This is an optimization exercise on Yosys and OpenROAD, whose aim is small area, a short achievable clock period and few clock cycles, not a production implementation. At most, simulation tests tie the RTL to the original design; equivalence was not proved. Some runs may be left out. An edit can pass the tests and still lose a function that they never use. The RTL of run 2 was laid out without a check of its function.

## design/flow/design.v

```verilog
module Decoder(
input [31:0] instrc,
output add_instrc,
output addu_instrc,
output sub_instrc,
output subu_instrc,
output and_instrc,
output or_instrc,
output xor_instrc,
output nor_instrc,
output slt_instrc,
output sltu_instrc,
output sll_instrc,
output srl_instrc,
output sra_instrc,
output sllv_instrc,
output srlv_instrc,
output srav_instrc,
output jr_instrc,
output addi_instrc,
output addiu_instrc,
output andi_instrc,
output ori_instrc,
output xori_instrc,
output lui_instrc,
output lw_instrc,
output sw_instrc,
output beq_instrc,
output bne_instrc,
output slti_instrc,
output sltiu_instrc,
output j_instrc,
output jal_instrc,
output mult_instrc,
output multu_instrc,
output div_instrc,
output divu_instrc,
output mflo_instrc,
output mfhi_instrc,
output mthi_instrc,
output mtlo_instrc,
output lb_instrc,
output lbu_instrc,
output lh_instrc,
output lhu_instrc,
output sb_instrc,
output sh_instrc,
output bgez_instrc,
output jalr_instrc,
output break_instrc,                                     
output syscall_instrc,
output teq_instrc,
output eret_instrc,
output mfc0_instrc,
output mtc0_instrc,
output clz_instrc,
output [15:0] imm,
output [4:0] shamt,
output [4:0] Rsc,
output [4:0] Rtc,
output [4:0] Rdc,
output [25:0] addr,
output [4:0] Rdc_CP0
);
assign imm = instrc[15:0];
assign shamt = instrc[10:6];
assign addr = instrc[25:0];
assign Rsc = instrc[25:21];
assign Rtc = (bgez_instrc)?5'b00000:instrc[20:16];
assign Rdc = (add_instrc|| addu_instrc ||sub_instrc||subu_instrc||and_instrc||or_instrc||xor_instrc
            ||nor_instrc||slt_instrc||sltu_instrc||sll_instrc|| srl_instrc ||sra_instrc||sllv_instrc||srlv_instrc
            ||srav_instrc||jr_instrc|| mflo_instrc||mfhi_instrc||clz_instrc || jalr_instrc )?instrc[15:11]:(jal_instrc)?5'b11111:instrc[20:16];
assign Rdc_CP0 = instrc[15:11];
assign add_instrc = (instrc[31:26]==6'b0 && instrc[10:6]==5'b00000 && instrc[5:0]==6'b100000)?1:0;
assign addu_instrc = (instrc[31:26]==6'b0 && instrc[10:6]==5'b00000 && instrc[5:0]==6'b100001)?1:0;
assign sub_instrc = (instrc[31:26]==6'b0 && instrc[10:6]==5'b00000 && instrc[5:0]==6'b100010)?1:0;
assign subu_instrc = (instrc[31:26]==6'b0 && instrc[10:6]==5'b00000 && instrc[5:0]==6'b100011)?1:0;
assign and_instrc = (instrc[31:26]==6'b0 && instrc[10:6]==5'b00000 && instrc[5:0]==6'b100100)?1:0;
assign or_instrc = (instrc[31:26]==6'b0 && instrc[10:6]==5'b00000 && instrc[5:0]==6'b100101)?1:0;
assign xor_instrc = (instrc[31:26]==6'b0 && instrc[10:6]==5'b00000 && instrc[5:0]==6'b100110)?1:0;
assign nor_instrc = (instrc[31:26]==6'b0 && instrc[10:6]==5'b00000 && instrc[5:0]==6'b100111)?1:0;
assign slt_instrc = (instrc[31:26]==6'b0 && instrc[10:6]==5'b00000 && instrc[5:0]==6'b101010)?1:0;
assign sltu_instrc = (instrc[31:26]==6'b0 && instrc[10:6]==5'b00000 && instrc[5:0]==6'b101011)?1:0;
assign sll_instrc = (instrc[31:26]==6'b0 && instrc[25:21]==5'b00000 && instrc[5:0]==6'b000000)?1:0;
assign srl_instrc = (instrc[31:26]==6'b0 && instrc[25:21]==5'b00000 && instrc[5:0]==6'b000010)?1:0;
assign sra_instrc = (instrc[31:26]==6'b0 && instrc[25:21]==5'b00000 && instrc[5:0]==6'b000011)?1:0;
assign sllv_instrc = (instrc[31:26]==6'b0 && instrc[10:6]==5'b00000 && instrc[5:0]==6'b000100)?1:0;
assign srlv_instrc = (instrc[31:26]==6'b0 && instrc[10:6]==5'b00000 && instrc[5:0]==6'b000110)?1:0;
assign srav_instrc = (instrc[31:26]==6'b0 && instrc[10:6]==5'b00000 && instrc[5:0]==6'b000111)?1:0;
assign jr_instrc = (instrc[31:26]==6'b0 && instrc[20:16]==5'b00000 && instrc[15:11]==5'b00000 && instrc[10:6]==5'b00000 && instrc[5:0]==6'b001000)?1:0;
assign addi_instrc = (instrc[31:26]==6'b001000)?1:0;
assign addiu_instrc = (instrc[31:26]==6'b001001)?1:0;
assign andi_instrc = (instrc[31:26]==6'b001100)?1:0;
assign ori_instrc = (instrc[31:26]==6'b001101)?1:0;
assign xori_instrc = (instrc[31:26]==6'b001110)?1:0;
assign lui_instrc = (instrc[31:26]==6'b001111 && instrc[25:21]==5'b00000)?1:0;
assign lw_instrc = (instrc[31:26]==6'b100011)?1:0;
assign sw_instrc = (instrc[31:26]==6'b101011)?1:0;
assign beq_instrc = (instrc[31:26]==6'b000100)?1:0;
assign bne_instrc = (instrc[31:26]==6'b000101)?1:0;
assign slti_instrc = (instrc[31:26]==6'b001010)?1:0;
assign sltiu_instrc = (instrc[31:26]==6'b001011)?1:0;
assign j_instrc = (instrc[31:26]==6'b000010)?1:0;
assign jal_instrc = (instrc[31:26]==6'b000011)?1:0;
assign mult_instrc = (instrc[31:26]==6'b000000 && instrc[15:11]==5'b00000 && instrc[5:0]==6'b011000)?1:0;
assign multu_instrc = (instrc[31:26]==6'b000000 && instrc[15:11]==5'b00000 && instrc[5:0]==6'b011001)?1:0;
assign div_instrc = (instrc[31:26]==6'b000000 && instrc[15:11]==5'b00000 && instrc[10:6]==5'b00000 && instrc[5:0]==6'b011010)?1:0;
assign divu_instrc = (instrc[31:26]==6'b000000 && instrc[15:11]==5'b00000 && instrc[5:0]==6'b011011)?1:0;
assign mflo_instrc = (instrc[31:26]==6'b000000 && instrc[25:21]==5'b00000 && instrc[20:16]==5'b00000 && instrc[10:6]==5'b00000 && instrc[5:0]==6'b010010)?1:0;
assign mfhi_instrc = (instrc[31:26]==6'b000000 && instrc[25:21]==5'b00000 && instrc[20:16]==5'b00000 && instrc[10:6]==5'b00000 && instrc[5:0]==6'b010000)?1:0;
assign mtlo_instrc = (instrc[31:26]==6'b000000 && instrc[20:16]==5'b00000 && instrc[15:11]==5'b00000 && instrc[10:6]==5'b00000 && instrc[5:0]==6'b010011)?1:0;
assign mthi_instrc = (instrc[31:26]==6'b000000 && instrc[20:16]==5'b00000 && instrc[15:11]==5'b00000 && instrc[10:6]==5'b00000 && instrc[5:0]==6'b010001)?1:0;
assign lb_instrc = (instrc[31:26]==6'b100000)?1:0;
assign lbu_instrc = (instrc[31:26]==6'b100100)?1:0;
assign lh_instrc = (instrc[31:26]==6'b100001)?1:0;
assign lhu_instrc = (instrc[31:26]==6'b100101)?1:0;
assign sb_instrc = (instrc[31:26]==6'b101000)?1:0;
assign sh_instrc = (instrc[31:26]==6'b101001)?1:0;
assign bgez_instrc = (instrc[31:26]==6'b000001 && instrc[20:16]==5'b00001)?1:0;
assign jalr_instrc = (instrc[31:26]==6'b000000 && instrc[20:16]==5'b00000 && instrc[5:0]==6'b001001)?1:0;
assign break_instrc = (instrc[31:26]==6'b000000 && instrc[5:0]==6'b001101)?1:0;
assign syscall_instrc = (instrc[31:26]==6'b000000 && instrc[5:0]==6'b001100)?1:0;
assign teq_instrc = (instrc[31:26]==6'b000000 && instrc[5:0]==6'b110100)?1:0;
assign eret_instrc = (instrc[31:26]==6'b010000 && instrc[25:21]==5'b10000 && instrc[20:16]==5'b00000 && instrc[15:11]==5'b00000 && instrc[10:6]==5'b00000 && instrc[5:0]==6'b011000)?1:0;
assign mfc0_instrc = (instrc[31:26]==6'b010000 && instrc[25:21]==5'b00000 && instrc[10:6]==5'b00000 && instrc[5:0]==6'b000000)?1:0;
assign mtc0_instrc = (instrc[31:26]==6'b010000 && instrc[25:21]==5'b00100 && instrc[10:6]==5'b00000 && instrc[5:0]==6'b000000)?1:0;
assign clz_instrc = (instrc[31:26]==6'b011100 && instrc[10:6]==5'b00000 && instrc[5:0]==6'b100000)?1:0;
endmodule
module Controller(
input add_instrc,
input addu_instrc,
input sub_instrc,
input subu_instrc,
input and_instrc,
input or_instrc,
input xor_instrc,
input nor_instrc,
input slt_instrc,
input sltu_instrc,
input sll_instrc,
input srl_instrc,
input sra_instrc,
input sllv_instrc,
input srlv_instrc,
input srav_instrc,
input jr_instrc,
input addi_instrc,
input addiu_instrc,
input andi_instrc,
input ori_instrc,
input xori_instrc,
input lui_instrc,
input lw_instrc,
input sw_instrc,
input beq_instrc,
input bne_instrc,
input slti_instrc,
input sltiu_instrc,
input j_instrc,
input jal_instrc,
input mult_instrc,
input multu_instrc,
input div_instrc,
input divu_instrc,
input mflo_instrc,
input mfhi_instrc,
input mthi_instrc,
input mtlo_instrc,
input lb_instrc,
input lbu_instrc,
input lh_instrc,
input lhu_instrc,
input sb_instrc,
input sh_instrc,
input bgez_instrc,
input jalr_instrc,
input break_instrc,                                  
input syscall_instrc,
input teq_instrc,
input eret_instrc,
input mfc0_instrc,
input mtc0_instrc,
input clz_instrc,
output M1,
output M2,
output M3,
output M4,
output M5,
output M6,
output M7,
output M8,
output M9,
output [1:0] M10,
output M11,
output M12,
output M13,
output M14,
output M15,
output M16,
output M17,
output M18,
output M19,
output M20,
output [1:0] cs,
output ready,
output [1:0] w,
output IM_R,
output wena1,
output wena2,
output [3:0] aluc,
output ena,
output WR
);
assign M1 = (sll_instrc || srl_instrc || sra_instrc)?0:1;
assign M2 = (addi_instrc || addiu_instrc || andi_instrc || ori_instrc || xori_instrc || lw_instrc || sw_instrc || slti_instrc || sltiu_instrc
             || lb_instrc || lbu_instrc || lh_instrc || lhu_instrc || sb_instrc || sh_instrc)?0:1;
assign M3 = (addi_instrc || lw_instrc || sw_instrc || slti_instrc || sltiu_instrc || addiu_instrc
             || lb_instrc || lbu_instrc || lh_instrc || lhu_instrc || sb_instrc || sh_instrc)?1:0;
assign M4 = (lui_instrc || jal_instrc || jalr_instrc || mfc0_instrc)?1:0;
assign M5 = (lw_instrc || lb_instrc || lbu_instrc || lh_instrc || lhu_instrc)?0:1;
assign M6 = (beq_instrc || bne_instrc || bgez_instrc)?0:1;
assign M7 = (j_instrc || jal_instrc || eret_instrc)?1:0;
assign M8 = (jal_instrc || jalr_instrc)?0:1;
assign M9 = (jr_instrc || jalr_instrc)?0:1;
assign M10 = (mult_instrc)?2'b00:(
              multu_instrc?2'b01:(
              div_instrc?2'b10:2'b11));
assign M11 =  (mflo_instrc || mfhi_instrc)?1:0;
assign M12 = mthi_instrc?1:0;
assign M13 = mtlo_instrc?1:0;
assign M14 = lb_instrc?1:0;
assign M15 = lh_instrc?1:0;
assign M16 = (lh_instrc || lhu_instrc)?1:0;
assign M17 = lw_instrc?0:1;
assign M18 = eret_instrc?1:0;
assign M19 = mfc0_instrc?1:0;
assign M20 = clz_instrc?1:0;
assign cs = (mfhi_instrc || mthi_instrc)? 2'b11:(
            (mtlo_instrc || mflo_instrc)? 2'b00:2'b01);
assign ready = (mthi_instrc || mtlo_instrc)?1:0;
assign w = sw_instrc?2'b00:(
           sb_instrc?2'b10:2'b01);
assign wena2 = (mult_instrc || multu_instrc || div_instrc || divu_instrc || mthi_instrc || mtlo_instrc)?1:0;                   
assign IM_R = 1;
assign wena1 = (jr_instrc || sw_instrc || beq_instrc || bne_instrc || j_instrc || mult_instrc || multu_instrc || div_instrc || divu_instrc || mthi_instrc || mtlo_instrc
                || sb_instrc || sh_instrc || bgez_instrc || break_instrc || syscall_instrc || teq_instrc || eret_instrc || mtc0_instrc )?0:1;
assign ena = (lw_instrc || sw_instrc || lb_instrc || lbu_instrc || lh_instrc || lhu_instrc || sb_instrc || sh_instrc )?1:0;
assign WR = (sw_instrc || sb_instrc || sh_instrc)?1:0;
assign aluc[0] = (sub_instrc || subu_instrc || or_instrc || nor_instrc || slt_instrc || srl_instrc || srlv_instrc || ori_instrc || beq_instrc || bne_instrc || slti_instrc || bgez_instrc || teq_instrc )?1:0;
assign aluc[1] = (addu_instrc || subu_instrc || and_instrc || or_instrc || srl_instrc || sra_instrc || srlv_instrc || srav_instrc || addiu_instrc || andi_instrc || ori_instrc)?0:1;
assign aluc[2] = (and_instrc || or_instrc || xor_instrc || nor_instrc || sll_instrc || srl_instrc || sra_instrc || sllv_instrc || srlv_instrc || srav_instrc || andi_instrc || ori_instrc || xori_instrc )?1:0;
assign aluc[3] = (slt_instrc || sltu_instrc || sll_instrc || srl_instrc || sra_instrc || sllv_instrc || srlv_instrc || srav_instrc || slti_instrc || sltiu_instrc)?1:0;
endmodule
module ALU(
    input [31:0] a,      
    input [31:0] b,      
    input [3:0] aluc,    
    output reg [31:0] r, 
    output reg zero,     
    output reg carry,   
    output reg negative,
    output reg overflow 
    );
    integer a0,b0;
    always@(*)
    begin
        carry = 0;
        overflow = 0;
        zero = 0;
        negative = 0;
        a0 = 0;
        b0 = 0;
        casex(aluc)
            4'b0000:  
            begin
                {carry, r} = a + b;
            end
            4'b0001: 
            begin
                {carry,r} = a - b;
            end
            4'b0010:  
            begin
                r = a + b;
                overflow = ((a[31] == b[31]) & (r[31]^a[31])) ? 1 : 0;
            end
            4'b0011: 
            begin
                r = a - b;
                overflow=(a[31]^b[31])&(r[31]^a[31]) ? 1 : 0;
            end
            4'b0100: r = a & b; 
            4'b0101: r = a | b; 
            4'b0110: r = a ^ b; 
            4'b0111: r = ~(a | b); 
            4'b100x: r = {b[15:0],16'b0}; 
            4'b1010: 
            begin
                r = (a < b) ? 1 : 0;
                carry = r;
                zero = (a == b) ? 1 : 0;
                negative = (r[31] == 1) ? 1 : 0;
            end
            4'b1011: 
            begin
                a0 = a;
                b0 = b;
                r = (a0 < b0) ? 1 : 0;
                zero = (a0 == b0) ? 1 : 0;
                negative = (a0 < b0) ? 1 : 0;
            end
            4'b1100: 
            begin
                b0 = b;
                r = b0 >>> a;
                carry = (a == 0) ? 0 : b0[a-1];
            end
            4'b1101: begin 
                r = b >> a;
                carry = (a == 0) ? 0 : b[a-1];
            end
            4'b111x: {carry,r} = b << a; 
            default: r = 32'b0;
        endcase
        if(aluc != 4'b1011 && aluc != 4'b1010)
        begin
            zero = (r == 32'b0);
            negative=(r[31]==1)?1:0;
        end
    end
endmodule
module CLZ(
input [31:0] datain,
output [31:0] dataout
);
assign dataout = datain[31] ? 0:(
                 datain[30] ? 1:(
                 datain[29] ? 2:(
                 datain[28] ? 3:(
                 datain[27] ? 4:(
                 datain[26] ? 5:(
                 datain[25] ? 6:(
                 datain[24] ? 7:(
                 datain[23] ? 8:(
                 datain[22] ? 9:(
                 datain[21] ? 10:(
                 datain[20] ? 11:(
                 datain[19] ? 12:(
                 datain[18] ? 13:(
                 datain[17] ? 14:(
                 datain[16] ? 15:(
                 datain[15] ? 16:(
                 datain[14] ? 17:(
                 datain[13] ? 18:(
                 datain[12] ? 19:(
                 datain[11] ? 20:(
                 datain[10] ? 21:(
                 datain[9] ? 22:(
                 datain[8] ? 23:(
                 datain[7] ? 24:(
                 datain[6] ? 25:(
                 datain[5] ? 26:(
                 datain[4] ? 27:(
                 datain[3] ? 28:(
                 datain[2] ? 29:(
                 datain[1] ? 30:(
                 datain[0] ? 31:32
                 )))))))))))))))))))))))))))))));
endmodule
module MULT(
input clk,
input reset,
input mult_instrc,
input [31:0] a,
input [31:0] b,
output ready,
output busy,
output [63:0] z
);
wire signed [63:0] signed_A;         
wire signed [63:0] signed_B;         
wire signed [63:0] signed_result;   
assign signed_A = { {32{a[31]}} , a };
assign signed_B = { {32{b[31]}} , b };
assign signed_result = signed_A * signed_B;
assign z = signed_result;
assign busy = 0;
assign ready = 1;
endmodule
module MULTU(
input clk,
input reset,
input multu_instrc,
input [31:0] a,
input [31:0] b,
output ready,
output busy,
output [63:0] z
);
wire [63:0] unsigned_A;              
wire [63:0] unsigned_B;              
wire [63:0] unsigned_result;        
assign unsigned_A = { 32'd0, a };
assign unsigned_B = { 32'd0, b };
assign unsigned_result = unsigned_A * unsigned_B;
assign z = unsigned_result;
assign busy = 0;
assign ready = 1;
endmodule
module DIV(
input [31:0] dividend,
input [31:0] divisor,
input start,
input clock,
input reset,
output [63:0] z,
output reg busy,
output reg ready
);
wire [31:0] q;
wire [31:0] r;
reg judge;
reg [4:0] count;
reg [31:0] reg_q;
reg [31:0] reg_r;
reg [31:0] reg_b;
reg r_sign;
wire [32:0] sub_add = r_sign?{reg_r,reg_q[31]}+{1'b0,reg_b}:{reg_r,reg_q[31]}-{1'b0,reg_b};
assign r = dividend[31]?~reg_r+1:reg_r;
assign q = (dividend[31] == divisor[31])?reg_q:(~reg_q+1);
assign z = {r,q};
always @(posedge clock,posedge reset)
begin
    if (reset==1)
    begin
        ready<=0;
        count<=5'b0;
        judge<=1;
        busy<=0;
    end
    else if (~start)
    begin
        ready<=0;
        count<=5'b0;
        judge<=1;
        busy<=0;
    end
    else
    begin
        if (start)
        begin
            if (count==5'b00000 && ~busy)
            begin
            reg_r<=32'b0;
            r_sign<=0;
            reg_q<=((dividend[31]==1)?(~dividend+1):dividend);
            reg_b<=((divisor[31]==1)?(~divisor+1):divisor);
            judge<=1;
            ready<=0;
            busy<=1'b1;
            end
            else if(busy && judge)
            begin
                reg_r<=sub_add[31:0];
                r_sign<=sub_add[32];
                reg_q<={reg_q[30:0],~sub_add[32]};
                count<=count+1;
                    if (count==5'b11111)
                    begin
                        judge<=0;
                    end
            end
            else if (busy && !judge)
            begin
                if (~ready)
                begin
                    reg_r <= r_sign ? reg_r + reg_b:reg_r;
                    ready<=1;
                end
                else
                begin
                    busy<=0;
                    ready<=0;
                end      
            end
        end
    end
end
endmodule
module DIVU(
input [31:0] dividend,
input [31:0] divisor,
input start,
input clock,
input reset,
output [63:0] z,
output reg busy,
output reg ready
);
wire [31:0] q;
wire [31:0] r;
reg [4:0] count;
reg [31:0] reg_q;
reg [31:0] reg_r;
reg [31:0] reg_b;
reg r_sign;
wire [32:0] sub_add = r_sign?{reg_r,q[31]}+{1'b0,reg_b}:{reg_r,q[31]}-{1'b0,reg_b};
assign r = r_sign ? reg_r+reg_b :reg_r;
assign q = reg_q;
assign z = {r,q};
always @(posedge clock,posedge reset)
begin
    if (reset==1)
    begin
        count<=5'b0;
        busy<=0;
        ready<=0;
    end
    else if (~start)
    begin
        count<=5'b0;
        busy<=0;
        ready<=0;
    end
    else
    begin
        if (start)
        begin
            if (count==5'b00000 && ~busy)
            begin
                reg_r<=32'b0;
                r_sign<=0;
                reg_q<=dividend;
                reg_b<=divisor;
                count<=5'b0;
                busy<=1'b1;
            end
            else if(busy && ~ready)
            begin
                reg_r<=sub_add[31:0];
                r_sign<=sub_add[32];
                reg_q<={reg_q[30:0],~sub_add[32]};
                count<=count+1;
                if (count==5'b11111)
                    ready<=1;
            end
            else if (busy && ready)
            begin
                busy<=0;
                ready<=0;
            end
        end
    end
end
endmodule
module HILO(
input clk,
input ena,
input rst,
input [31:0] hi_datain,
input [31:0] lo_datain,
input [1:0] cs,
input wena,
input ready,
output [31:0] dataout
);
reg [31:0] HI_reg;
reg [31:0] LO_reg;
assign dataout = (cs==2'b00) ? LO_reg:HI_reg;
always@(posedge clk,posedge rst)
begin
    if (rst)
    begin
        HI_reg <= 32'h0;
        LO_reg <= 32'h0;
    end
    else if (ena && wena && ready)
    begin
        if (cs==2'b00)
            LO_reg <= lo_datain;
        else if (cs==2'b11)
            HI_reg <= hi_datain;
        else if (cs==2'b01)
        begin
            LO_reg <= lo_datain;
            HI_reg <= hi_datain;
        end
    end
end
endmodule
module PC(
input clk,
input rst,
input ena,
input busy,
input [31:0] addr_in,
output [31:0] addr_out
);
reg [31:0] pc_reg;
assign addr_out = pc_reg;
always@(posedge clk,posedge rst)
begin
if (rst)
    pc_reg<=32'h00400000;
else if (ena && !busy)
    pc_reg<=addr_in;
end
endmodule
module regfile(
input clk,
input ena,
input rst,
input [31:0] datain,
input [4:0] Rsc,
input [4:0] Rtc,
input [4:0] Rdc,
input wena,
output [31:0] Rs,
output [31:0] Rt
);
reg [31:0] array_reg[31:0];
assign Rs = array_reg[Rsc];
assign Rt = array_reg[Rtc];
always @(posedge clk,posedge rst)
begin
if (rst)
begin
       array_reg[0] <= 32'h0;
       array_reg[1] <= 32'h0;
       array_reg[2] <= 32'h0;
       array_reg[3] <= 32'h0;
       array_reg[4] <= 32'h0;
       array_reg[5] <= 32'h0;
       array_reg[6] <= 32'h0;
       array_reg[7] <= 32'h0;
       array_reg[8] <= 32'h0;
       array_reg[9] <= 32'h0;
       array_reg[10] <= 32'h0;
       array_reg[11] <= 32'h0;
       array_reg[12] <= 32'h0;
       array_reg[13] <= 32'h0;
       array_reg[14] <= 32'h0;
       array_reg[15] <= 32'h0;
       array_reg[16] <= 32'h0;
       array_reg[17] <= 32'h0;
       array_reg[18] <= 32'h0;
       array_reg[19] <= 32'h0;
       array_reg[20] <= 32'h0;
       array_reg[21] <= 32'h0;
       array_reg[22] <= 32'h0;
       array_reg[23] <= 32'h0;
       array_reg[24] <= 32'h0;
       array_reg[25] <= 32'h0;
       array_reg[26] <= 32'h0;
       array_reg[27] <= 32'h0;
       array_reg[28] <= 32'h0;
       array_reg[29] <= 32'h0;
       array_reg[30] <= 32'h0;
       array_reg[31] <= 32'h0;
end
else if (ena && wena)
begin
    if (Rdc!=0)
    array_reg[Rdc] <= datain;
end
end
endmodule
module CP0( 
input clk, 
input rst, 
input mfc0,    
input mtc0,    
input [31:0]pc, 
input [4:0] Rd,   
input [31:0] wdata,    
input exception, 
input eret,      
input [4:0]cause, 
input intr,    
output [31:0] rdata,  
output [31:0] status, 
output reg timer_int,  
output [31:0]exc_addr   
);
parameter STATUS = 12,
            CAUSE = 13,
            EPC= 14;
reg [31:0] CP0_reg [31:0];
assign status = CP0_reg[STATUS];
assign rdata = (mfc0)? CP0_reg[Rd] : 32'b0;
assign exc_addr = (eret)? CP0_reg[EPC] : 32'b0;
always@(posedge clk,posedge rst)
begin
    if (rst)
    begin
        CP0_reg[0] <= 32'b0;
        CP0_reg[1] <= 32'b0;
        CP0_reg[2] <= 32'b0;
        CP0_reg[3] <= 32'b0;
        CP0_reg[4] <= 32'b0;
        CP0_reg[5] <= 32'b0;
        CP0_reg[6] <= 32'b0;
        CP0_reg[7] <= 32'b0;
        CP0_reg[8] <= 32'b0;
        CP0_reg[9] <= 32'b0;
        CP0_reg[10] <= 32'b0;
        CP0_reg[11] <= 32'b0;
        CP0_reg[12] <= 32'b0;
        CP0_reg[13] <= 32'b0;
        CP0_reg[14] <= 32'b0;
        CP0_reg[15] <= 32'b0;
        CP0_reg[16] <= 32'b0;
        CP0_reg[17] <= 32'b0;
        CP0_reg[18] <= 32'b0;
        CP0_reg[19] <= 32'b0;
        CP0_reg[20] <= 32'b0;
        CP0_reg[21] <= 32'b0;
        CP0_reg[22] <= 32'b0;
        CP0_reg[23] <= 32'b0;
        CP0_reg[24] <= 32'b0;
        CP0_reg[25] <= 32'b0;
        CP0_reg[26] <= 32'b0;
        CP0_reg[27] <= 32'b0;
        CP0_reg[28] <= 32'b0;
        CP0_reg[29] <= 32'b0;
        CP0_reg[30] <= 32'b0;
        CP0_reg[31] <= 32'b0;    
    end
    else
    begin
        if (mtc0)
        begin
            CP0_reg[Rd]<= wdata;
        end
        else if (exception)
        begin
            CP0_reg[STATUS] <= (CP0_reg[STATUS] << 5);
            CP0_reg[CAUSE] <= {24'b0,cause,2'b0};
            CP0_reg[EPC] <= pc;      
        end
        else if (eret)
        begin
            CP0_reg[STATUS] <= (CP0_reg[STATUS] >> 5);
        end
    end
end
endmodule
module cpu(
input [31:0] inst,
input clk,
input [31:0] datain_32,
input [15:0] datain_16,
input [7:0] datain_8,
input pc_ena,
input pc_rst,
input reg_ena,
input reg_rst,
input mult_div_rst,
input hilo_ena,
input hilo_rst,
output [31:0] dataout_32,
output [15:0] dataout_16,
output [7:0] dataout_8,
output [31:0] addr_out,
output [31:0] ALUdataout,
output ena,
output WR,
output [1:0] w,
output IM_R,
input [31:0] exc_addr,
input [31:0] CP0_datain,
output eret_instrc,
output mfc0_instrc,
output mtc0_instrc,
output [31:0] NPC_out,
output [31:0] Rt,
output [4:0] Rdc_CP0,
output [5:0] cause,
output exception
);
wire add_instrc;
wire addu_instrc;
wire sub_instrc;
wire subu_instrc;
wire and_instrc;
wire or_instrc;
wire xor_instrc;
wire nor_instrc;
wire slt_instrc;
wire sltu_instrc;
wire sll_instrc;
wire srl_instrc;
wire sra_instrc;
wire sllv_instrc;
wire srlv_instrc;
wire srav_instrc;
wire jr_instrc;
wire addi_instrc;
wire addiu_instrc;
wire andi_instrc;
wire ori_instrc;
wire xori_instrc;
wire lui_instrc;
wire lw_instrc;
wire sw_instrc;
wire beq_instrc;
wire bne_instrc;
wire slti_instrc;
wire sltiu_instrc;
wire j_instrc;
wire jal_instrc;
wire mult_instrc;
wire multu_instrc;
wire div_instrc;
wire divu_instrc;
wire mflo_instrc;
wire mfhi_instrc;
wire mthi_instrc;
wire mtlo_instrc;
wire lb_instrc;
wire lbu_instrc;
wire lh_instrc;
wire lhu_instrc;
wire sb_instrc;
wire sh_instrc;
wire bgez_instrc;
wire jalr_instrc;
wire break_instrc;
wire syscall_instrc;
wire teq_instrc;
wire clz_instrc;
wire [15:0] imm;
wire [4:0] shamt;
wire [4:0] Rsc;
wire [4:0] Rtc;
wire [4:0] Rdc;
wire [25:0] addr;
Decoder decoder(
.instrc(inst),
.add_instrc(add_instrc),
.addu_instrc(addu_instrc),
.sub_instrc(sub_instrc),
.subu_instrc(subu_instrc),
.and_instrc(and_instrc),
.or_instrc(or_instrc),
.xor_instrc(xor_instrc),
.nor_instrc(nor_instrc),
.slt_instrc(slt_instrc),
.sltu_instrc(sltu_instrc),
.sll_instrc(sll_instrc),
.srl_instrc(srl_instrc),
.sra_instrc(sra_instrc),
.sllv_instrc(sllv_instrc),
.srlv_instrc(srlv_instrc),
.srav_instrc(srav_instrc),
.jr_instrc(jr_instrc),
.addi_instrc(addi_instrc),
.addiu_instrc(addiu_instrc),
.andi_instrc( andi_instrc),
.ori_instrc(ori_instrc),
.xori_instrc(xori_instrc),
.lui_instrc(lui_instrc),
.lw_instrc(lw_instrc),
.sw_instrc(sw_instrc),
.beq_instrc(beq_instrc),
.bne_instrc(bne_instrc),
.slti_instrc(slti_instrc),
.sltiu_instrc(sltiu_instrc),
.j_instrc(j_instrc),
.jal_instrc(jal_instrc),
.mult_instrc(mult_instrc),
.multu_instrc(multu_instrc),
.div_instrc(div_instrc),
.divu_instrc(divu_instrc),
.mflo_instrc(mflo_instrc),
.mfhi_instrc(mfhi_instrc),
.mthi_instrc(mthi_instrc),
.mtlo_instrc(mtlo_instrc),
.lb_instrc(lb_instrc),
.lbu_instrc(lbu_instrc),
.lh_instrc(lh_instrc),
.lhu_instrc(lhu_instrc),
.sb_instrc(sb_instrc),
.sh_instrc(sh_instrc),
.bgez_instrc(bgez_instrc),
.jalr_instrc(jalr_instrc),
.break_instrc(break_instrc),
.syscall_instrc(syscall_instrc),
.teq_instrc(teq_instrc),
.eret_instrc(eret_instrc),
.mfc0_instrc(mfc0_instrc),
.mtc0_instrc(mtc0_instrc),
.clz_instrc(clz_instrc),
.imm(imm),
.shamt(shamt),
.Rsc(Rsc),
.Rtc(Rtc),
.Rdc(Rdc),
.addr(addr),
.Rdc_CP0(Rdc_CP0)
);
wire M1;
wire M2;
wire M3;
wire M4;
wire M5;
wire M6;
wire M7;
wire M8;
wire M9;
wire [1:0] M10;
wire M11;
wire M12;
wire M13;
wire M14;
wire M15;
wire M16;
wire M17;
wire M18;
wire M19;
wire M20;
wire [1:0] cs;
wire ready;
wire ready1;
wire ready2;
wire ready2_1;
wire ready2_2;
wire ready2_3;
wire ready2_4;
wire wena2;
wire wena1;
wire [3:0] aluc;
Controller controller(
.add_instrc(add_instrc),
.addu_instrc(addu_instrc),
.sub_instrc(sub_instrc),
.subu_instrc(subu_instrc),
.and_instrc(and_instrc),
.or_instrc(or_instrc),
.xor_instrc(xor_instrc),
.nor_instrc(nor_instrc),
.slt_instrc(slt_instrc),
.sltu_instrc(sltu_instrc),
.sll_instrc(sll_instrc),
.srl_instrc(srl_instrc),
.sra_instrc(sra_instrc),
.sllv_instrc(sllv_instrc),
.srlv_instrc(srlv_instrc),
.srav_instrc(srav_instrc),
.jr_instrc(jr_instrc),
.addi_instrc(addi_instrc),
.addiu_instrc(addiu_instrc),
.andi_instrc( andi_instrc),
.ori_instrc(ori_instrc),
.xori_instrc(xori_instrc),
.lui_instrc(lui_instrc),
.lw_instrc(lw_instrc),
.sw_instrc(sw_instrc),
.beq_instrc(beq_instrc),
.bne_instrc(bne_instrc),
.slti_instrc(slti_instrc),
.sltiu_instrc(sltiu_instrc),
.j_instrc(j_instrc),
.jal_instrc(jal_instrc),
.mult_instrc(mult_instrc),
.multu_instrc(multu_instrc),
.div_instrc(div_instrc),
.divu_instrc(divu_instrc),
.mflo_instrc(mflo_instrc),
.mfhi_instrc(mfhi_instrc),
.mthi_instrc(mthi_instrc),
.mtlo_instrc(mtlo_instrc),
.lb_instrc(lb_instrc),
.lbu_instrc(lbu_instrc),
.lh_instrc(lh_instrc),
.lhu_instrc(lhu_instrc),
.sb_instrc(sb_instrc),
.sh_instrc(sh_instrc),
.bgez_instrc(bgez_instrc),
.jalr_instrc(jalr_instrc),
.break_instrc(break_instrc),
.syscall_instrc(syscall_instrc),
.teq_instrc(teq_instrc),
.eret_instrc(eret_instrc),
.mfc0_instrc(mfc0_instrc),
.mtc0_instrc(mtc0_instrc),
.clz_instrc(clz_instrc),
.M1(M1),
.M2(M2),
.M3(M3),
.M4(M4),
.M5(M5),
.M6(M6),
.M7(M7),
.M8(M8),
.M9(M9),
.M10(M10),
.M11(M11),
.M12(M12),
.M13(M13),
.M14(M14),
.M15(M15),
.M16(M16),
.M17(M17),
.M18(M18),
.M19(M19),
.M20(M20),
.cs(cs),
.ready(ready1),
.w(w),
.wena2(wena2),
.IM_R(IM_R),
.wena1(wena1),
.aluc(aluc),
.ena(ena),
.WR(WR)
);
wire [31:0] M1_out;
wire [31:0] M2_out;
wire [31:0] M3_out;
wire [31:0] M4_out;
wire [31:0] M5_out;
wire [31:0] M6_out;
wire [31:0] M7_out;
wire [31:0] M8_out;
wire [31:0] M9_out;
wire [31:0] M10_hi_out;
wire [31:0] M10_lo_out;
wire [31:0] M11_out;
wire [31:0] M12_out;
wire [31:0] M13_out;
wire [31:0] M14_out;
wire [31:0] M15_out;
wire [31:0] M16_out;
wire [31:0] M17_out;
wire [31:0] M18_out;
wire [31:0] M19_out;
wire [31:0] M20_out;
wire [31:0] M21_out;
wire [31:0] add_out;
wire [31:0] cat_out;
wire [31:0] shift16_out;
wire [31:0] unExt5_out;
wire [31:0] unExt16_1_out;
wire [31:0] Ext16_1_out;
wire [31:0] Ext18_out;
wire [31:0] clz_out;
wire [15:0] least_significant_16_out;
wire [7:0] least_significant_8_out;
wire [31:0] Ext8_out;
wire [31:0] unExt8_out;
wire [31:0] Ext16_2_out;
wire [31:0] unExt16_2_out;
wire [63:0] mult_out;
wire [63:0] multu_out;
wire [63:0] div_out;
wire [63:0] divu_out;
wire zero;
wire carry;
wire negative;
wire overflow;
wire busy;
wire busy_1;
wire busy_2;
wire busy_3;
wire busy_4;
wire [31:0] Rs;
wire [31:0] hilo_dataout;
wire [31:0] exception_addr;
assign exception_addr = 32'h00400004;
assign M1_out = M1 ? Rs:unExt5_out;
assign M2_out = M2 ? Rt:M3_out;
assign M3_out = M3 ? Ext16_1_out:unExt16_1_out;
assign M4_out = M4 ? M19_out:M20_out;
assign M5_out = M5 ? ALUdataout:M17_out;
assign M6_out = M6 ? NPC_out :((beq_instrc && zero || bne_instrc && !zero || bgez_instrc && !negative) ? add_out:NPC_out);
assign M7_out = M7 ? M18_out:M6_out;
assign M8_out = M8 ? shift16_out:NPC_out;
assign M9_out = M9 ? M7_out:Rs;
assign M10_hi_out = (M10==2'b00)?mult_out[63:32]:(
                    (M10==2'b01)?multu_out[63:32]:(
                    (M10==2'b10)?div_out[63:32]:divu_out[63:32]));
assign M10_lo_out = (M10==2'b00)?mult_out[31:0]:(
                    (M10==2'b01)?multu_out[31:0]:(
                    (M10==2'b10)?div_out[31:0]:divu_out[31:0]));
assign M11_out = M11 ? hilo_dataout:M5_out;
assign M12_out = M12 ? Rs:M10_hi_out;
assign M13_out = M13 ? Rs:M10_lo_out;
assign M14_out = M14 ? Ext8_out:unExt8_out;
assign M15_out = M15 ? Ext16_2_out:unExt16_2_out;
assign M16_out = M16 ? M15_out:M14_out;
assign M17_out = M17 ? M16_out:datain_32;
assign M18_out = M18 ? exc_addr:cat_out;
assign M19_out = M19 ? CP0_datain:M8_out;
assign M20_out = M20 ? clz_out:M11_out;
assign M21_out = exception ? exception_addr : M9_out;
assign NPC_out = addr_out+4;
assign add_out = Ext18_out + NPC_out;
assign cat_out = {{NPC_out[31:28]},addr,2'b00};
assign shift16_out = {imm,16'b0};
assign unExt5_out = {27'b0,shamt};
assign unExt16_1_out = {16'b0,imm};
assign Ext16_1_out = {{16{imm[15]}},imm};
assign Ext18_out = {{14{imm[15]}},imm,2'b0};
assign Ext8_out = {{24{datain_8[7]}},datain_8};
assign unExt8_out = {24'b0,datain_8};
assign Ext16_2_out = {{16{datain_16[15]}},datain_16};
assign unExt16_2_out = {16'b0,datain_16};
assign dataout_32 = Rt;
assign dataout_16 = Rt[15:0];
assign dataout_8 = Rt[7:0];
assign exception = (break_instrc || syscall_instrc || (teq_instrc && zero))?1:0;
assign cause = break_instrc?5'b01001:(
               syscall_instrc?5'b01000:(
               (teq_instrc && zero) ?5'b01101:5'b00000));
assign busy = (div_instrc && !ready2_3) || (divu_instrc && !ready2_4);
assign ready2 = div_instrc ? ready2_3 : (divu_instrc ? ready2_4 : (ready2_1 || ready2_2));
assign ready = (mult_instrc || multu_instrc || div_instrc || divu_instrc) ? ready2:ready1;
ALU alu(
.a(M1_out),
.b(M2_out),
.aluc(aluc),
.r(ALUdataout),
.zero(zero),
.carry(carry),
.negative(negative),
.overflow(overflow)
);
PC pc(
.clk(clk),
.rst(pc_rst),
.ena(pc_ena),
.busy(busy),
.addr_in(M21_out),
.addr_out(addr_out)
);
regfile cpu_ref(
.clk(clk),
.ena(reg_ena),
.rst(reg_rst),
.wena(wena1),
.datain(M4_out),
.Rsc(Rsc),
.Rtc(Rtc),
.Rdc(Rdc),
.Rs(Rs),
.Rt(Rt)
);
CLZ clz(
.datain(Rs),
.dataout(clz_out)
);
MULT mult(
.clk(clk),
.reset(mult_div_rst),
.mult_instrc(mult_instrc),
.a(Rs),
.b(Rt),
.ready(ready2_1),
.busy(busy_1),
.z(mult_out)
);
MULTU multu(
.clk(clk),
.reset(mult_div_rst),
.multu_instrc(multu_instrc),
.a(Rs),
.b(Rt),
.ready(ready2_2),
.busy(busy_2),
.z(multu_out)
);
DIV div(
.dividend(Rs),
.divisor(Rt),
.start(div_instrc),
.clock(clk),
.reset(mult_div_rst),
.busy(busy_3),
.z(div_out),
.ready(ready2_3)
);
DIVU divu(
.dividend(Rs),
.divisor(Rt),
.start(divu_instrc),
.clock(clk),
.reset(mult_div_rst),
.z(divu_out),
.busy(busy_4),
.ready(ready2_4)
);
HILO hilo(
.clk(clk),
.ena(hilo_ena),
.rst(hilo_rst),
.hi_datain(M12_out),
.lo_datain(M13_out),
.cs(cs),
.wena(wena2),
.ready(ready),
.dataout(hilo_dataout)
);
endmodule
module mips54(
input clk,
input rst,
output [31:0] pc,
input [31:0] inst,
output [31:0] dmem_addr,
output dmem_we,
output [3:0] dmem_wstrb,
output [31:0] dmem_wdata,
input [31:0] dmem_rdata
);
wire WR;
wire mem_ena;
wire [1:0] w;
wire [31:0] cpu_dataout_32;
wire [15:0] cpu_dataout_16;
wire [7:0] cpu_dataout_8;
wire [31:0] cpu_datain_32;
wire [15:0] cpu_datain_16;
wire [7:0] cpu_datain_8;
wire IM_R;
wire [31:0] exc_addr;
wire [31:0] rdata;
wire eret_instrc;
wire mfc0_instrc;
wire mtc0_instrc;
wire [31:0] CP0_pc;
wire [31:0] wdata;
wire [4:0] Rdc_CP0;
wire [5:0] cause;
wire exception;
cpu sccpu(
.clk(clk),
.pc_ena(1'b1),
.pc_rst(rst),
.reg_ena(1'b1),
.reg_rst(rst),
.mult_div_rst(rst),
.hilo_ena(1'b1),
.hilo_rst(rst),
.inst(inst),
.dataout_32(cpu_dataout_32),
.dataout_16(cpu_dataout_16),
.dataout_8(cpu_dataout_8),
.datain_32(cpu_datain_32),
.datain_8(cpu_datain_8),
.datain_16(cpu_datain_16),
.addr_out(pc),
.ena(mem_ena),
.WR(WR),
.w(w),
.ALUdataout(dmem_addr),
.IM_R(IM_R),
.exc_addr(exc_addr),
.CP0_datain(rdata),
.eret_instrc(eret_instrc),
.mfc0_instrc(mfc0_instrc),
.mtc0_instrc(mtc0_instrc),
.NPC_out(CP0_pc),
.Rt(wdata),
.Rdc_CP0(Rdc_CP0),
.cause(cause),
.exception(exception)
);
assign cpu_datain_32 = dmem_rdata;
assign cpu_datain_16 = dmem_addr[1] ? dmem_rdata[31:16] : dmem_rdata[15:0];
assign cpu_datain_8 = (dmem_addr[1:0] == 2'b00) ? dmem_rdata[7:0] :
                      (dmem_addr[1:0] == 2'b01) ? dmem_rdata[15:8] :
                      (dmem_addr[1:0] == 2'b10) ? dmem_rdata[23:16] : dmem_rdata[31:24];
assign dmem_we = mem_ena && WR;
assign dmem_wstrb = (w == 2'b00) ? 4'b1111 :
                    (w == 2'b01) ? (dmem_addr[1] ? 4'b1100 : 4'b0011) :
                    (w == 2'b10) ? (4'b0001 << dmem_addr[1:0]) : 4'b0000;
assign dmem_wdata = (w == 2'b00) ? cpu_dataout_32 :
                    (w == 2'b01) ? {cpu_dataout_16, cpu_dataout_16} :
                    {cpu_dataout_8, cpu_dataout_8, cpu_dataout_8, cpu_dataout_8};
CP0 cp0(
.clk(clk),
.rst(rst),
.mfc0(mfc0_instrc),
.mtc0(mtc0_instrc),
.eret(eret_instrc),
.pc(CP0_pc),
.Rd(Rdc_CP0),
.wdata(wdata),
.exception(exception),
.cause(cause[4:0]),
.intr(1'b0),
.rdata(rdata),
.status(),
.timer_int(),
.exc_addr(exc_addr)
);
endmodule
```

## design/flow/run.sh

```bash
#!/bin/bash
# synth_recipe.tcl (not shown) runs the flow's synth.tcl, then flattens the netlist and writes it again
# the make line also repeats each setting of config.mk as NAME=value (left out here)
make -C /OpenROAD-flow-scripts/flow DESIGN_CONFIG=/design/flow/config.mk WORK_HOME=/design/flow/orfs CLKGATE_MAP_FILE= SYNTH_SCRIPT=/design/flow/synth_recipe.tcl finish
```

## design/flow/config.mk

```make
export PLATFORM = sky130hd
export DESIGN_NAME = mips54
export DESIGN_NICKNAME = mips54
export VERILOG_FILES = /design/flow/design.v
export SDC_FILE = /design/flow/constraint.sdc
export NUM_CORES = 8
export LEC_CHECK = 0
export CAP_MARGIN = 20
export CORE_MARGIN = 2
export CORE_UTILIZATION = 40
export SLEW_MARGIN = 20
```

## design/flow/constraint.sdc

```tcl
create_clock -name core_clock -period 20.0 [get_ports {clk}]
set_input_delay 4.0000 -clock core_clock [delete_from_list [all_inputs] [get_ports {clk}]]
set_output_delay 4.0000 -clock core_clock [all_outputs]
set_load 0.01 [all_outputs]
```

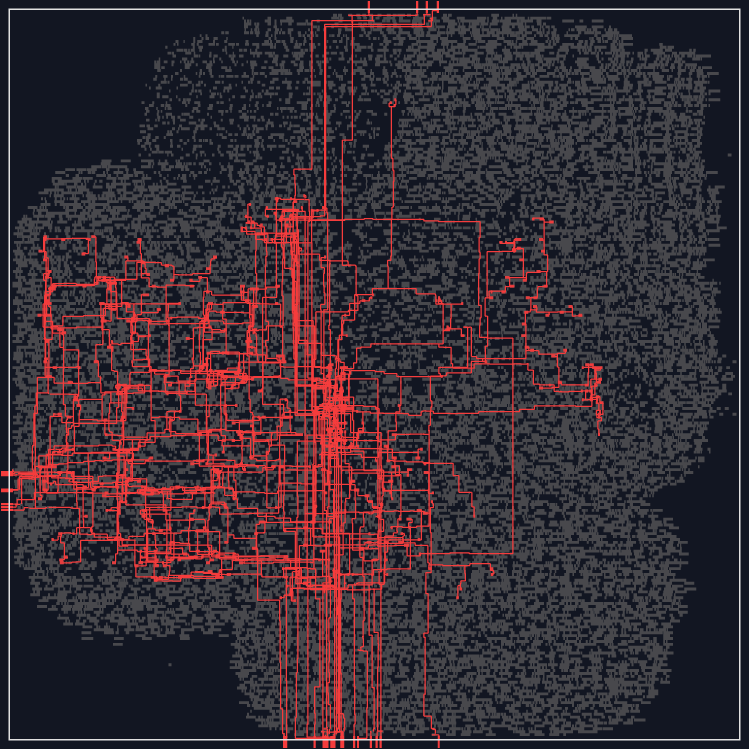
*Port wiring, run 1*
- inst: red (bits 32; direction input; edge 20 bottom, 8 left, 4 top; end cells 660; buffers 73; wire 34.5 mm)
Ports: 167
Port Buffers: 166

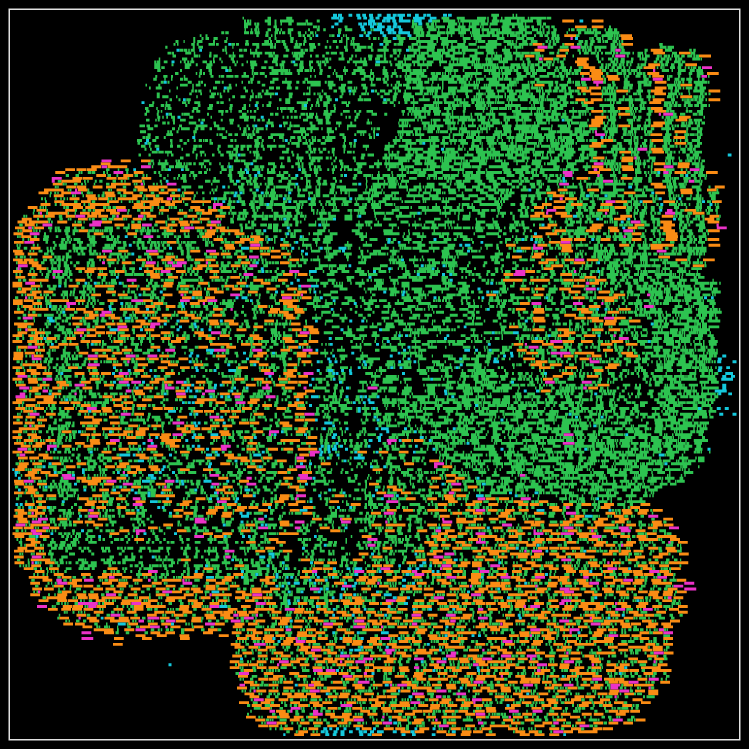
*Placement by cell class, run 1*
- remaining buffers and delay cells: cyan (cells 875; share of their area 3.8%)
- registers: orange (cells 2321; share of their area 30%)
- remaining logic cells: green (cells 17064; share of their area 61%)
- clock drivers and dummy loads: magenta (cells 484; share of their area 4.7%)
Seq area share: 29.1%
Final Util: 44.5%

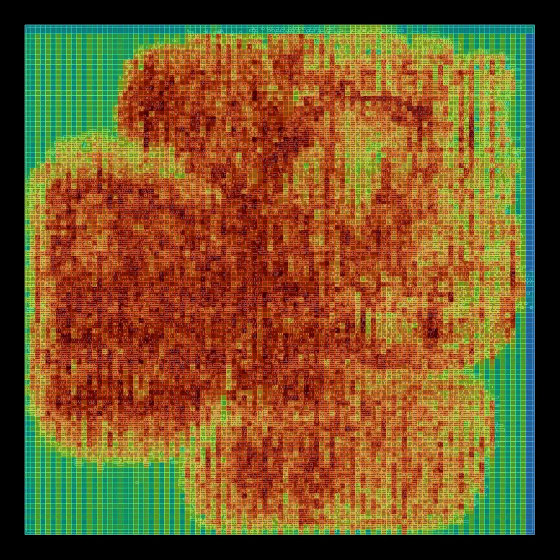
*Congestion heat map, run 1*
wire per inst: 37.1 um
met2 global-route usage: 58.6%
Overall Global Routing Usage: 42.1%
GRT met1 Usage: 52.8%

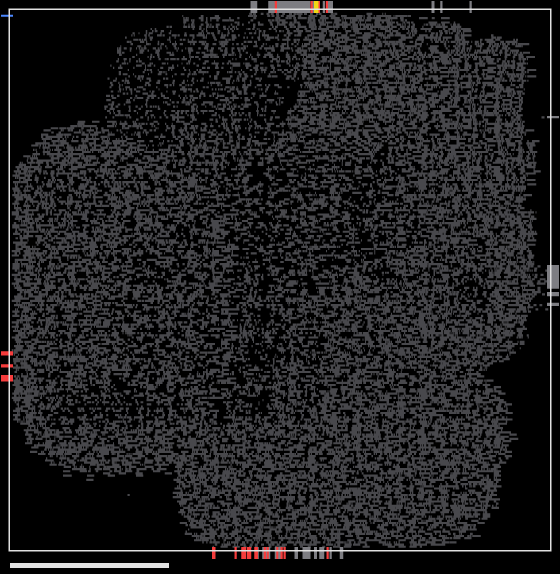
*Ports around the boundary, run 1*
The bar under the picture is 200 um long. Pins as bars across the die edge, other pins in gray.
- inst: red (pins 32; direction input; edge 20 bottom, 8 left, 4 top)
- clk: blue (pins 1; direction input; edge left)
- dmem_wstrb: yellow (pins 4; direction output; edge top)

==> results.tsv, run 1 <==
stage	metric	value	unit
yosys	synth-seq-cells	2321	
die	initial_core_util	40.2	%
sta	finalSetupTns	0	ps
grt	antenna_found_initial	142	
placement	post-dp-hpwl	705	mm
yosys	synth_area	183000	um^2
clock_network	post-cts-setup-buffers	0	
yosys	syn_avg_cell_area	8.72	um^2
run_status	status	complete, no violations	
die	die_w	681	um
die	core-area	456000	um^2
clock_network	cts.sinks	2321	
route	drc	0	
clock_network	clock_latency	1010	ps
sta	post-route-period-util	92.2	%
route	wirelength	996	mm
sta	rsz0062_at_grt	no	
critical_path	endpoint_kind	output pin	
critical_path	reg2regPathDepth	40	
yosys	synthArstFlopShare	91.6	%
route	postRouteAntennaNets	0	
clock_network	cts_tree	done	
route	vias	178000	
critical_path	crit_arrival	14440	ps
Testbench counts for the RTL of run 1, summed over its fixed seeds: cycles 124,256.
## run 1: cells in the mapped netlist, types with 489 or more instances
master	number	area, um^2
nor2_1	2093	7860
a21oi_1	1300	6510
nand3_1	489	2450
fa_1	1479	29600
ha_1	656	8210
inv_1	1824	6850
dfrtp_1	2125	53200
and3_1	542	3390
nand2_1	2429	9120
o21ai_0	1764	8830
clkbuf_1	1274	4780
a22oi_1	564	4230
## run 1: worst max-delay path: stages
cell and delay [ps]:
buf_4 570, buf_4 410, or3b_1 850, nor2_4 460
buf_4 390, a2111oi_0 690, nand4_1 250, nor2_4 670
inv_2 480, buf_4 390, nand2_1 280, nand2_1 170
inv_1 130, ha_1 370, a2111oi_0 530, a221oi_1 210
o21a_1 200, o31a_1 290, o31a_1 290, nor3_1 200
o21ai_0 320, o41ai_1 450, nand4_2 520, nor2b_1 330
o21ai_0 180, clkdlybuf4s50_1 570
## run 1: cell type report
class | instances | area, um^2 | area share (%)
Timing Repair Buffer | 875 | 7320 | 3.61
Inverter | 1861 | 6990 | 3.45
Clock inverter | 91 | 1210 | 0.596
Multi-Input combinational cell | 15200 | 112000 | 55.5
Antenna cell | 91 | 228 | 0.112
Tap cell | 6000 | 7510 | 3.70
Sequential cell | 2321 | 59100 | 29.1
Clock buffer | 393 | 7970 | 3.93
## run 1: path summary, 6_finish.rpt
check	start	end	slack, ps
max	inst[17]	dmem_wstrb[2]	1560
max in group asynchronous	rst	sccpu.cpu_ref.array_reg[24][8]	11890
min	cp0.CP0_reg[17][15]	cp0.CP0_reg[17][15]	480
min in group asynchronous	rst	sccpu.hilo.HI_reg[26]	4150
min reg2reg	cp0.CP0_reg[17][15]	cp0.CP0_reg[17][15]	480
max reg2reg	sccpu.cpu_ref.array_reg[12][1]	sccpu.hilo.HI_reg[31]	7040
## run 1: cell families after synthesis
group                    count (synthesis)  synth area share, %
AO/OA/AOI/OAI                         5581                 19.2
flip-flops                            2321                 32.2
XOR/XNOR                               473                 2.26
AND/OR/NAND/NOR                       6760                 16.8
buffers and inverters                 3481                 7.37
multiplexers                           254                 1.47
adder cells (fa/ha/maj)               2135                 20.6
## run 1: metal layers
layer / global-route usage [%] / share of wire (%) / up-vias
met2: 58.6 / 40 / 13900
li1: - / - / 71400
met4: 33.5 / 10 / 68
met1: 52.8 / 36 / 88100
met5: 0.729 / 0.055 / -
met3: 14.5 / 13 / 4080
## run 1: through the flow
step                      setup slack, ps  hold slack (ps)
after floorplan                    -13540              441
after global placement               2090              454
after detailed placement             2100              464
after CTS                            2250              477
after global routing                 1800              487
final                                1560              477
## Run 2: files that changed since run 1, shown whole
==> design/flow/design.v <==
module mips54(
input clk,
input rst,
output [31:0] pc,
input [31:0] inst,
output [31:0] dmem_addr,
output dmem_we,
output [3:0] dmem_wstrb,
output [31:0] dmem_wdata,
input [31:0] dmem_rdata
);
reg [31:0] pc_f;     
reg [31:0] ir;       
reg        m_we;
reg [31:0] m_addr;
reg [3:0]  m_strb;
reg [31:0] m_wdata;
reg        m_rwe;    
reg [4:0]  m_rd;
reg [31:0] m_res;
reg        m_ld;
reg [1:0]  m_lsz;    
reg        m_lsg;    
assign pc = pc_f;
assign dmem_addr = m_addr;
assign dmem_we = m_we;
assign dmem_wstrb = m_strb;
assign dmem_wdata = m_wdata;
wire [15:0] ld_h = m_addr[1] ? dmem_rdata[31:16] : dmem_rdata[15:0];
wire [7:0]  ld_b = m_addr[0] ? ld_h[15:8] : ld_h[7:0];
wire [31:0] ld_val = m_lsz[1] ? {{24{m_lsg & ld_b[7]}}, ld_b} :
                     m_lsz[0] ? {{16{m_lsg & ld_h[15]}}, ld_h} : dmem_rdata;
wire [31:0] wb_data = m_ld ? ld_val : m_res;
reg  [31:1]   gv;
wire [1023:0] gq;
assign gq[31:0] = 32'b0;
genvar gi;
generate for (gi = 1; gi < 32; gi = gi + 1) begin : GPR
  reg [31:0] r;
  always @(posedge clk)
    if (m_rwe && m_rd == gi) r <= wb_data;
  assign gq[gi*32 +: 32] = r;
end endgenerate
integer k;
always @(posedge clk or posedge rst)
  if (rst) gv <= 31'b0;
  else for (k = 1; k < 32; k = k + 1)
    if (m_rwe && m_rd == k) gv[k] <= 1'b1;
function [31:0] onehot32(input [4:0] i);
  onehot32 = 32'b1 << i;
endfunction
function [31:0] rdport(input [1023:0] q, input [31:0] sel);
  integer j;
  begin
    rdport = 32'b0;
    for (j = 0; j < 32; j = j + 1)
      rdport = rdport | (q[j*32 +: 32] & {32{sel[j]}});
  end
endfunction
wire [5:0]  op  = ir[31:26];
wire [4:0]  rs  = ir[25:21];
wire [4:0]  rt  = ir[20:16];
wire [4:0]  rd  = ir[15:11];
wire [4:0]  sa  = ir[10:6];
wire [5:0]  fn  = ir[5:0];
wire [15:0] imm = ir[15:0];
wire rtype  = (op == 6'h00);
wire d_sll  = rtype & (fn == 6'h00);
wire d_srl  = rtype & (fn == 6'h02);
wire d_sra  = rtype & (fn == 6'h03);
wire d_sllv = rtype & (fn == 6'h04);
wire d_srlv = rtype & (fn == 6'h06);
wire d_srav = rtype & (fn == 6'h07);
wire d_jr   = rtype & (fn == 6'h08);
wire d_jalr = rtype & (fn == 6'h09);
wire d_sysc = rtype & (fn == 6'h0c);
wire d_brk  = rtype & (fn == 6'h0d);
wire d_mfhi = rtype & (fn == 6'h10);
wire d_mthi = rtype & (fn == 6'h11);
wire d_mflo = rtype & (fn == 6'h12);
wire d_mtlo = rtype & (fn == 6'h13);
wire d_mult = rtype & (fn == 6'h18);
wire d_multu= rtype & (fn == 6'h19);
wire d_div  = rtype & (fn == 6'h1a);
wire d_divu = rtype & (fn == 6'h1b);
wire d_add  = rtype & (fn == 6'h20);
wire d_addu = rtype & (fn == 6'h21);
wire d_sub  = rtype & (fn == 6'h22);
wire d_subu = rtype & (fn == 6'h23);
wire d_and  = rtype & (fn == 6'h24);
wire d_or   = rtype & (fn == 6'h25);
wire d_xor  = rtype & (fn == 6'h26);
wire d_nor  = rtype & (fn == 6'h27);
wire d_slt  = rtype & (fn == 6'h2a);
wire d_sltu = rtype & (fn == 6'h2b);
wire d_teq  = rtype & (fn == 6'h34);
wire d_bgez = (op == 6'h01);
wire d_j    = (op == 6'h02);
wire d_jal  = (op == 6'h03);
wire d_beq  = (op == 6'h04);
wire d_bne  = (op == 6'h05);
wire d_addi = (op == 6'h08);
wire d_addiu= (op == 6'h09);
wire d_slti = (op == 6'h0a);
wire d_sltiu= (op == 6'h0b);
wire d_andi = (op == 6'h0c);
wire d_ori  = (op == 6'h0d);
wire d_xori = (op == 6'h0e);
wire d_lui  = (op == 6'h0f);
wire cop0   = (op == 6'h10);
wire d_mfc0 = cop0 & (rs == 5'b00000);
wire d_mtc0 = cop0 & (rs == 5'b00100);
wire d_eret = cop0 & (rs == 5'b10000);
wire d_clz  = (op == 6'h1c);
wire d_lb   = (op == 6'h20);
wire d_lh   = (op == 6'h21);
wire d_lw   = (op == 6'h23);
wire d_lbu  = (op == 6'h24);
wire d_lhu  = (op == 6'h25);
wire d_sb   = (op == 6'h28);
wire d_sh   = (op == 6'h29);
wire d_sw   = (op == 6'h2b);
wire is_load  = d_lb | d_lh | d_lw | d_lbu | d_lhu;
wire is_store = d_sb | d_sh | d_sw;
wire touch_hl = d_mfhi | d_mflo | d_mthi | d_mtlo | d_mult | d_multu | d_div | d_divu;
wire uses_rs = ~(d_j | d_jal | cop0);
wire uses_rt = rtype | d_beq | d_bne | is_store | d_mtc0;
reg md_busy;
wire lu_stall = m_ld & m_rwe & ((uses_rs & (m_rd == rs)) | (uses_rt & (m_rd == rt)));
wire md_stall = md_busy & touch_hl;
wire stall = lu_stall | md_stall;
wire [31:0] rf_s = rdport(gq, onehot32(rs) & {gv, 1'b0});
wire [31:0] rf_t = rdport(gq, onehot32(rt) & {gv, 1'b0});
wire fw_s = m_rwe & (m_rd == rs);
wire fw_t = m_rwe & (m_rd == rt);
wire [31:0] va = fw_s ? m_res : rf_s;
wire [31:0] vb = fw_t ? m_res : rf_t;
wire use_imm = d_addi | d_addiu | d_slti | d_sltiu | d_andi | d_ori | d_xori | is_load | is_store;
wire zimm    = d_andi | d_ori | d_xori;
wire [31:0] immx = {{16{imm[15] & ~zimm}}, imm};
wire [31:0] opb = use_imm ? immx : vb;
wire do_sub = d_sub | d_subu | d_slt | d_sltu | d_slti | d_sltiu;
wire [32:0] sum = {1'b0, va} + {1'b0, opb ^ {32{do_sub}}} + {32'b0, do_sub};
wire lt_u = ~sum[32];
wire lt_s = (va[31] ^ opb[31]) ? va[31] : sum[31];
function [31:0] rev32(input [31:0] x);
  integer j;
  for (j = 0; j < 32; j = j + 1) rev32[j] = x[31-j];
endfunction
wire sh_var = d_sllv | d_srlv | d_srav;
wire sh_l   = d_sll | d_sllv;
wire sh_a   = d_sra | d_srav;
wire [4:0]  sh_n = sh_var ? va[4:0] : sa;
wire sh_big = sh_var & (|va[31:5]);
wire sh_fill = sh_a & vb[31];
wire [31:0] sh_in = sh_l ? rev32(vb) : vb;
wire [63:0] sh_x = {{32{sh_fill}}, sh_in} >> sh_n;
wire [31:0] sh_r = sh_big ? {32{sh_fill}} : sh_x[31:0];
wire [31:0] sh_out = sh_l ? rev32(sh_r) : sh_r;
function [5:0] clz32(input [31:0] x);
  integer j;
  reg found;
  begin
    clz32 = 6'd32;
    found = 1'b0;
    for (j = 31; j >= 0; j = j - 1)
      if (!found && x[j]) begin clz32 = 31 - j; found = 1'b1; end
  end
endfunction
reg [31:0] c0_status, c0_cause, c0_epc;
reg [31:0] cv;               
wire [1023:0] cq;
generate for (gi = 0; gi < 32; gi = gi + 1) begin : CP0R
  if (gi == 12) begin : ST
    assign cq[gi*32 +: 32] = c0_status;
  end else if (gi == 13) begin : CA
    assign cq[gi*32 +: 32] = c0_cause;
  end else if (gi == 14) begin : EP
    assign cq[gi*32 +: 32] = c0_epc;
  end else begin : R
    reg [31:0] r;
    always @(posedge clk)
      if (!stall && d_mtc0 && rd == gi) r <= vb;
    assign cq[gi*32 +: 32] = r;
  end
end endgenerate
always @(posedge clk or posedge rst)
  if (rst) cv <= 32'b0;
  else for (k = 0; k < 32; k = k + 1)
    if (!stall && d_mtc0 && rd == k) cv[k] <= 1'b1;
wire [31:0] c0_rd = rdport(cq, onehot32(rd) & (cv | 32'h00007000));
reg [31:0] hi, lo;
wire eq = (va == vb);
wire br_taken = (d_beq & eq) | (d_bne & ~eq) | (d_bgez & ~va[31]);
wire exc = d_sysc | d_brk | (d_teq & eq);
wire [4:0] exc_code = d_sysc ? 5'd8 : d_brk ? 5'd9 : 5'd13;
wire jmp = d_j | d_jal;
wire jreg = d_jr | d_jalr;
wire redirect = ~stall & (br_taken | jmp | jreg | d_eret | exc);
wire [31:0] br_target = pc_f + {{14{imm[15]}}, imm, 2'b00};
wire [31:0] target = exc ? 32'h00400004 :
                     d_eret ? c0_epc :
                     jreg ? va :
                     jmp ? {pc_f[31:28], ir[25:0], 2'b00} : br_target;
wire r_add = d_add | d_addu | d_sub | d_subu | d_addi | d_addiu;
wire r_slt = d_slt | d_slti;
wire r_sltu = d_sltu | d_sltiu;
wire r_and = d_and | d_andi;
wire r_or  = d_or | d_ori;
wire r_xor = d_xor | d_xori;
wire r_sh  = d_sll | d_srl | d_sra | d_sllv | d_srlv | d_srav;
wire r_link = d_jal | d_jalr;
wire [31:0] res =
    ({32{r_add}}  & sum[31:0]) |
    ({32{r_slt}}  & {31'b0, lt_s}) |
    ({32{r_sltu}} & {31'b0, lt_u}) |
    ({32{r_and}}  & (va & opb)) |
    ({32{r_or}}   & (va | opb)) |
    ({32{r_xor}}  & (va ^ opb)) |
    ({32{d_nor}}  & ~(va | opb)) |
    ({32{d_lui}}  & {imm, 16'b0}) |
    ({32{r_sh}}   & sh_out) |
    ({32{d_clz}}  & {26'b0, clz32(va)}) |
    ({32{r_link}} & pc_f) |
    ({32{d_mfhi}} & hi) |
    ({32{d_mflo}} & lo) |
    ({32{d_mfc0}} & c0_rd);
wire wr_rd = d_add | d_addu | d_sub | d_subu | d_and | d_or | d_xor | d_nor |
             d_slt | d_sltu | r_sh | d_jalr | d_mfhi | d_mflo | d_clz;
wire wr_rt = d_addi | d_addiu | d_slti | d_sltiu | d_andi | d_ori | d_xori |
             d_lui | is_load | d_mfc0;
wire [4:0] dest = d_jal ? 5'd31 : wr_rd ? rd : rt;
wire rwe_x = (wr_rd | wr_rt | d_jal) & (dest != 5'd0);
always @(posedge clk or posedge rst)
  if (rst) begin
    pc_f <= 32'h00400000;
    ir <= 32'b0;
  end else if (redirect) begin
    pc_f <= target;
    ir <= 32'b0;
  end else if (!stall) begin
    pc_f <= pc_f + 32'd4;
    ir <= inst;
  end
always @(posedge clk or posedge rst)
  if (rst) begin
    m_we <= 1'b0;
    m_rwe <= 1'b0;
  end else begin
    m_we <= ~stall & is_store;
    m_rwe <= ~stall & rwe_x;
  end
always @(posedge clk) begin
  m_addr <= sum[31:0];
  m_strb <= d_sw ? 4'b1111 : d_sh ? (sum[1] ? 4'b1100 : 4'b0011) : (4'b0001 << sum[1:0]);
  m_wdata <= d_sw ? vb : d_sh ? {2{vb[15:0]}} : {4{vb[7:0]}};
  m_rd <= dest;
  m_res <= res;
  m_ld <= is_load;
  m_lsz <= {d_lb | d_lbu, d_lh | d_lhu};
  m_lsg <= d_lb | d_lh;
end
always @(posedge clk or posedge rst)
  if (rst) begin
    c0_status <= 32'b0;
    c0_cause <= 32'b0;
    c0_epc <= 32'b0;
  end else if (!stall) begin
    if (d_mtc0) begin
      if (rd == 5'd12) c0_status <= vb;
      if (rd == 5'd13) c0_cause <= vb;
      if (rd == 5'd14) c0_epc <= vb;
    end else if (exc) begin
      c0_status <= c0_status << 5;
      c0_cause <= {25'b0, exc_code, 2'b00};
      c0_epc <= pc_f;
    end else if (d_eret) begin
      c0_status <= c0_status >> 5;
    end
  end
reg        md_div;
reg [4:0]  md_cnt;
reg [32:0] md_a;
reg        md_sg, md_nq, md_nr;
wire [8:0]  mul_c = {md_sg & (md_cnt[1:0] == 2'd3) & lo[7], lo[7:0]};
wire [41:0] mul_t = $signed({md_sg & hi[31], hi}) + $signed(md_a) * $signed(mul_c);
wire [32:0] dv_r1 = {hi, lo[31]};
wire [33:0] dv_d1 = {1'b0, dv_r1} - {2'b0, md_a[31:0]};
wire        dv_q1 = ~dv_d1[33];
wire [31:0] dv_s1 = dv_q1 ? dv_d1[31:0] : dv_r1[31:0];
wire [32:0] dv_r2 = {dv_s1, lo[30]};
wire [33:0] dv_d2 = {1'b0, dv_r2} - {2'b0, md_a[31:0]};
wire        dv_q2 = ~dv_d2[33];
wire [31:0] dv_s2 = dv_q2 ? dv_d2[31:0] : dv_r2[31:0];
wire [31:0] abs_a = (d_div & va[31]) ? -va : va;
wire [31:0] abs_b = (d_div & vb[31]) ? -vb : vb;
always @(posedge clk or posedge rst)
  if (rst) begin
    hi <= 32'b0;
    lo <= 32'b0;
    md_busy <= 1'b0;
  end else if (md_busy) begin
    if (!md_div) begin
      hi <= mul_t[39:8];
      lo <= {mul_t[7:0], lo[31:8]};
      if (md_cnt[1:0] == 2'd3) md_busy <= 1'b0;
    end else if (md_cnt[4]) begin
      if (md_nr) hi <= -hi;
      if (md_nq) lo <= -lo;
      md_busy <= 1'b0;
    end else begin
      hi <= dv_s2;
      lo <= {lo[29:0], dv_q1, dv_q2};
    end
  end else if (!stall) begin
    if (d_mthi) hi <= va;
    if (d_mtlo) lo <= va;
    if (d_mult | d_multu) begin
      hi <= 32'b0;
      lo <= vb;
      md_busy <= 1'b1;
    end
    if (d_div | d_divu) begin
      hi <= 32'b0;
      lo <= abs_a;
      md_busy <= 1'b1;
    end
  end
always @(posedge clk)
  if (md_busy) md_cnt <= md_cnt + 5'd1;
  else if (!stall) begin
    md_cnt <= 5'd0;
    md_div <= d_div | d_divu;
    md_sg <= d_mult;
    md_a <= (d_div | d_divu) ? {1'b0, abs_b} : {d_mult & va[31], va};
    md_nq <= d_div & (va[31] ^ vb[31]);
    md_nr <= d_div & va[31];
  end
endmodule
==> run 2 against run 1 <==
Net effect:
- clock skew fell by 32 ps
- cell count shrank 39%
- fmax rose by 81%
- setup slack improved by 8300 ps
- critical path type is now register to register
- critical endpoint is now hi[22]
==> results.tsv, run 2 <==
stage	metric	value	unit
run_status	status	complete, no violations	
critical_path	crit_top_cell	o21ai_0	
clock_network	cts.sinks	2358	
yosys	netlist_top_cells_count	1962 x edfxtp_1, 1099 x nand2_1, 716 x nand3_1	
critical_path	cpMaxStageDelayCell	a2111oi_0	
yosys	synth_xor_area_share	1.93	%
critical_path	cpPeakStageDelay	980	ps
sta	rsz0062_at_grt	no	
clock_network	post-cts-setup-buffers	0	
yosys	synth_area	129000	um^2
die	core-area	321000	um^2
yosys	synthMuxAreaShare	2.30	%
yosys	synth_top_area_share	45.7	%
route	wirelength	773	mm
critical_path	crit_arrival	10970	ps
yosys	synth-seq-cells	2358	
critical_path	regToRegStartpoint	md_a[1]	
yosys	synth_compound_area_share	14.9	%
route	drc	0	
placement	port_buffers	166	
die	io_pins	167	
yosys	syn_avg_cell_area	11.1	um^2
route	first_iter_violations	25500	
critical_path	r2r-end	hi[22]	
clock_network	clock_latency	970	ps
yosys	synthArstFlopShare	12.2	%
die	die_w	572	um
critical_path	crit_start	md_a[1]	
sta	setup_slack	9830	ps
die	die_h	572	um
critical_path	reg2regPathDepth	32	
yosys	synth_top_family_by_area	simple AND/OR/NAND/NOR gates	
placement	post-dp-hpwl	491	mm
sta	hold_slack	457	ps
sta	finalSetupTns	0	ps
yosys	synth_most_common_cell	edfxtp_1	
route	postRouteAntennaNets	0	
grt	antenna_found_initial	112	
yosys	synth_area_leaders	edfxtp_1 46%, dfrtp_1 5.6%, fa_1 4.2%	
critical_path	rrSetupSlack	9830	ps
sta	post-route-period-util	50.8	%
## run 2: final cells by class
| class | count | area [um^2] |
|---|---|---|
| antenna | 129 | 323 |
| clock buffer | 340 | 7280 |
| clock inverter | 152 | 1660 |
| fill | 29500 | 174000 |
| inverter | 420 | 1580 |
| multi-input combinational | 7901 | 56300 |
| sequential | 2358 | 68300 |
| tap | 4305 | 5390 |
| timing repair buffer | 731 | 6130 |
## run 2: critical path: cells and delay by family, from the launching register on
kind            cells  cell delay (ps)
fa+ha+maj           2              610
mux                 1              400
compound gates     17             5590
flops               1              520
simple gates        7             1550
buf+inv             5             1250
## run 2: layer usage
| layer | GRT usage (%) | vias up | routed length [um] |
|---|---|---|---|
| li1 | - | 45100 | - |
| met1 | 57.1 | 60900 | 271000 |
| met2 | 62.9 | 13200 | 304000 |
| met3 | 21.2 | 3796 | 124000 |
| met4 | 32.8 | 52 | 73700 |
| met5 | 0.250 | - | 575 |
## run 2: worst min path at each step
stage / startpoint / to / slack [ps]
floorplan: cv[0] / cv[0] / 430
global placement: cv[3] / cv[3] / 440
detailed placement: cv[20] / cv[20] / 440
CTS: cv[20] / cv[20] / 460
global route: cv[20] / cv[20] / 470
finish: cv[26] / cv[26] / 460
## run 2: cells by family after synthesis
family | count (synthesis)
and+or+nand+nor | 4190
AOI/OAI and AO/OA | 2606
DFF | 2358
buffers and inverters | 1382
adders and majority gates | 555
xor gates and xnor gates | 284
muxes | 266
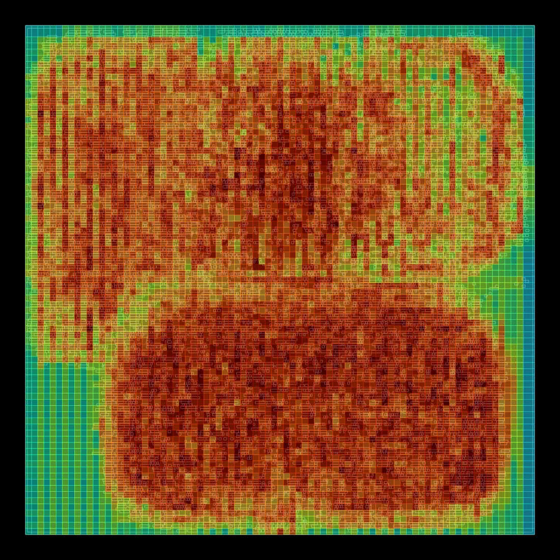
*Congestion heat map, run 2*
Overall Global Routing Usage: 46.1%
wire per inst: 47.3 um
Final Util: 45.8%

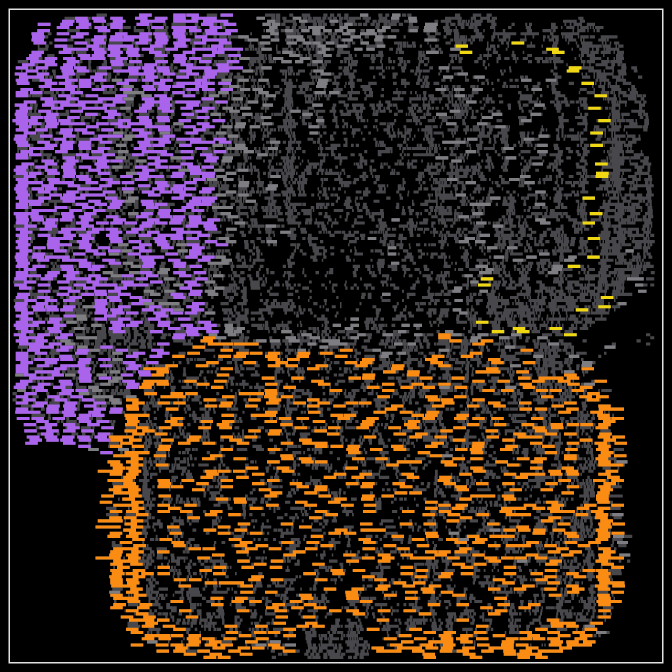
*Sequential cells grouped by signal name, run 2*
Other sequential cells in the stronger gray, the rest of the logic in the fainter gray.
- CP0R.genblk1.genblk1.R.r: purple (sequential cells 928)
- GPR.r: orange (sequential cells 992)
- md_a: yellow (sequential cells 33)
- not colored: 405

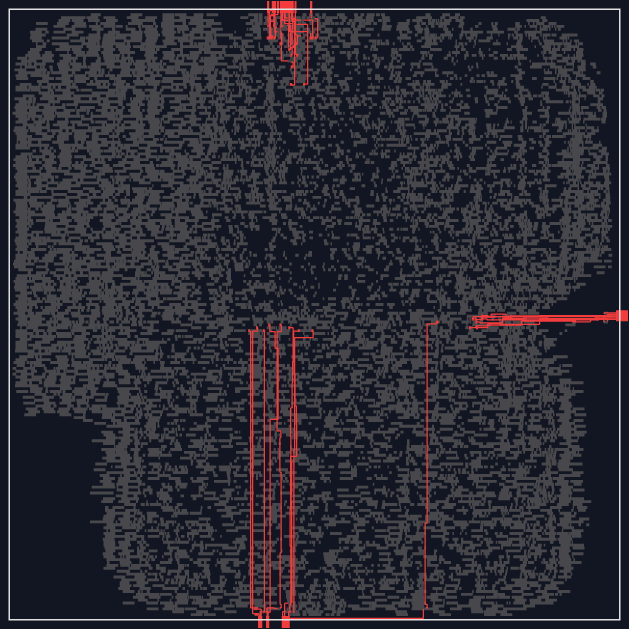
*Port wiring, run 2*

## Run 3: files that changed since run 2, shown whole
removed: design/flow/run.sh
==> design/flow/design.v <==
module mips54(
input clk,
input rst,
output [31:0] pc,
input [31:0] inst,
output [31:0] dmem_addr,
output dmem_we,
output [3:0] dmem_wstrb,
output [31:0] dmem_wdata,
input [31:0] dmem_rdata
);
localparam C_ADD = 0, C_SUB = 1, C_SLT = 2, C_SLTU = 3, C_AND = 4, C_OR = 5,
           C_XOR = 6, C_NOR = 7, C_LUI = 8, C_SLL = 9, C_SRL = 10, C_SRA = 11,
           C_VAR = 12, C_CLZ = 13, C_LINK = 14, C_MFHI = 15, C_MFLO = 16,
           C_MFC0 = 17, C_MTHI = 18, C_MTLO = 19, C_MULT = 20, C_MULTU = 21,
           C_DIV = 22, C_DIVU = 23, C_BEQ = 24, C_BNE = 25, C_BGEZ = 26,
           C_J = 27, C_JR = 28, C_SYSC = 29, C_BRK = 30, C_TEQ = 31,
           C_ERET = 32, C_MTC0 = 33, C_LD = 34, C_ST = 35, C_IMM = 36,
           C_ZIMM = 37, C_RWE = 38, C_SZH = 39, C_SZB = 40, C_LSG = 41,
           C_HL = 42, C_BR = 43, C_AR = 44, C_C0R = 45, NC = 46;
function [NC+4:0] decode(input [31:0] i);    
  reg [5:0] op, fn;
  reg [4:0] rs, rt, rd, dest;
  reg [NC-1:0] c;
  reg rtype, wr_rd, wr_rt;
  begin
    op = i[31:26]; fn = i[5:0]; rs = i[25:21]; rt = i[20:16]; rd = i[15:11];
    rtype = (op == 6'h00);
    c = {NC{1'b0}};
    c[C_ADD]  = (rtype & (fn == 6'h20 | fn == 6'h21)) | op == 6'h08 | op == 6'h09;
    c[C_SUB]  = rtype & (fn == 6'h22 | fn == 6'h23);
    c[C_SLT]  = (rtype & fn == 6'h2a) | op == 6'h0a;
    c[C_SLTU] = (rtype & fn == 6'h2b) | op == 6'h0b;
    c[C_AND]  = (rtype & fn == 6'h24) | op == 6'h0c;
    c[C_OR]   = (rtype & fn == 6'h25) | op == 6'h0d;
    c[C_XOR]  = (rtype & fn == 6'h26) | op == 6'h0e;
    c[C_NOR]  = rtype & fn == 6'h27;
    c[C_LUI]  = op == 6'h0f;
    c[C_SLL]  = rtype & (fn == 6'h00 | fn == 6'h04);
    c[C_SRL]  = rtype & (fn == 6'h02 | fn == 6'h06);
    c[C_SRA]  = rtype & (fn == 6'h03 | fn == 6'h07);
    c[C_VAR]  = rtype & (fn == 6'h04 | fn == 6'h06 | fn == 6'h07);
    c[C_CLZ]  = op == 6'h1c;
    c[C_LINK] = op == 6'h03 | (rtype & fn == 6'h09);
    c[C_MFHI] = rtype & fn == 6'h10;
    c[C_MFLO] = rtype & fn == 6'h12;
    c[C_MFC0] = op == 6'h10 & rs == 5'b00000;
    c[C_MTHI] = rtype & fn == 6'h11;
    c[C_MTLO] = rtype & fn == 6'h13;
    c[C_MULT] = rtype & fn == 6'h18;
    c[C_MULTU]= rtype & fn == 6'h19;
    c[C_DIV]  = rtype & fn == 6'h1a;
    c[C_DIVU] = rtype & fn == 6'h1b;
    c[C_BEQ]  = op == 6'h04;
    c[C_BNE]  = op == 6'h05;
    c[C_BGEZ] = op == 6'h01;
    c[C_J]    = op == 6'h02 | op == 6'h03;
    c[C_JR]   = rtype & (fn == 6'h08 | fn == 6'h09);
    c[C_SYSC] = rtype & fn == 6'h0c;
    c[C_BRK]  = rtype & fn == 6'h0d;
    c[C_TEQ]  = rtype & fn == 6'h34;
    c[C_ERET] = op == 6'h10 & rs == 5'b10000;
    c[C_MTC0] = op == 6'h10 & rs == 5'b00100;
    c[C_LD]   = op == 6'h20 | op == 6'h21 | op == 6'h23 | op == 6'h24 | op == 6'h25;
    c[C_ST]   = op == 6'h28 | op == 6'h29 | op == 6'h2b;
    c[C_IMM]  = op == 6'h08 | op == 6'h09 | op == 6'h0a | op == 6'h0b |
                op == 6'h0c | op == 6'h0d | op == 6'h0e | c[C_LD] | c[C_ST];
    c[C_ZIMM] = op == 6'h0c | op == 6'h0d | op == 6'h0e;
    c[C_SZH]  = op == 6'h21 | op == 6'h25 | op == 6'h29;
    c[C_SZB]  = op == 6'h20 | op == 6'h24 | op == 6'h28;
    c[C_LSG]  = op == 6'h20 | op == 6'h21;
    c[C_BR]   = op == 6'h04 | op == 6'h05 | op == 6'h01;
    c[C_AR]   = c[C_ADD] | c[C_SUB] | c[C_SLT] | c[C_SLTU];
    c[C_C0R]  = c[C_MFC0] | c[C_ERET] | c[C_SYSC] | c[C_BRK] | c[C_TEQ];
    c[C_HL]   = c[C_MFHI] | c[C_MFLO] | c[C_MTHI] | c[C_MTLO];
    wr_rd = rtype & (fn == 6'h20 | fn == 6'h21 | fn == 6'h22 | fn == 6'h23 |
                     fn == 6'h24 | fn == 6'h25 | fn == 6'h26 | fn == 6'h27 |
                     fn == 6'h2a | fn == 6'h2b | fn == 6'h00 | fn == 6'h02 |
                     fn == 6'h03 | fn == 6'h04 | fn == 6'h06 | fn == 6'h07 |
                     fn == 6'h09 | fn == 6'h10 | fn == 6'h12) | c[C_CLZ];
    wr_rt = op == 6'h08 | op == 6'h09 | op == 6'h0a | op == 6'h0b | op == 6'h0c |
            op == 6'h0d | op == 6'h0e | op == 6'h0f | c[C_LD] | c[C_MFC0];
    dest = (rtype | op == 6'h1c | c[C_MTC0]) ? rd : (op == 6'h03) ? 5'd31 : rt;
    c[C_RWE]  = (wr_rd & (rd != 5'd0)) | (wr_rt & (rt != 5'd0)) | op == 6'h03;
    decode = {dest, c};
  end
endfunction
function [31:0] onehot32(input [4:0] i);
  onehot32 = 32'b1 << i;
endfunction
function [31:0] rdport(input [1023:0] q, input [31:0] sel);
  integer j;
  begin
    rdport = 32'b0;
    for (j = 0; j < 32; j = j + 1)
      rdport = rdport | (q[j*32 +: 32] & {32{sel[j]}});
  end
endfunction
reg [31:0] pc_r;         
wire [31:0] pc_f = pc_r ^ 32'h00400000;    
reg [31:0] npc_x;        
reg        x_erx;        
reg [31:0] ir;           
reg [NC-1:0] xc;         
reg [4:0]  x_dest;
reg [31:0] xs, xt;       
reg        xfsa, xfta;   
reg        xfsr, xftr;   
reg        x_c0st;       
reg        x_lu;         
reg        m_we;
reg [31:0] m_addr;
reg [3:0]  m_strb;
reg [31:0] m_wdata;
reg        m_rwe;        
reg [4:0]  m_rd;
reg [31:0] m_res;        
reg [31:0] m_ar;         
reg        m_sar;        
reg        m_c0w;        
reg        m_ld;
reg        m_szh, m_szb, m_lsg;
reg [31:1] gv;           
reg [31:0] cv;           
reg        hv, lv;       
reg [31:0] hi, lo;
reg        md_busy;
assign pc = pc_f;
assign dmem_addr = m_addr;
assign dmem_we = m_we;
assign dmem_wstrb = m_strb;
assign dmem_wdata = m_wdata;
wire [15:0] ld_h = m_addr[1] ? dmem_rdata[31:16] : dmem_rdata[15:0];
wire [7:0]  ld_b = m_addr[0] ? ld_h[15:8] : ld_h[7:0];
wire [31:0] ld_val = m_szb ? {{24{m_lsg & ld_b[7]}}, ld_b} :
                     m_szh ? {{16{m_lsg & ld_h[15]}}, ld_h} : dmem_rdata;
wire [31:0] wb_data = m_ld ? ld_val : m_sar ? m_ar : m_res;
wire [31:0] wb_sel = m_rwe ? onehot32(m_rd) : 32'b0;
wire [1023:0] gq;
assign gq[31:0] = 32'b0;
genvar gi;
generate for (gi = 1; gi < 32; gi = gi + 1) begin : GPR
  reg [31:0] r;
  always @(posedge clk)
    if (wb_sel[gi]) r <= wb_data;
  assign gq[gi*32 +: 32] = r;
end endgenerate
wire [31:0] gv_next = {gv, 1'b0} | {wb_sel[31:1], 1'b0};
always @(posedge clk or posedge rst)
  if (rst) gv <= 31'b0;
  else gv <= gv_next[31:1];
wire x_add = xc[C_ADD], x_sub = xc[C_SUB], x_slt = xc[C_SLT], x_sltu = xc[C_SLTU];
wire x_and = xc[C_AND], x_or = xc[C_OR], x_xor = xc[C_XOR], x_nor = xc[C_NOR];
wire x_lui = xc[C_LUI], x_sll = xc[C_SLL], x_srl = xc[C_SRL], x_sra = xc[C_SRA];
wire x_var = xc[C_VAR], x_clz = xc[C_CLZ], x_link = xc[C_LINK];
wire x_mfhi = xc[C_MFHI], x_mflo = xc[C_MFLO], x_mfc0 = xc[C_MFC0];
wire x_mthi = xc[C_MTHI], x_mtlo = xc[C_MTLO];
wire x_mult = xc[C_MULT], x_multu = xc[C_MULTU], x_div = xc[C_DIV], x_divu = xc[C_DIVU];
wire x_beq = xc[C_BEQ], x_bne = xc[C_BNE], x_bgez = xc[C_BGEZ];
wire x_j = xc[C_J], x_jr = xc[C_JR];
wire x_sysc = xc[C_SYSC], x_brk = xc[C_BRK], x_teq = xc[C_TEQ];
wire x_eret = xc[C_ERET], x_mtc0 = xc[C_MTC0];
wire x_ld = xc[C_LD], x_st = xc[C_ST], x_imm = xc[C_IMM], x_zimm = xc[C_ZIMM];
wire x_rwe = xc[C_RWE], x_szh = xc[C_SZH], x_szb = xc[C_SZB], x_lsg = xc[C_LSG];
wire x_hl = xc[C_HL], x_br = xc[C_BR], x_ar = xc[C_AR], x_c0r = xc[C_C0R];
wire md_stall = md_busy & x_hl & ~(md_lok & x_mflo);
wire stall = x_lu | md_stall | x_c0st;
wire [31:0] va = rdport(gq, xs) | ({32{xfsa}} & m_ar) | ({32{xfsr}} & m_res);
wire [31:0] vb = rdport(gq, xt) | ({32{xfta}} & m_ar) | ({32{xftr}} & m_res);
wire [15:0] imm = ir[15:0];
wire [31:0] immx = {{16{imm[15] & ~x_zimm}}, imm};
wire [31:0] opb = x_imm ? immx : vb;
function [32:0] ksadd(input [31:0] a, input [31:0] b, input ci);
  reg [31:0] g, p, gn, pn;
  integer lv, j;
  begin
    g = a & b;
    p = a ^ b;
    g[0] = g[0] | (p[0] & ci);
    for (lv = 1; lv < 32; lv = lv * 2) begin
      gn = g; pn = p;
      for (j = lv; j < 32; j = j + 1) begin
        gn[j] = g[j] | (p[j] & g[j-lv]);
        pn[j] = p[j] & p[j-lv];
      end
      g = gn; p = pn;
    end
    ksadd = {g[31], (a ^ b) ^ {g[30:0], ci}};
  end
endfunction
wire [32:0] sum_c = ksadd(va, opb, 1'b0);
wire [31:0] sum = sum_c[31:0];
wire [32:0] dif_c = ksadd(va, ~opb, 1'b1);
wire [32:0] dif = {~dif_c[32], dif_c[31:0]};
wire lt_u = dif[32];
wire lt_s = (va[31] ^ opb[31]) ? va[31] : dif[31];
wire [4:0]  sh_n = x_var ? va[4:0] : ir[10:6];
wire sh_big = x_var & (|va[31:5]);
wire [31:0] shl = sh_big ? 32'b0 : (vb << sh_n);
wire [63:0] shr_x = {{32{x_sra & vb[31]}}, vb} >> sh_n;
wire [31:0] shr = sh_big ? {32{x_sra & vb[31]}} : shr_x[31:0];
function [5:0] clz32(input [31:0] x);
  integer j;
  reg found;
  begin
    clz32 = 6'd32;
    found = 1'b0;
    for (j = 31; j >= 0; j = j - 1)
      if (!found && x[j]) begin clz32 = 31 - j; found = 1'b1; end
  end
endfunction
wire [31:0] c0_wsel;
wire        c0_exc, c0_eret;
wire [4:0]  exc_code;
wire [31:0] status, epc;
wire [1023:0] cq;
generate for (gi = 0; gi < 32; gi = gi + 1) begin : CP0R
  reg [31:0] r;
  assign cq[gi*32 +: 32] = r;
  if (gi == 12) begin : ST
    always @(posedge clk)
      if (c0_exc) r <= status << 5;
      else if (c0_eret) r <= status >> 5;
      else if (c0_wsel[gi]) r <= m_wdata;
  end else if (gi == 13) begin : CA
    always @(posedge clk)
      if (c0_exc) r <= {25'b0, exc_code, 2'b00};
      else if (c0_wsel[gi]) r <= m_wdata;
  end else if (gi == 14) begin : EP
    always @(posedge clk)
      if (c0_exc) r <= npc_x;
      else if (c0_wsel[gi]) r <= m_wdata;
  end else begin : R
    always @(posedge clk)
      if (c0_wsel[gi]) r <= m_wdata;
  end
end endgenerate
wire [31:0] c0_rd = rdport(cq, onehot32(ir[15:11]) & cv);
assign status = cv[12] ? cq[12*32 +: 32] : 32'b0;
assign epc    = cv[14] ? cq[14*32 +: 32] : 32'b0;
always @(posedge clk or posedge rst)
  if (rst) cv <= 32'b0;
  else cv <= cv | c0_wsel | {17'b0, {3{c0_exc}}, 12'b0} | {19'b0, c0_eret, 12'b0};
wire eq = (va == vb);
wire br_taken = (x_beq & eq) | (x_bne & ~eq) | (x_bgez & ~va[31]);
wire exc = x_sysc | x_brk | (x_teq & eq);
assign exc_code = x_sysc ? 5'd8 : x_brk ? 5'd9 : 5'd13;
wire teq_exc = x_teq & eq;
wire redirect = ~stall & ((x_br & ~br_taken) | x_jr | teq_exc | x_erx);
wire [31:0] target = teq_exc ? 32'h00400004 :
                     x_erx ? epc :
                     x_jr ? va : npc_x;
wire [31:0] hi_v = hv ? hi : 32'b0;
wire [31:0] lo_v = lv ? lo : 32'b0;
wire [31:0] ar = x_sub ? dif[31:0] : x_add ? sum : {31'b0, (x_slt & lt_s) | (x_sltu & lt_u)};
wire [31:0] res =
    ({32{x_and}}  & (va & opb)) |
    ({32{x_or}}   & (va | opb)) |
    ({32{x_xor}}  & (va ^ opb)) |
    ({32{x_nor}}  & ~(va | opb)) |
    ({32{x_lui}}  & {imm, 16'b0}) |
    ({32{x_sll}}  & shl) |
    ({32{x_srl | x_sra}} & shr) |
    ({32{x_clz}}  & {26'b0, clz32(va)}) |
    ({32{x_link}} & npc_x) |
    ({32{x_mfhi}} & hi_v) |
    ({32{x_mflo}} & lo_v) |
    ({32{x_mfc0}} & c0_rd);
wire [NC+4:0] f_dec = decode(inst);
wire [NC-1:0] f_c = f_dec[NC-1:0];
wire [4:0] f_rs = stall ? ir[25:21] : inst[25:21];
wire [4:0] f_rt = stall ? ir[20:16] : inst[20:16];
wire nfs = ~stall & x_rwe & (x_dest == inst[25:21]);
wire nft = ~stall & x_rwe & (x_dest == inst[20:16]);
wire nc0 = ~stall & x_mtc0 & f_c[C_C0R];
wire nlu = ~stall & x_ld & x_rwe & ((x_dest == inst[25:21]) | (x_dest == inst[20:16]));
wire [31:0] pc4 = pc_f + 32'd4;
wire f_br = f_c[C_BR];
wire f_j  = f_c[C_J];
wire f_sc = f_c[C_SYSC] | f_c[C_BRK];
wire f_er = f_c[C_ERET] & ~(x_mtc0 | x_sysc | x_brk | x_teq | m_c0w);
wire fr = f_br | f_j | f_sc | f_er;
wire [31:0] f_bt = pc4 + {{14{inst[15]}}, inst[15:0], 2'b00};
wire [31:0] f_target = f_br ? f_bt :
                       f_j ? {pc4[31:28], inst[25:0], 2'b00} :
                       f_sc ? 32'h00400004 : epc;
always @(posedge clk or posedge rst)
  if (rst) begin
    pc_r <= 32'b0;
    xc <= {NC{1'b0}};
    x_lu <= 1'b0;
    x_c0st <= 1'b0;
    x_erx <= 1'b0;
  end else if (redirect) begin
    pc_r <= target ^ 32'h00400000;
    xc <= {NC{1'b0}};
    x_lu <= 1'b0;
    x_c0st <= 1'b0;
    x_erx <= 1'b0;
  end else if (!stall) begin
    pc_r <= (fr ? f_target : pc4) ^ 32'h00400000;
    xc <= f_c;
    x_lu <= nlu;
    x_c0st <= nc0;
    x_erx <= f_c[C_ERET] & ~f_er;
  end else begin
    x_lu <= 1'b0;
    x_c0st <= 1'b0;
  end
always @(posedge clk) begin
  if (!stall) begin
    ir <= inst;
    npc_x <= pc4;
    x_dest <= f_dec[NC+4:NC];
  end
  xs <= onehot32(f_rs) & gv_next & {32{~nfs}};
  xt <= onehot32(f_rt) & gv_next & {32{~nft}};
  xfsa <= nfs & x_ar;
  xfta <= nft & x_ar;
  xfsr <= nfs & ~x_ar;
  xftr <= nft & ~x_ar;
end
always @(posedge clk or posedge rst)
  if (rst) begin
    m_we <= 1'b0;
    m_rwe <= 1'b0;
    m_c0w <= 1'b0;
  end else begin
    m_we <= ~stall & x_st;
    m_rwe <= ~stall & x_rwe;
    m_c0w <= ~stall & x_mtc0;
  end
always @(posedge clk) begin
  m_addr <= sum;
  m_strb <= x_szb ? (4'b0001 << sum[1:0]) : x_szh ? (sum[1] ? 4'b1100 : 4'b0011) : 4'b1111;
  m_wdata <= x_szb ? {4{vb[7:0]}} : x_szh ? {2{vb[15:0]}} : vb;
  m_rd <= x_dest;
  m_res <= res;
  m_ar <= ar;
  m_sar <= x_ar;
  m_ld <= x_ld;
  m_szh <= x_szh;
  m_szb <= x_szb;
  m_lsg <= x_lsg;
end
assign c0_wsel = m_c0w ? onehot32(m_rd) : 32'b0;
assign c0_exc  = ~stall & exc;
assign c0_eret = ~stall & x_eret;
reg        md_div;
reg [4:0]  md_cnt;
reg [32:0] md_a;         
reg [33:0] md_a3;        
reg        md_sg, md_nq, md_nr, md_lok;
reg [34:0] md_s, md_c;
reg        md_ci;
reg [11:0] md_be;        
function [2:0] benc(input [2:0] b);
  benc = {b[2], (b[2] & ~b[1] & ~b[0]) | (~b[2] & b[1] & b[0]), b[1] ^ b[0]};
endfunction
function [11:0] benc4(input [7:0] b, input bp);
  benc4 = {benc(b[7:5]), benc(b[5:3]), benc(b[3:1]), benc({b[1:0], bp})};
endfunction
function [34:0] brow(input [32:0] a, input [2:0] e);
  reg [34:0] t;
  begin
    t = e[0] ? {{2{a[32]}}, a} : e[1] ? {a[32], a, 1'b0} : 35'b0;
    t = t ^ {35{e[2]}};
    brow = {~t[34], t[33:0]};
  end
endfunction
function [87:0] csa(input [43:0] x, input [43:0] y, input [43:0] z);
  csa = {(x & y) | (x & z) | (y & z), x ^ y ^ z};
endfunction
wire mlast = (md_cnt[1:0] == 2'd3);
wire [43:0] mr0 = {9'b0, md_s};
wire [43:0] mr1 = {9'b0, md_c};
wire [43:0] mr2 = {9'b0, brow(md_a, md_be[2:0])};
wire [43:0] mr3 = {7'b0, brow(md_a, md_be[5:3]), 2'b0};
wire [43:0] mr4 = {5'b0, brow(md_a, md_be[8:6]), 4'b0};
wire [43:0] mr5 = {3'b0, brow(md_a, md_be[11:9]), 6'b0};
wire [43:0] mr6 = {3'b0, (~md_sg & mlast & lo[7]) ? md_a : 33'b0, 7'b0, md_ci};
wire [43:0] mr7 = {37'b0, md_be[11], 1'b0, md_be[8], 1'b0, md_be[5], 1'b0, md_be[2]};
wire [87:0] ml1a = csa(mr0, mr1, mr2);
wire [87:0] ml1b = csa(mr3, mr4, mr5);
wire [87:0] ml2a = csa(ml1a[43:0], {ml1a[86:44], 1'b0}, ml1b[43:0]);
wire [87:0] ml2b = csa({ml1b[86:44], 1'b0}, mr6, mr7);
wire [87:0] ml3  = csa(ml2a[43:0], {ml2a[86:44], 1'b0}, ml2b[43:0]);
wire [87:0] ml4  = csa(ml3[43:0], {ml3[86:44], 1'b0}, {ml2b[86:44], 1'b0});
wire [43:0] ms = ml4[43:0];
wire [43:0] mc = {ml4[86:44], 1'b0};
wire [8:0]  mlow = {1'b0, ms[7:0]} + {1'b0, mc[7:0]};
wire [31:0] mhi = md_s[31:0] + md_c[31:0] + {31'b0, md_ci} + 32'haaaaaaac;
wire        dv_first = (md_cnt == 5'd0);
wire [33:0] dv_x  = {hi, lo[31:30]};
wire [35:0] dv_t1 = {2'b00, dv_x} - {3'b000, md_a[31:0]};
wire [35:0] dv_t2 = {2'b00, dv_x} - {2'b00, md_a[31:0], 1'b0};
wire [35:0] dv_t3 = {2'b00, dv_x} - {2'b00, md_a3};
wire        dv_d0 = (md_a[31:0] == 32'd0);
wire        dv_d1 = (md_a[31:0] == 32'd1);
wire        dv_g3 = dv_first ? (dv_d0 | (dv_d1 & dv_x[1:0] == 2'd3)) : ~dv_t3[35];
wire [31:0] dv_r3 = dv_first ? (dv_d0 ? dv_x[31:0] : 32'b0) : dv_t3[31:0];
wire [1:0]  dv_q  = dv_g3 ? 2'd3 : ~dv_t2[35] ? 2'd2 : ~dv_t1[35] ? 2'd1 : 2'd0;
wire [31:0] dv_r  = dv_g3 ? dv_r3 : ~dv_t2[35] ? dv_t2[31:0] :
                    ~dv_t1[35] ? dv_t1[31:0] : dv_x[31:0];
wire [31:0] abs_a = (x_div & va[31]) ? -va : va;
wire [31:0] abs_b = (x_div & vb[31]) ? -vb : vb;
wire md_go = ~stall & (x_mult | x_multu | x_div | x_divu);
wire md_end = md_busy & (md_div ? md_cnt[4] : md_cnt[2]);
always @(posedge clk or posedge rst)
  if (rst) begin
    md_busy <= 1'b0;
    md_lok <= 1'b0;
    hv <= 1'b0;
    lv <= 1'b0;
  end else begin
    if (md_go) md_busy <= 1'b1;
    else if (md_end) md_busy <= 1'b0;
    md_lok <= ~md_go & md_busy & ~md_div & mlast;
    if (md_go | (~stall & x_mthi)) hv <= 1'b1;
    if (md_go | (~stall & x_mtlo)) lv <= 1'b1;
  end
always @(posedge clk)
  if (md_go) begin
    if (x_mult | x_multu) begin
      lo <= vb;
      md_s <= 35'b0;
      md_c <= 35'b0;
      md_ci <= 1'b0;
      md_be <= benc4(vb[7:0], 1'b0);
    end else begin
      hi <= 32'b0;
      lo <= abs_a;
    end
  end else if (md_busy) begin
    if (!md_div) begin
      if (md_cnt[2]) hi <= mhi;
      else begin
        md_s <= ms[42:8];
        md_c <= mc[42:8];
        md_ci <= mlow[8];
        lo <= {mlow[7:0], lo[31:8]};
        md_be <= benc4(lo[15:8], lo[7]);
      end
    end else if (md_cnt[4]) begin
      if (md_nr) hi <= -hi;
      if (md_nq) lo <= -lo;
    end else begin
      hi <= dv_r;
      lo <= {lo[29:0], dv_q};
      if (dv_first) md_a3 <= {1'b0, md_a[31:0], 1'b0} + {2'b0, md_a[31:0]};
    end
  end else if (!stall) begin
    if (x_mthi) hi <= va;
    if (x_mtlo) lo <= va;
  end
always @(posedge clk)
  if (md_go) begin
    md_cnt <= 5'd0;
    md_div <= x_div | x_divu;
    md_sg <= x_mult;
    md_a <= (x_div | x_divu) ? {1'b0, abs_b} : {x_mult & va[31], va};
    md_nq <= x_div & (va[31] ^ vb[31]);
    md_nr <= x_div & va[31];
  end else if (md_busy) md_cnt <= md_cnt + 5'd1;
endmodule
==> design/flow/flow/run.sh <==
#!/bin/bash
# Standard ORFS layout (standard.sh), with repair_timing aiming at a
# setup slack margin (shorter achieved period) and faster port buffers.
set -euo pipefail
bash standard.sh SETUP_SLACK_MARGIN=14.5 "BUFFER_PORTS_ARGS=-buffer_cell sky130_fd_sc_hd__buf_4" finish > flow_make.log 2>&1
==> design/flow/standard.sh <==
#!/bin/bash
# synth_recipe.tcl (not shown) runs the flow's synth.tcl, then flattens the netlist and writes it again
# the make line also repeats each setting of config.mk as NAME=value (left out here)
make -C /OpenROAD-flow-scripts/flow DESIGN_CONFIG=/design/flow/config.mk WORK_HOME=/design/flow/orfs CLKGATE_MAP_FILE= SYNTH_SCRIPT=/design/flow/synth_recipe.tcl "${@:-finish}"
==> run 3 against run 2 <==
Net effect:
- still clean on timing, DRC and antenna
- worst hold slack got worse by 16 ps
- via count decreased by 0.36%
- cell count increased by 4.0%
- critical path depth decreased by 18
- largest cell class unchanged
- highest routed layer unchanged
==> results.tsv, run 3 <==
stage	metric	value	unit
critical_path	r2r-end	m_res[20]	
yosys	synthSimpleGateAreaFrac	9.88	%
clock_network	cts_tree	done	
yosys	synthMuxAreaShare	2.27	%
route	drc	0	
critical_path	reg2regPathDepth	11	
yosys	synth_most_common_cell	edfxtp_1	
route	met3WireLength	120	mm
route	vias	123000	
sta	post-route-period-util	29.5	%
route	wl_met2	295	mm
sta	setup_slack	14090	ps
yosys	synth_top_area_share	49.6	%
critical_path	endpoint_kind	register	
placement	place_ws	12830	ps
clock_network	clock_latency	1010	ps
grt	antenna_found_initial	82	
yosys	synthArstFlopShare	5.61	%
die	io_pins	167	
yosys	synth_compound_area_share	18.4	%
run_status	status	complete, no violations	
yosys	syn_avg_cell_area	11.7	um^2
die	initial_core_util	40.2	%
sta	finalSetupTns	0	ps
die	core-area	340000	um^2
yosys	synth-seq-cells	2657	
yosys	yosys.area_share.adder	6.27	%
clock_network	cts.sinks	2657	
yosys	synth_area	137000	um^2
hold_path	holdPathEnd	m_ld	
critical_path	rrSetupSlack	14120	ps
route	m1WireLength	259	mm
yosys	netlist_top_cells_count	2263 x edfxtp_1, 1310 x a22oi_1, 714 x nand2_1	
route	postRouteAntennaNets	0	
finish	fill_cells	30100	
Testbench counts for the RTL of run 3, summed over its fixed seeds: cycles 115,418.
==> run 3: cell types whose count changed after synthesis, moves of 206 or more <==
cell       before   now
a22oi_1       232  1310
edfxtp_1     1962  2263
nand3_1       716   287
nand4_1       650   269
o2111ai_1     224    18
nand2_1      1099   714
==> run 3: cells by family (layout without fill, tap and decap cells) <==
family	count (synthesis)	after routing
AND/OR/NAND/NOR	2767	2770
adder cells (fa/ha/maj)	581	581
AO/OA/AOI/OAI	3515	3515
XOR/XNOR	509	509
multiplexers	290	290
buffers and inverters	1370	2071
other	0	67
flip-flops	2657	2657
==> run 3: worst max path at each step <==
stage	cells after the start	endpoint	slack [ps]	start
global route	14	pc_r[30]	14030	inst[0]
CTS	14	pc_r[30]	14140	inst[0]
finish	14	pc_r[30]	14090	inst[0]
floorplan	13	pc_r[30]	13510	inst[0]
detailed placement	14	pc_r[30]	12830	inst[0]
global placement	14	pc_r[30]	12660	inst[0]
==> run 3: timing repair <==
| item | in CTS | in global routing |
|---|---|---|
| gates resized for setup | 625 | 201 |
| setup endpoints to repair | 349 | 418 |
| pin swaps | 74 | 110 |
| setup buffers | 225 | 137 |
| gates cloned | 49 | 12 |
==> run 3: layout make-up <==
| cell class | count | area, um^2 | area share [%] |
|---|---|---|---|
| flip-flops and latches | 2657 | 77000 | 47.2 |
| multi-input cells | 7665 | 57500 | 35.3 |
| repair buffers | 994 | 10900 | 6.69 |
| clock buffers | 380 | 8160 | 5.00 |
| well taps | 4536 | 5680 | 3.48 |
| inverters | 532 | 2020 | 1.24 |
| clock inverters | 165 | 1590 | 0.977 |
| diodes | 67 | 168 | 0.103 |
==> run 3: worst max-delay path, stage by stage <==
cell and delay, ps:
buf_12 100, ha_4 160, fa_2 370, a21o_1 180
a21oi_2 180, o21ai_2 120, a21oi_4 250, a311oi_4 140
o41a_1 400, a21o_1 210, nor4b_2 220, o21ai_1 90
a211o_1 280, o311ai_2 80
==> run 3: metrics by stage <==
| step | instance area, um^2 | util (%) | cells | hold slack, ps |
|---|---|---|---|---|
| after floorplan | 138000 | - | 11700 | 348 |
| after global placement | 145000 | 42.5 | 15900 | 406 |
| after detailed placement | 145000 | 42.6 | 16000 | 422 |
| after CTS | 160000 | 47.1 | 16800 | 434 |
| after global routing | 163000 | 47.8 | 16900 | 445 |
| final | 163000 | 47.9 | 17000 | 441 |
==> run 3: layer usage <==
| metal | vias to the layer above | track usage [%] |
|---|---|---|
| li1 | 46400 | - |
| met1 | 60400 | 50.8 |
| met2 | 12300 | 57.2 |
| met3 | 3475 | 17.7 |
| met4 | 72 | 30.5 |
| met5 | - | 0.643 |
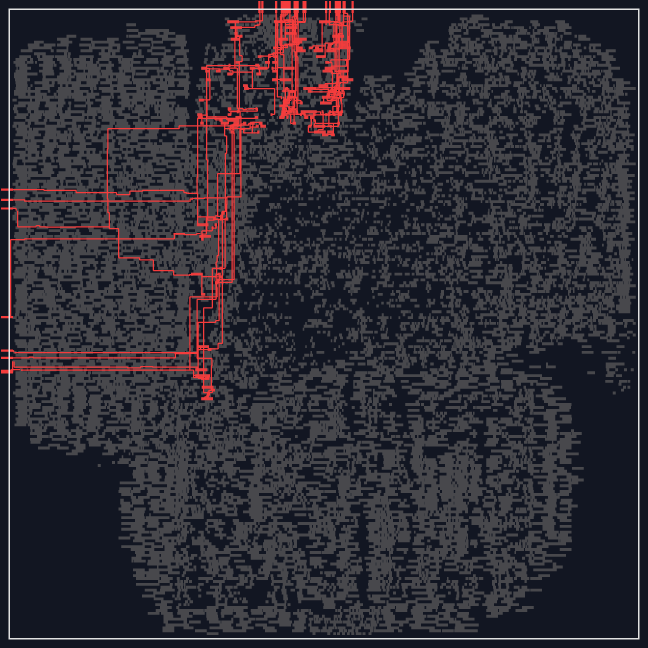
*Port wiring, run 3*
- inst: red (bits 32; direction input; edge 24 top, 8 left; end cells 196; buffers 37; wire 7280 um)

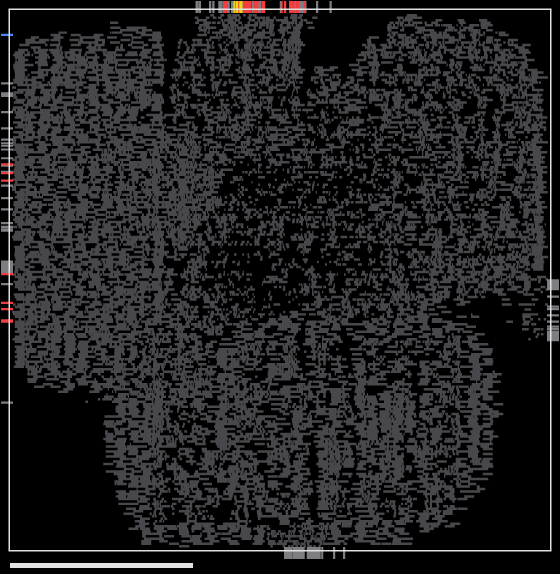
*Ports around the boundary, run 3*
The bar under the picture is 200 um long. Pins as bars across the die edge, other pins in gray.
- dmem_wstrb: yellow (pins 4; direction output; edge top)
- clk: blue (pins 1; direction input; edge left)
- inst: red (pins 32; direction input; edge 24 top, 8 left)

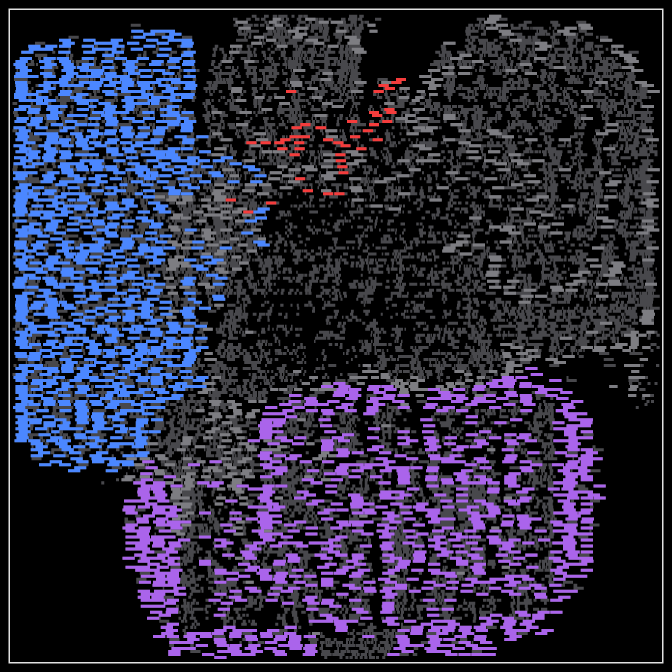
*Sequential cells grouped by signal name, run 3*
Other sequential cells in the stronger gray, the rest of the logic in the fainter gray.
- xc: red (sequential cells 44; where top center)
- GPR.r: purple (sequential cells 992)
- CP0R.r: blue (sequential cells 1024)
- not colored: 597
Final Util: 47.9%
Seq area share: 47.2%
Reg area: 77000 um^2

==> run 4, diff against run 3 <==
--- a/design/flow/design.v
+++ b/design/flow/design.v
@@ -100,6 +100,7 @@
 wire [31:0] pc_f = pc_r ^ 32'h00400000;    
 reg [31:0] npc_x;        
 reg        x_erx;        
+reg [31:0] x_c0s;        
 reg [31:0] ir;           
 reg [NC-1:0] xc;         
 reg [4:0]  x_dest;
@@ -117,6 +118,7 @@
 reg [31:0] m_res;        
 reg [31:0] m_ar;         
 reg        m_sar;        
+reg        m_slt, m_sltu, m_cy, m_sx, m_sa;   
 reg        m_c0w;        
 reg        m_ld;
 reg        m_szh, m_szb, m_lsg;
@@ -125,6 +127,8 @@
 reg        hv, lv;       
 reg [31:0] hi, lo;
 reg        md_busy;
+reg        md_hcs;       
+wire [31:0] mhi;
 assign pc = pc_f;
 assign dmem_addr = m_addr;
 assign dmem_we = m_we;
@@ -134,7 +138,9 @@
 wire [7:0]  ld_b = m_addr[0] ? ld_h[15:8] : ld_h[7:0];
 wire [31:0] ld_val = m_szb ? {{24{m_lsg & ld_b[7]}}, ld_b} :
                      m_szh ? {{16{m_lsg & ld_h[15]}}, ld_h} : dmem_rdata;
-wire [31:0] wb_data = m_ld ? ld_val : m_sar ? m_ar : m_res;
+wire        m_lt  = m_sltu ? m_cy : m_sx ? m_sa : m_ar[31];
+wire [31:0] m_arv = (m_slt | m_sltu) ? {31'b0, m_lt} : m_ar;
+wire [31:0] wb_data = m_ld ? ld_val : m_sar ? m_arv : m_res;
 wire [31:0] wb_sel = m_rwe ? onehot32(m_rd) : 32'b0;
 wire [1023:0] gq;
 assign gq[31:0] = 32'b0;
@@ -163,10 +169,10 @@
 wire x_ld = xc[C_LD], x_st = xc[C_ST], x_imm = xc[C_IMM], x_zimm = xc[C_ZIMM];
 wire x_rwe = xc[C_RWE], x_szh = xc[C_SZH], x_szb = xc[C_SZB], x_lsg = xc[C_LSG];
 wire x_hl = xc[C_HL], x_br = xc[C_BR], x_ar = xc[C_AR], x_c0r = xc[C_C0R];
-wire md_stall = md_busy & x_hl & ~(md_lok & x_mflo);
+wire md_stall = md_busy & x_hl;
 wire stall = x_lu | md_stall | x_c0st;
-wire [31:0] va = rdport(gq, xs) | ({32{xfsa}} & m_ar) | ({32{xfsr}} & m_res);
-wire [31:0] vb = rdport(gq, xt) | ({32{xfta}} & m_ar) | ({32{xftr}} & m_res);
+wire [31:0] va = rdport(gq, xs) | ({32{xfsa}} & m_arv) | ({32{xfsr}} & m_res);
+wire [31:0] vb = rdport(gq, xt) | ({32{xfta}} & m_arv) | ({32{xftr}} & m_res);
 wire [15:0] imm = ir[15:0];
 wire [31:0] immx = {{16{imm[15] & ~x_zimm}}, imm};
 wire [31:0] opb = x_imm ? immx : vb;
@@ -192,8 +198,6 @@
 wire [31:0] sum = sum_c[31:0];
 wire [32:0] dif_c = ksadd(va, ~opb, 1'b1);
 wire [32:0] dif = {~dif_c[32], dif_c[31:0]};
-wire lt_u = dif[32];
-wire lt_s = (va[31] ^ opb[31]) ? va[31] : dif[31];
 wire [4:0]  sh_n = x_var ? va[4:0] : ir[10:6];
 wire sh_big = x_var & (|va[31:5]);
 wire [31:0] shl = sh_big ? 32'b0 : (vb << sh_n);
@@ -235,7 +239,7 @@
       if (c0_wsel[gi]) r <= m_wdata;
   end
 end endgenerate
-wire [31:0] c0_rd = rdport(cq, onehot32(ir[15:11]) & cv);
+wire [31:0] c0_rd = rdport(cq, x_c0s & cv);
 assign status = cv[12] ? cq[12*32 +: 32] : 32'b0;
 assign epc    = cv[14] ? cq[14*32 +: 32] : 32'b0;
 always @(posedge clk or posedge rst)
@@ -246,13 +250,14 @@
 wire exc = x_sysc | x_brk | (x_teq & eq);
 assign exc_code = x_sysc ? 5'd8 : x_brk ? 5'd9 : 5'd13;
 wire teq_exc = x_teq & eq;
-wire redirect = ~stall & ((x_br & ~br_taken) | x_jr | teq_exc | x_erx);
+wire [31:0] br_target = npc_x + {{14{imm[15]}}, imm, 2'b00};
+wire redirect = ~stall & (br_taken | x_jr | teq_exc | x_erx);
 wire [31:0] target = teq_exc ? 32'h00400004 :
                      x_erx ? epc :
-                     x_jr ? va : npc_x;
-wire [31:0] hi_v = hv ? hi : 32'b0;
+                     x_jr ? va : br_target;
+wire [31:0] hi_v = ~hv ? 32'b0 : md_hcs ? mhi : hi;
 wire [31:0] lo_v = lv ? lo : 32'b0;
-wire [31:0] ar = x_sub ? dif[31:0] : x_add ? sum : {31'b0, (x_slt & lt_s) | (x_sltu & lt_u)};
+wire [31:0] ar = x_add ? sum : dif[31:0];
 wire [31:0] res =
     ({32{x_and}}  & (va & opb)) |
     ({32{x_or}}   & (va | opb)) |
@@ -275,30 +280,30 @@
 wire nc0 = ~stall & x_mtc0 & f_c[C_C0R];
 wire nlu = ~stall & x_ld & x_rwe & ((x_dest == inst[25:21]) | (x_dest == inst[20:16]));
 wire [31:0] pc4 = pc_f + 32'd4;
-wire f_br = f_c[C_BR];
 wire f_j  = f_c[C_J];
 wire f_sc = f_c[C_SYSC] | f_c[C_BRK];
 wire f_er = f_c[C_ERET] & ~(x_mtc0 | x_sysc | x_brk | x_teq | m_c0w);
-wire fr = f_br | f_j | f_sc | f_er;
-wire [31:0] f_bt = pc4 + {{14{inst[15]}}, inst[15:0], 2'b00};
-wire [31:0] f_target = f_br ? f_bt :
-                       f_j ? {pc4[31:28], inst[25:0], 2'b00} :
-                       f_sc ? 32'h00400004 : epc;
+wire fr = f_j | f_sc | f_er;
+wire [31:0] f_other = f_j ? {pc4[31:28], inst[25:0], 2'b00} :
+                      f_sc ? 32'h00400004 : epc;
+wire [31:0] pc_base = redirect ? target : stall ? pc_f :
+                      (f_j | f_sc | f_er) ? f_other : pc4;
+wire [31:0] pc_next = pc_base;
+always @(posedge clk or posedge rst)
+  if (rst) pc_r <= 32'b0;
+  else pc_r <= pc_next ^ 32'h00400000;
 always @(posedge clk or posedge rst)
   if (rst) begin
-    pc_r <= 32'b0;
     xc <= {NC{1'b0}};
     x_lu <= 1'b0;
     x_c0st <= 1'b0;
     x_erx <= 1'b0;
   end else if (redirect) begin
-    pc_r <= target ^ 32'h00400000;
     xc <= {NC{1'b0}};
     x_lu <= 1'b0;
     x_c0st <= 1'b0;
     x_erx <= 1'b0;
   end else if (!stall) begin
-    pc_r <= (fr ? f_target : pc4) ^ 32'h00400000;
     xc <= f_c;
     x_lu <= nlu;
     x_c0st <= nc0;
@@ -310,6 +315,7 @@
 always @(posedge clk) begin
   if (!stall) begin
     ir <= inst;
+    x_c0s <= onehot32(inst[15:11]);
     npc_x <= pc4;
     x_dest <= f_dec[NC+4:NC];
   end
@@ -338,6 +344,11 @@
   m_res <= res;
   m_ar <= ar;
   m_sar <= x_ar;
+  m_slt <= x_slt;
+  m_sltu <= x_sltu;
+  m_cy <= dif[32];
+  m_sx <= va[31] ^ opb[31];
+  m_sa <= va[31];
   m_ld <= x_ld;
   m_szh <= x_szh;
   m_szb <= x_szb;
@@ -349,8 +360,8 @@
 reg        md_div;
 reg [4:0]  md_cnt;
 reg [32:0] md_a;         
-reg [33:0] md_a3;        
-reg        md_sg, md_nq, md_nr, md_lok;
+reg        md_nrm;       
+reg        md_sg, md_nq, md_nr, md_nb;    
 reg [34:0] md_s, md_c;
 reg        md_ci;
 reg [11:0] md_be;        
@@ -389,33 +400,33 @@
 wire [43:0] ms = ml4[43:0];
 wire [43:0] mc = {ml4[86:44], 1'b0};
 wire [8:0]  mlow = {1'b0, ms[7:0]} + {1'b0, mc[7:0]};
-wire [31:0] mhi = md_s[31:0] + md_c[31:0] + {31'b0, md_ci} + 32'haaaaaaac;
-wire        dv_first = (md_cnt == 5'd0);
+assign mhi = md_s[31:0] + md_c[31:0] + {31'b0, md_ci} + 32'haaaaaaac;
+wire [33:0] md_a3 = md_s[33:0];    
+wire [5:0]  dv_lz0 = clz32(lo ^ {32{md_nr}});
+wire [5:0]  dv_lz = (md_a[31:0] == 32'd0) ? 6'd0 : dv_lz0 - {5'b0, md_nr};
+wire [31:0] dv_na = md_nr ? -lo : lo;
+wire [31:0] dv_nb = md_nb ? -md_a[31:0] : md_a[31:0];
 wire [33:0] dv_x  = {hi, lo[31:30]};
 wire [35:0] dv_t1 = {2'b00, dv_x} - {3'b000, md_a[31:0]};
 wire [35:0] dv_t2 = {2'b00, dv_x} - {2'b00, md_a[31:0], 1'b0};
 wire [35:0] dv_t3 = {2'b00, dv_x} - {2'b00, md_a3};
-wire        dv_d0 = (md_a[31:0] == 32'd0);
-wire        dv_d1 = (md_a[31:0] == 32'd1);
-wire        dv_g3 = dv_first ? (dv_d0 | (dv_d1 & dv_x[1:0] == 2'd3)) : ~dv_t3[35];
-wire [31:0] dv_r3 = dv_first ? (dv_d0 ? dv_x[31:0] : 32'b0) : dv_t3[31:0];
+wire        dv_g3 = ~dv_t3[35];
 wire [1:0]  dv_q  = dv_g3 ? 2'd3 : ~dv_t2[35] ? 2'd2 : ~dv_t1[35] ? 2'd1 : 2'd0;
-wire [31:0] dv_r  = dv_g3 ? dv_r3 : ~dv_t2[35] ? dv_t2[31:0] :
+wire [31:0] dv_r  = dv_g3 ? dv_t3[31:0] : ~dv_t2[35] ? dv_t2[31:0] :
                     ~dv_t1[35] ? dv_t1[31:0] : dv_x[31:0];
-wire [31:0] abs_a = (x_div & va[31]) ? -va : va;
-wire [31:0] abs_b = (x_div & vb[31]) ? -vb : vb;
 wire md_go = ~stall & (x_mult | x_multu | x_div | x_divu);
-wire md_end = md_busy & (md_div ? md_cnt[4] : md_cnt[2]);
+wire md_end = md_busy & (md_div ? md_cnt[4] : mlast);
 always @(posedge clk or posedge rst)
   if (rst) begin
     md_busy <= 1'b0;
-    md_lok <= 1'b0;
+    md_hcs <= 1'b0;
     hv <= 1'b0;
     lv <= 1'b0;
   end else begin
     if (md_go) md_busy <= 1'b1;
     else if (md_end) md_busy <= 1'b0;
-    md_lok <= ~md_go & md_busy & ~md_div & mlast;
+    if (md_go | (~stall & x_mthi)) md_hcs <= 1'b0;
+    else if (md_end & ~md_div) md_hcs <= 1'b1;
     if (md_go | (~stall & x_mthi)) hv <= 1'b1;
     if (md_go | (~stall & x_mtlo)) lv <= 1'b1;
   end
@@ -429,25 +440,24 @@
       md_be <= benc4(vb[7:0], 1'b0);
     end else begin
       hi <= 32'b0;
-      lo <= abs_a;
+      lo <= va;
     end
   end else if (md_busy) begin
     if (!md_div) begin
-      if (md_cnt[2]) hi <= mhi;
-      else begin
-        md_s <= ms[42:8];
-        md_c <= mc[42:8];
-        md_ci <= mlow[8];
-        lo <= {mlow[7:0], lo[31:8]};
-        md_be <= benc4(lo[15:8], lo[7]);
-      end
+      md_s <= ms[42:8];
+      md_c <= mc[42:8];
+      md_ci <= mlow[8];
+      lo <= {mlow[7:0], lo[31:8]};
+      md_be <= benc4(lo[15:8], lo[7]);
     end else if (md_cnt[4]) begin
       if (md_nr) hi <= -hi;
       if (md_nq) lo <= -lo;
+    end else if (md_nrm) begin
+      lo <= dv_na << {dv_lz[5:1], 1'b0};
+      md_s <= {1'b0, dv_nb, 1'b0} + {2'b0, dv_nb};
     end else begin
       hi <= dv_r;
       lo <= {lo[29:0], dv_q};
-      if (dv_first) md_a3 <= {1'b0, md_a[31:0], 1'b0} + {2'b0, md_a[31:0]};
     end
   end else if (!stall) begin
     if (x_mthi) hi <= va;
@@ -456,10 +466,16 @@
 always @(posedge clk)
   if (md_go) begin
     md_cnt <= 5'd0;
+    md_nrm <= x_div | x_divu;
     md_div <= x_div | x_divu;
     md_sg <= x_mult;
-    md_a <= (x_div | x_divu) ? {1'b0, abs_b} : {x_mult & va[31], va};
+    md_a <= (x_div | x_divu) ? {1'b0, vb} : {x_mult & va[31], va};
+    md_nb <= x_div & vb[31];
     md_nq <= x_div & (va[31] ^ vb[31]);
     md_nr <= x_div & va[31];
-  end else if (md_busy) md_cnt <= md_cnt + 5'd1;
+  end else if (md_busy) begin
+    md_nrm <= 1'b0;
+    if (md_nrm) md_a <= {1'b0, dv_nb};
+    md_cnt <= md_nrm ? dv_lz[5:1] : md_cnt + 5'd1;
+  end
 endmodule
==> design/flow/flow/run.sh (replaced) <==
#!/bin/bash
# Standard ORFS layout (standard.sh) with: repair_timing aiming at a
# setup slack margin (shorter achieved period), faster port buffers, denser
# placement and somewhat larger clock-tree sink clusters.
set -euo pipefail
bash standard.sh SETUP_SLACK_MARGIN=14.5 "BUFFER_PORTS_ARGS=-buffer_cell sky130_fd_sc_hd__buf_4" \
  CORE_UTILIZATION=60 PLACE_DENSITY=0.75 CTS_CLUSTER_SIZE=25 CTS_CLUSTER_DIAMETER=60 \
  finish > flow_make.log 2>&1
==> run 4 against run 3 <==
Net effect:
- the flow now stops in 5_1_grt
- synthesized cell count rose by 3.7%
- synthesized area rose by 1.9%
==> results.tsv, run 4 <==
stage	metric	value	unit
run_status	status	aborted with a tool error	
run_status	haltStage	5_1_grt	
run_status	error_message	[ERROR GRT-0232] Routing congestion too high. Check the congestion heatmap in the GUI.	
yosys	netlist_top_cells_count	2263 x edfxtp_1, 1365 x a22oi_1, 766 x nand2_1	
die	die_h	486	um
yosys	synth-seq-cells	2659	
die	initial_core_util	60.2	%
die	io_pins	167	
placement	place_ws	12650	ps
placement	dp_cells	14900	
yosys	synth_top_area_share	48.7	%
clock_network	cts.sinks	2659	
yosys	netlist_instances	12100	
grt	antenna_found_initial	107	
placement	place_area	145000	um^2
yosys	yosys.area.top_type	edfxtp_1	
yosys	synth_nets	12700	
yosys	synth_most_common_cell	edfxtp_1	
clock_network	h-tree-depth	4	
placement	port_buffers	166	
yosys	synth_flop_cell	edfxtp_1	
placement	post-dp-hpwl	459	mm
die	die_w	486	um
yosys	synth_area	140000	um^2
grt	grt_usage	72.0	%
yosys	synthArstFlopShare	5.53	%
yosys	synth_area_leaders	edfxtp_1 49%, a22oi_1 7.3%, dfxtp_1 3.6%	
yosys	syn_avg_cell_area	11.5	um^2
Testbench counts for the RTL of run 4, summed over its fixed seeds: cycles 118,561.
==> run 4: kinds of logic after synthesis <==
group	after synthesis	synth area share, %
XOR/XNOR	509	3.20
flip-flops	2659	54.9
buffers and inverters	1394	4.20
adder cells (fa/ha/maj)	558	5.94
multiplexers	258	1.97
AO/OA/AOI/OAI	3736	19.1
AND/OR/NAND/NOR	3011	10.6
==> run 4: repair_timing <==
item / in CTS
gates resized for setup: 492
pin swaps: 24
hold buffers: 0
buffers inserted: 149
endpoints found under the setup margin: 446
cloned: 34
==> run 4: how the worst max path moves through the flow <==
stage,endpoint,cells after the start,slack (ps),startpoint
after global placement,CP0R[12].r[24],15,12920,xs[2]
after floorplan,async pin,1,14150,rst
after detailed placement,CP0R[12].r[22],15,12650,xs[2]
after CTS,pc[2],1,14400,pc_r[2]
==> run 4: per-layer routing <==
layer  track usage [%]  overflow
met1              77.4        14
met2              84.8        26
met3              57.8        12
met4              63.4        60
met5              31.8         0
==> run 5, diff against run 4 <==
--- a/design/flow/design.v
+++ b/design/flow/design.v
@@ -128,6 +128,8 @@
 reg [31:0] hi, lo;
 reg        md_busy;
 reg        md_hcs;       
+reg        md_dvh, md_dvl;   
+reg        md_nr, md_nq;
 wire [31:0] mhi;
 assign pc = pc_f;
 assign dmem_addr = m_addr;
@@ -250,13 +252,12 @@
 wire exc = x_sysc | x_brk | (x_teq & eq);
 assign exc_code = x_sysc ? 5'd8 : x_brk ? 5'd9 : 5'd13;
 wire teq_exc = x_teq & eq;
-wire [31:0] br_target = npc_x + {{14{imm[15]}}, imm, 2'b00};
-wire redirect = ~stall & (br_taken | x_jr | teq_exc | x_erx);
+wire redirect = ~stall & ((x_br & ~br_taken) | x_jr | teq_exc | x_erx);
 wire [31:0] target = teq_exc ? 32'h00400004 :
                      x_erx ? epc :
-                     x_jr ? va : br_target;
-wire [31:0] hi_v = ~hv ? 32'b0 : md_hcs ? mhi : hi;
-wire [31:0] lo_v = lv ? lo : 32'b0;
+                     x_jr ? va : npc_x;
+wire [31:0] hi_v = ~hv ? 32'b0 : md_hcs ? mhi : (md_dvh & md_nr) ? -hi : hi;
+wire [31:0] lo_v = ~lv ? 32'b0 : (md_dvl & md_nq) ? -lo : lo;
 wire [31:0] ar = x_add ? sum : dif[31:0];
 wire [31:0] res =
     ({32{x_and}}  & (va & opb)) |
@@ -283,12 +284,34 @@
 wire f_j  = f_c[C_J];
 wire f_sc = f_c[C_SYSC] | f_c[C_BRK];
 wire f_er = f_c[C_ERET] & ~(x_mtc0 | x_sysc | x_brk | x_teq | m_c0w);
+wire f_br = f_c[C_BR];
 wire fr = f_j | f_sc | f_er;
 wire [31:0] f_other = f_j ? {pc4[31:28], inst[25:0], 2'b00} :
                       f_sc ? 32'h00400004 : epc;
 wire [31:0] pc_base = redirect ? target : stall ? pc_f :
                       (f_j | f_sc | f_er) ? f_other : pc4;
-wire [31:0] pc_next = pc_base;
+wire sel_bt = ~redirect & ~stall & f_br;
+wire [16:0] f_bl;
+add16c u_badd(.a(pc4[17:2]), .b(inst[15:0]), .s(f_bl));
+wire [13:0] f_ph = pc4[31:18];
+function [13:0] incdec14(input [13:0] x, input dn);    
+  integer j;
+  reg t;
+  begin
+    t = 1'b1;
+    for (j = 0; j < 14; j = j + 1) begin
+      incdec14[j] = x[j] ^ t;
+      t = t & (x[j] ^ dn);
+    end
+  end
+endfunction
+wire [13:0] f_pi = incdec14(f_ph, 1'b0);
+wire [13:0] f_pd = incdec14(f_ph, 1'b1);
+wire [13:0] f_x1 = sel_bt ? (inst[15] ? f_ph : f_pi) : pc_base[31:18];
+wire [13:0] f_x0 = sel_bt ? (inst[15] ? f_pd : f_ph) : pc_base[31:18];
+wire [31:0] pc_next;
+pcpick u_pick(.sb(sel_bt), .c(f_bl[16]), .bl(f_bl[15:0]), .x1(f_x1), .x0(f_x0),
+              .base(pc_base[17:0]), .pn(pc_next));
 always @(posedge clk or posedge rst)
   if (rst) pc_r <= 32'b0;
   else pc_r <= pc_next ^ 32'h00400000;
@@ -361,7 +384,7 @@
 reg [4:0]  md_cnt;
 reg [32:0] md_a;         
 reg        md_nrm;       
-reg        md_sg, md_nq, md_nr, md_nb;    
+reg        md_sg, md_nb;    
 reg [34:0] md_s, md_c;
 reg        md_ci;
 reg [11:0] md_be;        
@@ -415,11 +438,13 @@
 wire [31:0] dv_r  = dv_g3 ? dv_t3[31:0] : ~dv_t2[35] ? dv_t2[31:0] :
                     ~dv_t1[35] ? dv_t1[31:0] : dv_x[31:0];
 wire md_go = ~stall & (x_mult | x_multu | x_div | x_divu);
-wire md_end = md_busy & (md_div ? md_cnt[4] : mlast);
+wire md_end = md_busy & (~md_div ? mlast : md_nrm ? dv_lz[5] : (md_cnt == 5'd15));
 always @(posedge clk or posedge rst)
   if (rst) begin
     md_busy <= 1'b0;
     md_hcs <= 1'b0;
+    md_dvh <= 1'b0;
+    md_dvl <= 1'b0;
     hv <= 1'b0;
     lv <= 1'b0;
   end else begin
@@ -427,6 +452,10 @@
     else if (md_end) md_busy <= 1'b0;
     if (md_go | (~stall & x_mthi)) md_hcs <= 1'b0;
     else if (md_end & ~md_div) md_hcs <= 1'b1;
+    if (md_go | (~stall & x_mthi)) md_dvh <= 1'b0;
+    else if (md_end & md_div) md_dvh <= 1'b1;
+    if (md_go | (~stall & x_mtlo)) md_dvl <= 1'b0;
+    else if (md_end & md_div) md_dvl <= 1'b1;
     if (md_go | (~stall & x_mthi)) hv <= 1'b1;
     if (md_go | (~stall & x_mtlo)) lv <= 1'b1;
   end
@@ -449,9 +478,6 @@
       md_ci <= mlow[8];
       lo <= {mlow[7:0], lo[31:8]};
       md_be <= benc4(lo[15:8], lo[7]);
-    end else if (md_cnt[4]) begin
-      if (md_nr) hi <= -hi;
-      if (md_nq) lo <= -lo;
     end else if (md_nrm) begin
       lo <= dv_na << {dv_lz[5:1], 1'b0};
       md_s <= {1'b0, dv_nb, 1'b0} + {2'b0, dv_nb};
@@ -479,3 +505,23 @@
     md_cnt <= md_nrm ? dv_lz[5:1] : md_cnt + 5'd1;
   end
 endmodule
+module add16c(
+input [15:0] a,
+input [15:0] b,
+output [16:0] s
+);
+assign s = {1'b0, a} + {1'b0, b};
+endmodule
+module pcpick(
+input sb,
+input c,
+input [15:0] bl,
+input [13:0] x1,
+input [13:0] x0,
+input [17:0] base,
+output [31:0] pn
+);
+assign pn[1:0] = base[1:0];
+assign pn[17:2] = sb ? bl : base[17:2];
+assign pn[31:18] = c ? x1 : x0;
+endmodule
==> design/flow/flow/run.sh (replaced) <==
#!/bin/bash
set -euo pipefail
bash standard.sh SETUP_SLACK_MARGIN=14.5 "BUFFER_PORTS_ARGS=-buffer_cell sky130_fd_sc_hd__buf_4" \
  CORE_UTILIZATION=45 PLACE_DENSITY=0.62 CTS_CLUSTER_SIZE=25 CTS_CLUSTER_DIAMETER=60 \
  finish > flow_make.log 2>&1
--- a/design/flow/config.mk
+++ b/design/flow/config.mk
@@ -9,3 +9,4 @@
 export CORE_MARGIN = 2
 export CORE_UTILIZATION = 40
 export SLEW_MARGIN = 20
+export SYNTH_HIERARCHICAL = 1
==> run 5 against run 4 <==
Net effect:
- now clean on timing, DRC and antenna
- synthesized cell count barely moved
- synthesized area increased by 0.23%
==> results.tsv, run 5 <==
stage	metric	value	unit
run_status	status	complete, no violations	
placement	post-dp-hpwl	471	mm
clock_network	h-tree-depth	4	
yosys	synth_area_leaders	edfxtp_1 49%, a22oi_1 7.8%, dfxtp_1 3.6%	
yosys	synth-seq-cells	2662	
sta	rsz0062_at_grt	yes	
critical_path	crit_family	compound AO/OA/AOI/OAI gates	
route	vias	123000	
yosys	netlist_instances	12100	
critical_path	regToRegStartpoint	xs[27]	
sta	hold_slack	389	ps
critical_path	crit_buf_inv	3	
placement	dp_cells	16000	
critical_path	cpPeakStageDelay	650	ps
route	postRouteAntennaNets	0	
critical_path	cpMaxStageDelayCell	dfxtp_4	
yosys	syn_avg_cell_area	11.5	um^2
yosys	synth_most_common_cell	edfxtp_1	
route	met3WireLength	114	mm
placement	port_buffers	166	
route	top_layer_used	met5	
sta	finalSetupTns	0	ps
critical_path	crit_chain	buf_4 > a22oi_1 > nand4_1 > nor4_4 > nand2_2 > buf_4 > clkinvlp_4 > fa_1 > o21bai_1 > a21oi_2 > o21ai_1 > a21o_1 > a211o_1 > a221oi_4 > a31oi_2 > a21oi_2 > o41ai_2 > o21ai_0 > xor2_1	
yosys	synth_nets	12800	
critical_path	crit_end	m_ar[30]	
yosys	synth_top_family_by_area	compound AO/OA/AOI/OAI gates	
placement	place_ws	13170	ps
critical_path	r2r-end	m_ar[30]	
die	die_h	561	um
clock_network	clock_latency	990	ps
yosys	synthSimpleGateAreaFrac	10.4	%
die	die_w	561	um
clock_network	cts.sinks	2662	
clock_network	holdBufCountCts	0	
sta	post-route-period-util	28.3	%
route	m1WireLength	269	mm
critical_path	rrSetupSlack	14340	ps
yosys	synth_xor_area_share	3.20	%
route	wirelength	745	mm
yosys	synth_area	140000	um^2
yosys	yosys.area.top_type	edfxtp_1	
yosys	synth_flop_cell	edfxtp_1	
route	first_iter_violations	22900	
Testbench counts for the RTL of run 5, summed over its fixed seeds: cycles 113,788.
-- run 5: changes by cell type after synthesis, moves of 28 or more --
| cell | delta |
|---|---|
| a22oi_1 | +87 |
| nand2_1 | +71 |
| a221oi_1 | -67 |
| a22o_1 | -57 |
| mux2i_1 | +55 |
| nand2b_1 | -44 |
| nand3_1 | -36 |
| nor2_1 | -36 |
| buf_1 | +35 |
| nor2b_1 | -30 |
| clkbuf_1 | +29 |
| buf_6 | -28 |
-- run 5: worst min-delay path by stage --
| stage | start | to | slack (ps) | cells after the start |
|---|---|---|---|---|
| final | xc[3] | m_sltu | 390 | 0 |
| after global routing | xc[2] | m_slt | 400 | 0 |
| after CTS | xc[3] | m_sltu | 400 | 0 |
| after detailed placement | xc[34] | m_ld | 380 | 0 |
| after global placement | xc[2] | m_slt | 360 | 0 |
| after floorplan | xc[40] | m_szb | 350 | 0 |
-- run 5: logic make-up (layout without fill, tap and decap cells) --
logic type | after synthesis | in the layout
XOR/XNOR | 511 | 511
AO/OA/AOI/OAI | 3712 | 3715
other | 0 | 45
AND/OR/NAND/NOR | 2934 | 2937
adder cells (fa/ha/maj) | 571 | 571
buffers and inverters | 1392 | 1788
multiplexers | 347 | 348
flip-flops | 2662 | 2662
-- run 5: modules after synthesis (local to each module, per instance) --
| module | cells inside | cell area [um^2] |
|---|---|---|
| mips54 | 12000 | 139000 |
| pcpick | 35 | 433 |
| add16c | 110 | 856 |
-- run 5: layout make-up --
cell class / instances / area [um^2]
antenna: 45 / 113
clock buffer: 243 / 5780
clock inverter: 176 / 2480
fill: 26700 / 148000
inverter: 517 / 1960
multi-input combinational: 8082 / 59900
sequential: 2662 / 77100
tap: 4120 / 5150
timing repair buffer: 852 / 8720
-- run 5: timing repair --
item	in CTS	in global routing
setup endpoints to repair	559	375
pin swaps	25	47
resized for setup	519	178
buffers inserted	145	88
cloned	35	6
-- run 5: worst register-to-register path, cell delays in order (launching register included) --
cell and delay [ps]:
dfxtp_4 650, buf_4 620, a22oi_1 260, nand4_1 220, nor4_4 100, nand2_2 80
buf_4 360, clkinvlp_4 450, fa_1 510, o21bai_1 210, a21oi_2 120, o21ai_1 300
a21o_1 240, a211o_1 220, a221oi_4 100, a31oi_2 290, a21oi_2 140, o41ai_2 310
o21ai_0 160, xor2_1 180
-- run 5: per-layer routing --
layer / vias to the layer above / GRT usage (%)
li1: 47400 / -
met5: - / 0
met4: 22 / 31.7
met1: 61200 / 59.5
met2: 11600 / 63.1
met3: 2681 / 16.4
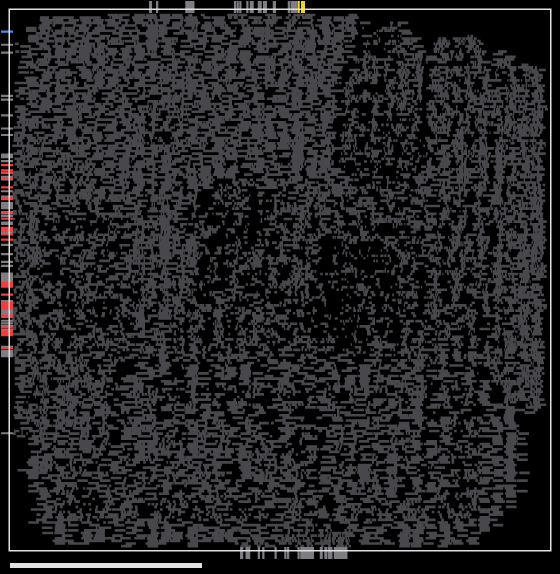
*Ports around the boundary, run 5*
The bar under the picture is 200 um long. Pins as bars across the die edge, other pins in gray.
- dmem_wstrb: yellow (pins 4; direction output; edge top)
- clk: blue (pins 1; direction input; edge left)
- inst: red (pins 32; direction input; edge left)
- all pins by edge: 87 left, 44 bottom, 36 top

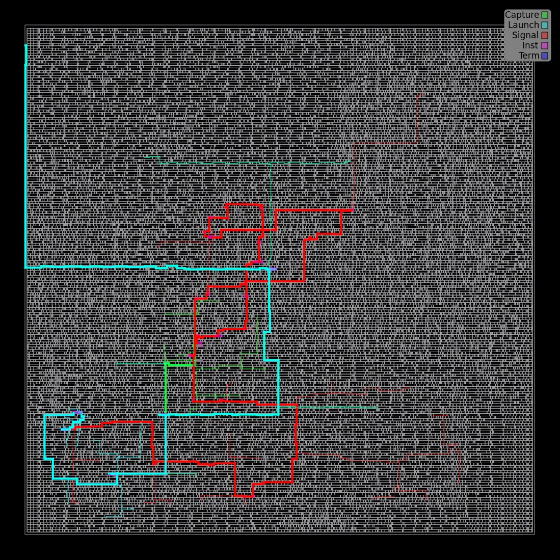
*Critical path on the layout, run 5*
final setup margin: 14340 ps
Final min period: 5660 ps
Final Util: 52.2%
Non-Filler Instances: 16700

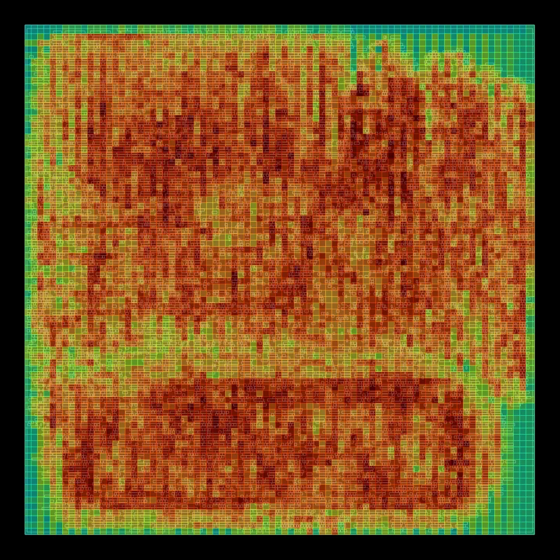
*Congestion heat map, run 5*
Most Crowded Layer GR: met2
Overall Global Routing Usage: 45.7%
GRT met1 Usage: 59.5%

==> run 6, diff against run 5 <==
==> design/flow/flow/run.sh (replaced) <==
#!/bin/bash
set -euo pipefail
bash standard.sh SETUP_SLACK_MARGIN=14.8 "BUFFER_PORTS_ARGS=-buffer_cell sky130_fd_sc_hd__buf_4" \
  CORE_UTILIZATION=45 PLACE_DENSITY=0.62 CTS_CLUSTER_SIZE=25 CTS_CLUSTER_DIAMETER=60 \
  finish > flow_make.log 2>&1
==> run 6 against run 5 <==
Net effect:
- highest routed layer unchanged
- setup slack gained 15 ps
- first-iteration DRC count grew 15%
- final area grew 2.2%
- clock skew grew 44 ps
- register-to-register slack gained 200 ps
- non-clock buffer count grew 146
- routed wire length grew 1.4%
- the layout now fails its checks (max-slew violations)
- synthesized cell count is the same
- core utilization grew 1.2 points
- fmax grew 0.27%
==> results.tsv, run 6 <==
stage	metric	value	unit
sta	post-route-period-util	28.2	%
run_status	status	finished with violations	
clock_network	clock_latency	1030	ps
die	io_pins	167	
grt	grt_use_met1	58.8	%
yosys	synth_area	140000	um^2
grt	grt_usage	46.0	%
die	die_w	561	um
yosys	synth_nets	12800	
yosys	synth_top_area_share	48.6	%
critical_path	crit_start	m_wdata[29]	
grt	grt.met2_usage	62.3	%
die	die_h	561	um
sta	rsz0062_at_grt	yes	
route	first_iter_violations	26400	
placement	place_area	147000	um^2
route	vias	126000	
sta	finalSetupTns	0	ps
grt	use_met3	20.0	%
yosys	synth_area_leaders	edfxtp_1 49%, a22oi_1 7.8%, dfxtp_1 3.6%	
route	drc	0	
yosys	synth_most_common_cell	edfxtp_1	
grt	antenna_found_initial	51	
yosys	syn_avg_cell_area	11.5	um^2
finish	fill_cells	26200	
sta	timing_max_transition_violations_final	2	
critical_path	crit_arrival	1640	ps
yosys	netlist_instances	12100	
route	postRouteAntennaNets	0	
critical_path	endpoint_kind	output pin	
clock_network	h-tree-depth	4	
critical_path	regToRegStartpoint	xs[24]	
route	wl_per_cell	44.9	um
yosys	synth-seq-cells	2662	
critical_path	cpPeakStageDelay	360	ps
placement	port_buffers	166	
clock_network	cts_tree	done	
finish	multi_input_area	61600	um^2
yosys	netlist_top_cells_count	2263 x edfxtp_1, 1452 x a22oi_1, 837 x nand2_1	
route	wirelength	756	mm
sta	fin_crit	5640	ps
run_status	check.faults	max-slew violations	
yosys	synth_flop_cell	edfxtp_1	
grt	top_usage_layer	met2	
hold_path	hp-start	xc[41]	
-- run 6: cell type report --
| type | instances | share of cell area, % |
|---|---|---|
| timing repair buffer | 998 | 6.52 |
| antenna | 43 | 0.0653 |
| inverter | 517 | 1.20 |
| multi-input combinational | 8088 | 37.4 |
| tap | 4120 | 3.13 |
| clock inverter | 170 | 1.43 |
| sequential | 2662 | 46.8 |
| clock buffer | 241 | 3.45 |
-- run 6: kinds of logic after synthesis --
| logic type | synth area share [%] |
|---|---|
| DFF | 54.8 |
| muxes | 2.71 |
| xor gates and xnor gates | 3.20 |
| AOI/OAI and AO/OA | 18.8 |
| adders and majority gates | 6.04 |
| and+or+nand+nor | 10.4 |
| buffers and inverters | 4.01 |
-- run 6: modules after synthesis (local to each module, per instance) --
module	times used	area [um^2]	flops+latches
mips54	1	139000	2662
pcpick	1	433	0
add16c	1	856	0
-- run 6: stage by stage --
step / util, % / std cells / hold WS [ps] / setup WS [ps]
after floorplan: - / 12100 / 345 / 13860
after global placement: 47.6 / 16000 / 368 / 12450
after detailed placement: 47.6 / 16000 / 370 / 12620
after CTS: 52.3 / 16600 / 408 / 14360
after global routing: 53.3 / 16800 / 413 / 14370
final: 53.3 / 16800 / 406 / 14360
-- run 6: per-layer routing --
metal / share of wire [%] / wire, um / up-vias
li1: - / - / 47800
met2: 39 / 294000 / 12700
met1: 35 / 263000 / 62300
met5: 0.12 / 877 / -
met3: 17 / 127000 / 3363
met4: 9.3 / 70100 / 46
-- run 6: critical path: cells and delay by family (launching register included) --
| kind | cells | cell delay (ps) |
|---|---|---|
| flip-flops | 1 | 360 |
| buffers and inverters | 2 | 280 |
-- run 6: worst paths after layout --
kind	endpoint	slack, ps	cells past startpoint
worst max-delay path	dmem_wdata[29]	14360	2
worst min-delay path	m_lsg	410	0
worst max register to register	m_res[30]	14540	16
worst min register to register	m_lsg	410	0
max in group asynchronous	md_busy	15650	3
min in group asynchronous	gv[21]	2970	2
-- run 6: timing repair --
action | 4_1_cts | 5_1_grt
gates resized for setup | 806 | 372
gates cloned | 42 | 17
pin swaps | 88 | 144
endpoints found under the setup margin | 1232 | 821
buffers inserted | 242 | 127
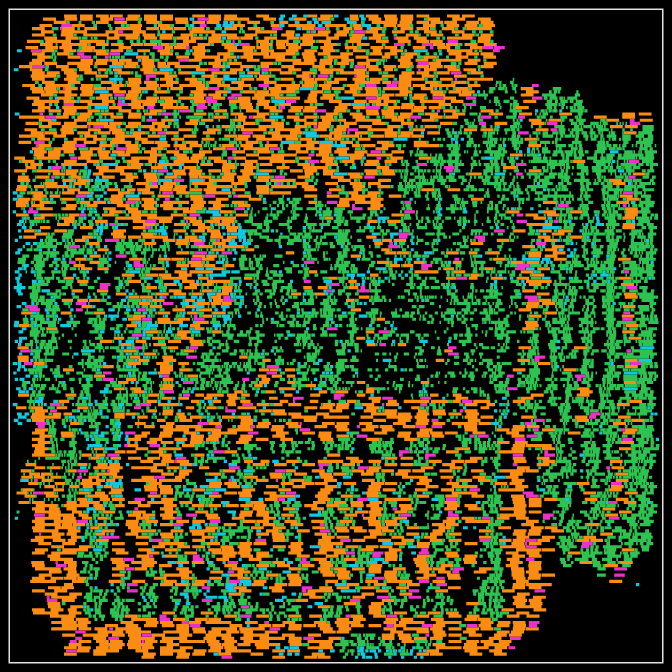
*Placement by cell class, run 6*
- remaining buffers and delay cells: cyan (cells 998; share of their area 6.7%)
- registers: orange (cells 2662; share of their area 48%)
- remaining logic cells: green (cells 8605; share of their area 40%)
- clock drivers and dummy loads: magenta (cells 411; share of their area 5.0%)
Final Cell Area: 165000 um^2
Seq area share: 46.8%
Core Footprint: 309000 um^2
Final Util: 53.3%

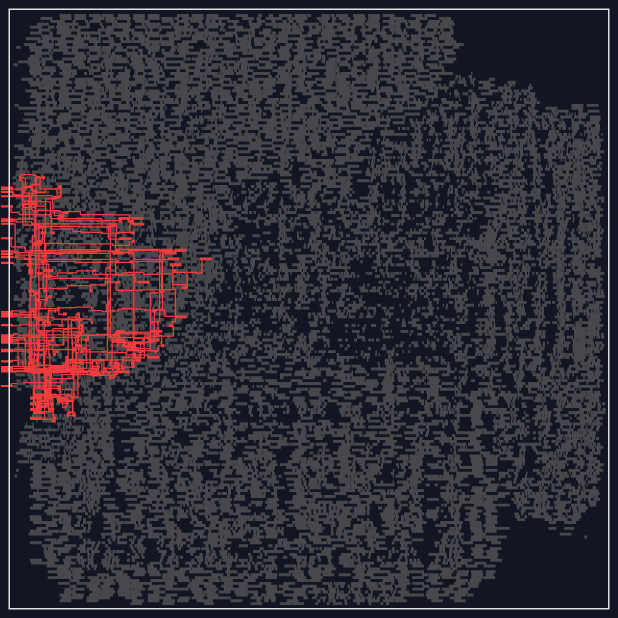
*Port wiring, run 6*
- inst: red (bits 32; direction input; edge left; end cells 248; buffers 37; wire 8400 um)

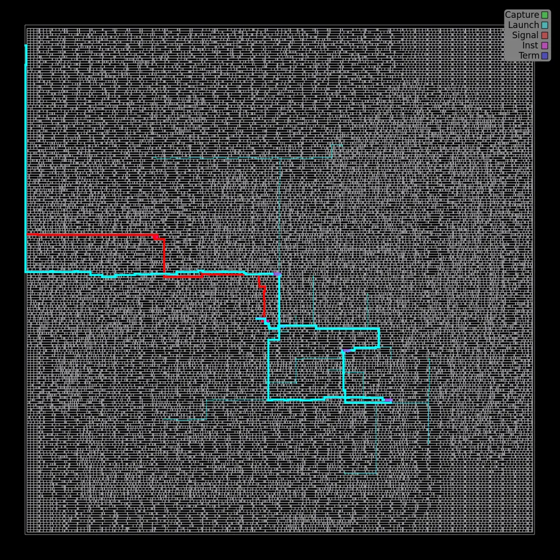
*Critical path on the layout, run 6*
final setup margin: 14360 ps
Non-Filler Instances: 16800

==> run 7, diff against run 6 <==
--- a/design/flow/design.v
+++ b/design/flow/design.v
@@ -196,9 +196,10 @@
     ksadd = {g[31], (a ^ b) ^ {g[30:0], ci}};
   end
 endfunction
-wire [32:0] sum_c = ksadd(va, opb, 1'b0);
+wire [32:0] sum_c, dif_c;
+add32 u_add(.a(va), .b(opb), .ci(1'b0), .s(sum_c));
+add32 u_sub(.a(va), .b(~opb), .ci(1'b1), .s(dif_c));
 wire [31:0] sum = sum_c[31:0];
-wire [32:0] dif_c = ksadd(va, ~opb, 1'b1);
 wire [32:0] dif = {~dif_c[32], dif_c[31:0]};
 wire [4:0]  sh_n = x_var ? va[4:0] : ir[10:6];
 wire sh_big = x_var & (|va[31:5]);
@@ -525,3 +526,11 @@
 assign pn[17:2] = sb ? bl : base[17:2];
 assign pn[31:18] = c ? x1 : x0;
 endmodule
+module add32(
+input [31:0] a,
+input [31:0] b,
+input ci,
+output [32:0] s
+);
+assign s = {1'b0, a} + {1'b0, b} + {32'b0, ci};
+endmodule
==> run 7 against run 6 <==
Net effect:
- now clean on timing, DRC and antenna
- fmax decreased by 3.3%
- critical path type is now input port to register
- via count is 0.76% lower
- highest routed layer unchanged
- clock-buffer cell count rose by 10
==> results.tsv, run 7 <==
stage	metric	value	unit
run_status	status	complete, no violations	
placement	gp_congestion	1.03	
critical_path	crit_arrival	6730	ps
placement	dp_cells	16200	
route	postRouteAntennaNets	0	
hold_path	hp-start	xc[44]	
finish	final_cell_mix	2263 x edfxtp_1, 1351 x a22oi_1, 743 x nand2_1	
yosys	synth_area	141000	um^2
yosys	syn_avg_cell_area	11.5	um^2
critical_path	regToRegStartpoint	xs[15]	
hold_path	worstHoldPathCells	0	
critical_path	cp-start-kind	input port	
die	die_h	564	um
finish	fill_cells	26800	
clock_network	clock_latency	1020	ps
route	wirelength	772	mm
sta	setup_viol	0	
critical_path	reg2regPathDepth	14	
clock_network	cts_tree	done	
die	die_w	564	um
grt	antenna_found_initial	93	
critical_path	endpoint_kind	register	
critical_path	r2r-end	m_res[9]	
die	rows	205	
die	io_pins	167	
die	initial_core_util	45.3	%
route	first_iter_violations	23900	
finish	register_area	77100	um^2
yosys	netlist_instances	12200	
sta	timing_max_transition_violations_final	0	
placement	place_ws	12300	ps
critical_path	criticalPathCategory	input port to register	
clock_network	h-tree-depth	4	
route	vias	125000	
placement	port_buffers	166	
clock_network	cts.sinks	2663	
sta	slew_headroom	13.8	%
critical_path	crit_path_max_fanout	6	
hold_path	holdPathEnd	m_sar	
finish	multi_input_area	61800	um^2
placement	place_area	149000	um^2
yosys	synth_nets	12900	
placement	post-dp-hpwl	495	mm
die	core-area	312000	um^2
sta	post-route-period-util	29.2	%
route	drc	0	
critical_path	cp.required	20890	ps
sta	hold_slack	425	ps
sta	rsz0062_at_grt	yes	
critical_path	rrSetupSlack	14490	ps
route	vias_per_cell	7.40	
finish	stdcell_area	164000	um^2
clock_network	holdBufCountCts	0	
Testbench counts for the RTL of run 7, summed over its fixed seeds: cycles 113,788.
-- run 7: worst max path at each step --
stage                         from  endpoint  depth (start not counted)
final                     inst[31]  pc_r[17]                         15
after CTS                 inst[30]  pc_r[19]                         14
after detailed placement  inst[31]  pc_r[23]                         14
after global routing      inst[30]  pc_r[21]                         14
after floorplan           inst[31]  pc_r[23]                         14
after global placement    inst[31]  pc_r[20]                         14
-- run 7: cell type report --
class | count | share of cell area, %
sequential | 2663 | 46.9
multi-input combinational | 8178 | 37.6
timing repair buffer | 946 | 5.86
clock buffer | 251 | 3.62
tap | 4140 | 3.15
clock inverter | 178 | 1.46
inverter | 528 | 1.27
antenna | 45 | 0.0685
timing repair inverter | 2 | 0.0198
-- run 7: per-layer routing --
metal	wire [um]	track usage (%)	share of wire [%]
met1	276000	59.9	36
met2	315000	66.6	41
met3	115000	17.3	15
met4	65900	31.2	8.5
met5	446	0.0893	0.058
-- run 7: worst max-delay path: stages --
cell and delay (ps):
buf_12 110, or2_4 240, nor3_4 180, nand4_1 240, nor4_4 310, nor2_2 80, and2_4 180, buf_4 130
buf_6 100, buf_6 130, buf_16 150, a221oi_4 240, o21ai_1 90, a32o_1 260, mux2_2 260
-- run 7: what timing repair did --
action | 4_1_cts | 5_1_grt
setup endpoints to repair | 631 | 613
gates cloned | 37 | 9
pin swaps | 70 | 79
buffers inserted | 164 | 90
resized for setup | 656 | 227
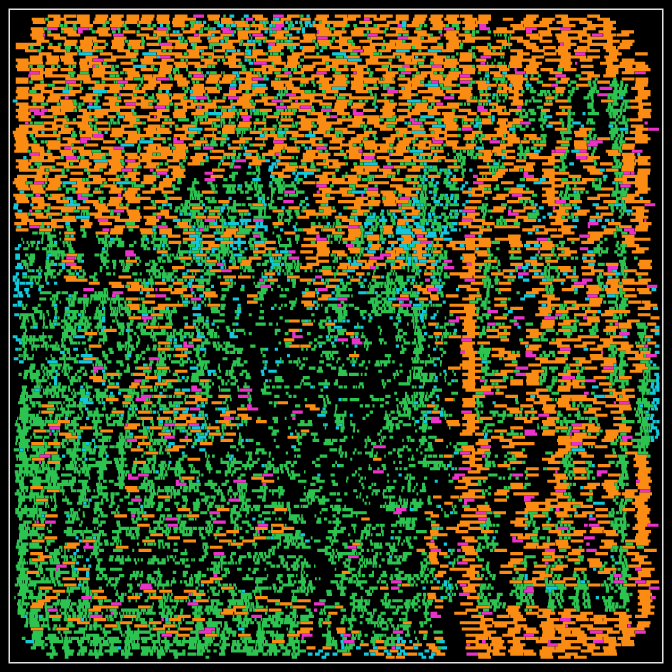
*Placement by cell class, run 7*
- remaining buffers and delay cells: cyan (cells 946; share of their area 6.1%)
- remaining logic cells: green (cells 8708; share of their area 40%)
- clock drivers and dummy loads: magenta (cells 429; share of their area 5.2%)
- registers: orange (cells 2663; share of their area 48%)

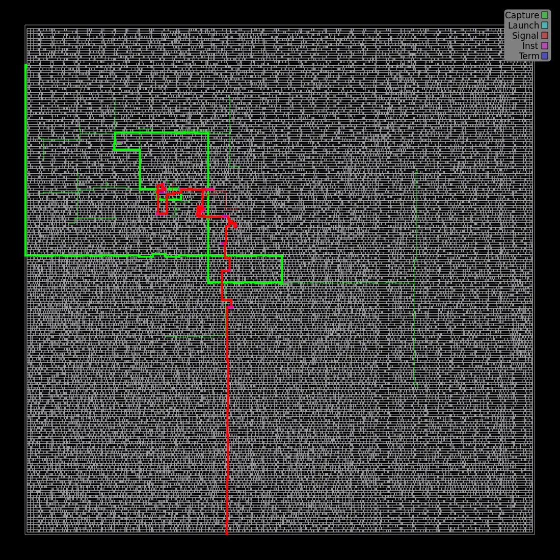
*Critical path on the layout, run 7*
Setup TNS: 0 ps
Final Util: 52.6%
Final min period: 5840 ps
Non-Filler Instances: 16900
final setup margin: 14160 ps

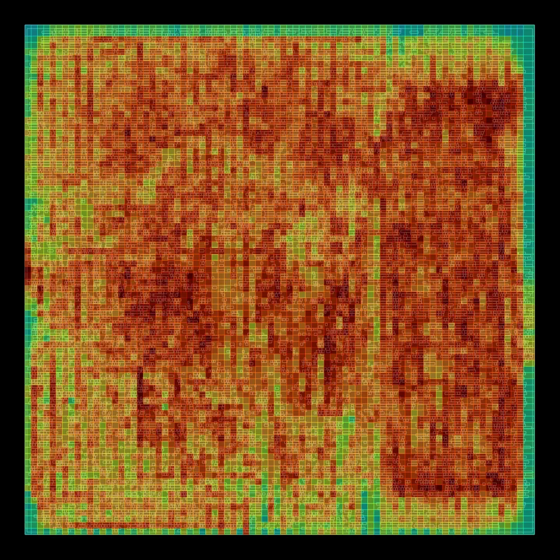
*Congestion heat map, run 7*
Overall Global Routing Usage: 47.0%
wire per inst: 45.6 um
GRT met1 Usage: 59.9%
grt met3 use: 17.3%
met2 global-route usage: 66.6%

==> run 8, diff against run 7 <==
--- a/design/flow/design.v
+++ b/design/flow/design.v
@@ -196,10 +196,9 @@
     ksadd = {g[31], (a ^ b) ^ {g[30:0], ci}};
   end
 endfunction
-wire [32:0] sum_c, dif_c;
-add32 u_add(.a(va), .b(opb), .ci(1'b0), .s(sum_c));
-add32 u_sub(.a(va), .b(~opb), .ci(1'b1), .s(dif_c));
+wire [32:0] sum_c = ksadd(va, opb, 1'b0);
 wire [31:0] sum = sum_c[31:0];
+wire [32:0] dif_c = ksadd(va, ~opb, 1'b1);
 wire [32:0] dif = {~dif_c[32], dif_c[31:0]};
 wire [4:0]  sh_n = x_var ? va[4:0] : ir[10:6];
 wire sh_big = x_var & (|va[31:5]);
@@ -289,8 +288,11 @@
 wire fr = f_j | f_sc | f_er;
 wire [31:0] f_other = f_j ? {pc4[31:28], inst[25:0], 2'b00} :
                       f_sc ? 32'h00400004 : epc;
-wire [31:0] pc_base = redirect ? target : stall ? pc_f :
-                      (f_j | f_sc | f_er) ? f_other : pc4;
+wire f_o = f_j | f_sc | f_er;
+wire [31:0] pc_base;
+pcsel u_psel(.t(target), .h(pc_f), .o(f_other), .q(pc4),
+             .st(redirect), .sh(~redirect & stall), .so(~redirect & ~stall & f_o),
+             .sq(~redirect & ~stall & ~f_o), .y(pc_base));
 wire sel_bt = ~redirect & ~stall & f_br;
 wire [16:0] f_bl;
 add16c u_badd(.a(pc4[17:2]), .b(inst[15:0]), .s(f_bl));
@@ -526,11 +528,16 @@
 assign pn[17:2] = sb ? bl : base[17:2];
 assign pn[31:18] = c ? x1 : x0;
 endmodule
-module add32(
-input [31:0] a,
-input [31:0] b,
-input ci,
-output [32:0] s
+module pcsel(
+input [31:0] t,
+input [31:0] h,
+input [31:0] o,
+input [31:0] q,
+input st,
+input sh,
+input so,
+input sq,
+output [31:0] y
 );
-assign s = {1'b0, a} + {1'b0, b} + {32'b0, ci};
+assign y = ({32{st}} & t) | ({32{sh}} & h) | ({32{so}} & o) | ({32{sq}} & q);
 endmodule
==> design/flow/flow/run.sh (replaced) <==
#!/bin/bash
set -euo pipefail
bash standard.sh SETUP_SLACK_MARGIN=14.5 "BUFFER_PORTS_ARGS=-buffer_cell sky130_fd_sc_hd__buf_4" \
  CORE_UTILIZATION=45 PLACE_DENSITY=0.62 CTS_CLUSTER_SIZE=25 CTS_CLUSTER_DIAMETER=60 \
  finish > flow_make.log 2>&1
==> run 8 against run 7 <==
Net effect:
- the layout now fails its checks (antenna violations)
- sequential cell count fell by 1
- global-route usage up 1.1 points
- synthesized area decreased by 1.2%
- first-iteration DRC count fell by 3.8%
- setup slack better by 130 ps
- register-to-register slack worse by 170 ps
- critical path depth shrank 13
- clock-buffer cell count unchanged
- cell count down 0.34%
- non-clock buffer count down 20
- critical path type is now register to output pin
- largest cell class unchanged
==> results.tsv, run 8 <==
stage	metric	value	unit
sta	setup_viol	0	
route	vias	124000	
critical_path	regToRegStartpoint	xs[4]	
yosys	synth_top_area_share	48.7	%
sta	rsz0062_at_grt	yes	
hold_path	holdPathEnd	m_slt	
route	wirelength	781	mm
yosys	synth-seq-cells	2662	
critical_path	cp.required	16000	ps
yosys	synthArstFlopShare	5.63	%
sta	slew_headroom	10.3	%
yosys	synth_area	140000	um^2
clock_network	holdBufCountCts	0	
yosys	synth_most_common_cell	edfxtp_1	
route	postRouteAntennaNets	1	
placement	dp_cells	16100	
clock_network	cts_tree	done	
die	io_pins	167	
sta	timing_max_transition_violations_final	0	
sta	hold_slack	375	ps
placement	place_ws	12440	ps
yosys	netlist_top_cells_count	2263 x edfxtp_1, 1376 x a22oi_1, 901 x nand2_1	
hold_path	worstHoldPathCells	0	
critical_path	criticalPathCategory	register to output pin	
route	vias_per_cell	7.38	
route	drc	0	
route	first_iter_violations	23000	
critical_path	rrSetupSlack	14320	ps
yosys	syn_avg_cell_area	11.4	um^2
die	die_w	561	um
yosys	yosys.area.top_type	edfxtp_1	
grt	antenna_found_initial	96	
grt	grt_usage	48.1	%
critical_path	crit_arrival	1710	ps
run_status	status	finished with violations	
run_status	check.faults	antenna violations	
critical_path	reg2regPathDepth	16	
sta	post-route-period-util	28.5	%
finish	final_cell_mix	2263 x edfxtp_1, 1362 x a22oi_1, 885 x nand2_1	
hold_path	hp-start	xc[2]	
Testbench counts for the RTL of run 8, summed over its fixed seeds: cycles 113,788.
==> run 8: final cells by class <==
| cell class | count | area (um^2) |
|---|---|---|
| Timing Repair Buffer | 926 | 9350 |
| Inverter | 509 | 1930 |
| Clock buffer | 251 | 5960 |
| Multi-Input combinational cell | 8168 | 59900 |
| Sequential cell | 2662 | 77100 |
| Antenna cell | 57 | 143 |
| Fill cell | 26600 | 147000 |
| Clock inverter | 180 | 2640 |
| Tap cell | 4120 | 5150 |
==> run 8: Yosys stat by module, one instance, submodules excluded <==
module	times used	cells inside
add16c	1	110
mips54	1	12000
pcpick	1	35
pcsel	1	108
==> run 8: per-stage QoR <==
stage          area (um^2)
5_1_grt             162000
3_5_place_dp        147000
3_3_place_gp        147000
4_1_cts             160000
2_1_floorplan       140000
6_report            162000
==> run 8: worst max-delay path by stage <==
stage	from	end	depth (start not counted)
3_3_place_gp	xt[23]	m_ar[30]	21
6_report	pc_r[3]	pc[3]	2
5_1_grt	pc_r[3]	pc[3]	2
4_1_cts	pc_r[3]	pc[3]	2
3_5_place_dp	xt[23]	m_ar[30]	21
2_1_floorplan	inst[28]	pc_r[25]	14
==> run 8: worst max-delay path, stage by stage (launching register included) <==
cell     delay, ps
dfrtp_2        420
buf_12         150
buf_6          120
==> run 8: routing by layer <==
| metal | global-route usage [%] | vias to the layer above | wire, um |
|---|---|---|---|
| met2 | 66.5 | 11400 | 311000 |
| li1 | - | 47800 | - |
| met5 | 0.211 | - | 733 |
| met3 | 18.6 | 2732 | 121000 |
| met4 | 31.4 | 92 | 65200 |
| met1 | 62.3 | 62400 | 283000 |
==> run 8: cell families after synthesis <==
logic type,synth area share (%)
adder cells (fa/ha/maj),6.05
multiplexers,2.35
buffers and inverters,4.02
AND/OR/NAND/NOR,10.5
AO/OA/AOI/OAI,18.9
flip-flops,54.9
XOR/XNOR,3.22
==> run 8: timing repair <==
item / CTS / global route
cloned: 34 / 4
setup buffers: 187 / 78
gates resized for setup: 578 / 207
setup endpoints to repair: 699 / 337
pin swaps: 36 / 80
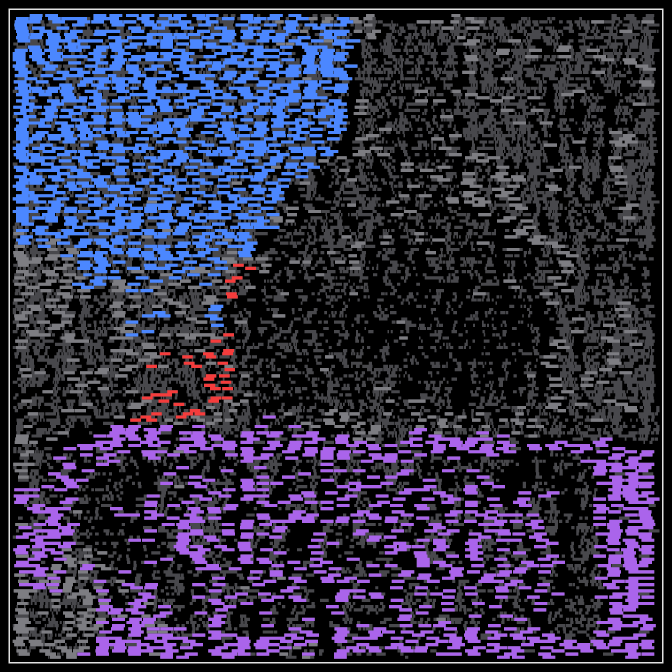
*Sequential cells grouped by signal name, run 8*
Other sequential cells in the stronger gray, the rest of the logic in the fainter gray.
Final Util: 52.5%
Seq area share: 47.6%

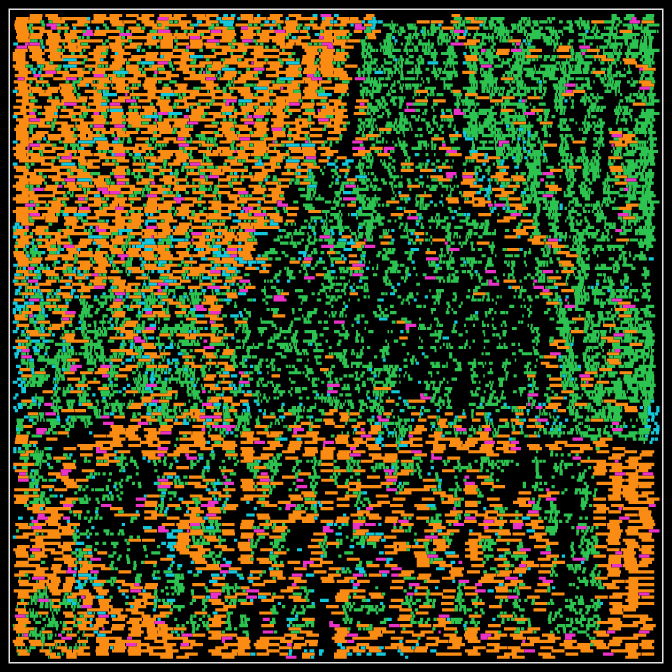
*Placement by cell class, run 8*
- remaining buffers and delay cells: cyan (cells 926; share of their area 6.0%)
- registers: orange (cells 2662; share of their area 49%)
- remaining logic cells: green (cells 8677; share of their area 39%)
- clock drivers and dummy loads: magenta (cells 431; share of their area 5.5%)
Final Cell Area: 162000 um^2
Core Footprint: 309000 um^2

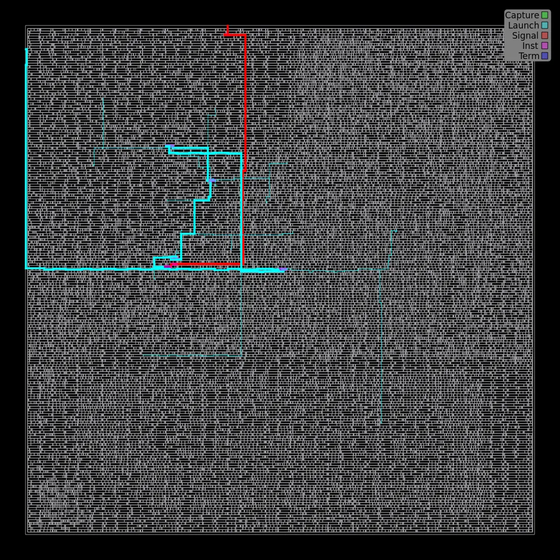
*Critical path on the layout, run 8*
Final min period: 5710 ps
Non-Filler Instances: 16900
final setup margin: 14290 ps

==> run 9, diff against run 8 <==
--- a/design/flow/design.v
+++ b/design/flow/design.v
@@ -119,6 +119,7 @@
 reg [31:0] m_ar;         
 reg        m_sar;        
 reg        m_slt, m_sltu, m_cy, m_sx, m_sa;   
+reg        m_tx;         
 reg        m_c0w;        
 reg        m_ld;
 reg        m_szh, m_szb, m_lsg;
@@ -249,8 +250,8 @@
   else cv <= cv | c0_wsel | {17'b0, {3{c0_exc}}, 12'b0} | {19'b0, c0_eret, 12'b0};
 wire eq = (va == vb);
 wire br_taken = (x_beq & eq) | (x_bne & ~eq) | (x_bgez & ~va[31]);
-wire exc = x_sysc | x_brk | (x_teq & eq);
-assign exc_code = x_sysc ? 5'd8 : x_brk ? 5'd9 : 5'd13;
+wire exc = x_sysc | x_brk;
+assign exc_code = m_tx ? 5'd13 : x_sysc ? 5'd8 : 5'd9;
 wire teq_exc = x_teq & eq;
 wire redirect = ~stall & ((x_br & ~br_taken) | x_jr | teq_exc | x_erx);
 wire [31:0] target = teq_exc ? 32'h00400004 :
@@ -283,7 +284,7 @@
 wire [31:0] pc4 = pc_f + 32'd4;
 wire f_j  = f_c[C_J];
 wire f_sc = f_c[C_SYSC] | f_c[C_BRK];
-wire f_er = f_c[C_ERET] & ~(x_mtc0 | x_sysc | x_brk | x_teq | m_c0w);
+wire f_er = f_c[C_ERET] & ~(x_mtc0 | x_sysc | x_brk | x_teq | m_c0w | m_tx);
 wire f_br = f_c[C_BR];
 wire fr = f_j | f_sc | f_er;
 wire [31:0] f_other = f_j ? {pc4[31:28], inst[25:0], 2'b00} :
@@ -338,11 +339,12 @@
     x_lu <= 1'b0;
     x_c0st <= 1'b0;
   end
+always @(posedge clk)
+  if (!stall && !teq_exc) npc_x <= pc4;
 always @(posedge clk) begin
   if (!stall) begin
     ir <= inst;
     x_c0s <= onehot32(inst[15:11]);
-    npc_x <= pc4;
     x_dest <= f_dec[NC+4:NC];
   end
   xs <= onehot32(f_rs) & gv_next & {32{~nfs}};
@@ -357,7 +359,9 @@
     m_we <= 1'b0;
     m_rwe <= 1'b0;
     m_c0w <= 1'b0;
+    m_tx <= 1'b0;
   end else begin
+    m_tx <= ~stall & teq_exc;
     m_we <= ~stall & x_st;
     m_rwe <= ~stall & x_rwe;
     m_c0w <= ~stall & x_mtc0;
@@ -381,7 +385,7 @@
   m_lsg <= x_lsg;
 end
 assign c0_wsel = m_c0w ? onehot32(m_rd) : 32'b0;
-assign c0_exc  = ~stall & exc;
+assign c0_exc  = (~stall & exc) | m_tx;
 assign c0_eret = ~stall & x_eret;
 reg        md_div;
 reg [4:0]  md_cnt;
==> design/flow/flow/run.sh (replaced) <==
#!/bin/bash
set -euo pipefail
bash standard.sh SETUP_SLACK_MARGIN=14.5 "BUFFER_PORTS_ARGS=-buffer_cell sky130_fd_sc_hd__buf_4" \
  CORE_UTILIZATION=45 PLACE_DENSITY=0.62 CTS_CLUSTER_SIZE=25 CTS_CLUSTER_DIAMETER=60 SKIP_GATE_CLONING=1 \
  finish > flow_make.log 2>&1
==> run 9 against run 8 <==
Net effect:
- the run now finishes clean
- global-route usage is 1.7 points lower
- worst hold slack improved by 4.9 ps
- routed wire length shrank 2.9%
- clock-buffer cell count decreased by 10
- register-to-register slack worse by 120 ps
- largest cell class unchanged
- highest routed layer unchanged
==> results.tsv, run 9 <==
stage	metric	value	unit
die	initial_core_util	45.3	%
yosys	synth_top_area_share	48.5	%
placement	port_buffers	166	
critical_path	crit_end	m_ar[31]	
route	vias_per_cell	7.43	
run_status	status	complete, no violations	
critical_path	reg2regPathDepth	14	
clock_network	cts.sinks	2663	
finish	final_cell_mix	2263 x edfxtp_1, 1455 x a22oi_1, 858 x nand2_1	
route	drc	0	
critical_path	criticalPathCategory	register to register	
critical_path	r2r-end	m_ar[31]	
yosys	synth_area_leaders	edfxtp_1 48%, a22oi_1 8.0%, dfxtp_1 3.6%	
critical_path	rrSetupSlack	14200	ps
hold_path	worstHoldPathCells	0	
sta	setup_viol	0	
critical_path	cp-start-kind	register	
critical_path	crit_path_max_fanout	21	
sta	post-route-period-util	29.0	%
clock_network	cts_tree	done	
sta	fin_crit	5800	ps
critical_path	regToRegStartpoint	xs[6]	
yosys	synth_nets	12900	
critical_path	cpPeakStageDelay	600	ps
placement	gp_congestion	1.05	
finish	fill_cells	26800	
critical_path	crit_arrival	6590	ps
route	wl_per_cell	45.2	um
grt	antenna_found_initial	61	
die	io_pins	167	
yosys	yosys.area.top_type	edfxtp_1	
route	wirelength	759	mm
route	postRouteAntennaNets	0	
yosys	netlist_top_cells_count	2263 x edfxtp_1, 1490 x a22oi_1, 878 x nand2_1	
placement	post-dp-hpwl	482	mm
yosys	synthArstFlopShare	5.67	%
yosys	syn_avg_cell_area	11.5	um^2
finish	register_area	77000	um^2
clock_network	clock_latency	980	ps
yosys	synth_area	140000	um^2
clock_network	holdBufCountCts	0	
clock_network	h-tree-depth	4	
sta	finalSetupTns	0	ps
critical_path	crit_chain	buf_6 > a22oi_1 > nand4_1 > nor3_1 > nand2_2 > ha_1 > or4_1 > or4b_4 > a211o_1 > a31oi_4 > a41o_1 > o41ai_4 > o211a_1 > a2111oi_2	
Testbench counts for the RTL of run 9, summed over its fixed seeds: cycles 113,788.
[run 9: cell count changes after synthesis, sizes merged, moves of 30 or more]
| cell | previous run | this run |
|---|---|---|
| xor2 | 159 | 125 |
| a221oi | 232 | 183 |
| inv | 500 | 530 |
| mux2 | 98 | 133 |
| a22oi | 1376 | 1490 |
| a21oi | 575 | 504 |
[run 9: worst min-delay path by stage]
| stage | from | to | slack [ps] |
|---|---|---|---|
| after global placement | xc[3] | m_sltu | 370 |
| after CTS | xc[3] | m_sltu | 380 |
| final | xc[3] | m_sltu | 380 |
| after global routing | xc[3] | m_sltu | 390 |
| after detailed placement | xc[3] | m_sltu | 360 |
| after floorplan | xc[40] | m_szb | 350 |
[run 9: cell type report]
| class | instances | area share, % |
|---|---|---|
| timing repair buffer | 859 | 5.15 |
| antenna | 37 | 0.0575 |
| clock buffer | 241 | 3.52 |
| clock inverter | 168 | 1.43 |
| tap | 4120 | 3.20 |
| inverter | 538 | 1.27 |
| sequential | 2663 | 47.8 |
| multi-input combinational | 8165 | 37.6 |
[run 9: timing repair]
action	4_1_cts	5_1_grt
pin swaps	38	68
endpoints found under the hold margin	0	0
setup endpoints to repair	343	306
gates resized for setup	553	190
buffers inserted	185	61
[run 9: cell families after synthesis]
kind of cell / after synthesis / synth area share (%)
AOI/OAI and AO/OA: 3735 / 19.0
DFF: 2663 / 54.7
buffers and inverters: 1415 / 4.03
xor gates and xnor gates: 494 / 3.09
muxes: 348 / 2.71
and+or+nand+nor: 3017 / 10.4
adders and majority gates: 571 / 6.03
[run 9: through the flow]
| step | util (%) | instance area (um^2) | cells | hold slack [ps] | worst slack [ps] |
|---|---|---|---|---|---|
| 6_report | 52.1 | 161000 | 16800 | 380 | 14200 |
| 5_1_grt | 52.1 | 161000 | 16800 | 386 | 14240 |
| 4_1_cts | 51.6 | 160000 | 16700 | 380 | 14260 |
| 3_5_place_dp | 47.8 | 148000 | 16100 | 362 | 12560 |
| 3_3_place_gp | 47.7 | 148000 | 16100 | 372 | 12520 |
| 2_1_floorplan | - | 141000 | 12200 | 345 | 13530 |
[run 9: metal layers]
| metal | share of wire (%) | GRT usage (%) |
|---|---|---|
| met1 | 36 | 59.9 |
| met3 | 15 | 17.0 |
| met4 | 8.7 | 30.9 |
| met5 | 0.059 | 0.437 |
| met2 | 40 | 64.7 |
[run 9: modules after synthesis, one instance, submodules excluded]
module / flip-flops and latches / area (um^2) / times used
add16c: 0 / 856 / 1
mips54: 2663 / 138000 / 1
pcpick: 0 / 433 / 1
pcsel: 0 / 679 / 1
[run 9: critical path: cells and delay by family, from the launching register on]
family / cells / cell delay [ps]
AO/OA/AOI/OAI: 7 / 2020
adder cells (fa/ha/maj): 1 / 600
buffers and inverters: 1 / 350
flip-flops: 1 / 520
AND/OR/NAND/NOR: 5 / 2040
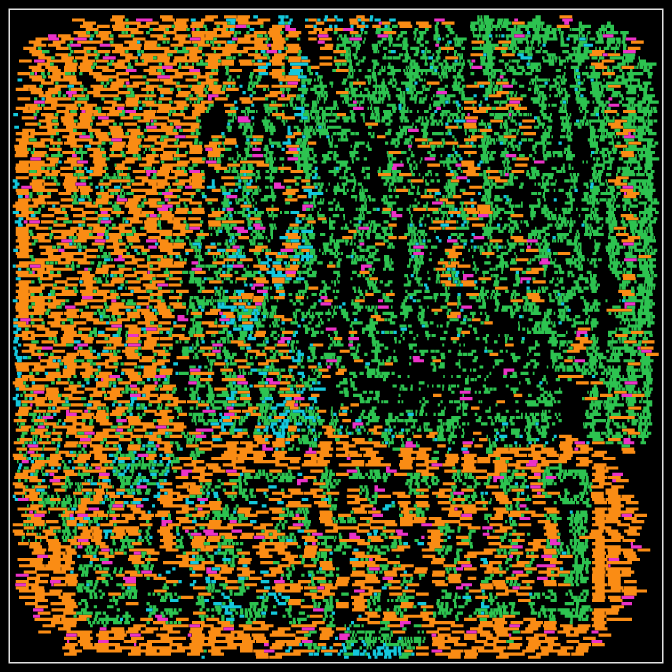
*Placement by cell class, run 9*
- remaining logic cells: green (cells 8703; share of their area 40%)
- registers: orange (cells 2663; share of their area 49%)
- remaining buffers and delay cells: cyan (cells 859; share of their area 5.3%)
- clock drivers and dummy loads: magenta (cells 409; share of their area 5.1%)
site row count: 204
Final Util: 52.1%
Seq area share: 47.8%
Core Footprint: 309000 um^2
Final Cell Area: 161000 um^2

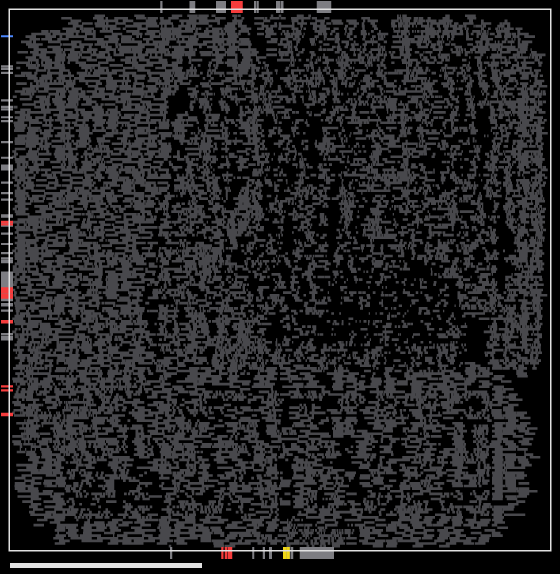
*Ports around the boundary, run 9*
The bar under the picture is 200 um long. Pins as bars across the die edge, other pins in gray.
width of the die: 562 um
die height: 562 um

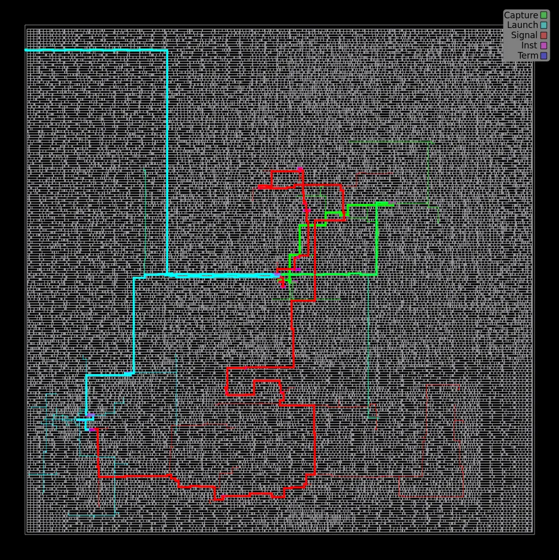
*Critical path on the layout, run 9*
Non-Filler Instances: 16800
final setup margin: 14200 ps

==> run 10, diff against run 9 <==
--- a/design/flow/design.v
+++ b/design/flow/design.v
@@ -174,8 +174,21 @@
 wire x_hl = xc[C_HL], x_br = xc[C_BR], x_ar = xc[C_AR], x_c0r = xc[C_C0R];
 wire md_stall = md_busy & x_hl;
 wire stall = x_lu | md_stall | x_c0st;
-wire [31:0] va = rdport(gq, xs) | ({32{xfsa}} & m_arv) | ({32{xfsr}} & m_res);
-wire [31:0] vb = rdport(gq, xt) | ({32{xfta}} & m_arv) | ({32{xftr}} & m_res);
+function [15:0] rdport16(input [1023:0] q, input [31:0] sel, input h);
+  integer j;
+  begin
+    rdport16 = 16'b0;
+    for (j = 0; j < 32; j = j + 1)
+      rdport16 = rdport16 | (q[j*32 + h*16 +: 16] & {16{sel[j]}});
+  end
+endfunction
+wire [31:0] xsh, xth;
+wire        xfsah, xfsrh, xftah, xftrh;
+wire [31:0] va, vb;
+assign va[15:0]  = rdport16(gq, xs, 1'b0) | ({16{xfsa}} & m_arv[15:0]) | ({16{xfsr}} & m_res[15:0]);
+assign va[31:16] = rdport16(gq, xsh, 1'b1) | ({16{xfsah}} & m_arv[31:16]) | ({16{xfsrh}} & m_res[31:16]);
+assign vb[15:0]  = rdport16(gq, xt, 1'b0) | ({16{xfta}} & m_arv[15:0]) | ({16{xftr}} & m_res[15:0]);
+assign vb[31:16] = rdport16(gq, xth, 1'b1) | ({16{xftah}} & m_arv[31:16]) | ({16{xftrh}} & m_res[31:16]);
 wire [15:0] imm = ir[15:0];
 wire [31:0] immx = {{16{imm[15] & ~x_zimm}}, imm};
 wire [31:0] opb = x_imm ? immx : vb;
@@ -339,6 +352,10 @@
     x_lu <= 1'b0;
     x_c0st <= 1'b0;
   end
+wire [31:0] xs_d = onehot32(f_rs) & gv_next & {32{~nfs}};
+wire [31:0] xt_d = onehot32(f_rt) & gv_next & {32{~nft}};
+dreg34 u_xsh(.clk(clk), .d({nfs & ~x_ar, nfs & x_ar, xs_d}), .q({xfsrh, xfsah, xsh}));
+dreg34 u_xth(.clk(clk), .d({nft & ~x_ar, nft & x_ar, xt_d}), .q({xftrh, xftah, xth}));
 always @(posedge clk)
   if (!stall && !teq_exc) npc_x <= pc4;
 always @(posedge clk) begin
@@ -347,8 +364,8 @@
     x_c0s <= onehot32(inst[15:11]);
     x_dest <= f_dec[NC+4:NC];
   end
-  xs <= onehot32(f_rs) & gv_next & {32{~nfs}};
-  xt <= onehot32(f_rt) & gv_next & {32{~nft}};
+  xs <= xs_d;
+  xt <= xt_d;
   xfsa <= nfs & x_ar;
   xfta <= nft & x_ar;
   xfsr <= nfs & ~x_ar;
@@ -545,3 +562,10 @@
 );
 assign y = ({32{st}} & t) | ({32{sh}} & h) | ({32{so}} & o) | ({32{sq}} & q);
 endmodule
+module dreg34(
+input clk,
+input [33:0] d,
+output reg [33:0] q
+);
+always @(posedge clk) q <= d;
+endmodule
==> design/flow/flow/run.sh (replaced) <==
#!/bin/bash
set -euo pipefail
ARGS=(SETUP_SLACK_MARGIN=14.5 "BUFFER_PORTS_ARGS=-buffer_cell sky130_fd_sc_hd__buf_4"
      CORE_UTILIZATION=45 PLACE_DENSITY=0.62 CTS_CLUSTER_SIZE=25 CTS_CLUSTER_DIAMETER=60
      SKIP_GATE_CLONING=1)
bash standard.sh "${ARGS[@]}" finish > flow_make.log 2>&1
RPT=orfs/reports/sky130hd/mips54/base/6_finish.rpt
ANT=$(grep -hoE "ANT-0002\] Found [0-9]+ net violations" orfs/logs/sky130hd/mips54/base/5_2_route.log | tail -1 | grep -oE "[0-9]+ net" | grep -oE "[0-9]+" || echo 0)
if grep -qE "max (slew|cap) violation count [1-9]" "$RPT" || [ "${ANT:-0}" != "0" ]; then
  cp "$RPT" 6_finish_first.rpt
  rm -f orfs/results/sky130hd/mips54/base/5_* orfs/results/sky130hd/mips54/base/6_* out/final.def
  ARGS[0]=SETUP_SLACK_MARGIN=14.2
  bash standard.sh "${ARGS[@]}" finish > flow_make_retry.log 2>&1
fi
==> run 10 against run 9 <==
Net effect:
- core utilization about the same
- via count down 0.66%
- fmax up 0.30%
- critical endpoint is now pc_r[2]
- critical path depth unchanged
==> results.tsv, run 10 <==
stage	metric	value	unit
route	top_layer_used	met5	
route	vias	124000	
finish	multi_input_area	60100	um^2
placement	gp_congestion	1.07	
placement	place_area	149000	um^2
hold_path	worstHoldPathCells	0	
sta	post-route-period-util	28.9	%
sta	setup_viol	0	
sta	finalSetupTns	0	ps
clock_network	holdBufCountCts	0	
yosys	netlist_instances	12300	
die	rows	205	
critical_path	cp.required	20790	ps
die	initial_core_util	45.3	%
finish	final_cell_mix	2263 x edfxtp_1, 1370 x a22oi_1, 845 x nand2_1	
yosys	synth_nets	12900	
yosys	synth_area	142000	um^2
critical_path	crit_arrival	6570	ps
hold_path	holdPathEnd	m_slt	
critical_path	endpoint_kind	register	
route	vias_per_cell	7.33	
route	wirelength	769	mm
grt	antenna_found_initial	101	
placement	place_ws	12600	ps
critical_path	cp-start-kind	input port	
sta	fin_crit	5780	ps
route	postRouteAntennaNets	0	
clock_network	cts_tree	done	
sta	setup_slack	14220	ps
sta	rsz0062_at_grt	yes	
critical_path	r2r-end	pc_r[2]	
die	die_w	565	um
clock_network	cts.sinks	2729	
run_status	status	complete, no violations	
route	met3WireLength	115	mm
route	wl_met2	317	mm
sta	slew_headroom	12.9	%
route	wl_per_cell	45.5	um
die	die_h	565	um
clock_network	clock_latency	1010	ps
Testbench counts for the RTL of run 10, summed over its fixed seeds: cycles 113,788.
==> run 10: timing repair <==
item / in CTS / in global routing
setup endpoints to repair: 331 / 542
pin swaps: 59 / 54
buffers inserted: 150 / 86
gates resized for setup: 456 / 151
endpoints found under the hold margin: 0 / 0
==> run 10: worst max-delay path, stage by stage <==
cell,delay (ps)
buf_12,110
nor4_4,390
nand2_4,170
nor3_4,170
nand4_1,200
buf_4,200
buf_6,120
and4b_4,220
buf_12,160
buf_16,150
buf_4,180
a22oi_2,130
nand2_1,70
mux2_2,260
==> run 10: final cells by class <==
| cell class | count | area share, % |
|---|---|---|
| multi-input combinational | 8113 | 36.9 |
| clock inverter | 188 | 1.60 |
| sequential | 2729 | 48.1 |
| timing repair buffer | 907 | 5.18 |
| tap | 4140 | 3.18 |
| clock buffer | 259 | 3.78 |
| antenna | 53 | 0.0814 |
| inverter | 518 | 1.21 |
==> run 10: through the flow <==
| stage | instances | hold WS [ps] |
|---|---|---|
| after floorplan | 12300 | 345 |
| after global placement | 16200 | 375 |
| after detailed placement | 16200 | 378 |
| after CTS | 16800 | 370 |
| after global routing | 16900 | 379 |
| final | 16900 | 382 |
==> run 10: worst max-delay path by stage <==
stage              from       end  slack (ps)  cells after the start
2_1_floorplan  inst[27]  pc_r[19]       13690                     12
5_1_grt        inst[30]  pc_r[26]       14250                     13
6_report       inst[30]   pc_r[2]       14220                     14
3_3_place_gp   inst[29]  pc_r[26]       12590                     10
3_5_place_dp   inst[29]  pc_r[22]       12600                     11
4_1_cts        pc_r[24]    pc[24]       14280                      1
==> run 10: routing by layer <==
layer  GRT usage, %  vias to the layer above
li1               -                    47800
met5          0.208                        -
met3           17.2                     2819
met2           67.1                    11500
met1           59.5                    61800
met4           29.9                       64
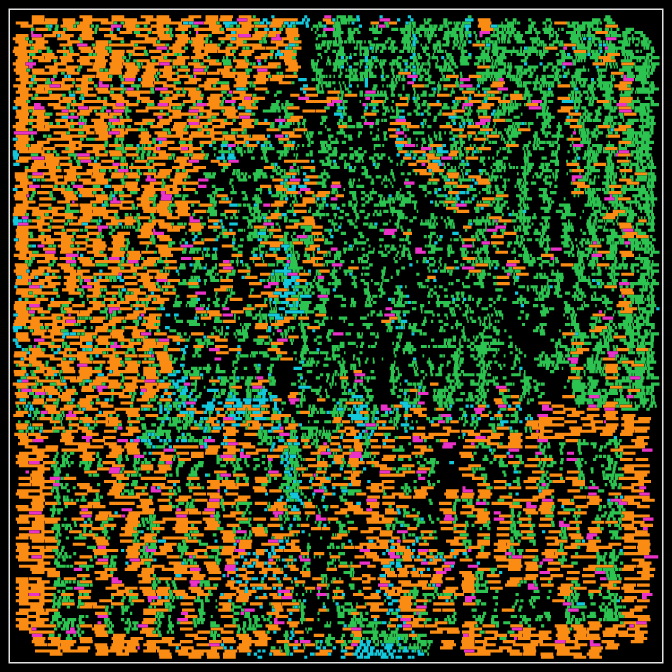
*Placement by cell class, run 10*
Seq area share: 48.1%
Final Util: 52.1%
Final Cell Area: 163000 um^2
Core Footprint: 312000 um^2

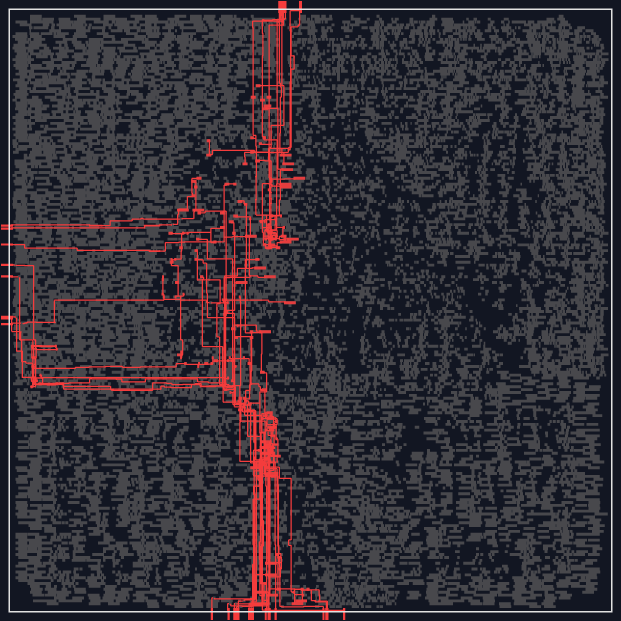
*Port wiring, run 10*
- inst: red (bits 32; direction input; edge 16 bottom, 8 top, 8 left; end cells 238; buffers 36; wire 11400 um)

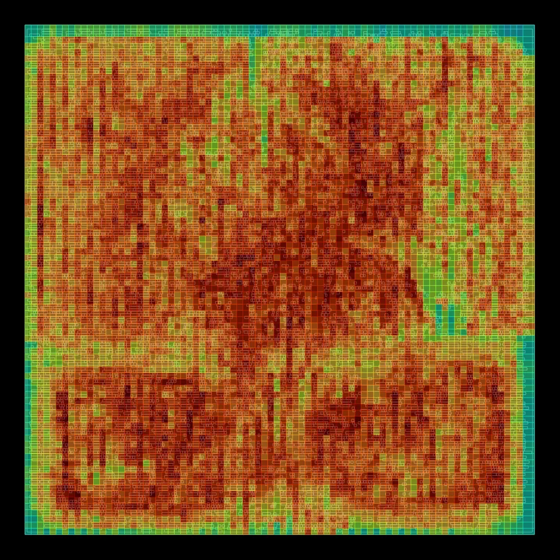
*Congestion heat map, run 10*
Overall Global Routing Usage: 46.8%
met2 global-route usage: 67.1%
GRT met1 Usage: 59.5%
grt met3 use: 17.2%

==> run 11, diff against run 10 <==
--- a/design/flow/design.v
+++ b/design/flow/design.v
@@ -17,7 +17,7 @@
            C_J = 27, C_JR = 28, C_SYSC = 29, C_BRK = 30, C_TEQ = 31,
            C_ERET = 32, C_MTC0 = 33, C_LD = 34, C_ST = 35, C_IMM = 36,
            C_ZIMM = 37, C_RWE = 38, C_SZH = 39, C_SZB = 40, C_LSG = 41,
-           C_HL = 42, C_BR = 43, C_AR = 44, C_C0R = 45, NC = 46;
+           C_HL = 42, C_BR = 43, C_AR = 44, C_C0R = 45, C_IMS = 46, NC = 47;
 function [NC+4:0] decode(input [31:0] i);    
   reg [5:0] op, fn;
   reg [4:0] rs, rt, rd, dest;
@@ -65,6 +65,7 @@
     c[C_ST]   = op == 6'h28 | op == 6'h29 | op == 6'h2b;
     c[C_IMM]  = op == 6'h08 | op == 6'h09 | op == 6'h0a | op == 6'h0b |
                 op == 6'h0c | op == 6'h0d | op == 6'h0e | c[C_LD] | c[C_ST];
+    c[C_IMS]  = c[C_IMM] & ~c[C_ST];    
     c[C_ZIMM] = op == 6'h0c | op == 6'h0d | op == 6'h0e;
     c[C_SZH]  = op == 6'h21 | op == 6'h25 | op == 6'h29;
     c[C_SZB]  = op == 6'h20 | op == 6'h24 | op == 6'h28;
@@ -169,29 +170,18 @@
 wire x_j = xc[C_J], x_jr = xc[C_JR];
 wire x_sysc = xc[C_SYSC], x_brk = xc[C_BRK], x_teq = xc[C_TEQ];
 wire x_eret = xc[C_ERET], x_mtc0 = xc[C_MTC0];
-wire x_ld = xc[C_LD], x_st = xc[C_ST], x_imm = xc[C_IMM], x_zimm = xc[C_ZIMM];
+wire x_ld = xc[C_LD], x_st = xc[C_ST], x_ims = xc[C_IMS], x_zimm = xc[C_ZIMM];
 wire x_rwe = xc[C_RWE], x_szh = xc[C_SZH], x_szb = xc[C_SZB], x_lsg = xc[C_LSG];
 wire x_hl = xc[C_HL], x_br = xc[C_BR], x_ar = xc[C_AR], x_c0r = xc[C_C0R];
 wire md_stall = md_busy & x_hl;
 wire stall = x_lu | md_stall | x_c0st;
-function [15:0] rdport16(input [1023:0] q, input [31:0] sel, input h);
-  integer j;
-  begin
-    rdport16 = 16'b0;
-    for (j = 0; j < 32; j = j + 1)
-      rdport16 = rdport16 | (q[j*32 + h*16 +: 16] & {16{sel[j]}});
-  end
-endfunction
-wire [31:0] xsh, xth;
-wire        xfsah, xfsrh, xftah, xftrh;
-wire [31:0] va, vb;
-assign va[15:0]  = rdport16(gq, xs, 1'b0) | ({16{xfsa}} & m_arv[15:0]) | ({16{xfsr}} & m_res[15:0]);
-assign va[31:16] = rdport16(gq, xsh, 1'b1) | ({16{xfsah}} & m_arv[31:16]) | ({16{xfsrh}} & m_res[31:16]);
-assign vb[15:0]  = rdport16(gq, xt, 1'b0) | ({16{xfta}} & m_arv[15:0]) | ({16{xftr}} & m_res[15:0]);
-assign vb[31:16] = rdport16(gq, xth, 1'b1) | ({16{xftah}} & m_arv[31:16]) | ({16{xftrh}} & m_res[31:16]);
+wire [31:0] va = rdport(gq, xs) | ({32{xfsa}} & m_arv) | ({32{xfsr}} & m_res);
+wire [31:0] vb = rdport(gq, xt) | ({32{xfta}} & m_arv) | ({32{xftr}} & m_res) | ({32{x_ims}} & immx);
 wire [15:0] imm = ir[15:0];
 wire [31:0] immx = {{16{imm[15] & ~x_zimm}}, imm};
-wire [31:0] opb = x_imm ? immx : vb;
+wire [31:0] opb = vb;
+wire [32:0] sadd_c = ksadd(va, immx, 1'b0);
+wire [31:0] saddr = sadd_c[31:0];
 function [32:0] ksadd(input [31:0] a, input [31:0] b, input ci);
   reg [31:0] g, p, gn, pn;
   integer lv, j;
@@ -291,7 +281,7 @@
 wire [4:0] f_rs = stall ? ir[25:21] : inst[25:21];
 wire [4:0] f_rt = stall ? ir[20:16] : inst[20:16];
 wire nfs = ~stall & x_rwe & (x_dest == inst[25:21]);
-wire nft = ~stall & x_rwe & (x_dest == inst[20:16]);
+wire nft = ~stall & x_rwe & (x_dest == inst[20:16]) & ~f_c[C_IMS];
 wire nc0 = ~stall & x_mtc0 & f_c[C_C0R];
 wire nlu = ~stall & x_ld & x_rwe & ((x_dest == inst[25:21]) | (x_dest == inst[20:16]));
 wire [31:0] pc4 = pc_f + 32'd4;
@@ -352,10 +342,6 @@
     x_lu <= 1'b0;
     x_c0st <= 1'b0;
   end
-wire [31:0] xs_d = onehot32(f_rs) & gv_next & {32{~nfs}};
-wire [31:0] xt_d = onehot32(f_rt) & gv_next & {32{~nft}};
-dreg34 u_xsh(.clk(clk), .d({nfs & ~x_ar, nfs & x_ar, xs_d}), .q({xfsrh, xfsah, xsh}));
-dreg34 u_xth(.clk(clk), .d({nft & ~x_ar, nft & x_ar, xt_d}), .q({xftrh, xftah, xth}));
 always @(posedge clk)
   if (!stall && !teq_exc) npc_x <= pc4;
 always @(posedge clk) begin
@@ -364,8 +350,8 @@
     x_c0s <= onehot32(inst[15:11]);
     x_dest <= f_dec[NC+4:NC];
   end
-  xs <= xs_d;
-  xt <= xt_d;
+  xs <= onehot32(f_rs) & gv_next & {32{~nfs}};
+  xt <= onehot32(f_rt) & gv_next & {32{~nft}} & {32{~(stall ? x_ims : f_c[C_IMS])}};
   xfsa <= nfs & x_ar;
   xfta <= nft & x_ar;
   xfsr <= nfs & ~x_ar;
@@ -384,8 +370,8 @@
     m_c0w <= ~stall & x_mtc0;
   end
 always @(posedge clk) begin
-  m_addr <= sum;
-  m_strb <= x_szb ? (4'b0001 << sum[1:0]) : x_szh ? (sum[1] ? 4'b1100 : 4'b0011) : 4'b1111;
+  m_addr <= x_st ? saddr : sum;
+  m_strb <= x_szb ? (4'b0001 << saddr[1:0]) : x_szh ? (saddr[1] ? 4'b1100 : 4'b0011) : 4'b1111;
   m_wdata <= x_szb ? {4{vb[7:0]}} : x_szh ? {2{vb[15:0]}} : vb;
   m_rd <= x_dest;
   m_res <= res;
@@ -562,10 +548,3 @@
 );
 assign y = ({32{st}} & t) | ({32{sh}} & h) | ({32{so}} & o) | ({32{sq}} & q);
 endmodule
-module dreg34(
-input clk,
-input [33:0] d,
-output reg [33:0] q
-);
-always @(posedge clk) q <= d;
-endmodule
==> run 11 against run 10 <==
Net effect:
- clock skew grew 12 ps
- non-clock buffer count up 138
- cell count grew 1.5%
- synthesized cell count about the same
- register-to-register slack got worse by 100 ps
- sequential share of layout area shrank 1.2 points
- synthesized area fell by 1.1%
- via count grew 3.5%
- critical path type unchanged
- critical endpoint is now pc_r[22]
==> results.tsv, run 11 <==
stage	metric	value	unit
route	met3WireLength	125	mm
yosys	yosys.area.top_type	edfxtp_1	
route	wl_per_cell	47.4	um
yosys	netlist_instances	12300	
critical_path	rrSetupSlack	14220	ps
hold_path	worstHoldPathCells	2	
clock_network	cts_tree	done	
critical_path	regToRegStartpoint	xs[4]	
yosys	syn_avg_cell_area	11.4	um^2
hold_path	holdPathEnd	CP0R[13].r[12]	
placement	place_area	148000	um^2
yosys	synth_flop_cell	edfxtp_1	
placement	post-dp-hpwl	534	mm
die	initial_core_util	45.3	%
finish	stdcell_area	164000	um^2
yosys	netlist_top_cells_count	2263 x edfxtp_1, 1373 x a22oi_1, 965 x nand2_1	
yosys	synth_top_area_share	48.5	%
die	rows	204	
die	core-area	309000	um^2
clock_network	cts.sinks	2664	
finish	finalNonFillerCells	17200	
hold_path	hp-start	CP0R[13].r[12]	
route	vias_per_cell	7.47	
route	top_layer_used	met5	
sta	finalSetupTns	0	ps
yosys	synth-seq-cells	2664	
grt	antenna_found_initial	116	
critical_path	crit_arrival	6690	ps
critical_path	reg2regPathDepth	22	
critical_path	cp-start-kind	input port	
critical_path	cp.required	20880	ps
critical_path	criticalPathCategory	input port to register	
yosys	synth_area	140000	um^2
placement	gp_congestion	1.11	
clock_network	holdBufCountCts	0	
sta	timing_max_transition_violations_final	0	
route	drc	0	
die	io_pins	167	
placement	dp_cells	16200	
yosys	synth_nets	13000	
die	die_h	562	um
placement	place_ws	11720	ps
sta	slew_headroom	7.98	%
route	m1WireLength	280	mm
critical_path	r2r-end	pc_r[22]	
finish	final_cell_mix	2263 x edfxtp_1, 1343 x a22oi_1, 934 x nand2_1	
critical_path	crit_path_max_fanout	32	
placement	port_buffers	166	
yosys	synth_most_common_cell	edfxtp_1	
run_status	status	complete, no violations	
route	wirelength	814	mm
route	wl_met2	326	mm
route	first_iter_violations	25200	
yosys	synthArstFlopShare	5.67	%
sta	fin_crit	5810	ps
grt	grt_usage	50.0	%
Testbench counts for the RTL of run 11, summed over its fixed seeds: cycles 113,788.
[run 11: cell type report]
class	instances	area, um^2	share of cell area (%)
Sequential cell	2664	77000	46.9
Multi-Input combinational cell	8273	61400	37.4
Timing Repair Buffer	1045	10300	6.28
Clock buffer	236	5730	3.49
Tap cell	4120	5150	3.14
Clock inverter	179	2380	1.45
Inverter	507	1980	1.20
Antenna cell	145	363	0.221
[run 11: what timing repair did]
action / 4_1_cts / 5_1_grt
gates resized for setup: 762 / 329
pin swaps: 66 / 94
setup endpoints to repair: 880 / 226
setup buffers: 250 / 113
cloned: 0 / 0
[run 11: cells by family after synthesis]
logic type                 after synthesis  synth area share [%]
DFF                                   2664                  54.8
muxes                                  246                  1.91
buffers and inverters                 1379                  3.97
and+or+nand+nor                       3092                  10.5
AOI/OAI and AO/OA                     3820                  19.2
adders and majority gates              603                  6.33
xor gates and xnor gates               512                  3.20
[run 11: worst max path at each step]
stage,start,to,slack (ps)
4_1_cts,pc_r[22],pc[22],14290
2_1_floorplan,inst[28],pc_r[26],13480
5_1_grt,inst[31],pc_r[22],14180
3_5_place_dp,xs[16],pc_r[22],11720
6_report,inst[31],pc_r[22],14190
3_3_place_gp,xs[17],pc_r[22],11260
[run 11: per-layer routing]
metal | track usage [%] | vias to the layer above
met2 | 69.4 | 12700
met4 | 38.5 | 76
met3 | 20.8 | 3623
met1 | 61.3 | 63600
met5 | 1.67 | -
li1 | - | 48300
[run 11: per-module statistics from Yosys (local to each module, per instance)]
module	times used	flops+latches	cells inside	cell area (um^2)
add16c	1	0	110	856
mips54	1	2664	12100	138000
pcpick	1	0	35	433
pcsel	1	0	108	679
[run 11: worst max-delay path, stage by stage]
cell and delay (ps):
buf_12 110, nor2_4 110, buf_6 100, buf_6 100, nand2_4 50, nor3_4 290
nand2b_4 90, or3_4 370, o211ai_1 200, nor2_2 130, buf_8 210, a22oi_2 190
nand2_1 130, nor2_2 170, a21oi_1 70, mux2_2 270, inv_1 60
[run 11: through the flow]
step                util [%]  hold WS, ps
global placement        47.8          438
CTS                     52.2          461
floorplan                  -          345
global route            53.1          480
detailed placement      47.9          444
finish                  53.2          462
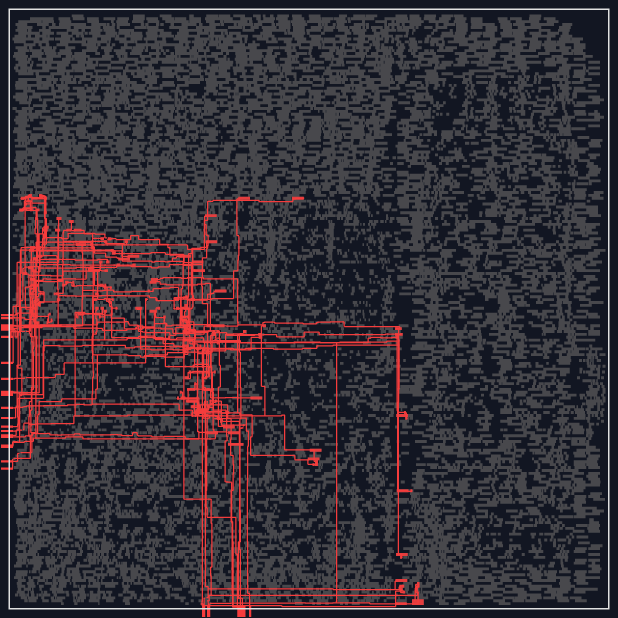
*Port wiring, run 11*

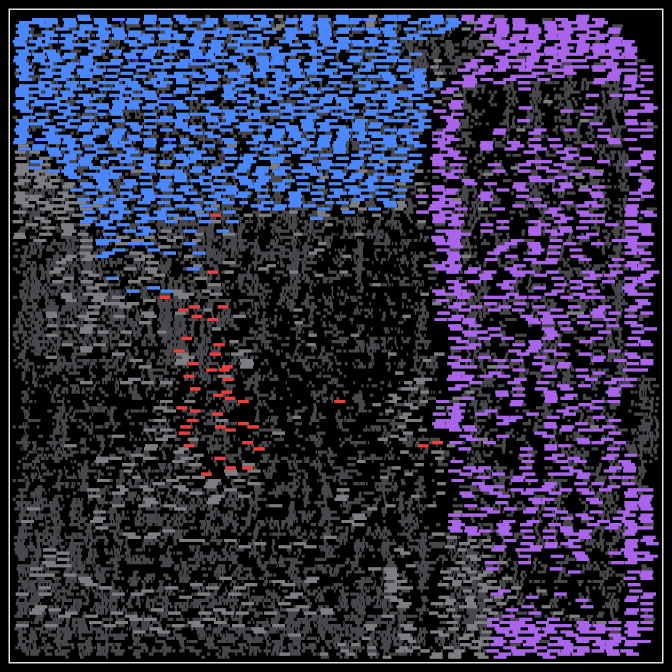
*Sequential cells grouped by signal name, run 11*
Other sequential cells in the stronger gray, the rest of the logic in the fainter gray.
- GPR.r: purple (sequential cells 992)
- CP0R.r: blue (sequential cells 1024)
- xc: red (sequential cells 43)
- not colored: 605

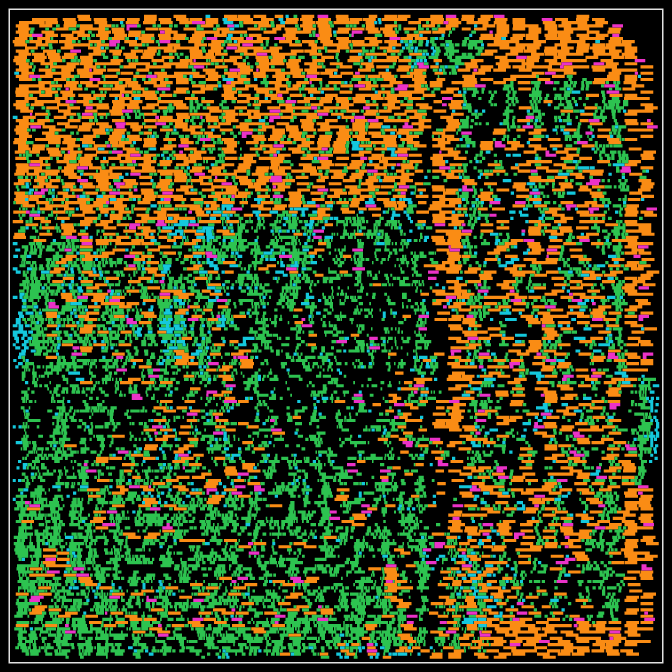
*Placement by cell class, run 11*
- remaining buffers and delay cells: cyan (cells 1045; share of their area 6.5%)
- remaining logic cells: green (cells 8780; share of their area 40%)
- registers: orange (cells 2664; share of their area 48%)
- clock drivers and dummy loads: magenta (cells 415; share of their area 5.1%)

==> run 12, diff against run 11 <==
--- a/design/flow/flow/run.sh
+++ b/design/flow/flow/run.sh
@@ -1,7 +1,7 @@
 #!/bin/bash
 set -euo pipefail
 ARGS=(SETUP_SLACK_MARGIN=14.5 "BUFFER_PORTS_ARGS=-buffer_cell sky130_fd_sc_hd__buf_4"
-      CORE_UTILIZATION=45 PLACE_DENSITY=0.62 CTS_CLUSTER_SIZE=25 CTS_CLUSTER_DIAMETER=60
+      CORE_UTILIZATION=50 PLACE_DENSITY=0.68 CTS_CLUSTER_SIZE=25 CTS_CLUSTER_DIAMETER=60
       SKIP_GATE_CLONING=1)
 bash standard.sh "${ARGS[@]}" finish > flow_make.log 2>&1
 RPT=orfs/reports/sky130hd/mips54/base/6_finish.rpt
==> run 12 against run 11 <==
Net effect:
- clock-buffer cell count is 8 higher
- worst hold slack worse by 2.4 ps
==> results.tsv, run 12 <==
stage	metric	value	unit
sta	setup_viol	0	
critical_path	crit_arrival	6560	ps
critical_path	regToRegStartpoint	xt[29]	
critical_path	cpMaxStageDelayCell	buf_4	
sta	setup_slack	14270	ps
finish	fill_cells	22700	
die	rows	194	
run_status	status	complete, no violations	
critical_path	crit_path_max_fanout	21	
sta	slew_headroom	5.84	%
sta	finalSetupTns	0	ps
critical_path	crit_start	xt[29]	
critical_path	reg2regPathDepth	26	
placement	gp_congestion	1.08	
finish	final_util	57.8	%
yosys	synth-seq-cells	2664	
route	drc	0	
yosys	synth_flop_cell	edfxtp_1	
clock_network	cts.sinks	2664	
grt	grt_usage	51.7	%
critical_path	criticalPathCategory	register to register	
route	vias_per_cell	7.66	
placement	place_ws	12370	ps
yosys	netlist_top_cells_count	2263 x edfxtp_1, 1373 x a22oi_1, 965 x nand2_1	
hold_path	worstHoldPathCells	2	
placement	port_buffers	166	
critical_path	cpPeakStageDelay	470	ps
sta	rsz0062_at_grt	yes	
yosys	syn_avg_cell_area	11.4	um^2
## run 12: cell counts after synthesis
Identical to the previous run, type by type.
## run 12: how the worst min path moves through the flow
| stage | from | endpoint | slack, ps |
|---|---|---|---|
| final | CP0R[13].r[10] | CP0R[13].r[10] | 460 |
| after global routing | CP0R[13].r[18] | CP0R[13].r[18] | 470 |
| after CTS | CP0R[13].r[10] | CP0R[13].r[10] | 460 |
| after detailed placement | cv[6] | cv[6] | 450 |
| after global placement | gv[31] | gv[31] | 440 |
| after floorplan | xc[40] | m_szb | 350 |
## run 12: metrics by stage
step | std cells | instance area [um^2] | hold WS, ps
after global placement | 15800 | 147000 | 437
after CTS | 16400 | 158000 | 459
final | 16600 | 161000 | 460
after global routing | 16500 | 161000 | 474
after detailed placement | 15800 | 147000 | 445
after floorplan | 12300 | 140000 | 345
## run 12: area by class of cell
class	count	area [um^2]	share of cell area, %
flip-flops and latches	2664	77100	47.8
clock inverters	144	1880	1.17
inverters	507	1980	1.23
well taps	3724	4660	2.89
diodes	58	145	0.0901
clock buffers	244	5480	3.40
repair buffers	956	9330	5.79
multi-input cells	8273	60600	37.6
## run 12: what timing repair did
item,4_1_cts,5_1_grt
pin swaps,26,94
setup buffers,193,144
resized for setup,591,300
endpoints found under the hold margin,0,0
endpoints found under the setup margin,1008,211
## run 12: per-module statistics from Yosys (local to each module, per instance)
module | area (um^2) | cells inside | times used | flip-flops and latches
add16c | 856 | 110 | 1 | 0
pcsel | 679 | 108 | 1 | 0
pcpick | 433 | 35 | 1 | 0
mips54 | 138000 | 12100 | 1 | 2664
## run 12: cells by family (layout without fill, tap and decap cells)
family | after synthesis | in the layout | share of synthesized area [%]
DFF | 2664 | 2664 | 54.8
buffers and inverters | 1379 | 1851 | 3.97
other | 0 | 58 | 0
adders and majority gates | 603 | 603 | 6.33
and+or+nand+nor | 3092 | 3092 | 10.5
xor gates and xnor gates | 512 | 512 | 3.20
muxes | 246 | 246 | 1.91
AOI/OAI and AO/OA | 3820 | 3820 | 19.2
## run 12: critical path: cells and delay by family, from the launching register on
family,cells,cell delay (ps)
multiplexers,1,270
AO/OA/AOI/OAI,2,230
adder cells (fa/ha/maj),1,460
AND/OR/NAND/NOR,14,2000
flip-flops,1,400
buffers and inverters,8,2120
## run 12: routing by layer
layer	vias up	share of wire, %	wire [um]	track usage, %
li1	48000	-	-	-
met1	61700	33	254000	63.8
met2	13400	39	301000	71.0
met3	3757	17	132000	23.8
met4	68	9.7	74100	37.2
met5	-	0.10	780	1.10
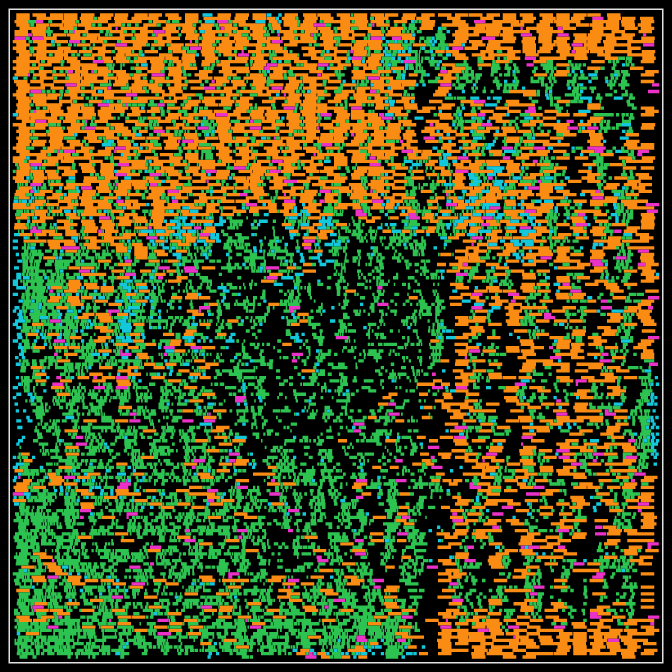
*Placement by cell class, run 12*
- clock drivers and dummy loads: magenta (cells 388; share of their area 4.7%)
- remaining buffers and delay cells: cyan (cells 956; share of their area 6.0%)
- remaining logic cells: green (cells 8780; share of their area 40%)
- registers: orange (cells 2664; share of their area 49%)

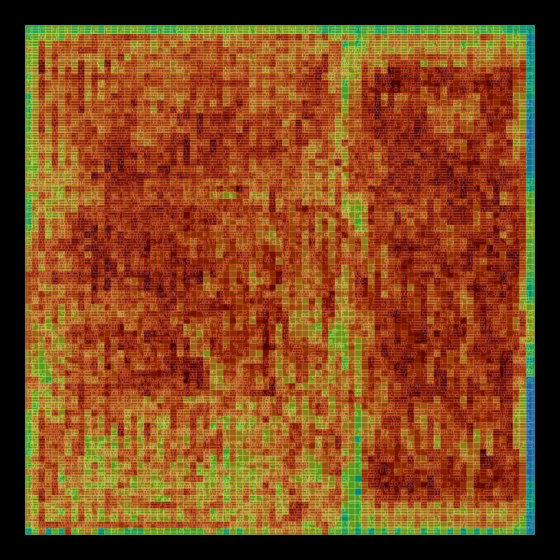
*Congestion heat map, run 12*
met2 global-route usage: 71.0%
grt met3 use: 23.8%

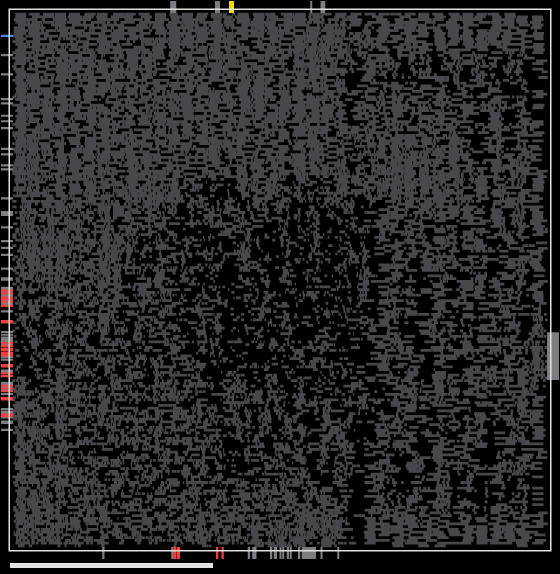
*Ports around the boundary, run 12*
The bar under the picture is 200 um long. Pins as bars across the die edge, other pins in gray.
- clk: blue (pins 1; direction input; edge left)
- dmem_wstrb: yellow (pins 4; direction output; edge top)
- inst: red (pins 32; direction input; edge 26 left, 6 bottom)
- all pins by edge: 81 left, 34 right, 34 bottom, 18 top
die height: 533 um
width of the die: 533 um

==> run 13, diff against run 12 <==
--- a/design/flow/design.v
+++ b/design/flow/design.v
@@ -17,7 +17,7 @@
            C_J = 27, C_JR = 28, C_SYSC = 29, C_BRK = 30, C_TEQ = 31,
            C_ERET = 32, C_MTC0 = 33, C_LD = 34, C_ST = 35, C_IMM = 36,
            C_ZIMM = 37, C_RWE = 38, C_SZH = 39, C_SZB = 40, C_LSG = 41,
-           C_HL = 42, C_BR = 43, C_AR = 44, C_C0R = 45, C_IMS = 46, NC = 47;
+           C_HL = 42, C_BR = 43, C_AR = 44, C_C0R = 45, NC = 46;
 function [NC+4:0] decode(input [31:0] i);    
   reg [5:0] op, fn;
   reg [4:0] rs, rt, rd, dest;
@@ -65,7 +65,6 @@
     c[C_ST]   = op == 6'h28 | op == 6'h29 | op == 6'h2b;
     c[C_IMM]  = op == 6'h08 | op == 6'h09 | op == 6'h0a | op == 6'h0b |
                 op == 6'h0c | op == 6'h0d | op == 6'h0e | c[C_LD] | c[C_ST];
-    c[C_IMS]  = c[C_IMM] & ~c[C_ST];    
     c[C_ZIMM] = op == 6'h0c | op == 6'h0d | op == 6'h0e;
     c[C_SZH]  = op == 6'h21 | op == 6'h25 | op == 6'h29;
     c[C_SZB]  = op == 6'h20 | op == 6'h24 | op == 6'h28;
@@ -120,7 +119,6 @@
 reg [31:0] m_ar;         
 reg        m_sar;        
 reg        m_slt, m_sltu, m_cy, m_sx, m_sa;   
-reg        m_tx;         
 reg        m_c0w;        
 reg        m_ld;
 reg        m_szh, m_szb, m_lsg;
@@ -170,18 +168,16 @@
 wire x_j = xc[C_J], x_jr = xc[C_JR];
 wire x_sysc = xc[C_SYSC], x_brk = xc[C_BRK], x_teq = xc[C_TEQ];
 wire x_eret = xc[C_ERET], x_mtc0 = xc[C_MTC0];
-wire x_ld = xc[C_LD], x_st = xc[C_ST], x_ims = xc[C_IMS], x_zimm = xc[C_ZIMM];
+wire x_ld = xc[C_LD], x_st = xc[C_ST], x_imm = xc[C_IMM], x_zimm = xc[C_ZIMM];
 wire x_rwe = xc[C_RWE], x_szh = xc[C_SZH], x_szb = xc[C_SZB], x_lsg = xc[C_LSG];
 wire x_hl = xc[C_HL], x_br = xc[C_BR], x_ar = xc[C_AR], x_c0r = xc[C_C0R];
 wire md_stall = md_busy & x_hl;
 wire stall = x_lu | md_stall | x_c0st;
 wire [31:0] va = rdport(gq, xs) | ({32{xfsa}} & m_arv) | ({32{xfsr}} & m_res);
-wire [31:0] vb = rdport(gq, xt) | ({32{xfta}} & m_arv) | ({32{xftr}} & m_res) | ({32{x_ims}} & immx);
+wire [31:0] vb = rdport(gq, xt) | ({32{xfta}} & m_arv) | ({32{xftr}} & m_res);
 wire [15:0] imm = ir[15:0];
 wire [31:0] immx = {{16{imm[15] & ~x_zimm}}, imm};
-wire [31:0] opb = vb;
-wire [32:0] sadd_c = ksadd(va, immx, 1'b0);
-wire [31:0] saddr = sadd_c[31:0];
+wire [31:0] opb = x_imm ? immx : vb;
 function [32:0] ksadd(input [31:0] a, input [31:0] b, input ci);
   reg [31:0] g, p, gn, pn;
   integer lv, j;
@@ -253,8 +249,8 @@
   else cv <= cv | c0_wsel | {17'b0, {3{c0_exc}}, 12'b0} | {19'b0, c0_eret, 12'b0};
 wire eq = (va == vb);
 wire br_taken = (x_beq & eq) | (x_bne & ~eq) | (x_bgez & ~va[31]);
-wire exc = x_sysc | x_brk;
-assign exc_code = m_tx ? 5'd13 : x_sysc ? 5'd8 : 5'd9;
+wire exc = x_sysc | x_brk | (x_teq & eq);
+assign exc_code = x_sysc ? 5'd8 : x_brk ? 5'd9 : 5'd13;
 wire teq_exc = x_teq & eq;
 wire redirect = ~stall & ((x_br & ~br_taken) | x_jr | teq_exc | x_erx);
 wire [31:0] target = teq_exc ? 32'h00400004 :
@@ -281,22 +277,19 @@
 wire [4:0] f_rs = stall ? ir[25:21] : inst[25:21];
 wire [4:0] f_rt = stall ? ir[20:16] : inst[20:16];
 wire nfs = ~stall & x_rwe & (x_dest == inst[25:21]);
-wire nft = ~stall & x_rwe & (x_dest == inst[20:16]) & ~f_c[C_IMS];
+wire nft = ~stall & x_rwe & (x_dest == inst[20:16]);
 wire nc0 = ~stall & x_mtc0 & f_c[C_C0R];
 wire nlu = ~stall & x_ld & x_rwe & ((x_dest == inst[25:21]) | (x_dest == inst[20:16]));
 wire [31:0] pc4 = pc_f + 32'd4;
 wire f_j  = f_c[C_J];
 wire f_sc = f_c[C_SYSC] | f_c[C_BRK];
-wire f_er = f_c[C_ERET] & ~(x_mtc0 | x_sysc | x_brk | x_teq | m_c0w | m_tx);
+wire f_er = f_c[C_ERET] & ~(x_mtc0 | x_sysc | x_brk | x_teq | m_c0w);
 wire f_br = f_c[C_BR];
 wire fr = f_j | f_sc | f_er;
 wire [31:0] f_other = f_j ? {pc4[31:28], inst[25:0], 2'b00} :
                       f_sc ? 32'h00400004 : epc;
-wire f_o = f_j | f_sc | f_er;
-wire [31:0] pc_base;
-pcsel u_psel(.t(target), .h(pc_f), .o(f_other), .q(pc4),
-             .st(redirect), .sh(~redirect & stall), .so(~redirect & ~stall & f_o),
-             .sq(~redirect & ~stall & ~f_o), .y(pc_base));
+wire [31:0] pc_base = redirect ? target : stall ? pc_f :
+                      (f_j | f_sc | f_er) ? f_other : pc4;
 wire sel_bt = ~redirect & ~stall & f_br;
 wire [16:0] f_bl;
 add16c u_badd(.a(pc4[17:2]), .b(inst[15:0]), .s(f_bl));
@@ -342,16 +335,15 @@
     x_lu <= 1'b0;
     x_c0st <= 1'b0;
   end
-always @(posedge clk)
-  if (!stall && !teq_exc) npc_x <= pc4;
 always @(posedge clk) begin
   if (!stall) begin
     ir <= inst;
     x_c0s <= onehot32(inst[15:11]);
+    npc_x <= pc4;
     x_dest <= f_dec[NC+4:NC];
   end
   xs <= onehot32(f_rs) & gv_next & {32{~nfs}};
-  xt <= onehot32(f_rt) & gv_next & {32{~nft}} & {32{~(stall ? x_ims : f_c[C_IMS])}};
+  xt <= onehot32(f_rt) & gv_next & {32{~nft}};
   xfsa <= nfs & x_ar;
   xfta <= nft & x_ar;
   xfsr <= nfs & ~x_ar;
@@ -362,16 +354,14 @@
     m_we <= 1'b0;
     m_rwe <= 1'b0;
     m_c0w <= 1'b0;
-    m_tx <= 1'b0;
   end else begin
-    m_tx <= ~stall & teq_exc;
     m_we <= ~stall & x_st;
     m_rwe <= ~stall & x_rwe;
     m_c0w <= ~stall & x_mtc0;
   end
 always @(posedge clk) begin
-  m_addr <= x_st ? saddr : sum;
-  m_strb <= x_szb ? (4'b0001 << saddr[1:0]) : x_szh ? (saddr[1] ? 4'b1100 : 4'b0011) : 4'b1111;
+  m_addr <= sum;
+  m_strb <= x_szb ? (4'b0001 << sum[1:0]) : x_szh ? (sum[1] ? 4'b1100 : 4'b0011) : 4'b1111;
   m_wdata <= x_szb ? {4{vb[7:0]}} : x_szh ? {2{vb[15:0]}} : vb;
   m_rd <= x_dest;
   m_res <= res;
@@ -388,7 +378,7 @@
   m_lsg <= x_lsg;
 end
 assign c0_wsel = m_c0w ? onehot32(m_rd) : 32'b0;
-assign c0_exc  = (~stall & exc) | m_tx;
+assign c0_exc  = ~stall & exc;
 assign c0_eret = ~stall & x_eret;
 reg        md_div;
 reg [4:0]  md_cnt;
@@ -535,16 +525,3 @@
 assign pn[17:2] = sb ? bl : base[17:2];
 assign pn[31:18] = c ? x1 : x0;
 endmodule
-module pcsel(
-input [31:0] t,
-input [31:0] h,
-input [31:0] o,
-input [31:0] q,
-input st,
-input sh,
-input so,
-input sq,
-output [31:0] y
-);
-assign y = ({32{st}} & t) | ({32{sh}} & h) | ({32{so}} & o) | ({32{sq}} & q);
-endmodule
==> run 13 against run 12 <==
Net effect:
- global-route usage is 2.5 points lower
- final area shrank 1.4%
- sequential share of layout area up 0.67 points
- register-to-register slack worse by 30 ps
- via count shrank 1.7%
- clock-buffer cell count decreased by 10
==> results.tsv, run 13 <==
stage	metric	value	unit
placement	gp_congestion	1.09	
yosys	yosys.area_share.adder	6.04	%
yosys	synth_top_area_share	48.6	%
critical_path	crit_top_cell	buf_4	
hold_path	worstHoldPathCells	0	
critical_path	cpPeakStageDelay	890	ps
run_status	status	complete, no violations	
die	rows	194	
critical_path	crit_start	xs[8]	
placement	post-dp-hpwl	458	mm
yosys	yosys.area.top_type	edfxtp_1	
route	postRouteAntennaNets	0	
sta	setup_viol	0	
yosys	synthArstFlopShare	5.63	%
route	vias_per_cell	7.70	
yosys	synth_area_leaders	edfxtp_1 49%, a22oi_1 7.8%, dfxtp_1 3.6%	
critical_path	cp-start-kind	register	
finish	final_cell_mix	2263 x edfxtp_1, 1447 x a22oi_1, 824 x nand2_1	
yosys	synth_most_common_cell	edfxtp_1	
critical_path	cpMaxStageDelayCell	dfxtp_2	
yosys	synth_flop_cell	edfxtp_1	
critical_path	crit_chain	buf_4 > a22oi_1 > nand4_1 > nor4_4 > nand2_1 > buf_4 > clkinv_2 > xnor2_1 > nor4_1 > nand4_2 > buf_4 > o21ai_4 > and3b_4 > nand2_1 > nor3_4 > buf_6 > mux2_2	
yosys	synth-seq-cells	2662	
yosys	synth_top_family_by_area	compound AO/OA/AOI/OAI gates	
Testbench counts for the RTL of run 13, summed over its fixed seeds: cycles 113,788.
==> run 13: cell count changes after synthesis, sizes merged, moves of 39 or more <==
cell | before | now
mux2 | 55 | 95
nand2 | 965 | 844
o21ai | 528 | 450
a22o | 269 | 152
a22oi | 1374 | 1452
nor2 | 764 | 696
mux2i | 183 | 240
a221oi | 246 | 207
==> run 13: worst max-delay path, delay by kind of cell (launching register included) <==
family / cells / cell delay [ps]
DFF: 1 / 890
buffers and inverters: 5 / 1740
AOI/OAI and AO/OA: 2 / 480
xor gates and xnor gates: 1 / 220
muxes: 1 / 370
and+or+nand+nor: 8 / 1870
==> run 13: layer usage <==
layer	global-route usage [%]	routed length [um]	vias up	share of wire [%]
li1	-	-	47200	-
met1	62.0	244000	60700	34
met2	64.9	275000	13200	38
met3	23.7	131000	3661	18
met4	35.6	72500	60	10
met5	1.65	981	-	0.14
==> run 13: per-module statistics from Yosys (local to each module, per instance) <==
module / cells / flops+latches / cell area (um^2)
add16c: 110 / 0 / 856
pcpick: 35 / 0 / 433
mips54: 12000 / 2662 / 139000
==> run 13: cells by family after synthesis <==
group / Yosys count
buffers and inverters: 1392
muxes: 347
xor gates and xnor gates: 511
DFF: 2662
adders and majority gates: 571
and+or+nand+nor: 2934
AOI/OAI and AO/OA: 3712
==> run 13: per-stage QoR <==
| step | hold slack [ps] | cell area, um^2 |
|---|---|---|
| after floorplan | 345 | 140000 |
| after global placement | 361 | 147000 |
| after detailed placement | 367 | 147000 |
| after CTS | 400 | 157000 |
| after global routing | 402 | 159000 |
| final | 385 | 159000 |
==> run 13: how the worst max path moves through the flow <==
stage,endpoint,slack [ps],cells past startpoint
after floorplan,pc_r[3],13860,13
after global placement,pc_r[17],13010,15
after CTS,pc[13],14380,1
after detailed placement,m_ar[26],12960,19
final,pc_r[2],14240,17
after global routing,pc[13],14380,1
==> run 13: cell type report <==
class,count,area (um^2)
Timing Repair Buffer,813,7660
Tap cell,3724,4660
Fill cell,22800,120000
Multi-Input combinational cell,8075,59900
Antenna cell,27,67.6
Sequential cell,2662,77000
Inverter,517,1960
Clock inverter,147,2130
Clock buffer,234,5400
==> run 13: timing repair <==
| action | in CTS | in global routing |
|---|---|---|
| setup endpoints to repair | 1083 | 355 |
| buffers inserted | 150 | 77 |
| gates cloned | 0 | 0 |
| gates resized for setup | 454 | 172 |
| pin swaps | 21 | 47 |
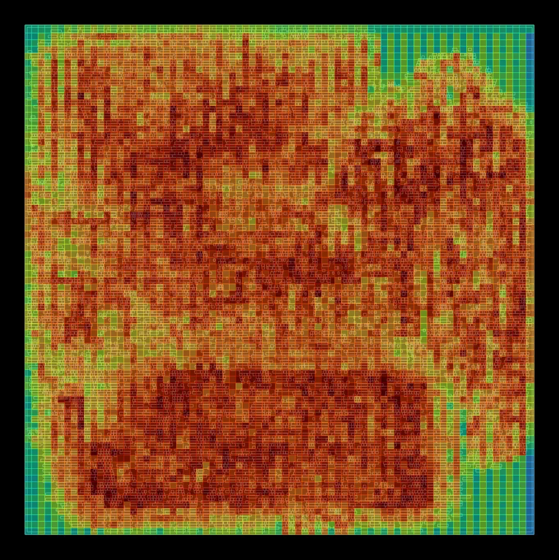
*Congestion heat map, run 13*
GRT met1 Usage: 62.0%
wire per inst: 44.7 um
met2 global-route usage: 64.9%

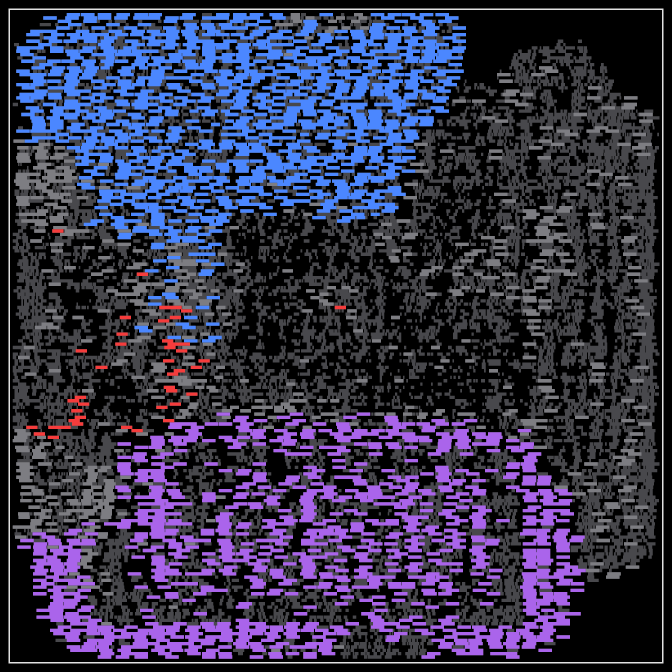
*Sequential cells grouped by signal name, run 13*
Other sequential cells in the stronger gray, the rest of the logic in the fainter gray.
- GPR.r: purple (sequential cells 992)
- CP0R.r: blue (sequential cells 1024)
- xc: red (sequential cells 43; where middle left)

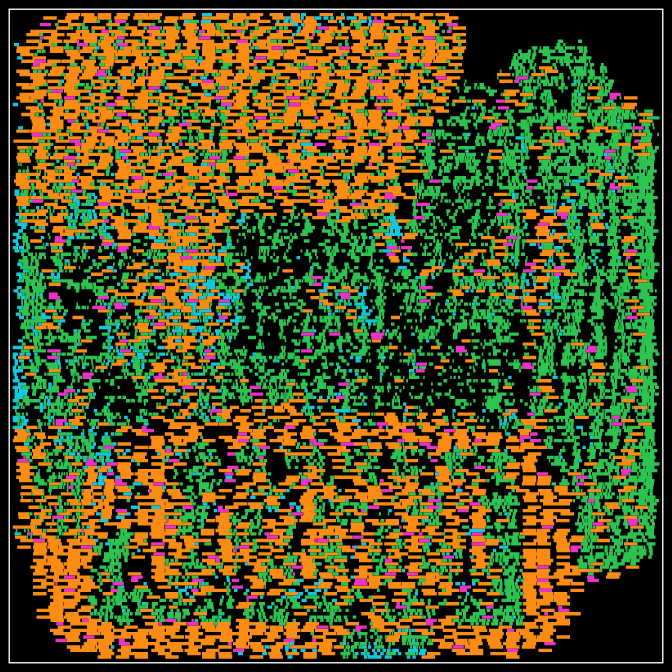
*Placement by cell class, run 13*
- clock drivers and dummy loads: magenta (cells 381; share of their area 4.9%)
- registers: orange (cells 2662; share of their area 50%)
- remaining logic cells: green (cells 8592; share of their area 40%)
- remaining buffers and delay cells: cyan (cells 813; share of their area 5.0%)


==> layout pictures side by side <==
Congestion heat map.
panel A
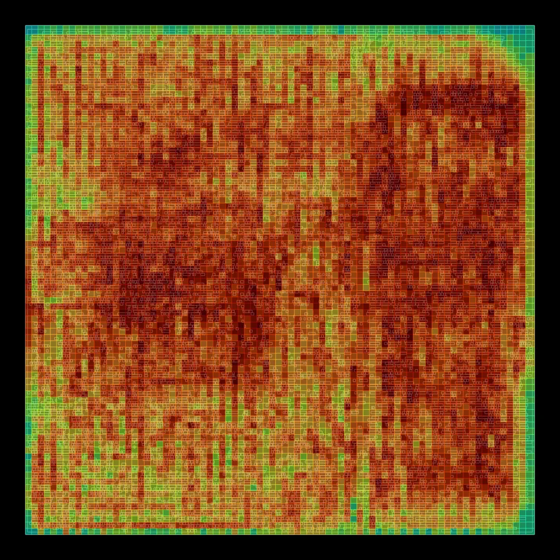
panel B
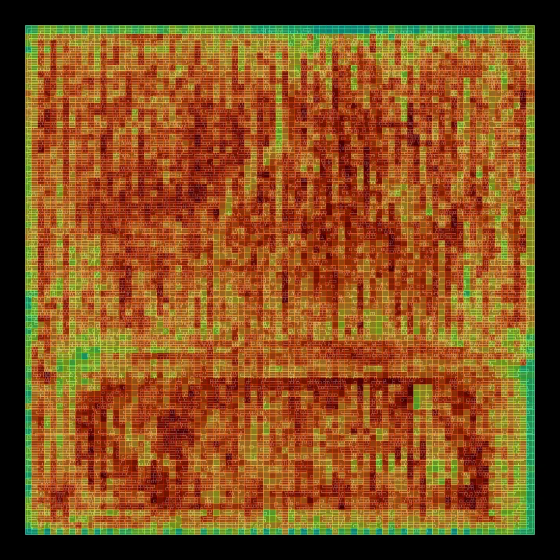
panel C
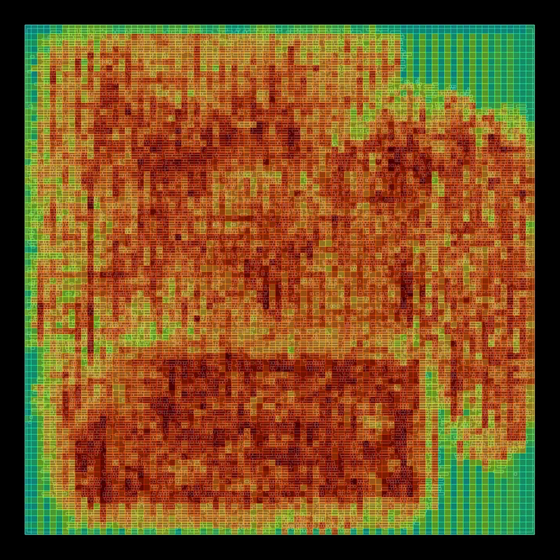
panel D
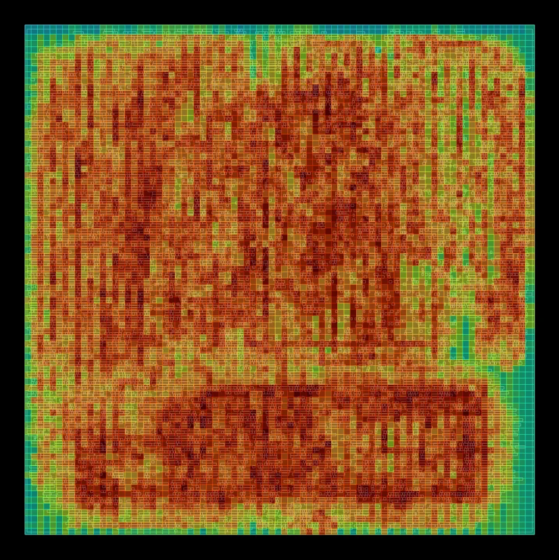
panel E
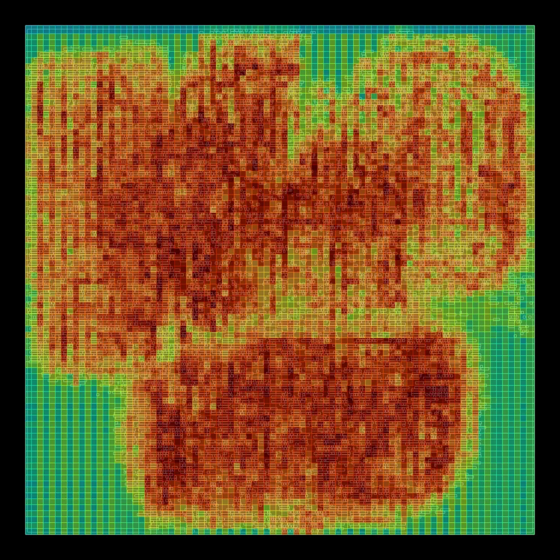
| from | picture |
|---|---|
| run 3 | panel E |
| run 6 | panel C |
| run 9 | panel D |
| run 8 | panel B |
| run 11 | panel A |

afterwards: timing with drivers on the ports:
Ports are ideal in the flow. The routed layouts listed here were re-timed in OpenROAD. Step 1: set_driving_cell puts a clkbuf_16 on clk and a buf_2 on each other input, an assumption about the parent block. Step 2 times the ports against the registers' clock, not the clock port: input delays grow and output delays shrink by t, the midpoint of the rising clock arrivals with the driver on. Three values: ideal, step 1, step 2; two values: the first two.
run | t, ns | setup slack, ns | hold WS [ns] | clock arrival spread, ns | worst data-port slew with drivers (ns)
run 1 | 1.099 | 1.557 / 1.522 / 1.438 | 0.477 / 0.477 / 0.477 | 0.102 / 0.102 | 0.30
run 2 | 1.044 | 9.832 / 9.832 / 9.832 | 0.457 / 0.457 / 0.457 | 0.065 / 0.066 | 0.13
run 3 | 1.058 | 14.092 / 14.119 / 13.071 | 0.441 / 0.441 / 0.441 | 0.138 / 0.138 | 0.24
run 5 | 1.059 | 14.341 / 14.271 / 13.548 | 0.389 / 0.389 / 0.389 | 0.082 / 0.081 | 0.06
run 6 | 1.073 | 14.356 / 14.250 / 13.564 | 0.406 / 0.406 / 0.406 | 0.120 / 0.121 | 0.12
run 7 | 1.065 | 14.164 / 14.119 / 13.054 | 0.425 / 0.425 / 0.425 | 0.130 / 0.130 | 0.26
run 8 | 1.070 | 14.291 / 14.179 / 13.391 | 0.375 / 0.375 / 0.375 | 0.161 / 0.160 | 0.30
run 9 | 1.051 | 14.200 / 14.180 / 13.224 | 0.380 / 0.380 / 0.380 | 0.119 / 0.119 | 0.26
run 10 | 1.068 | 14.218 / 14.166 / 13.145 | 0.382 / 0.382 / 0.382 | 0.124 / 0.123 | 0.24
run 11 | 1.096 | 14.191 / 14.160 / 13.082 | 0.462 / 0.462 / 0.462 | 0.130 / 0.130 | 0.21
run 12 | 1.084 | 14.269 / 14.193 / 13.182 | 0.460 / 0.460 / 0.460 | 0.129 / 0.130 | 0.32
run 13 | 1.054 | 14.237 / 14.237 / 13.565 | 0.385 / 0.385 / 0.385 | 0.088 / 0.089 | 0.07
For run 7, which loses most, drivers alone change the setup slack by -0.045 ns; drivers and shift together by -1.110 ns.
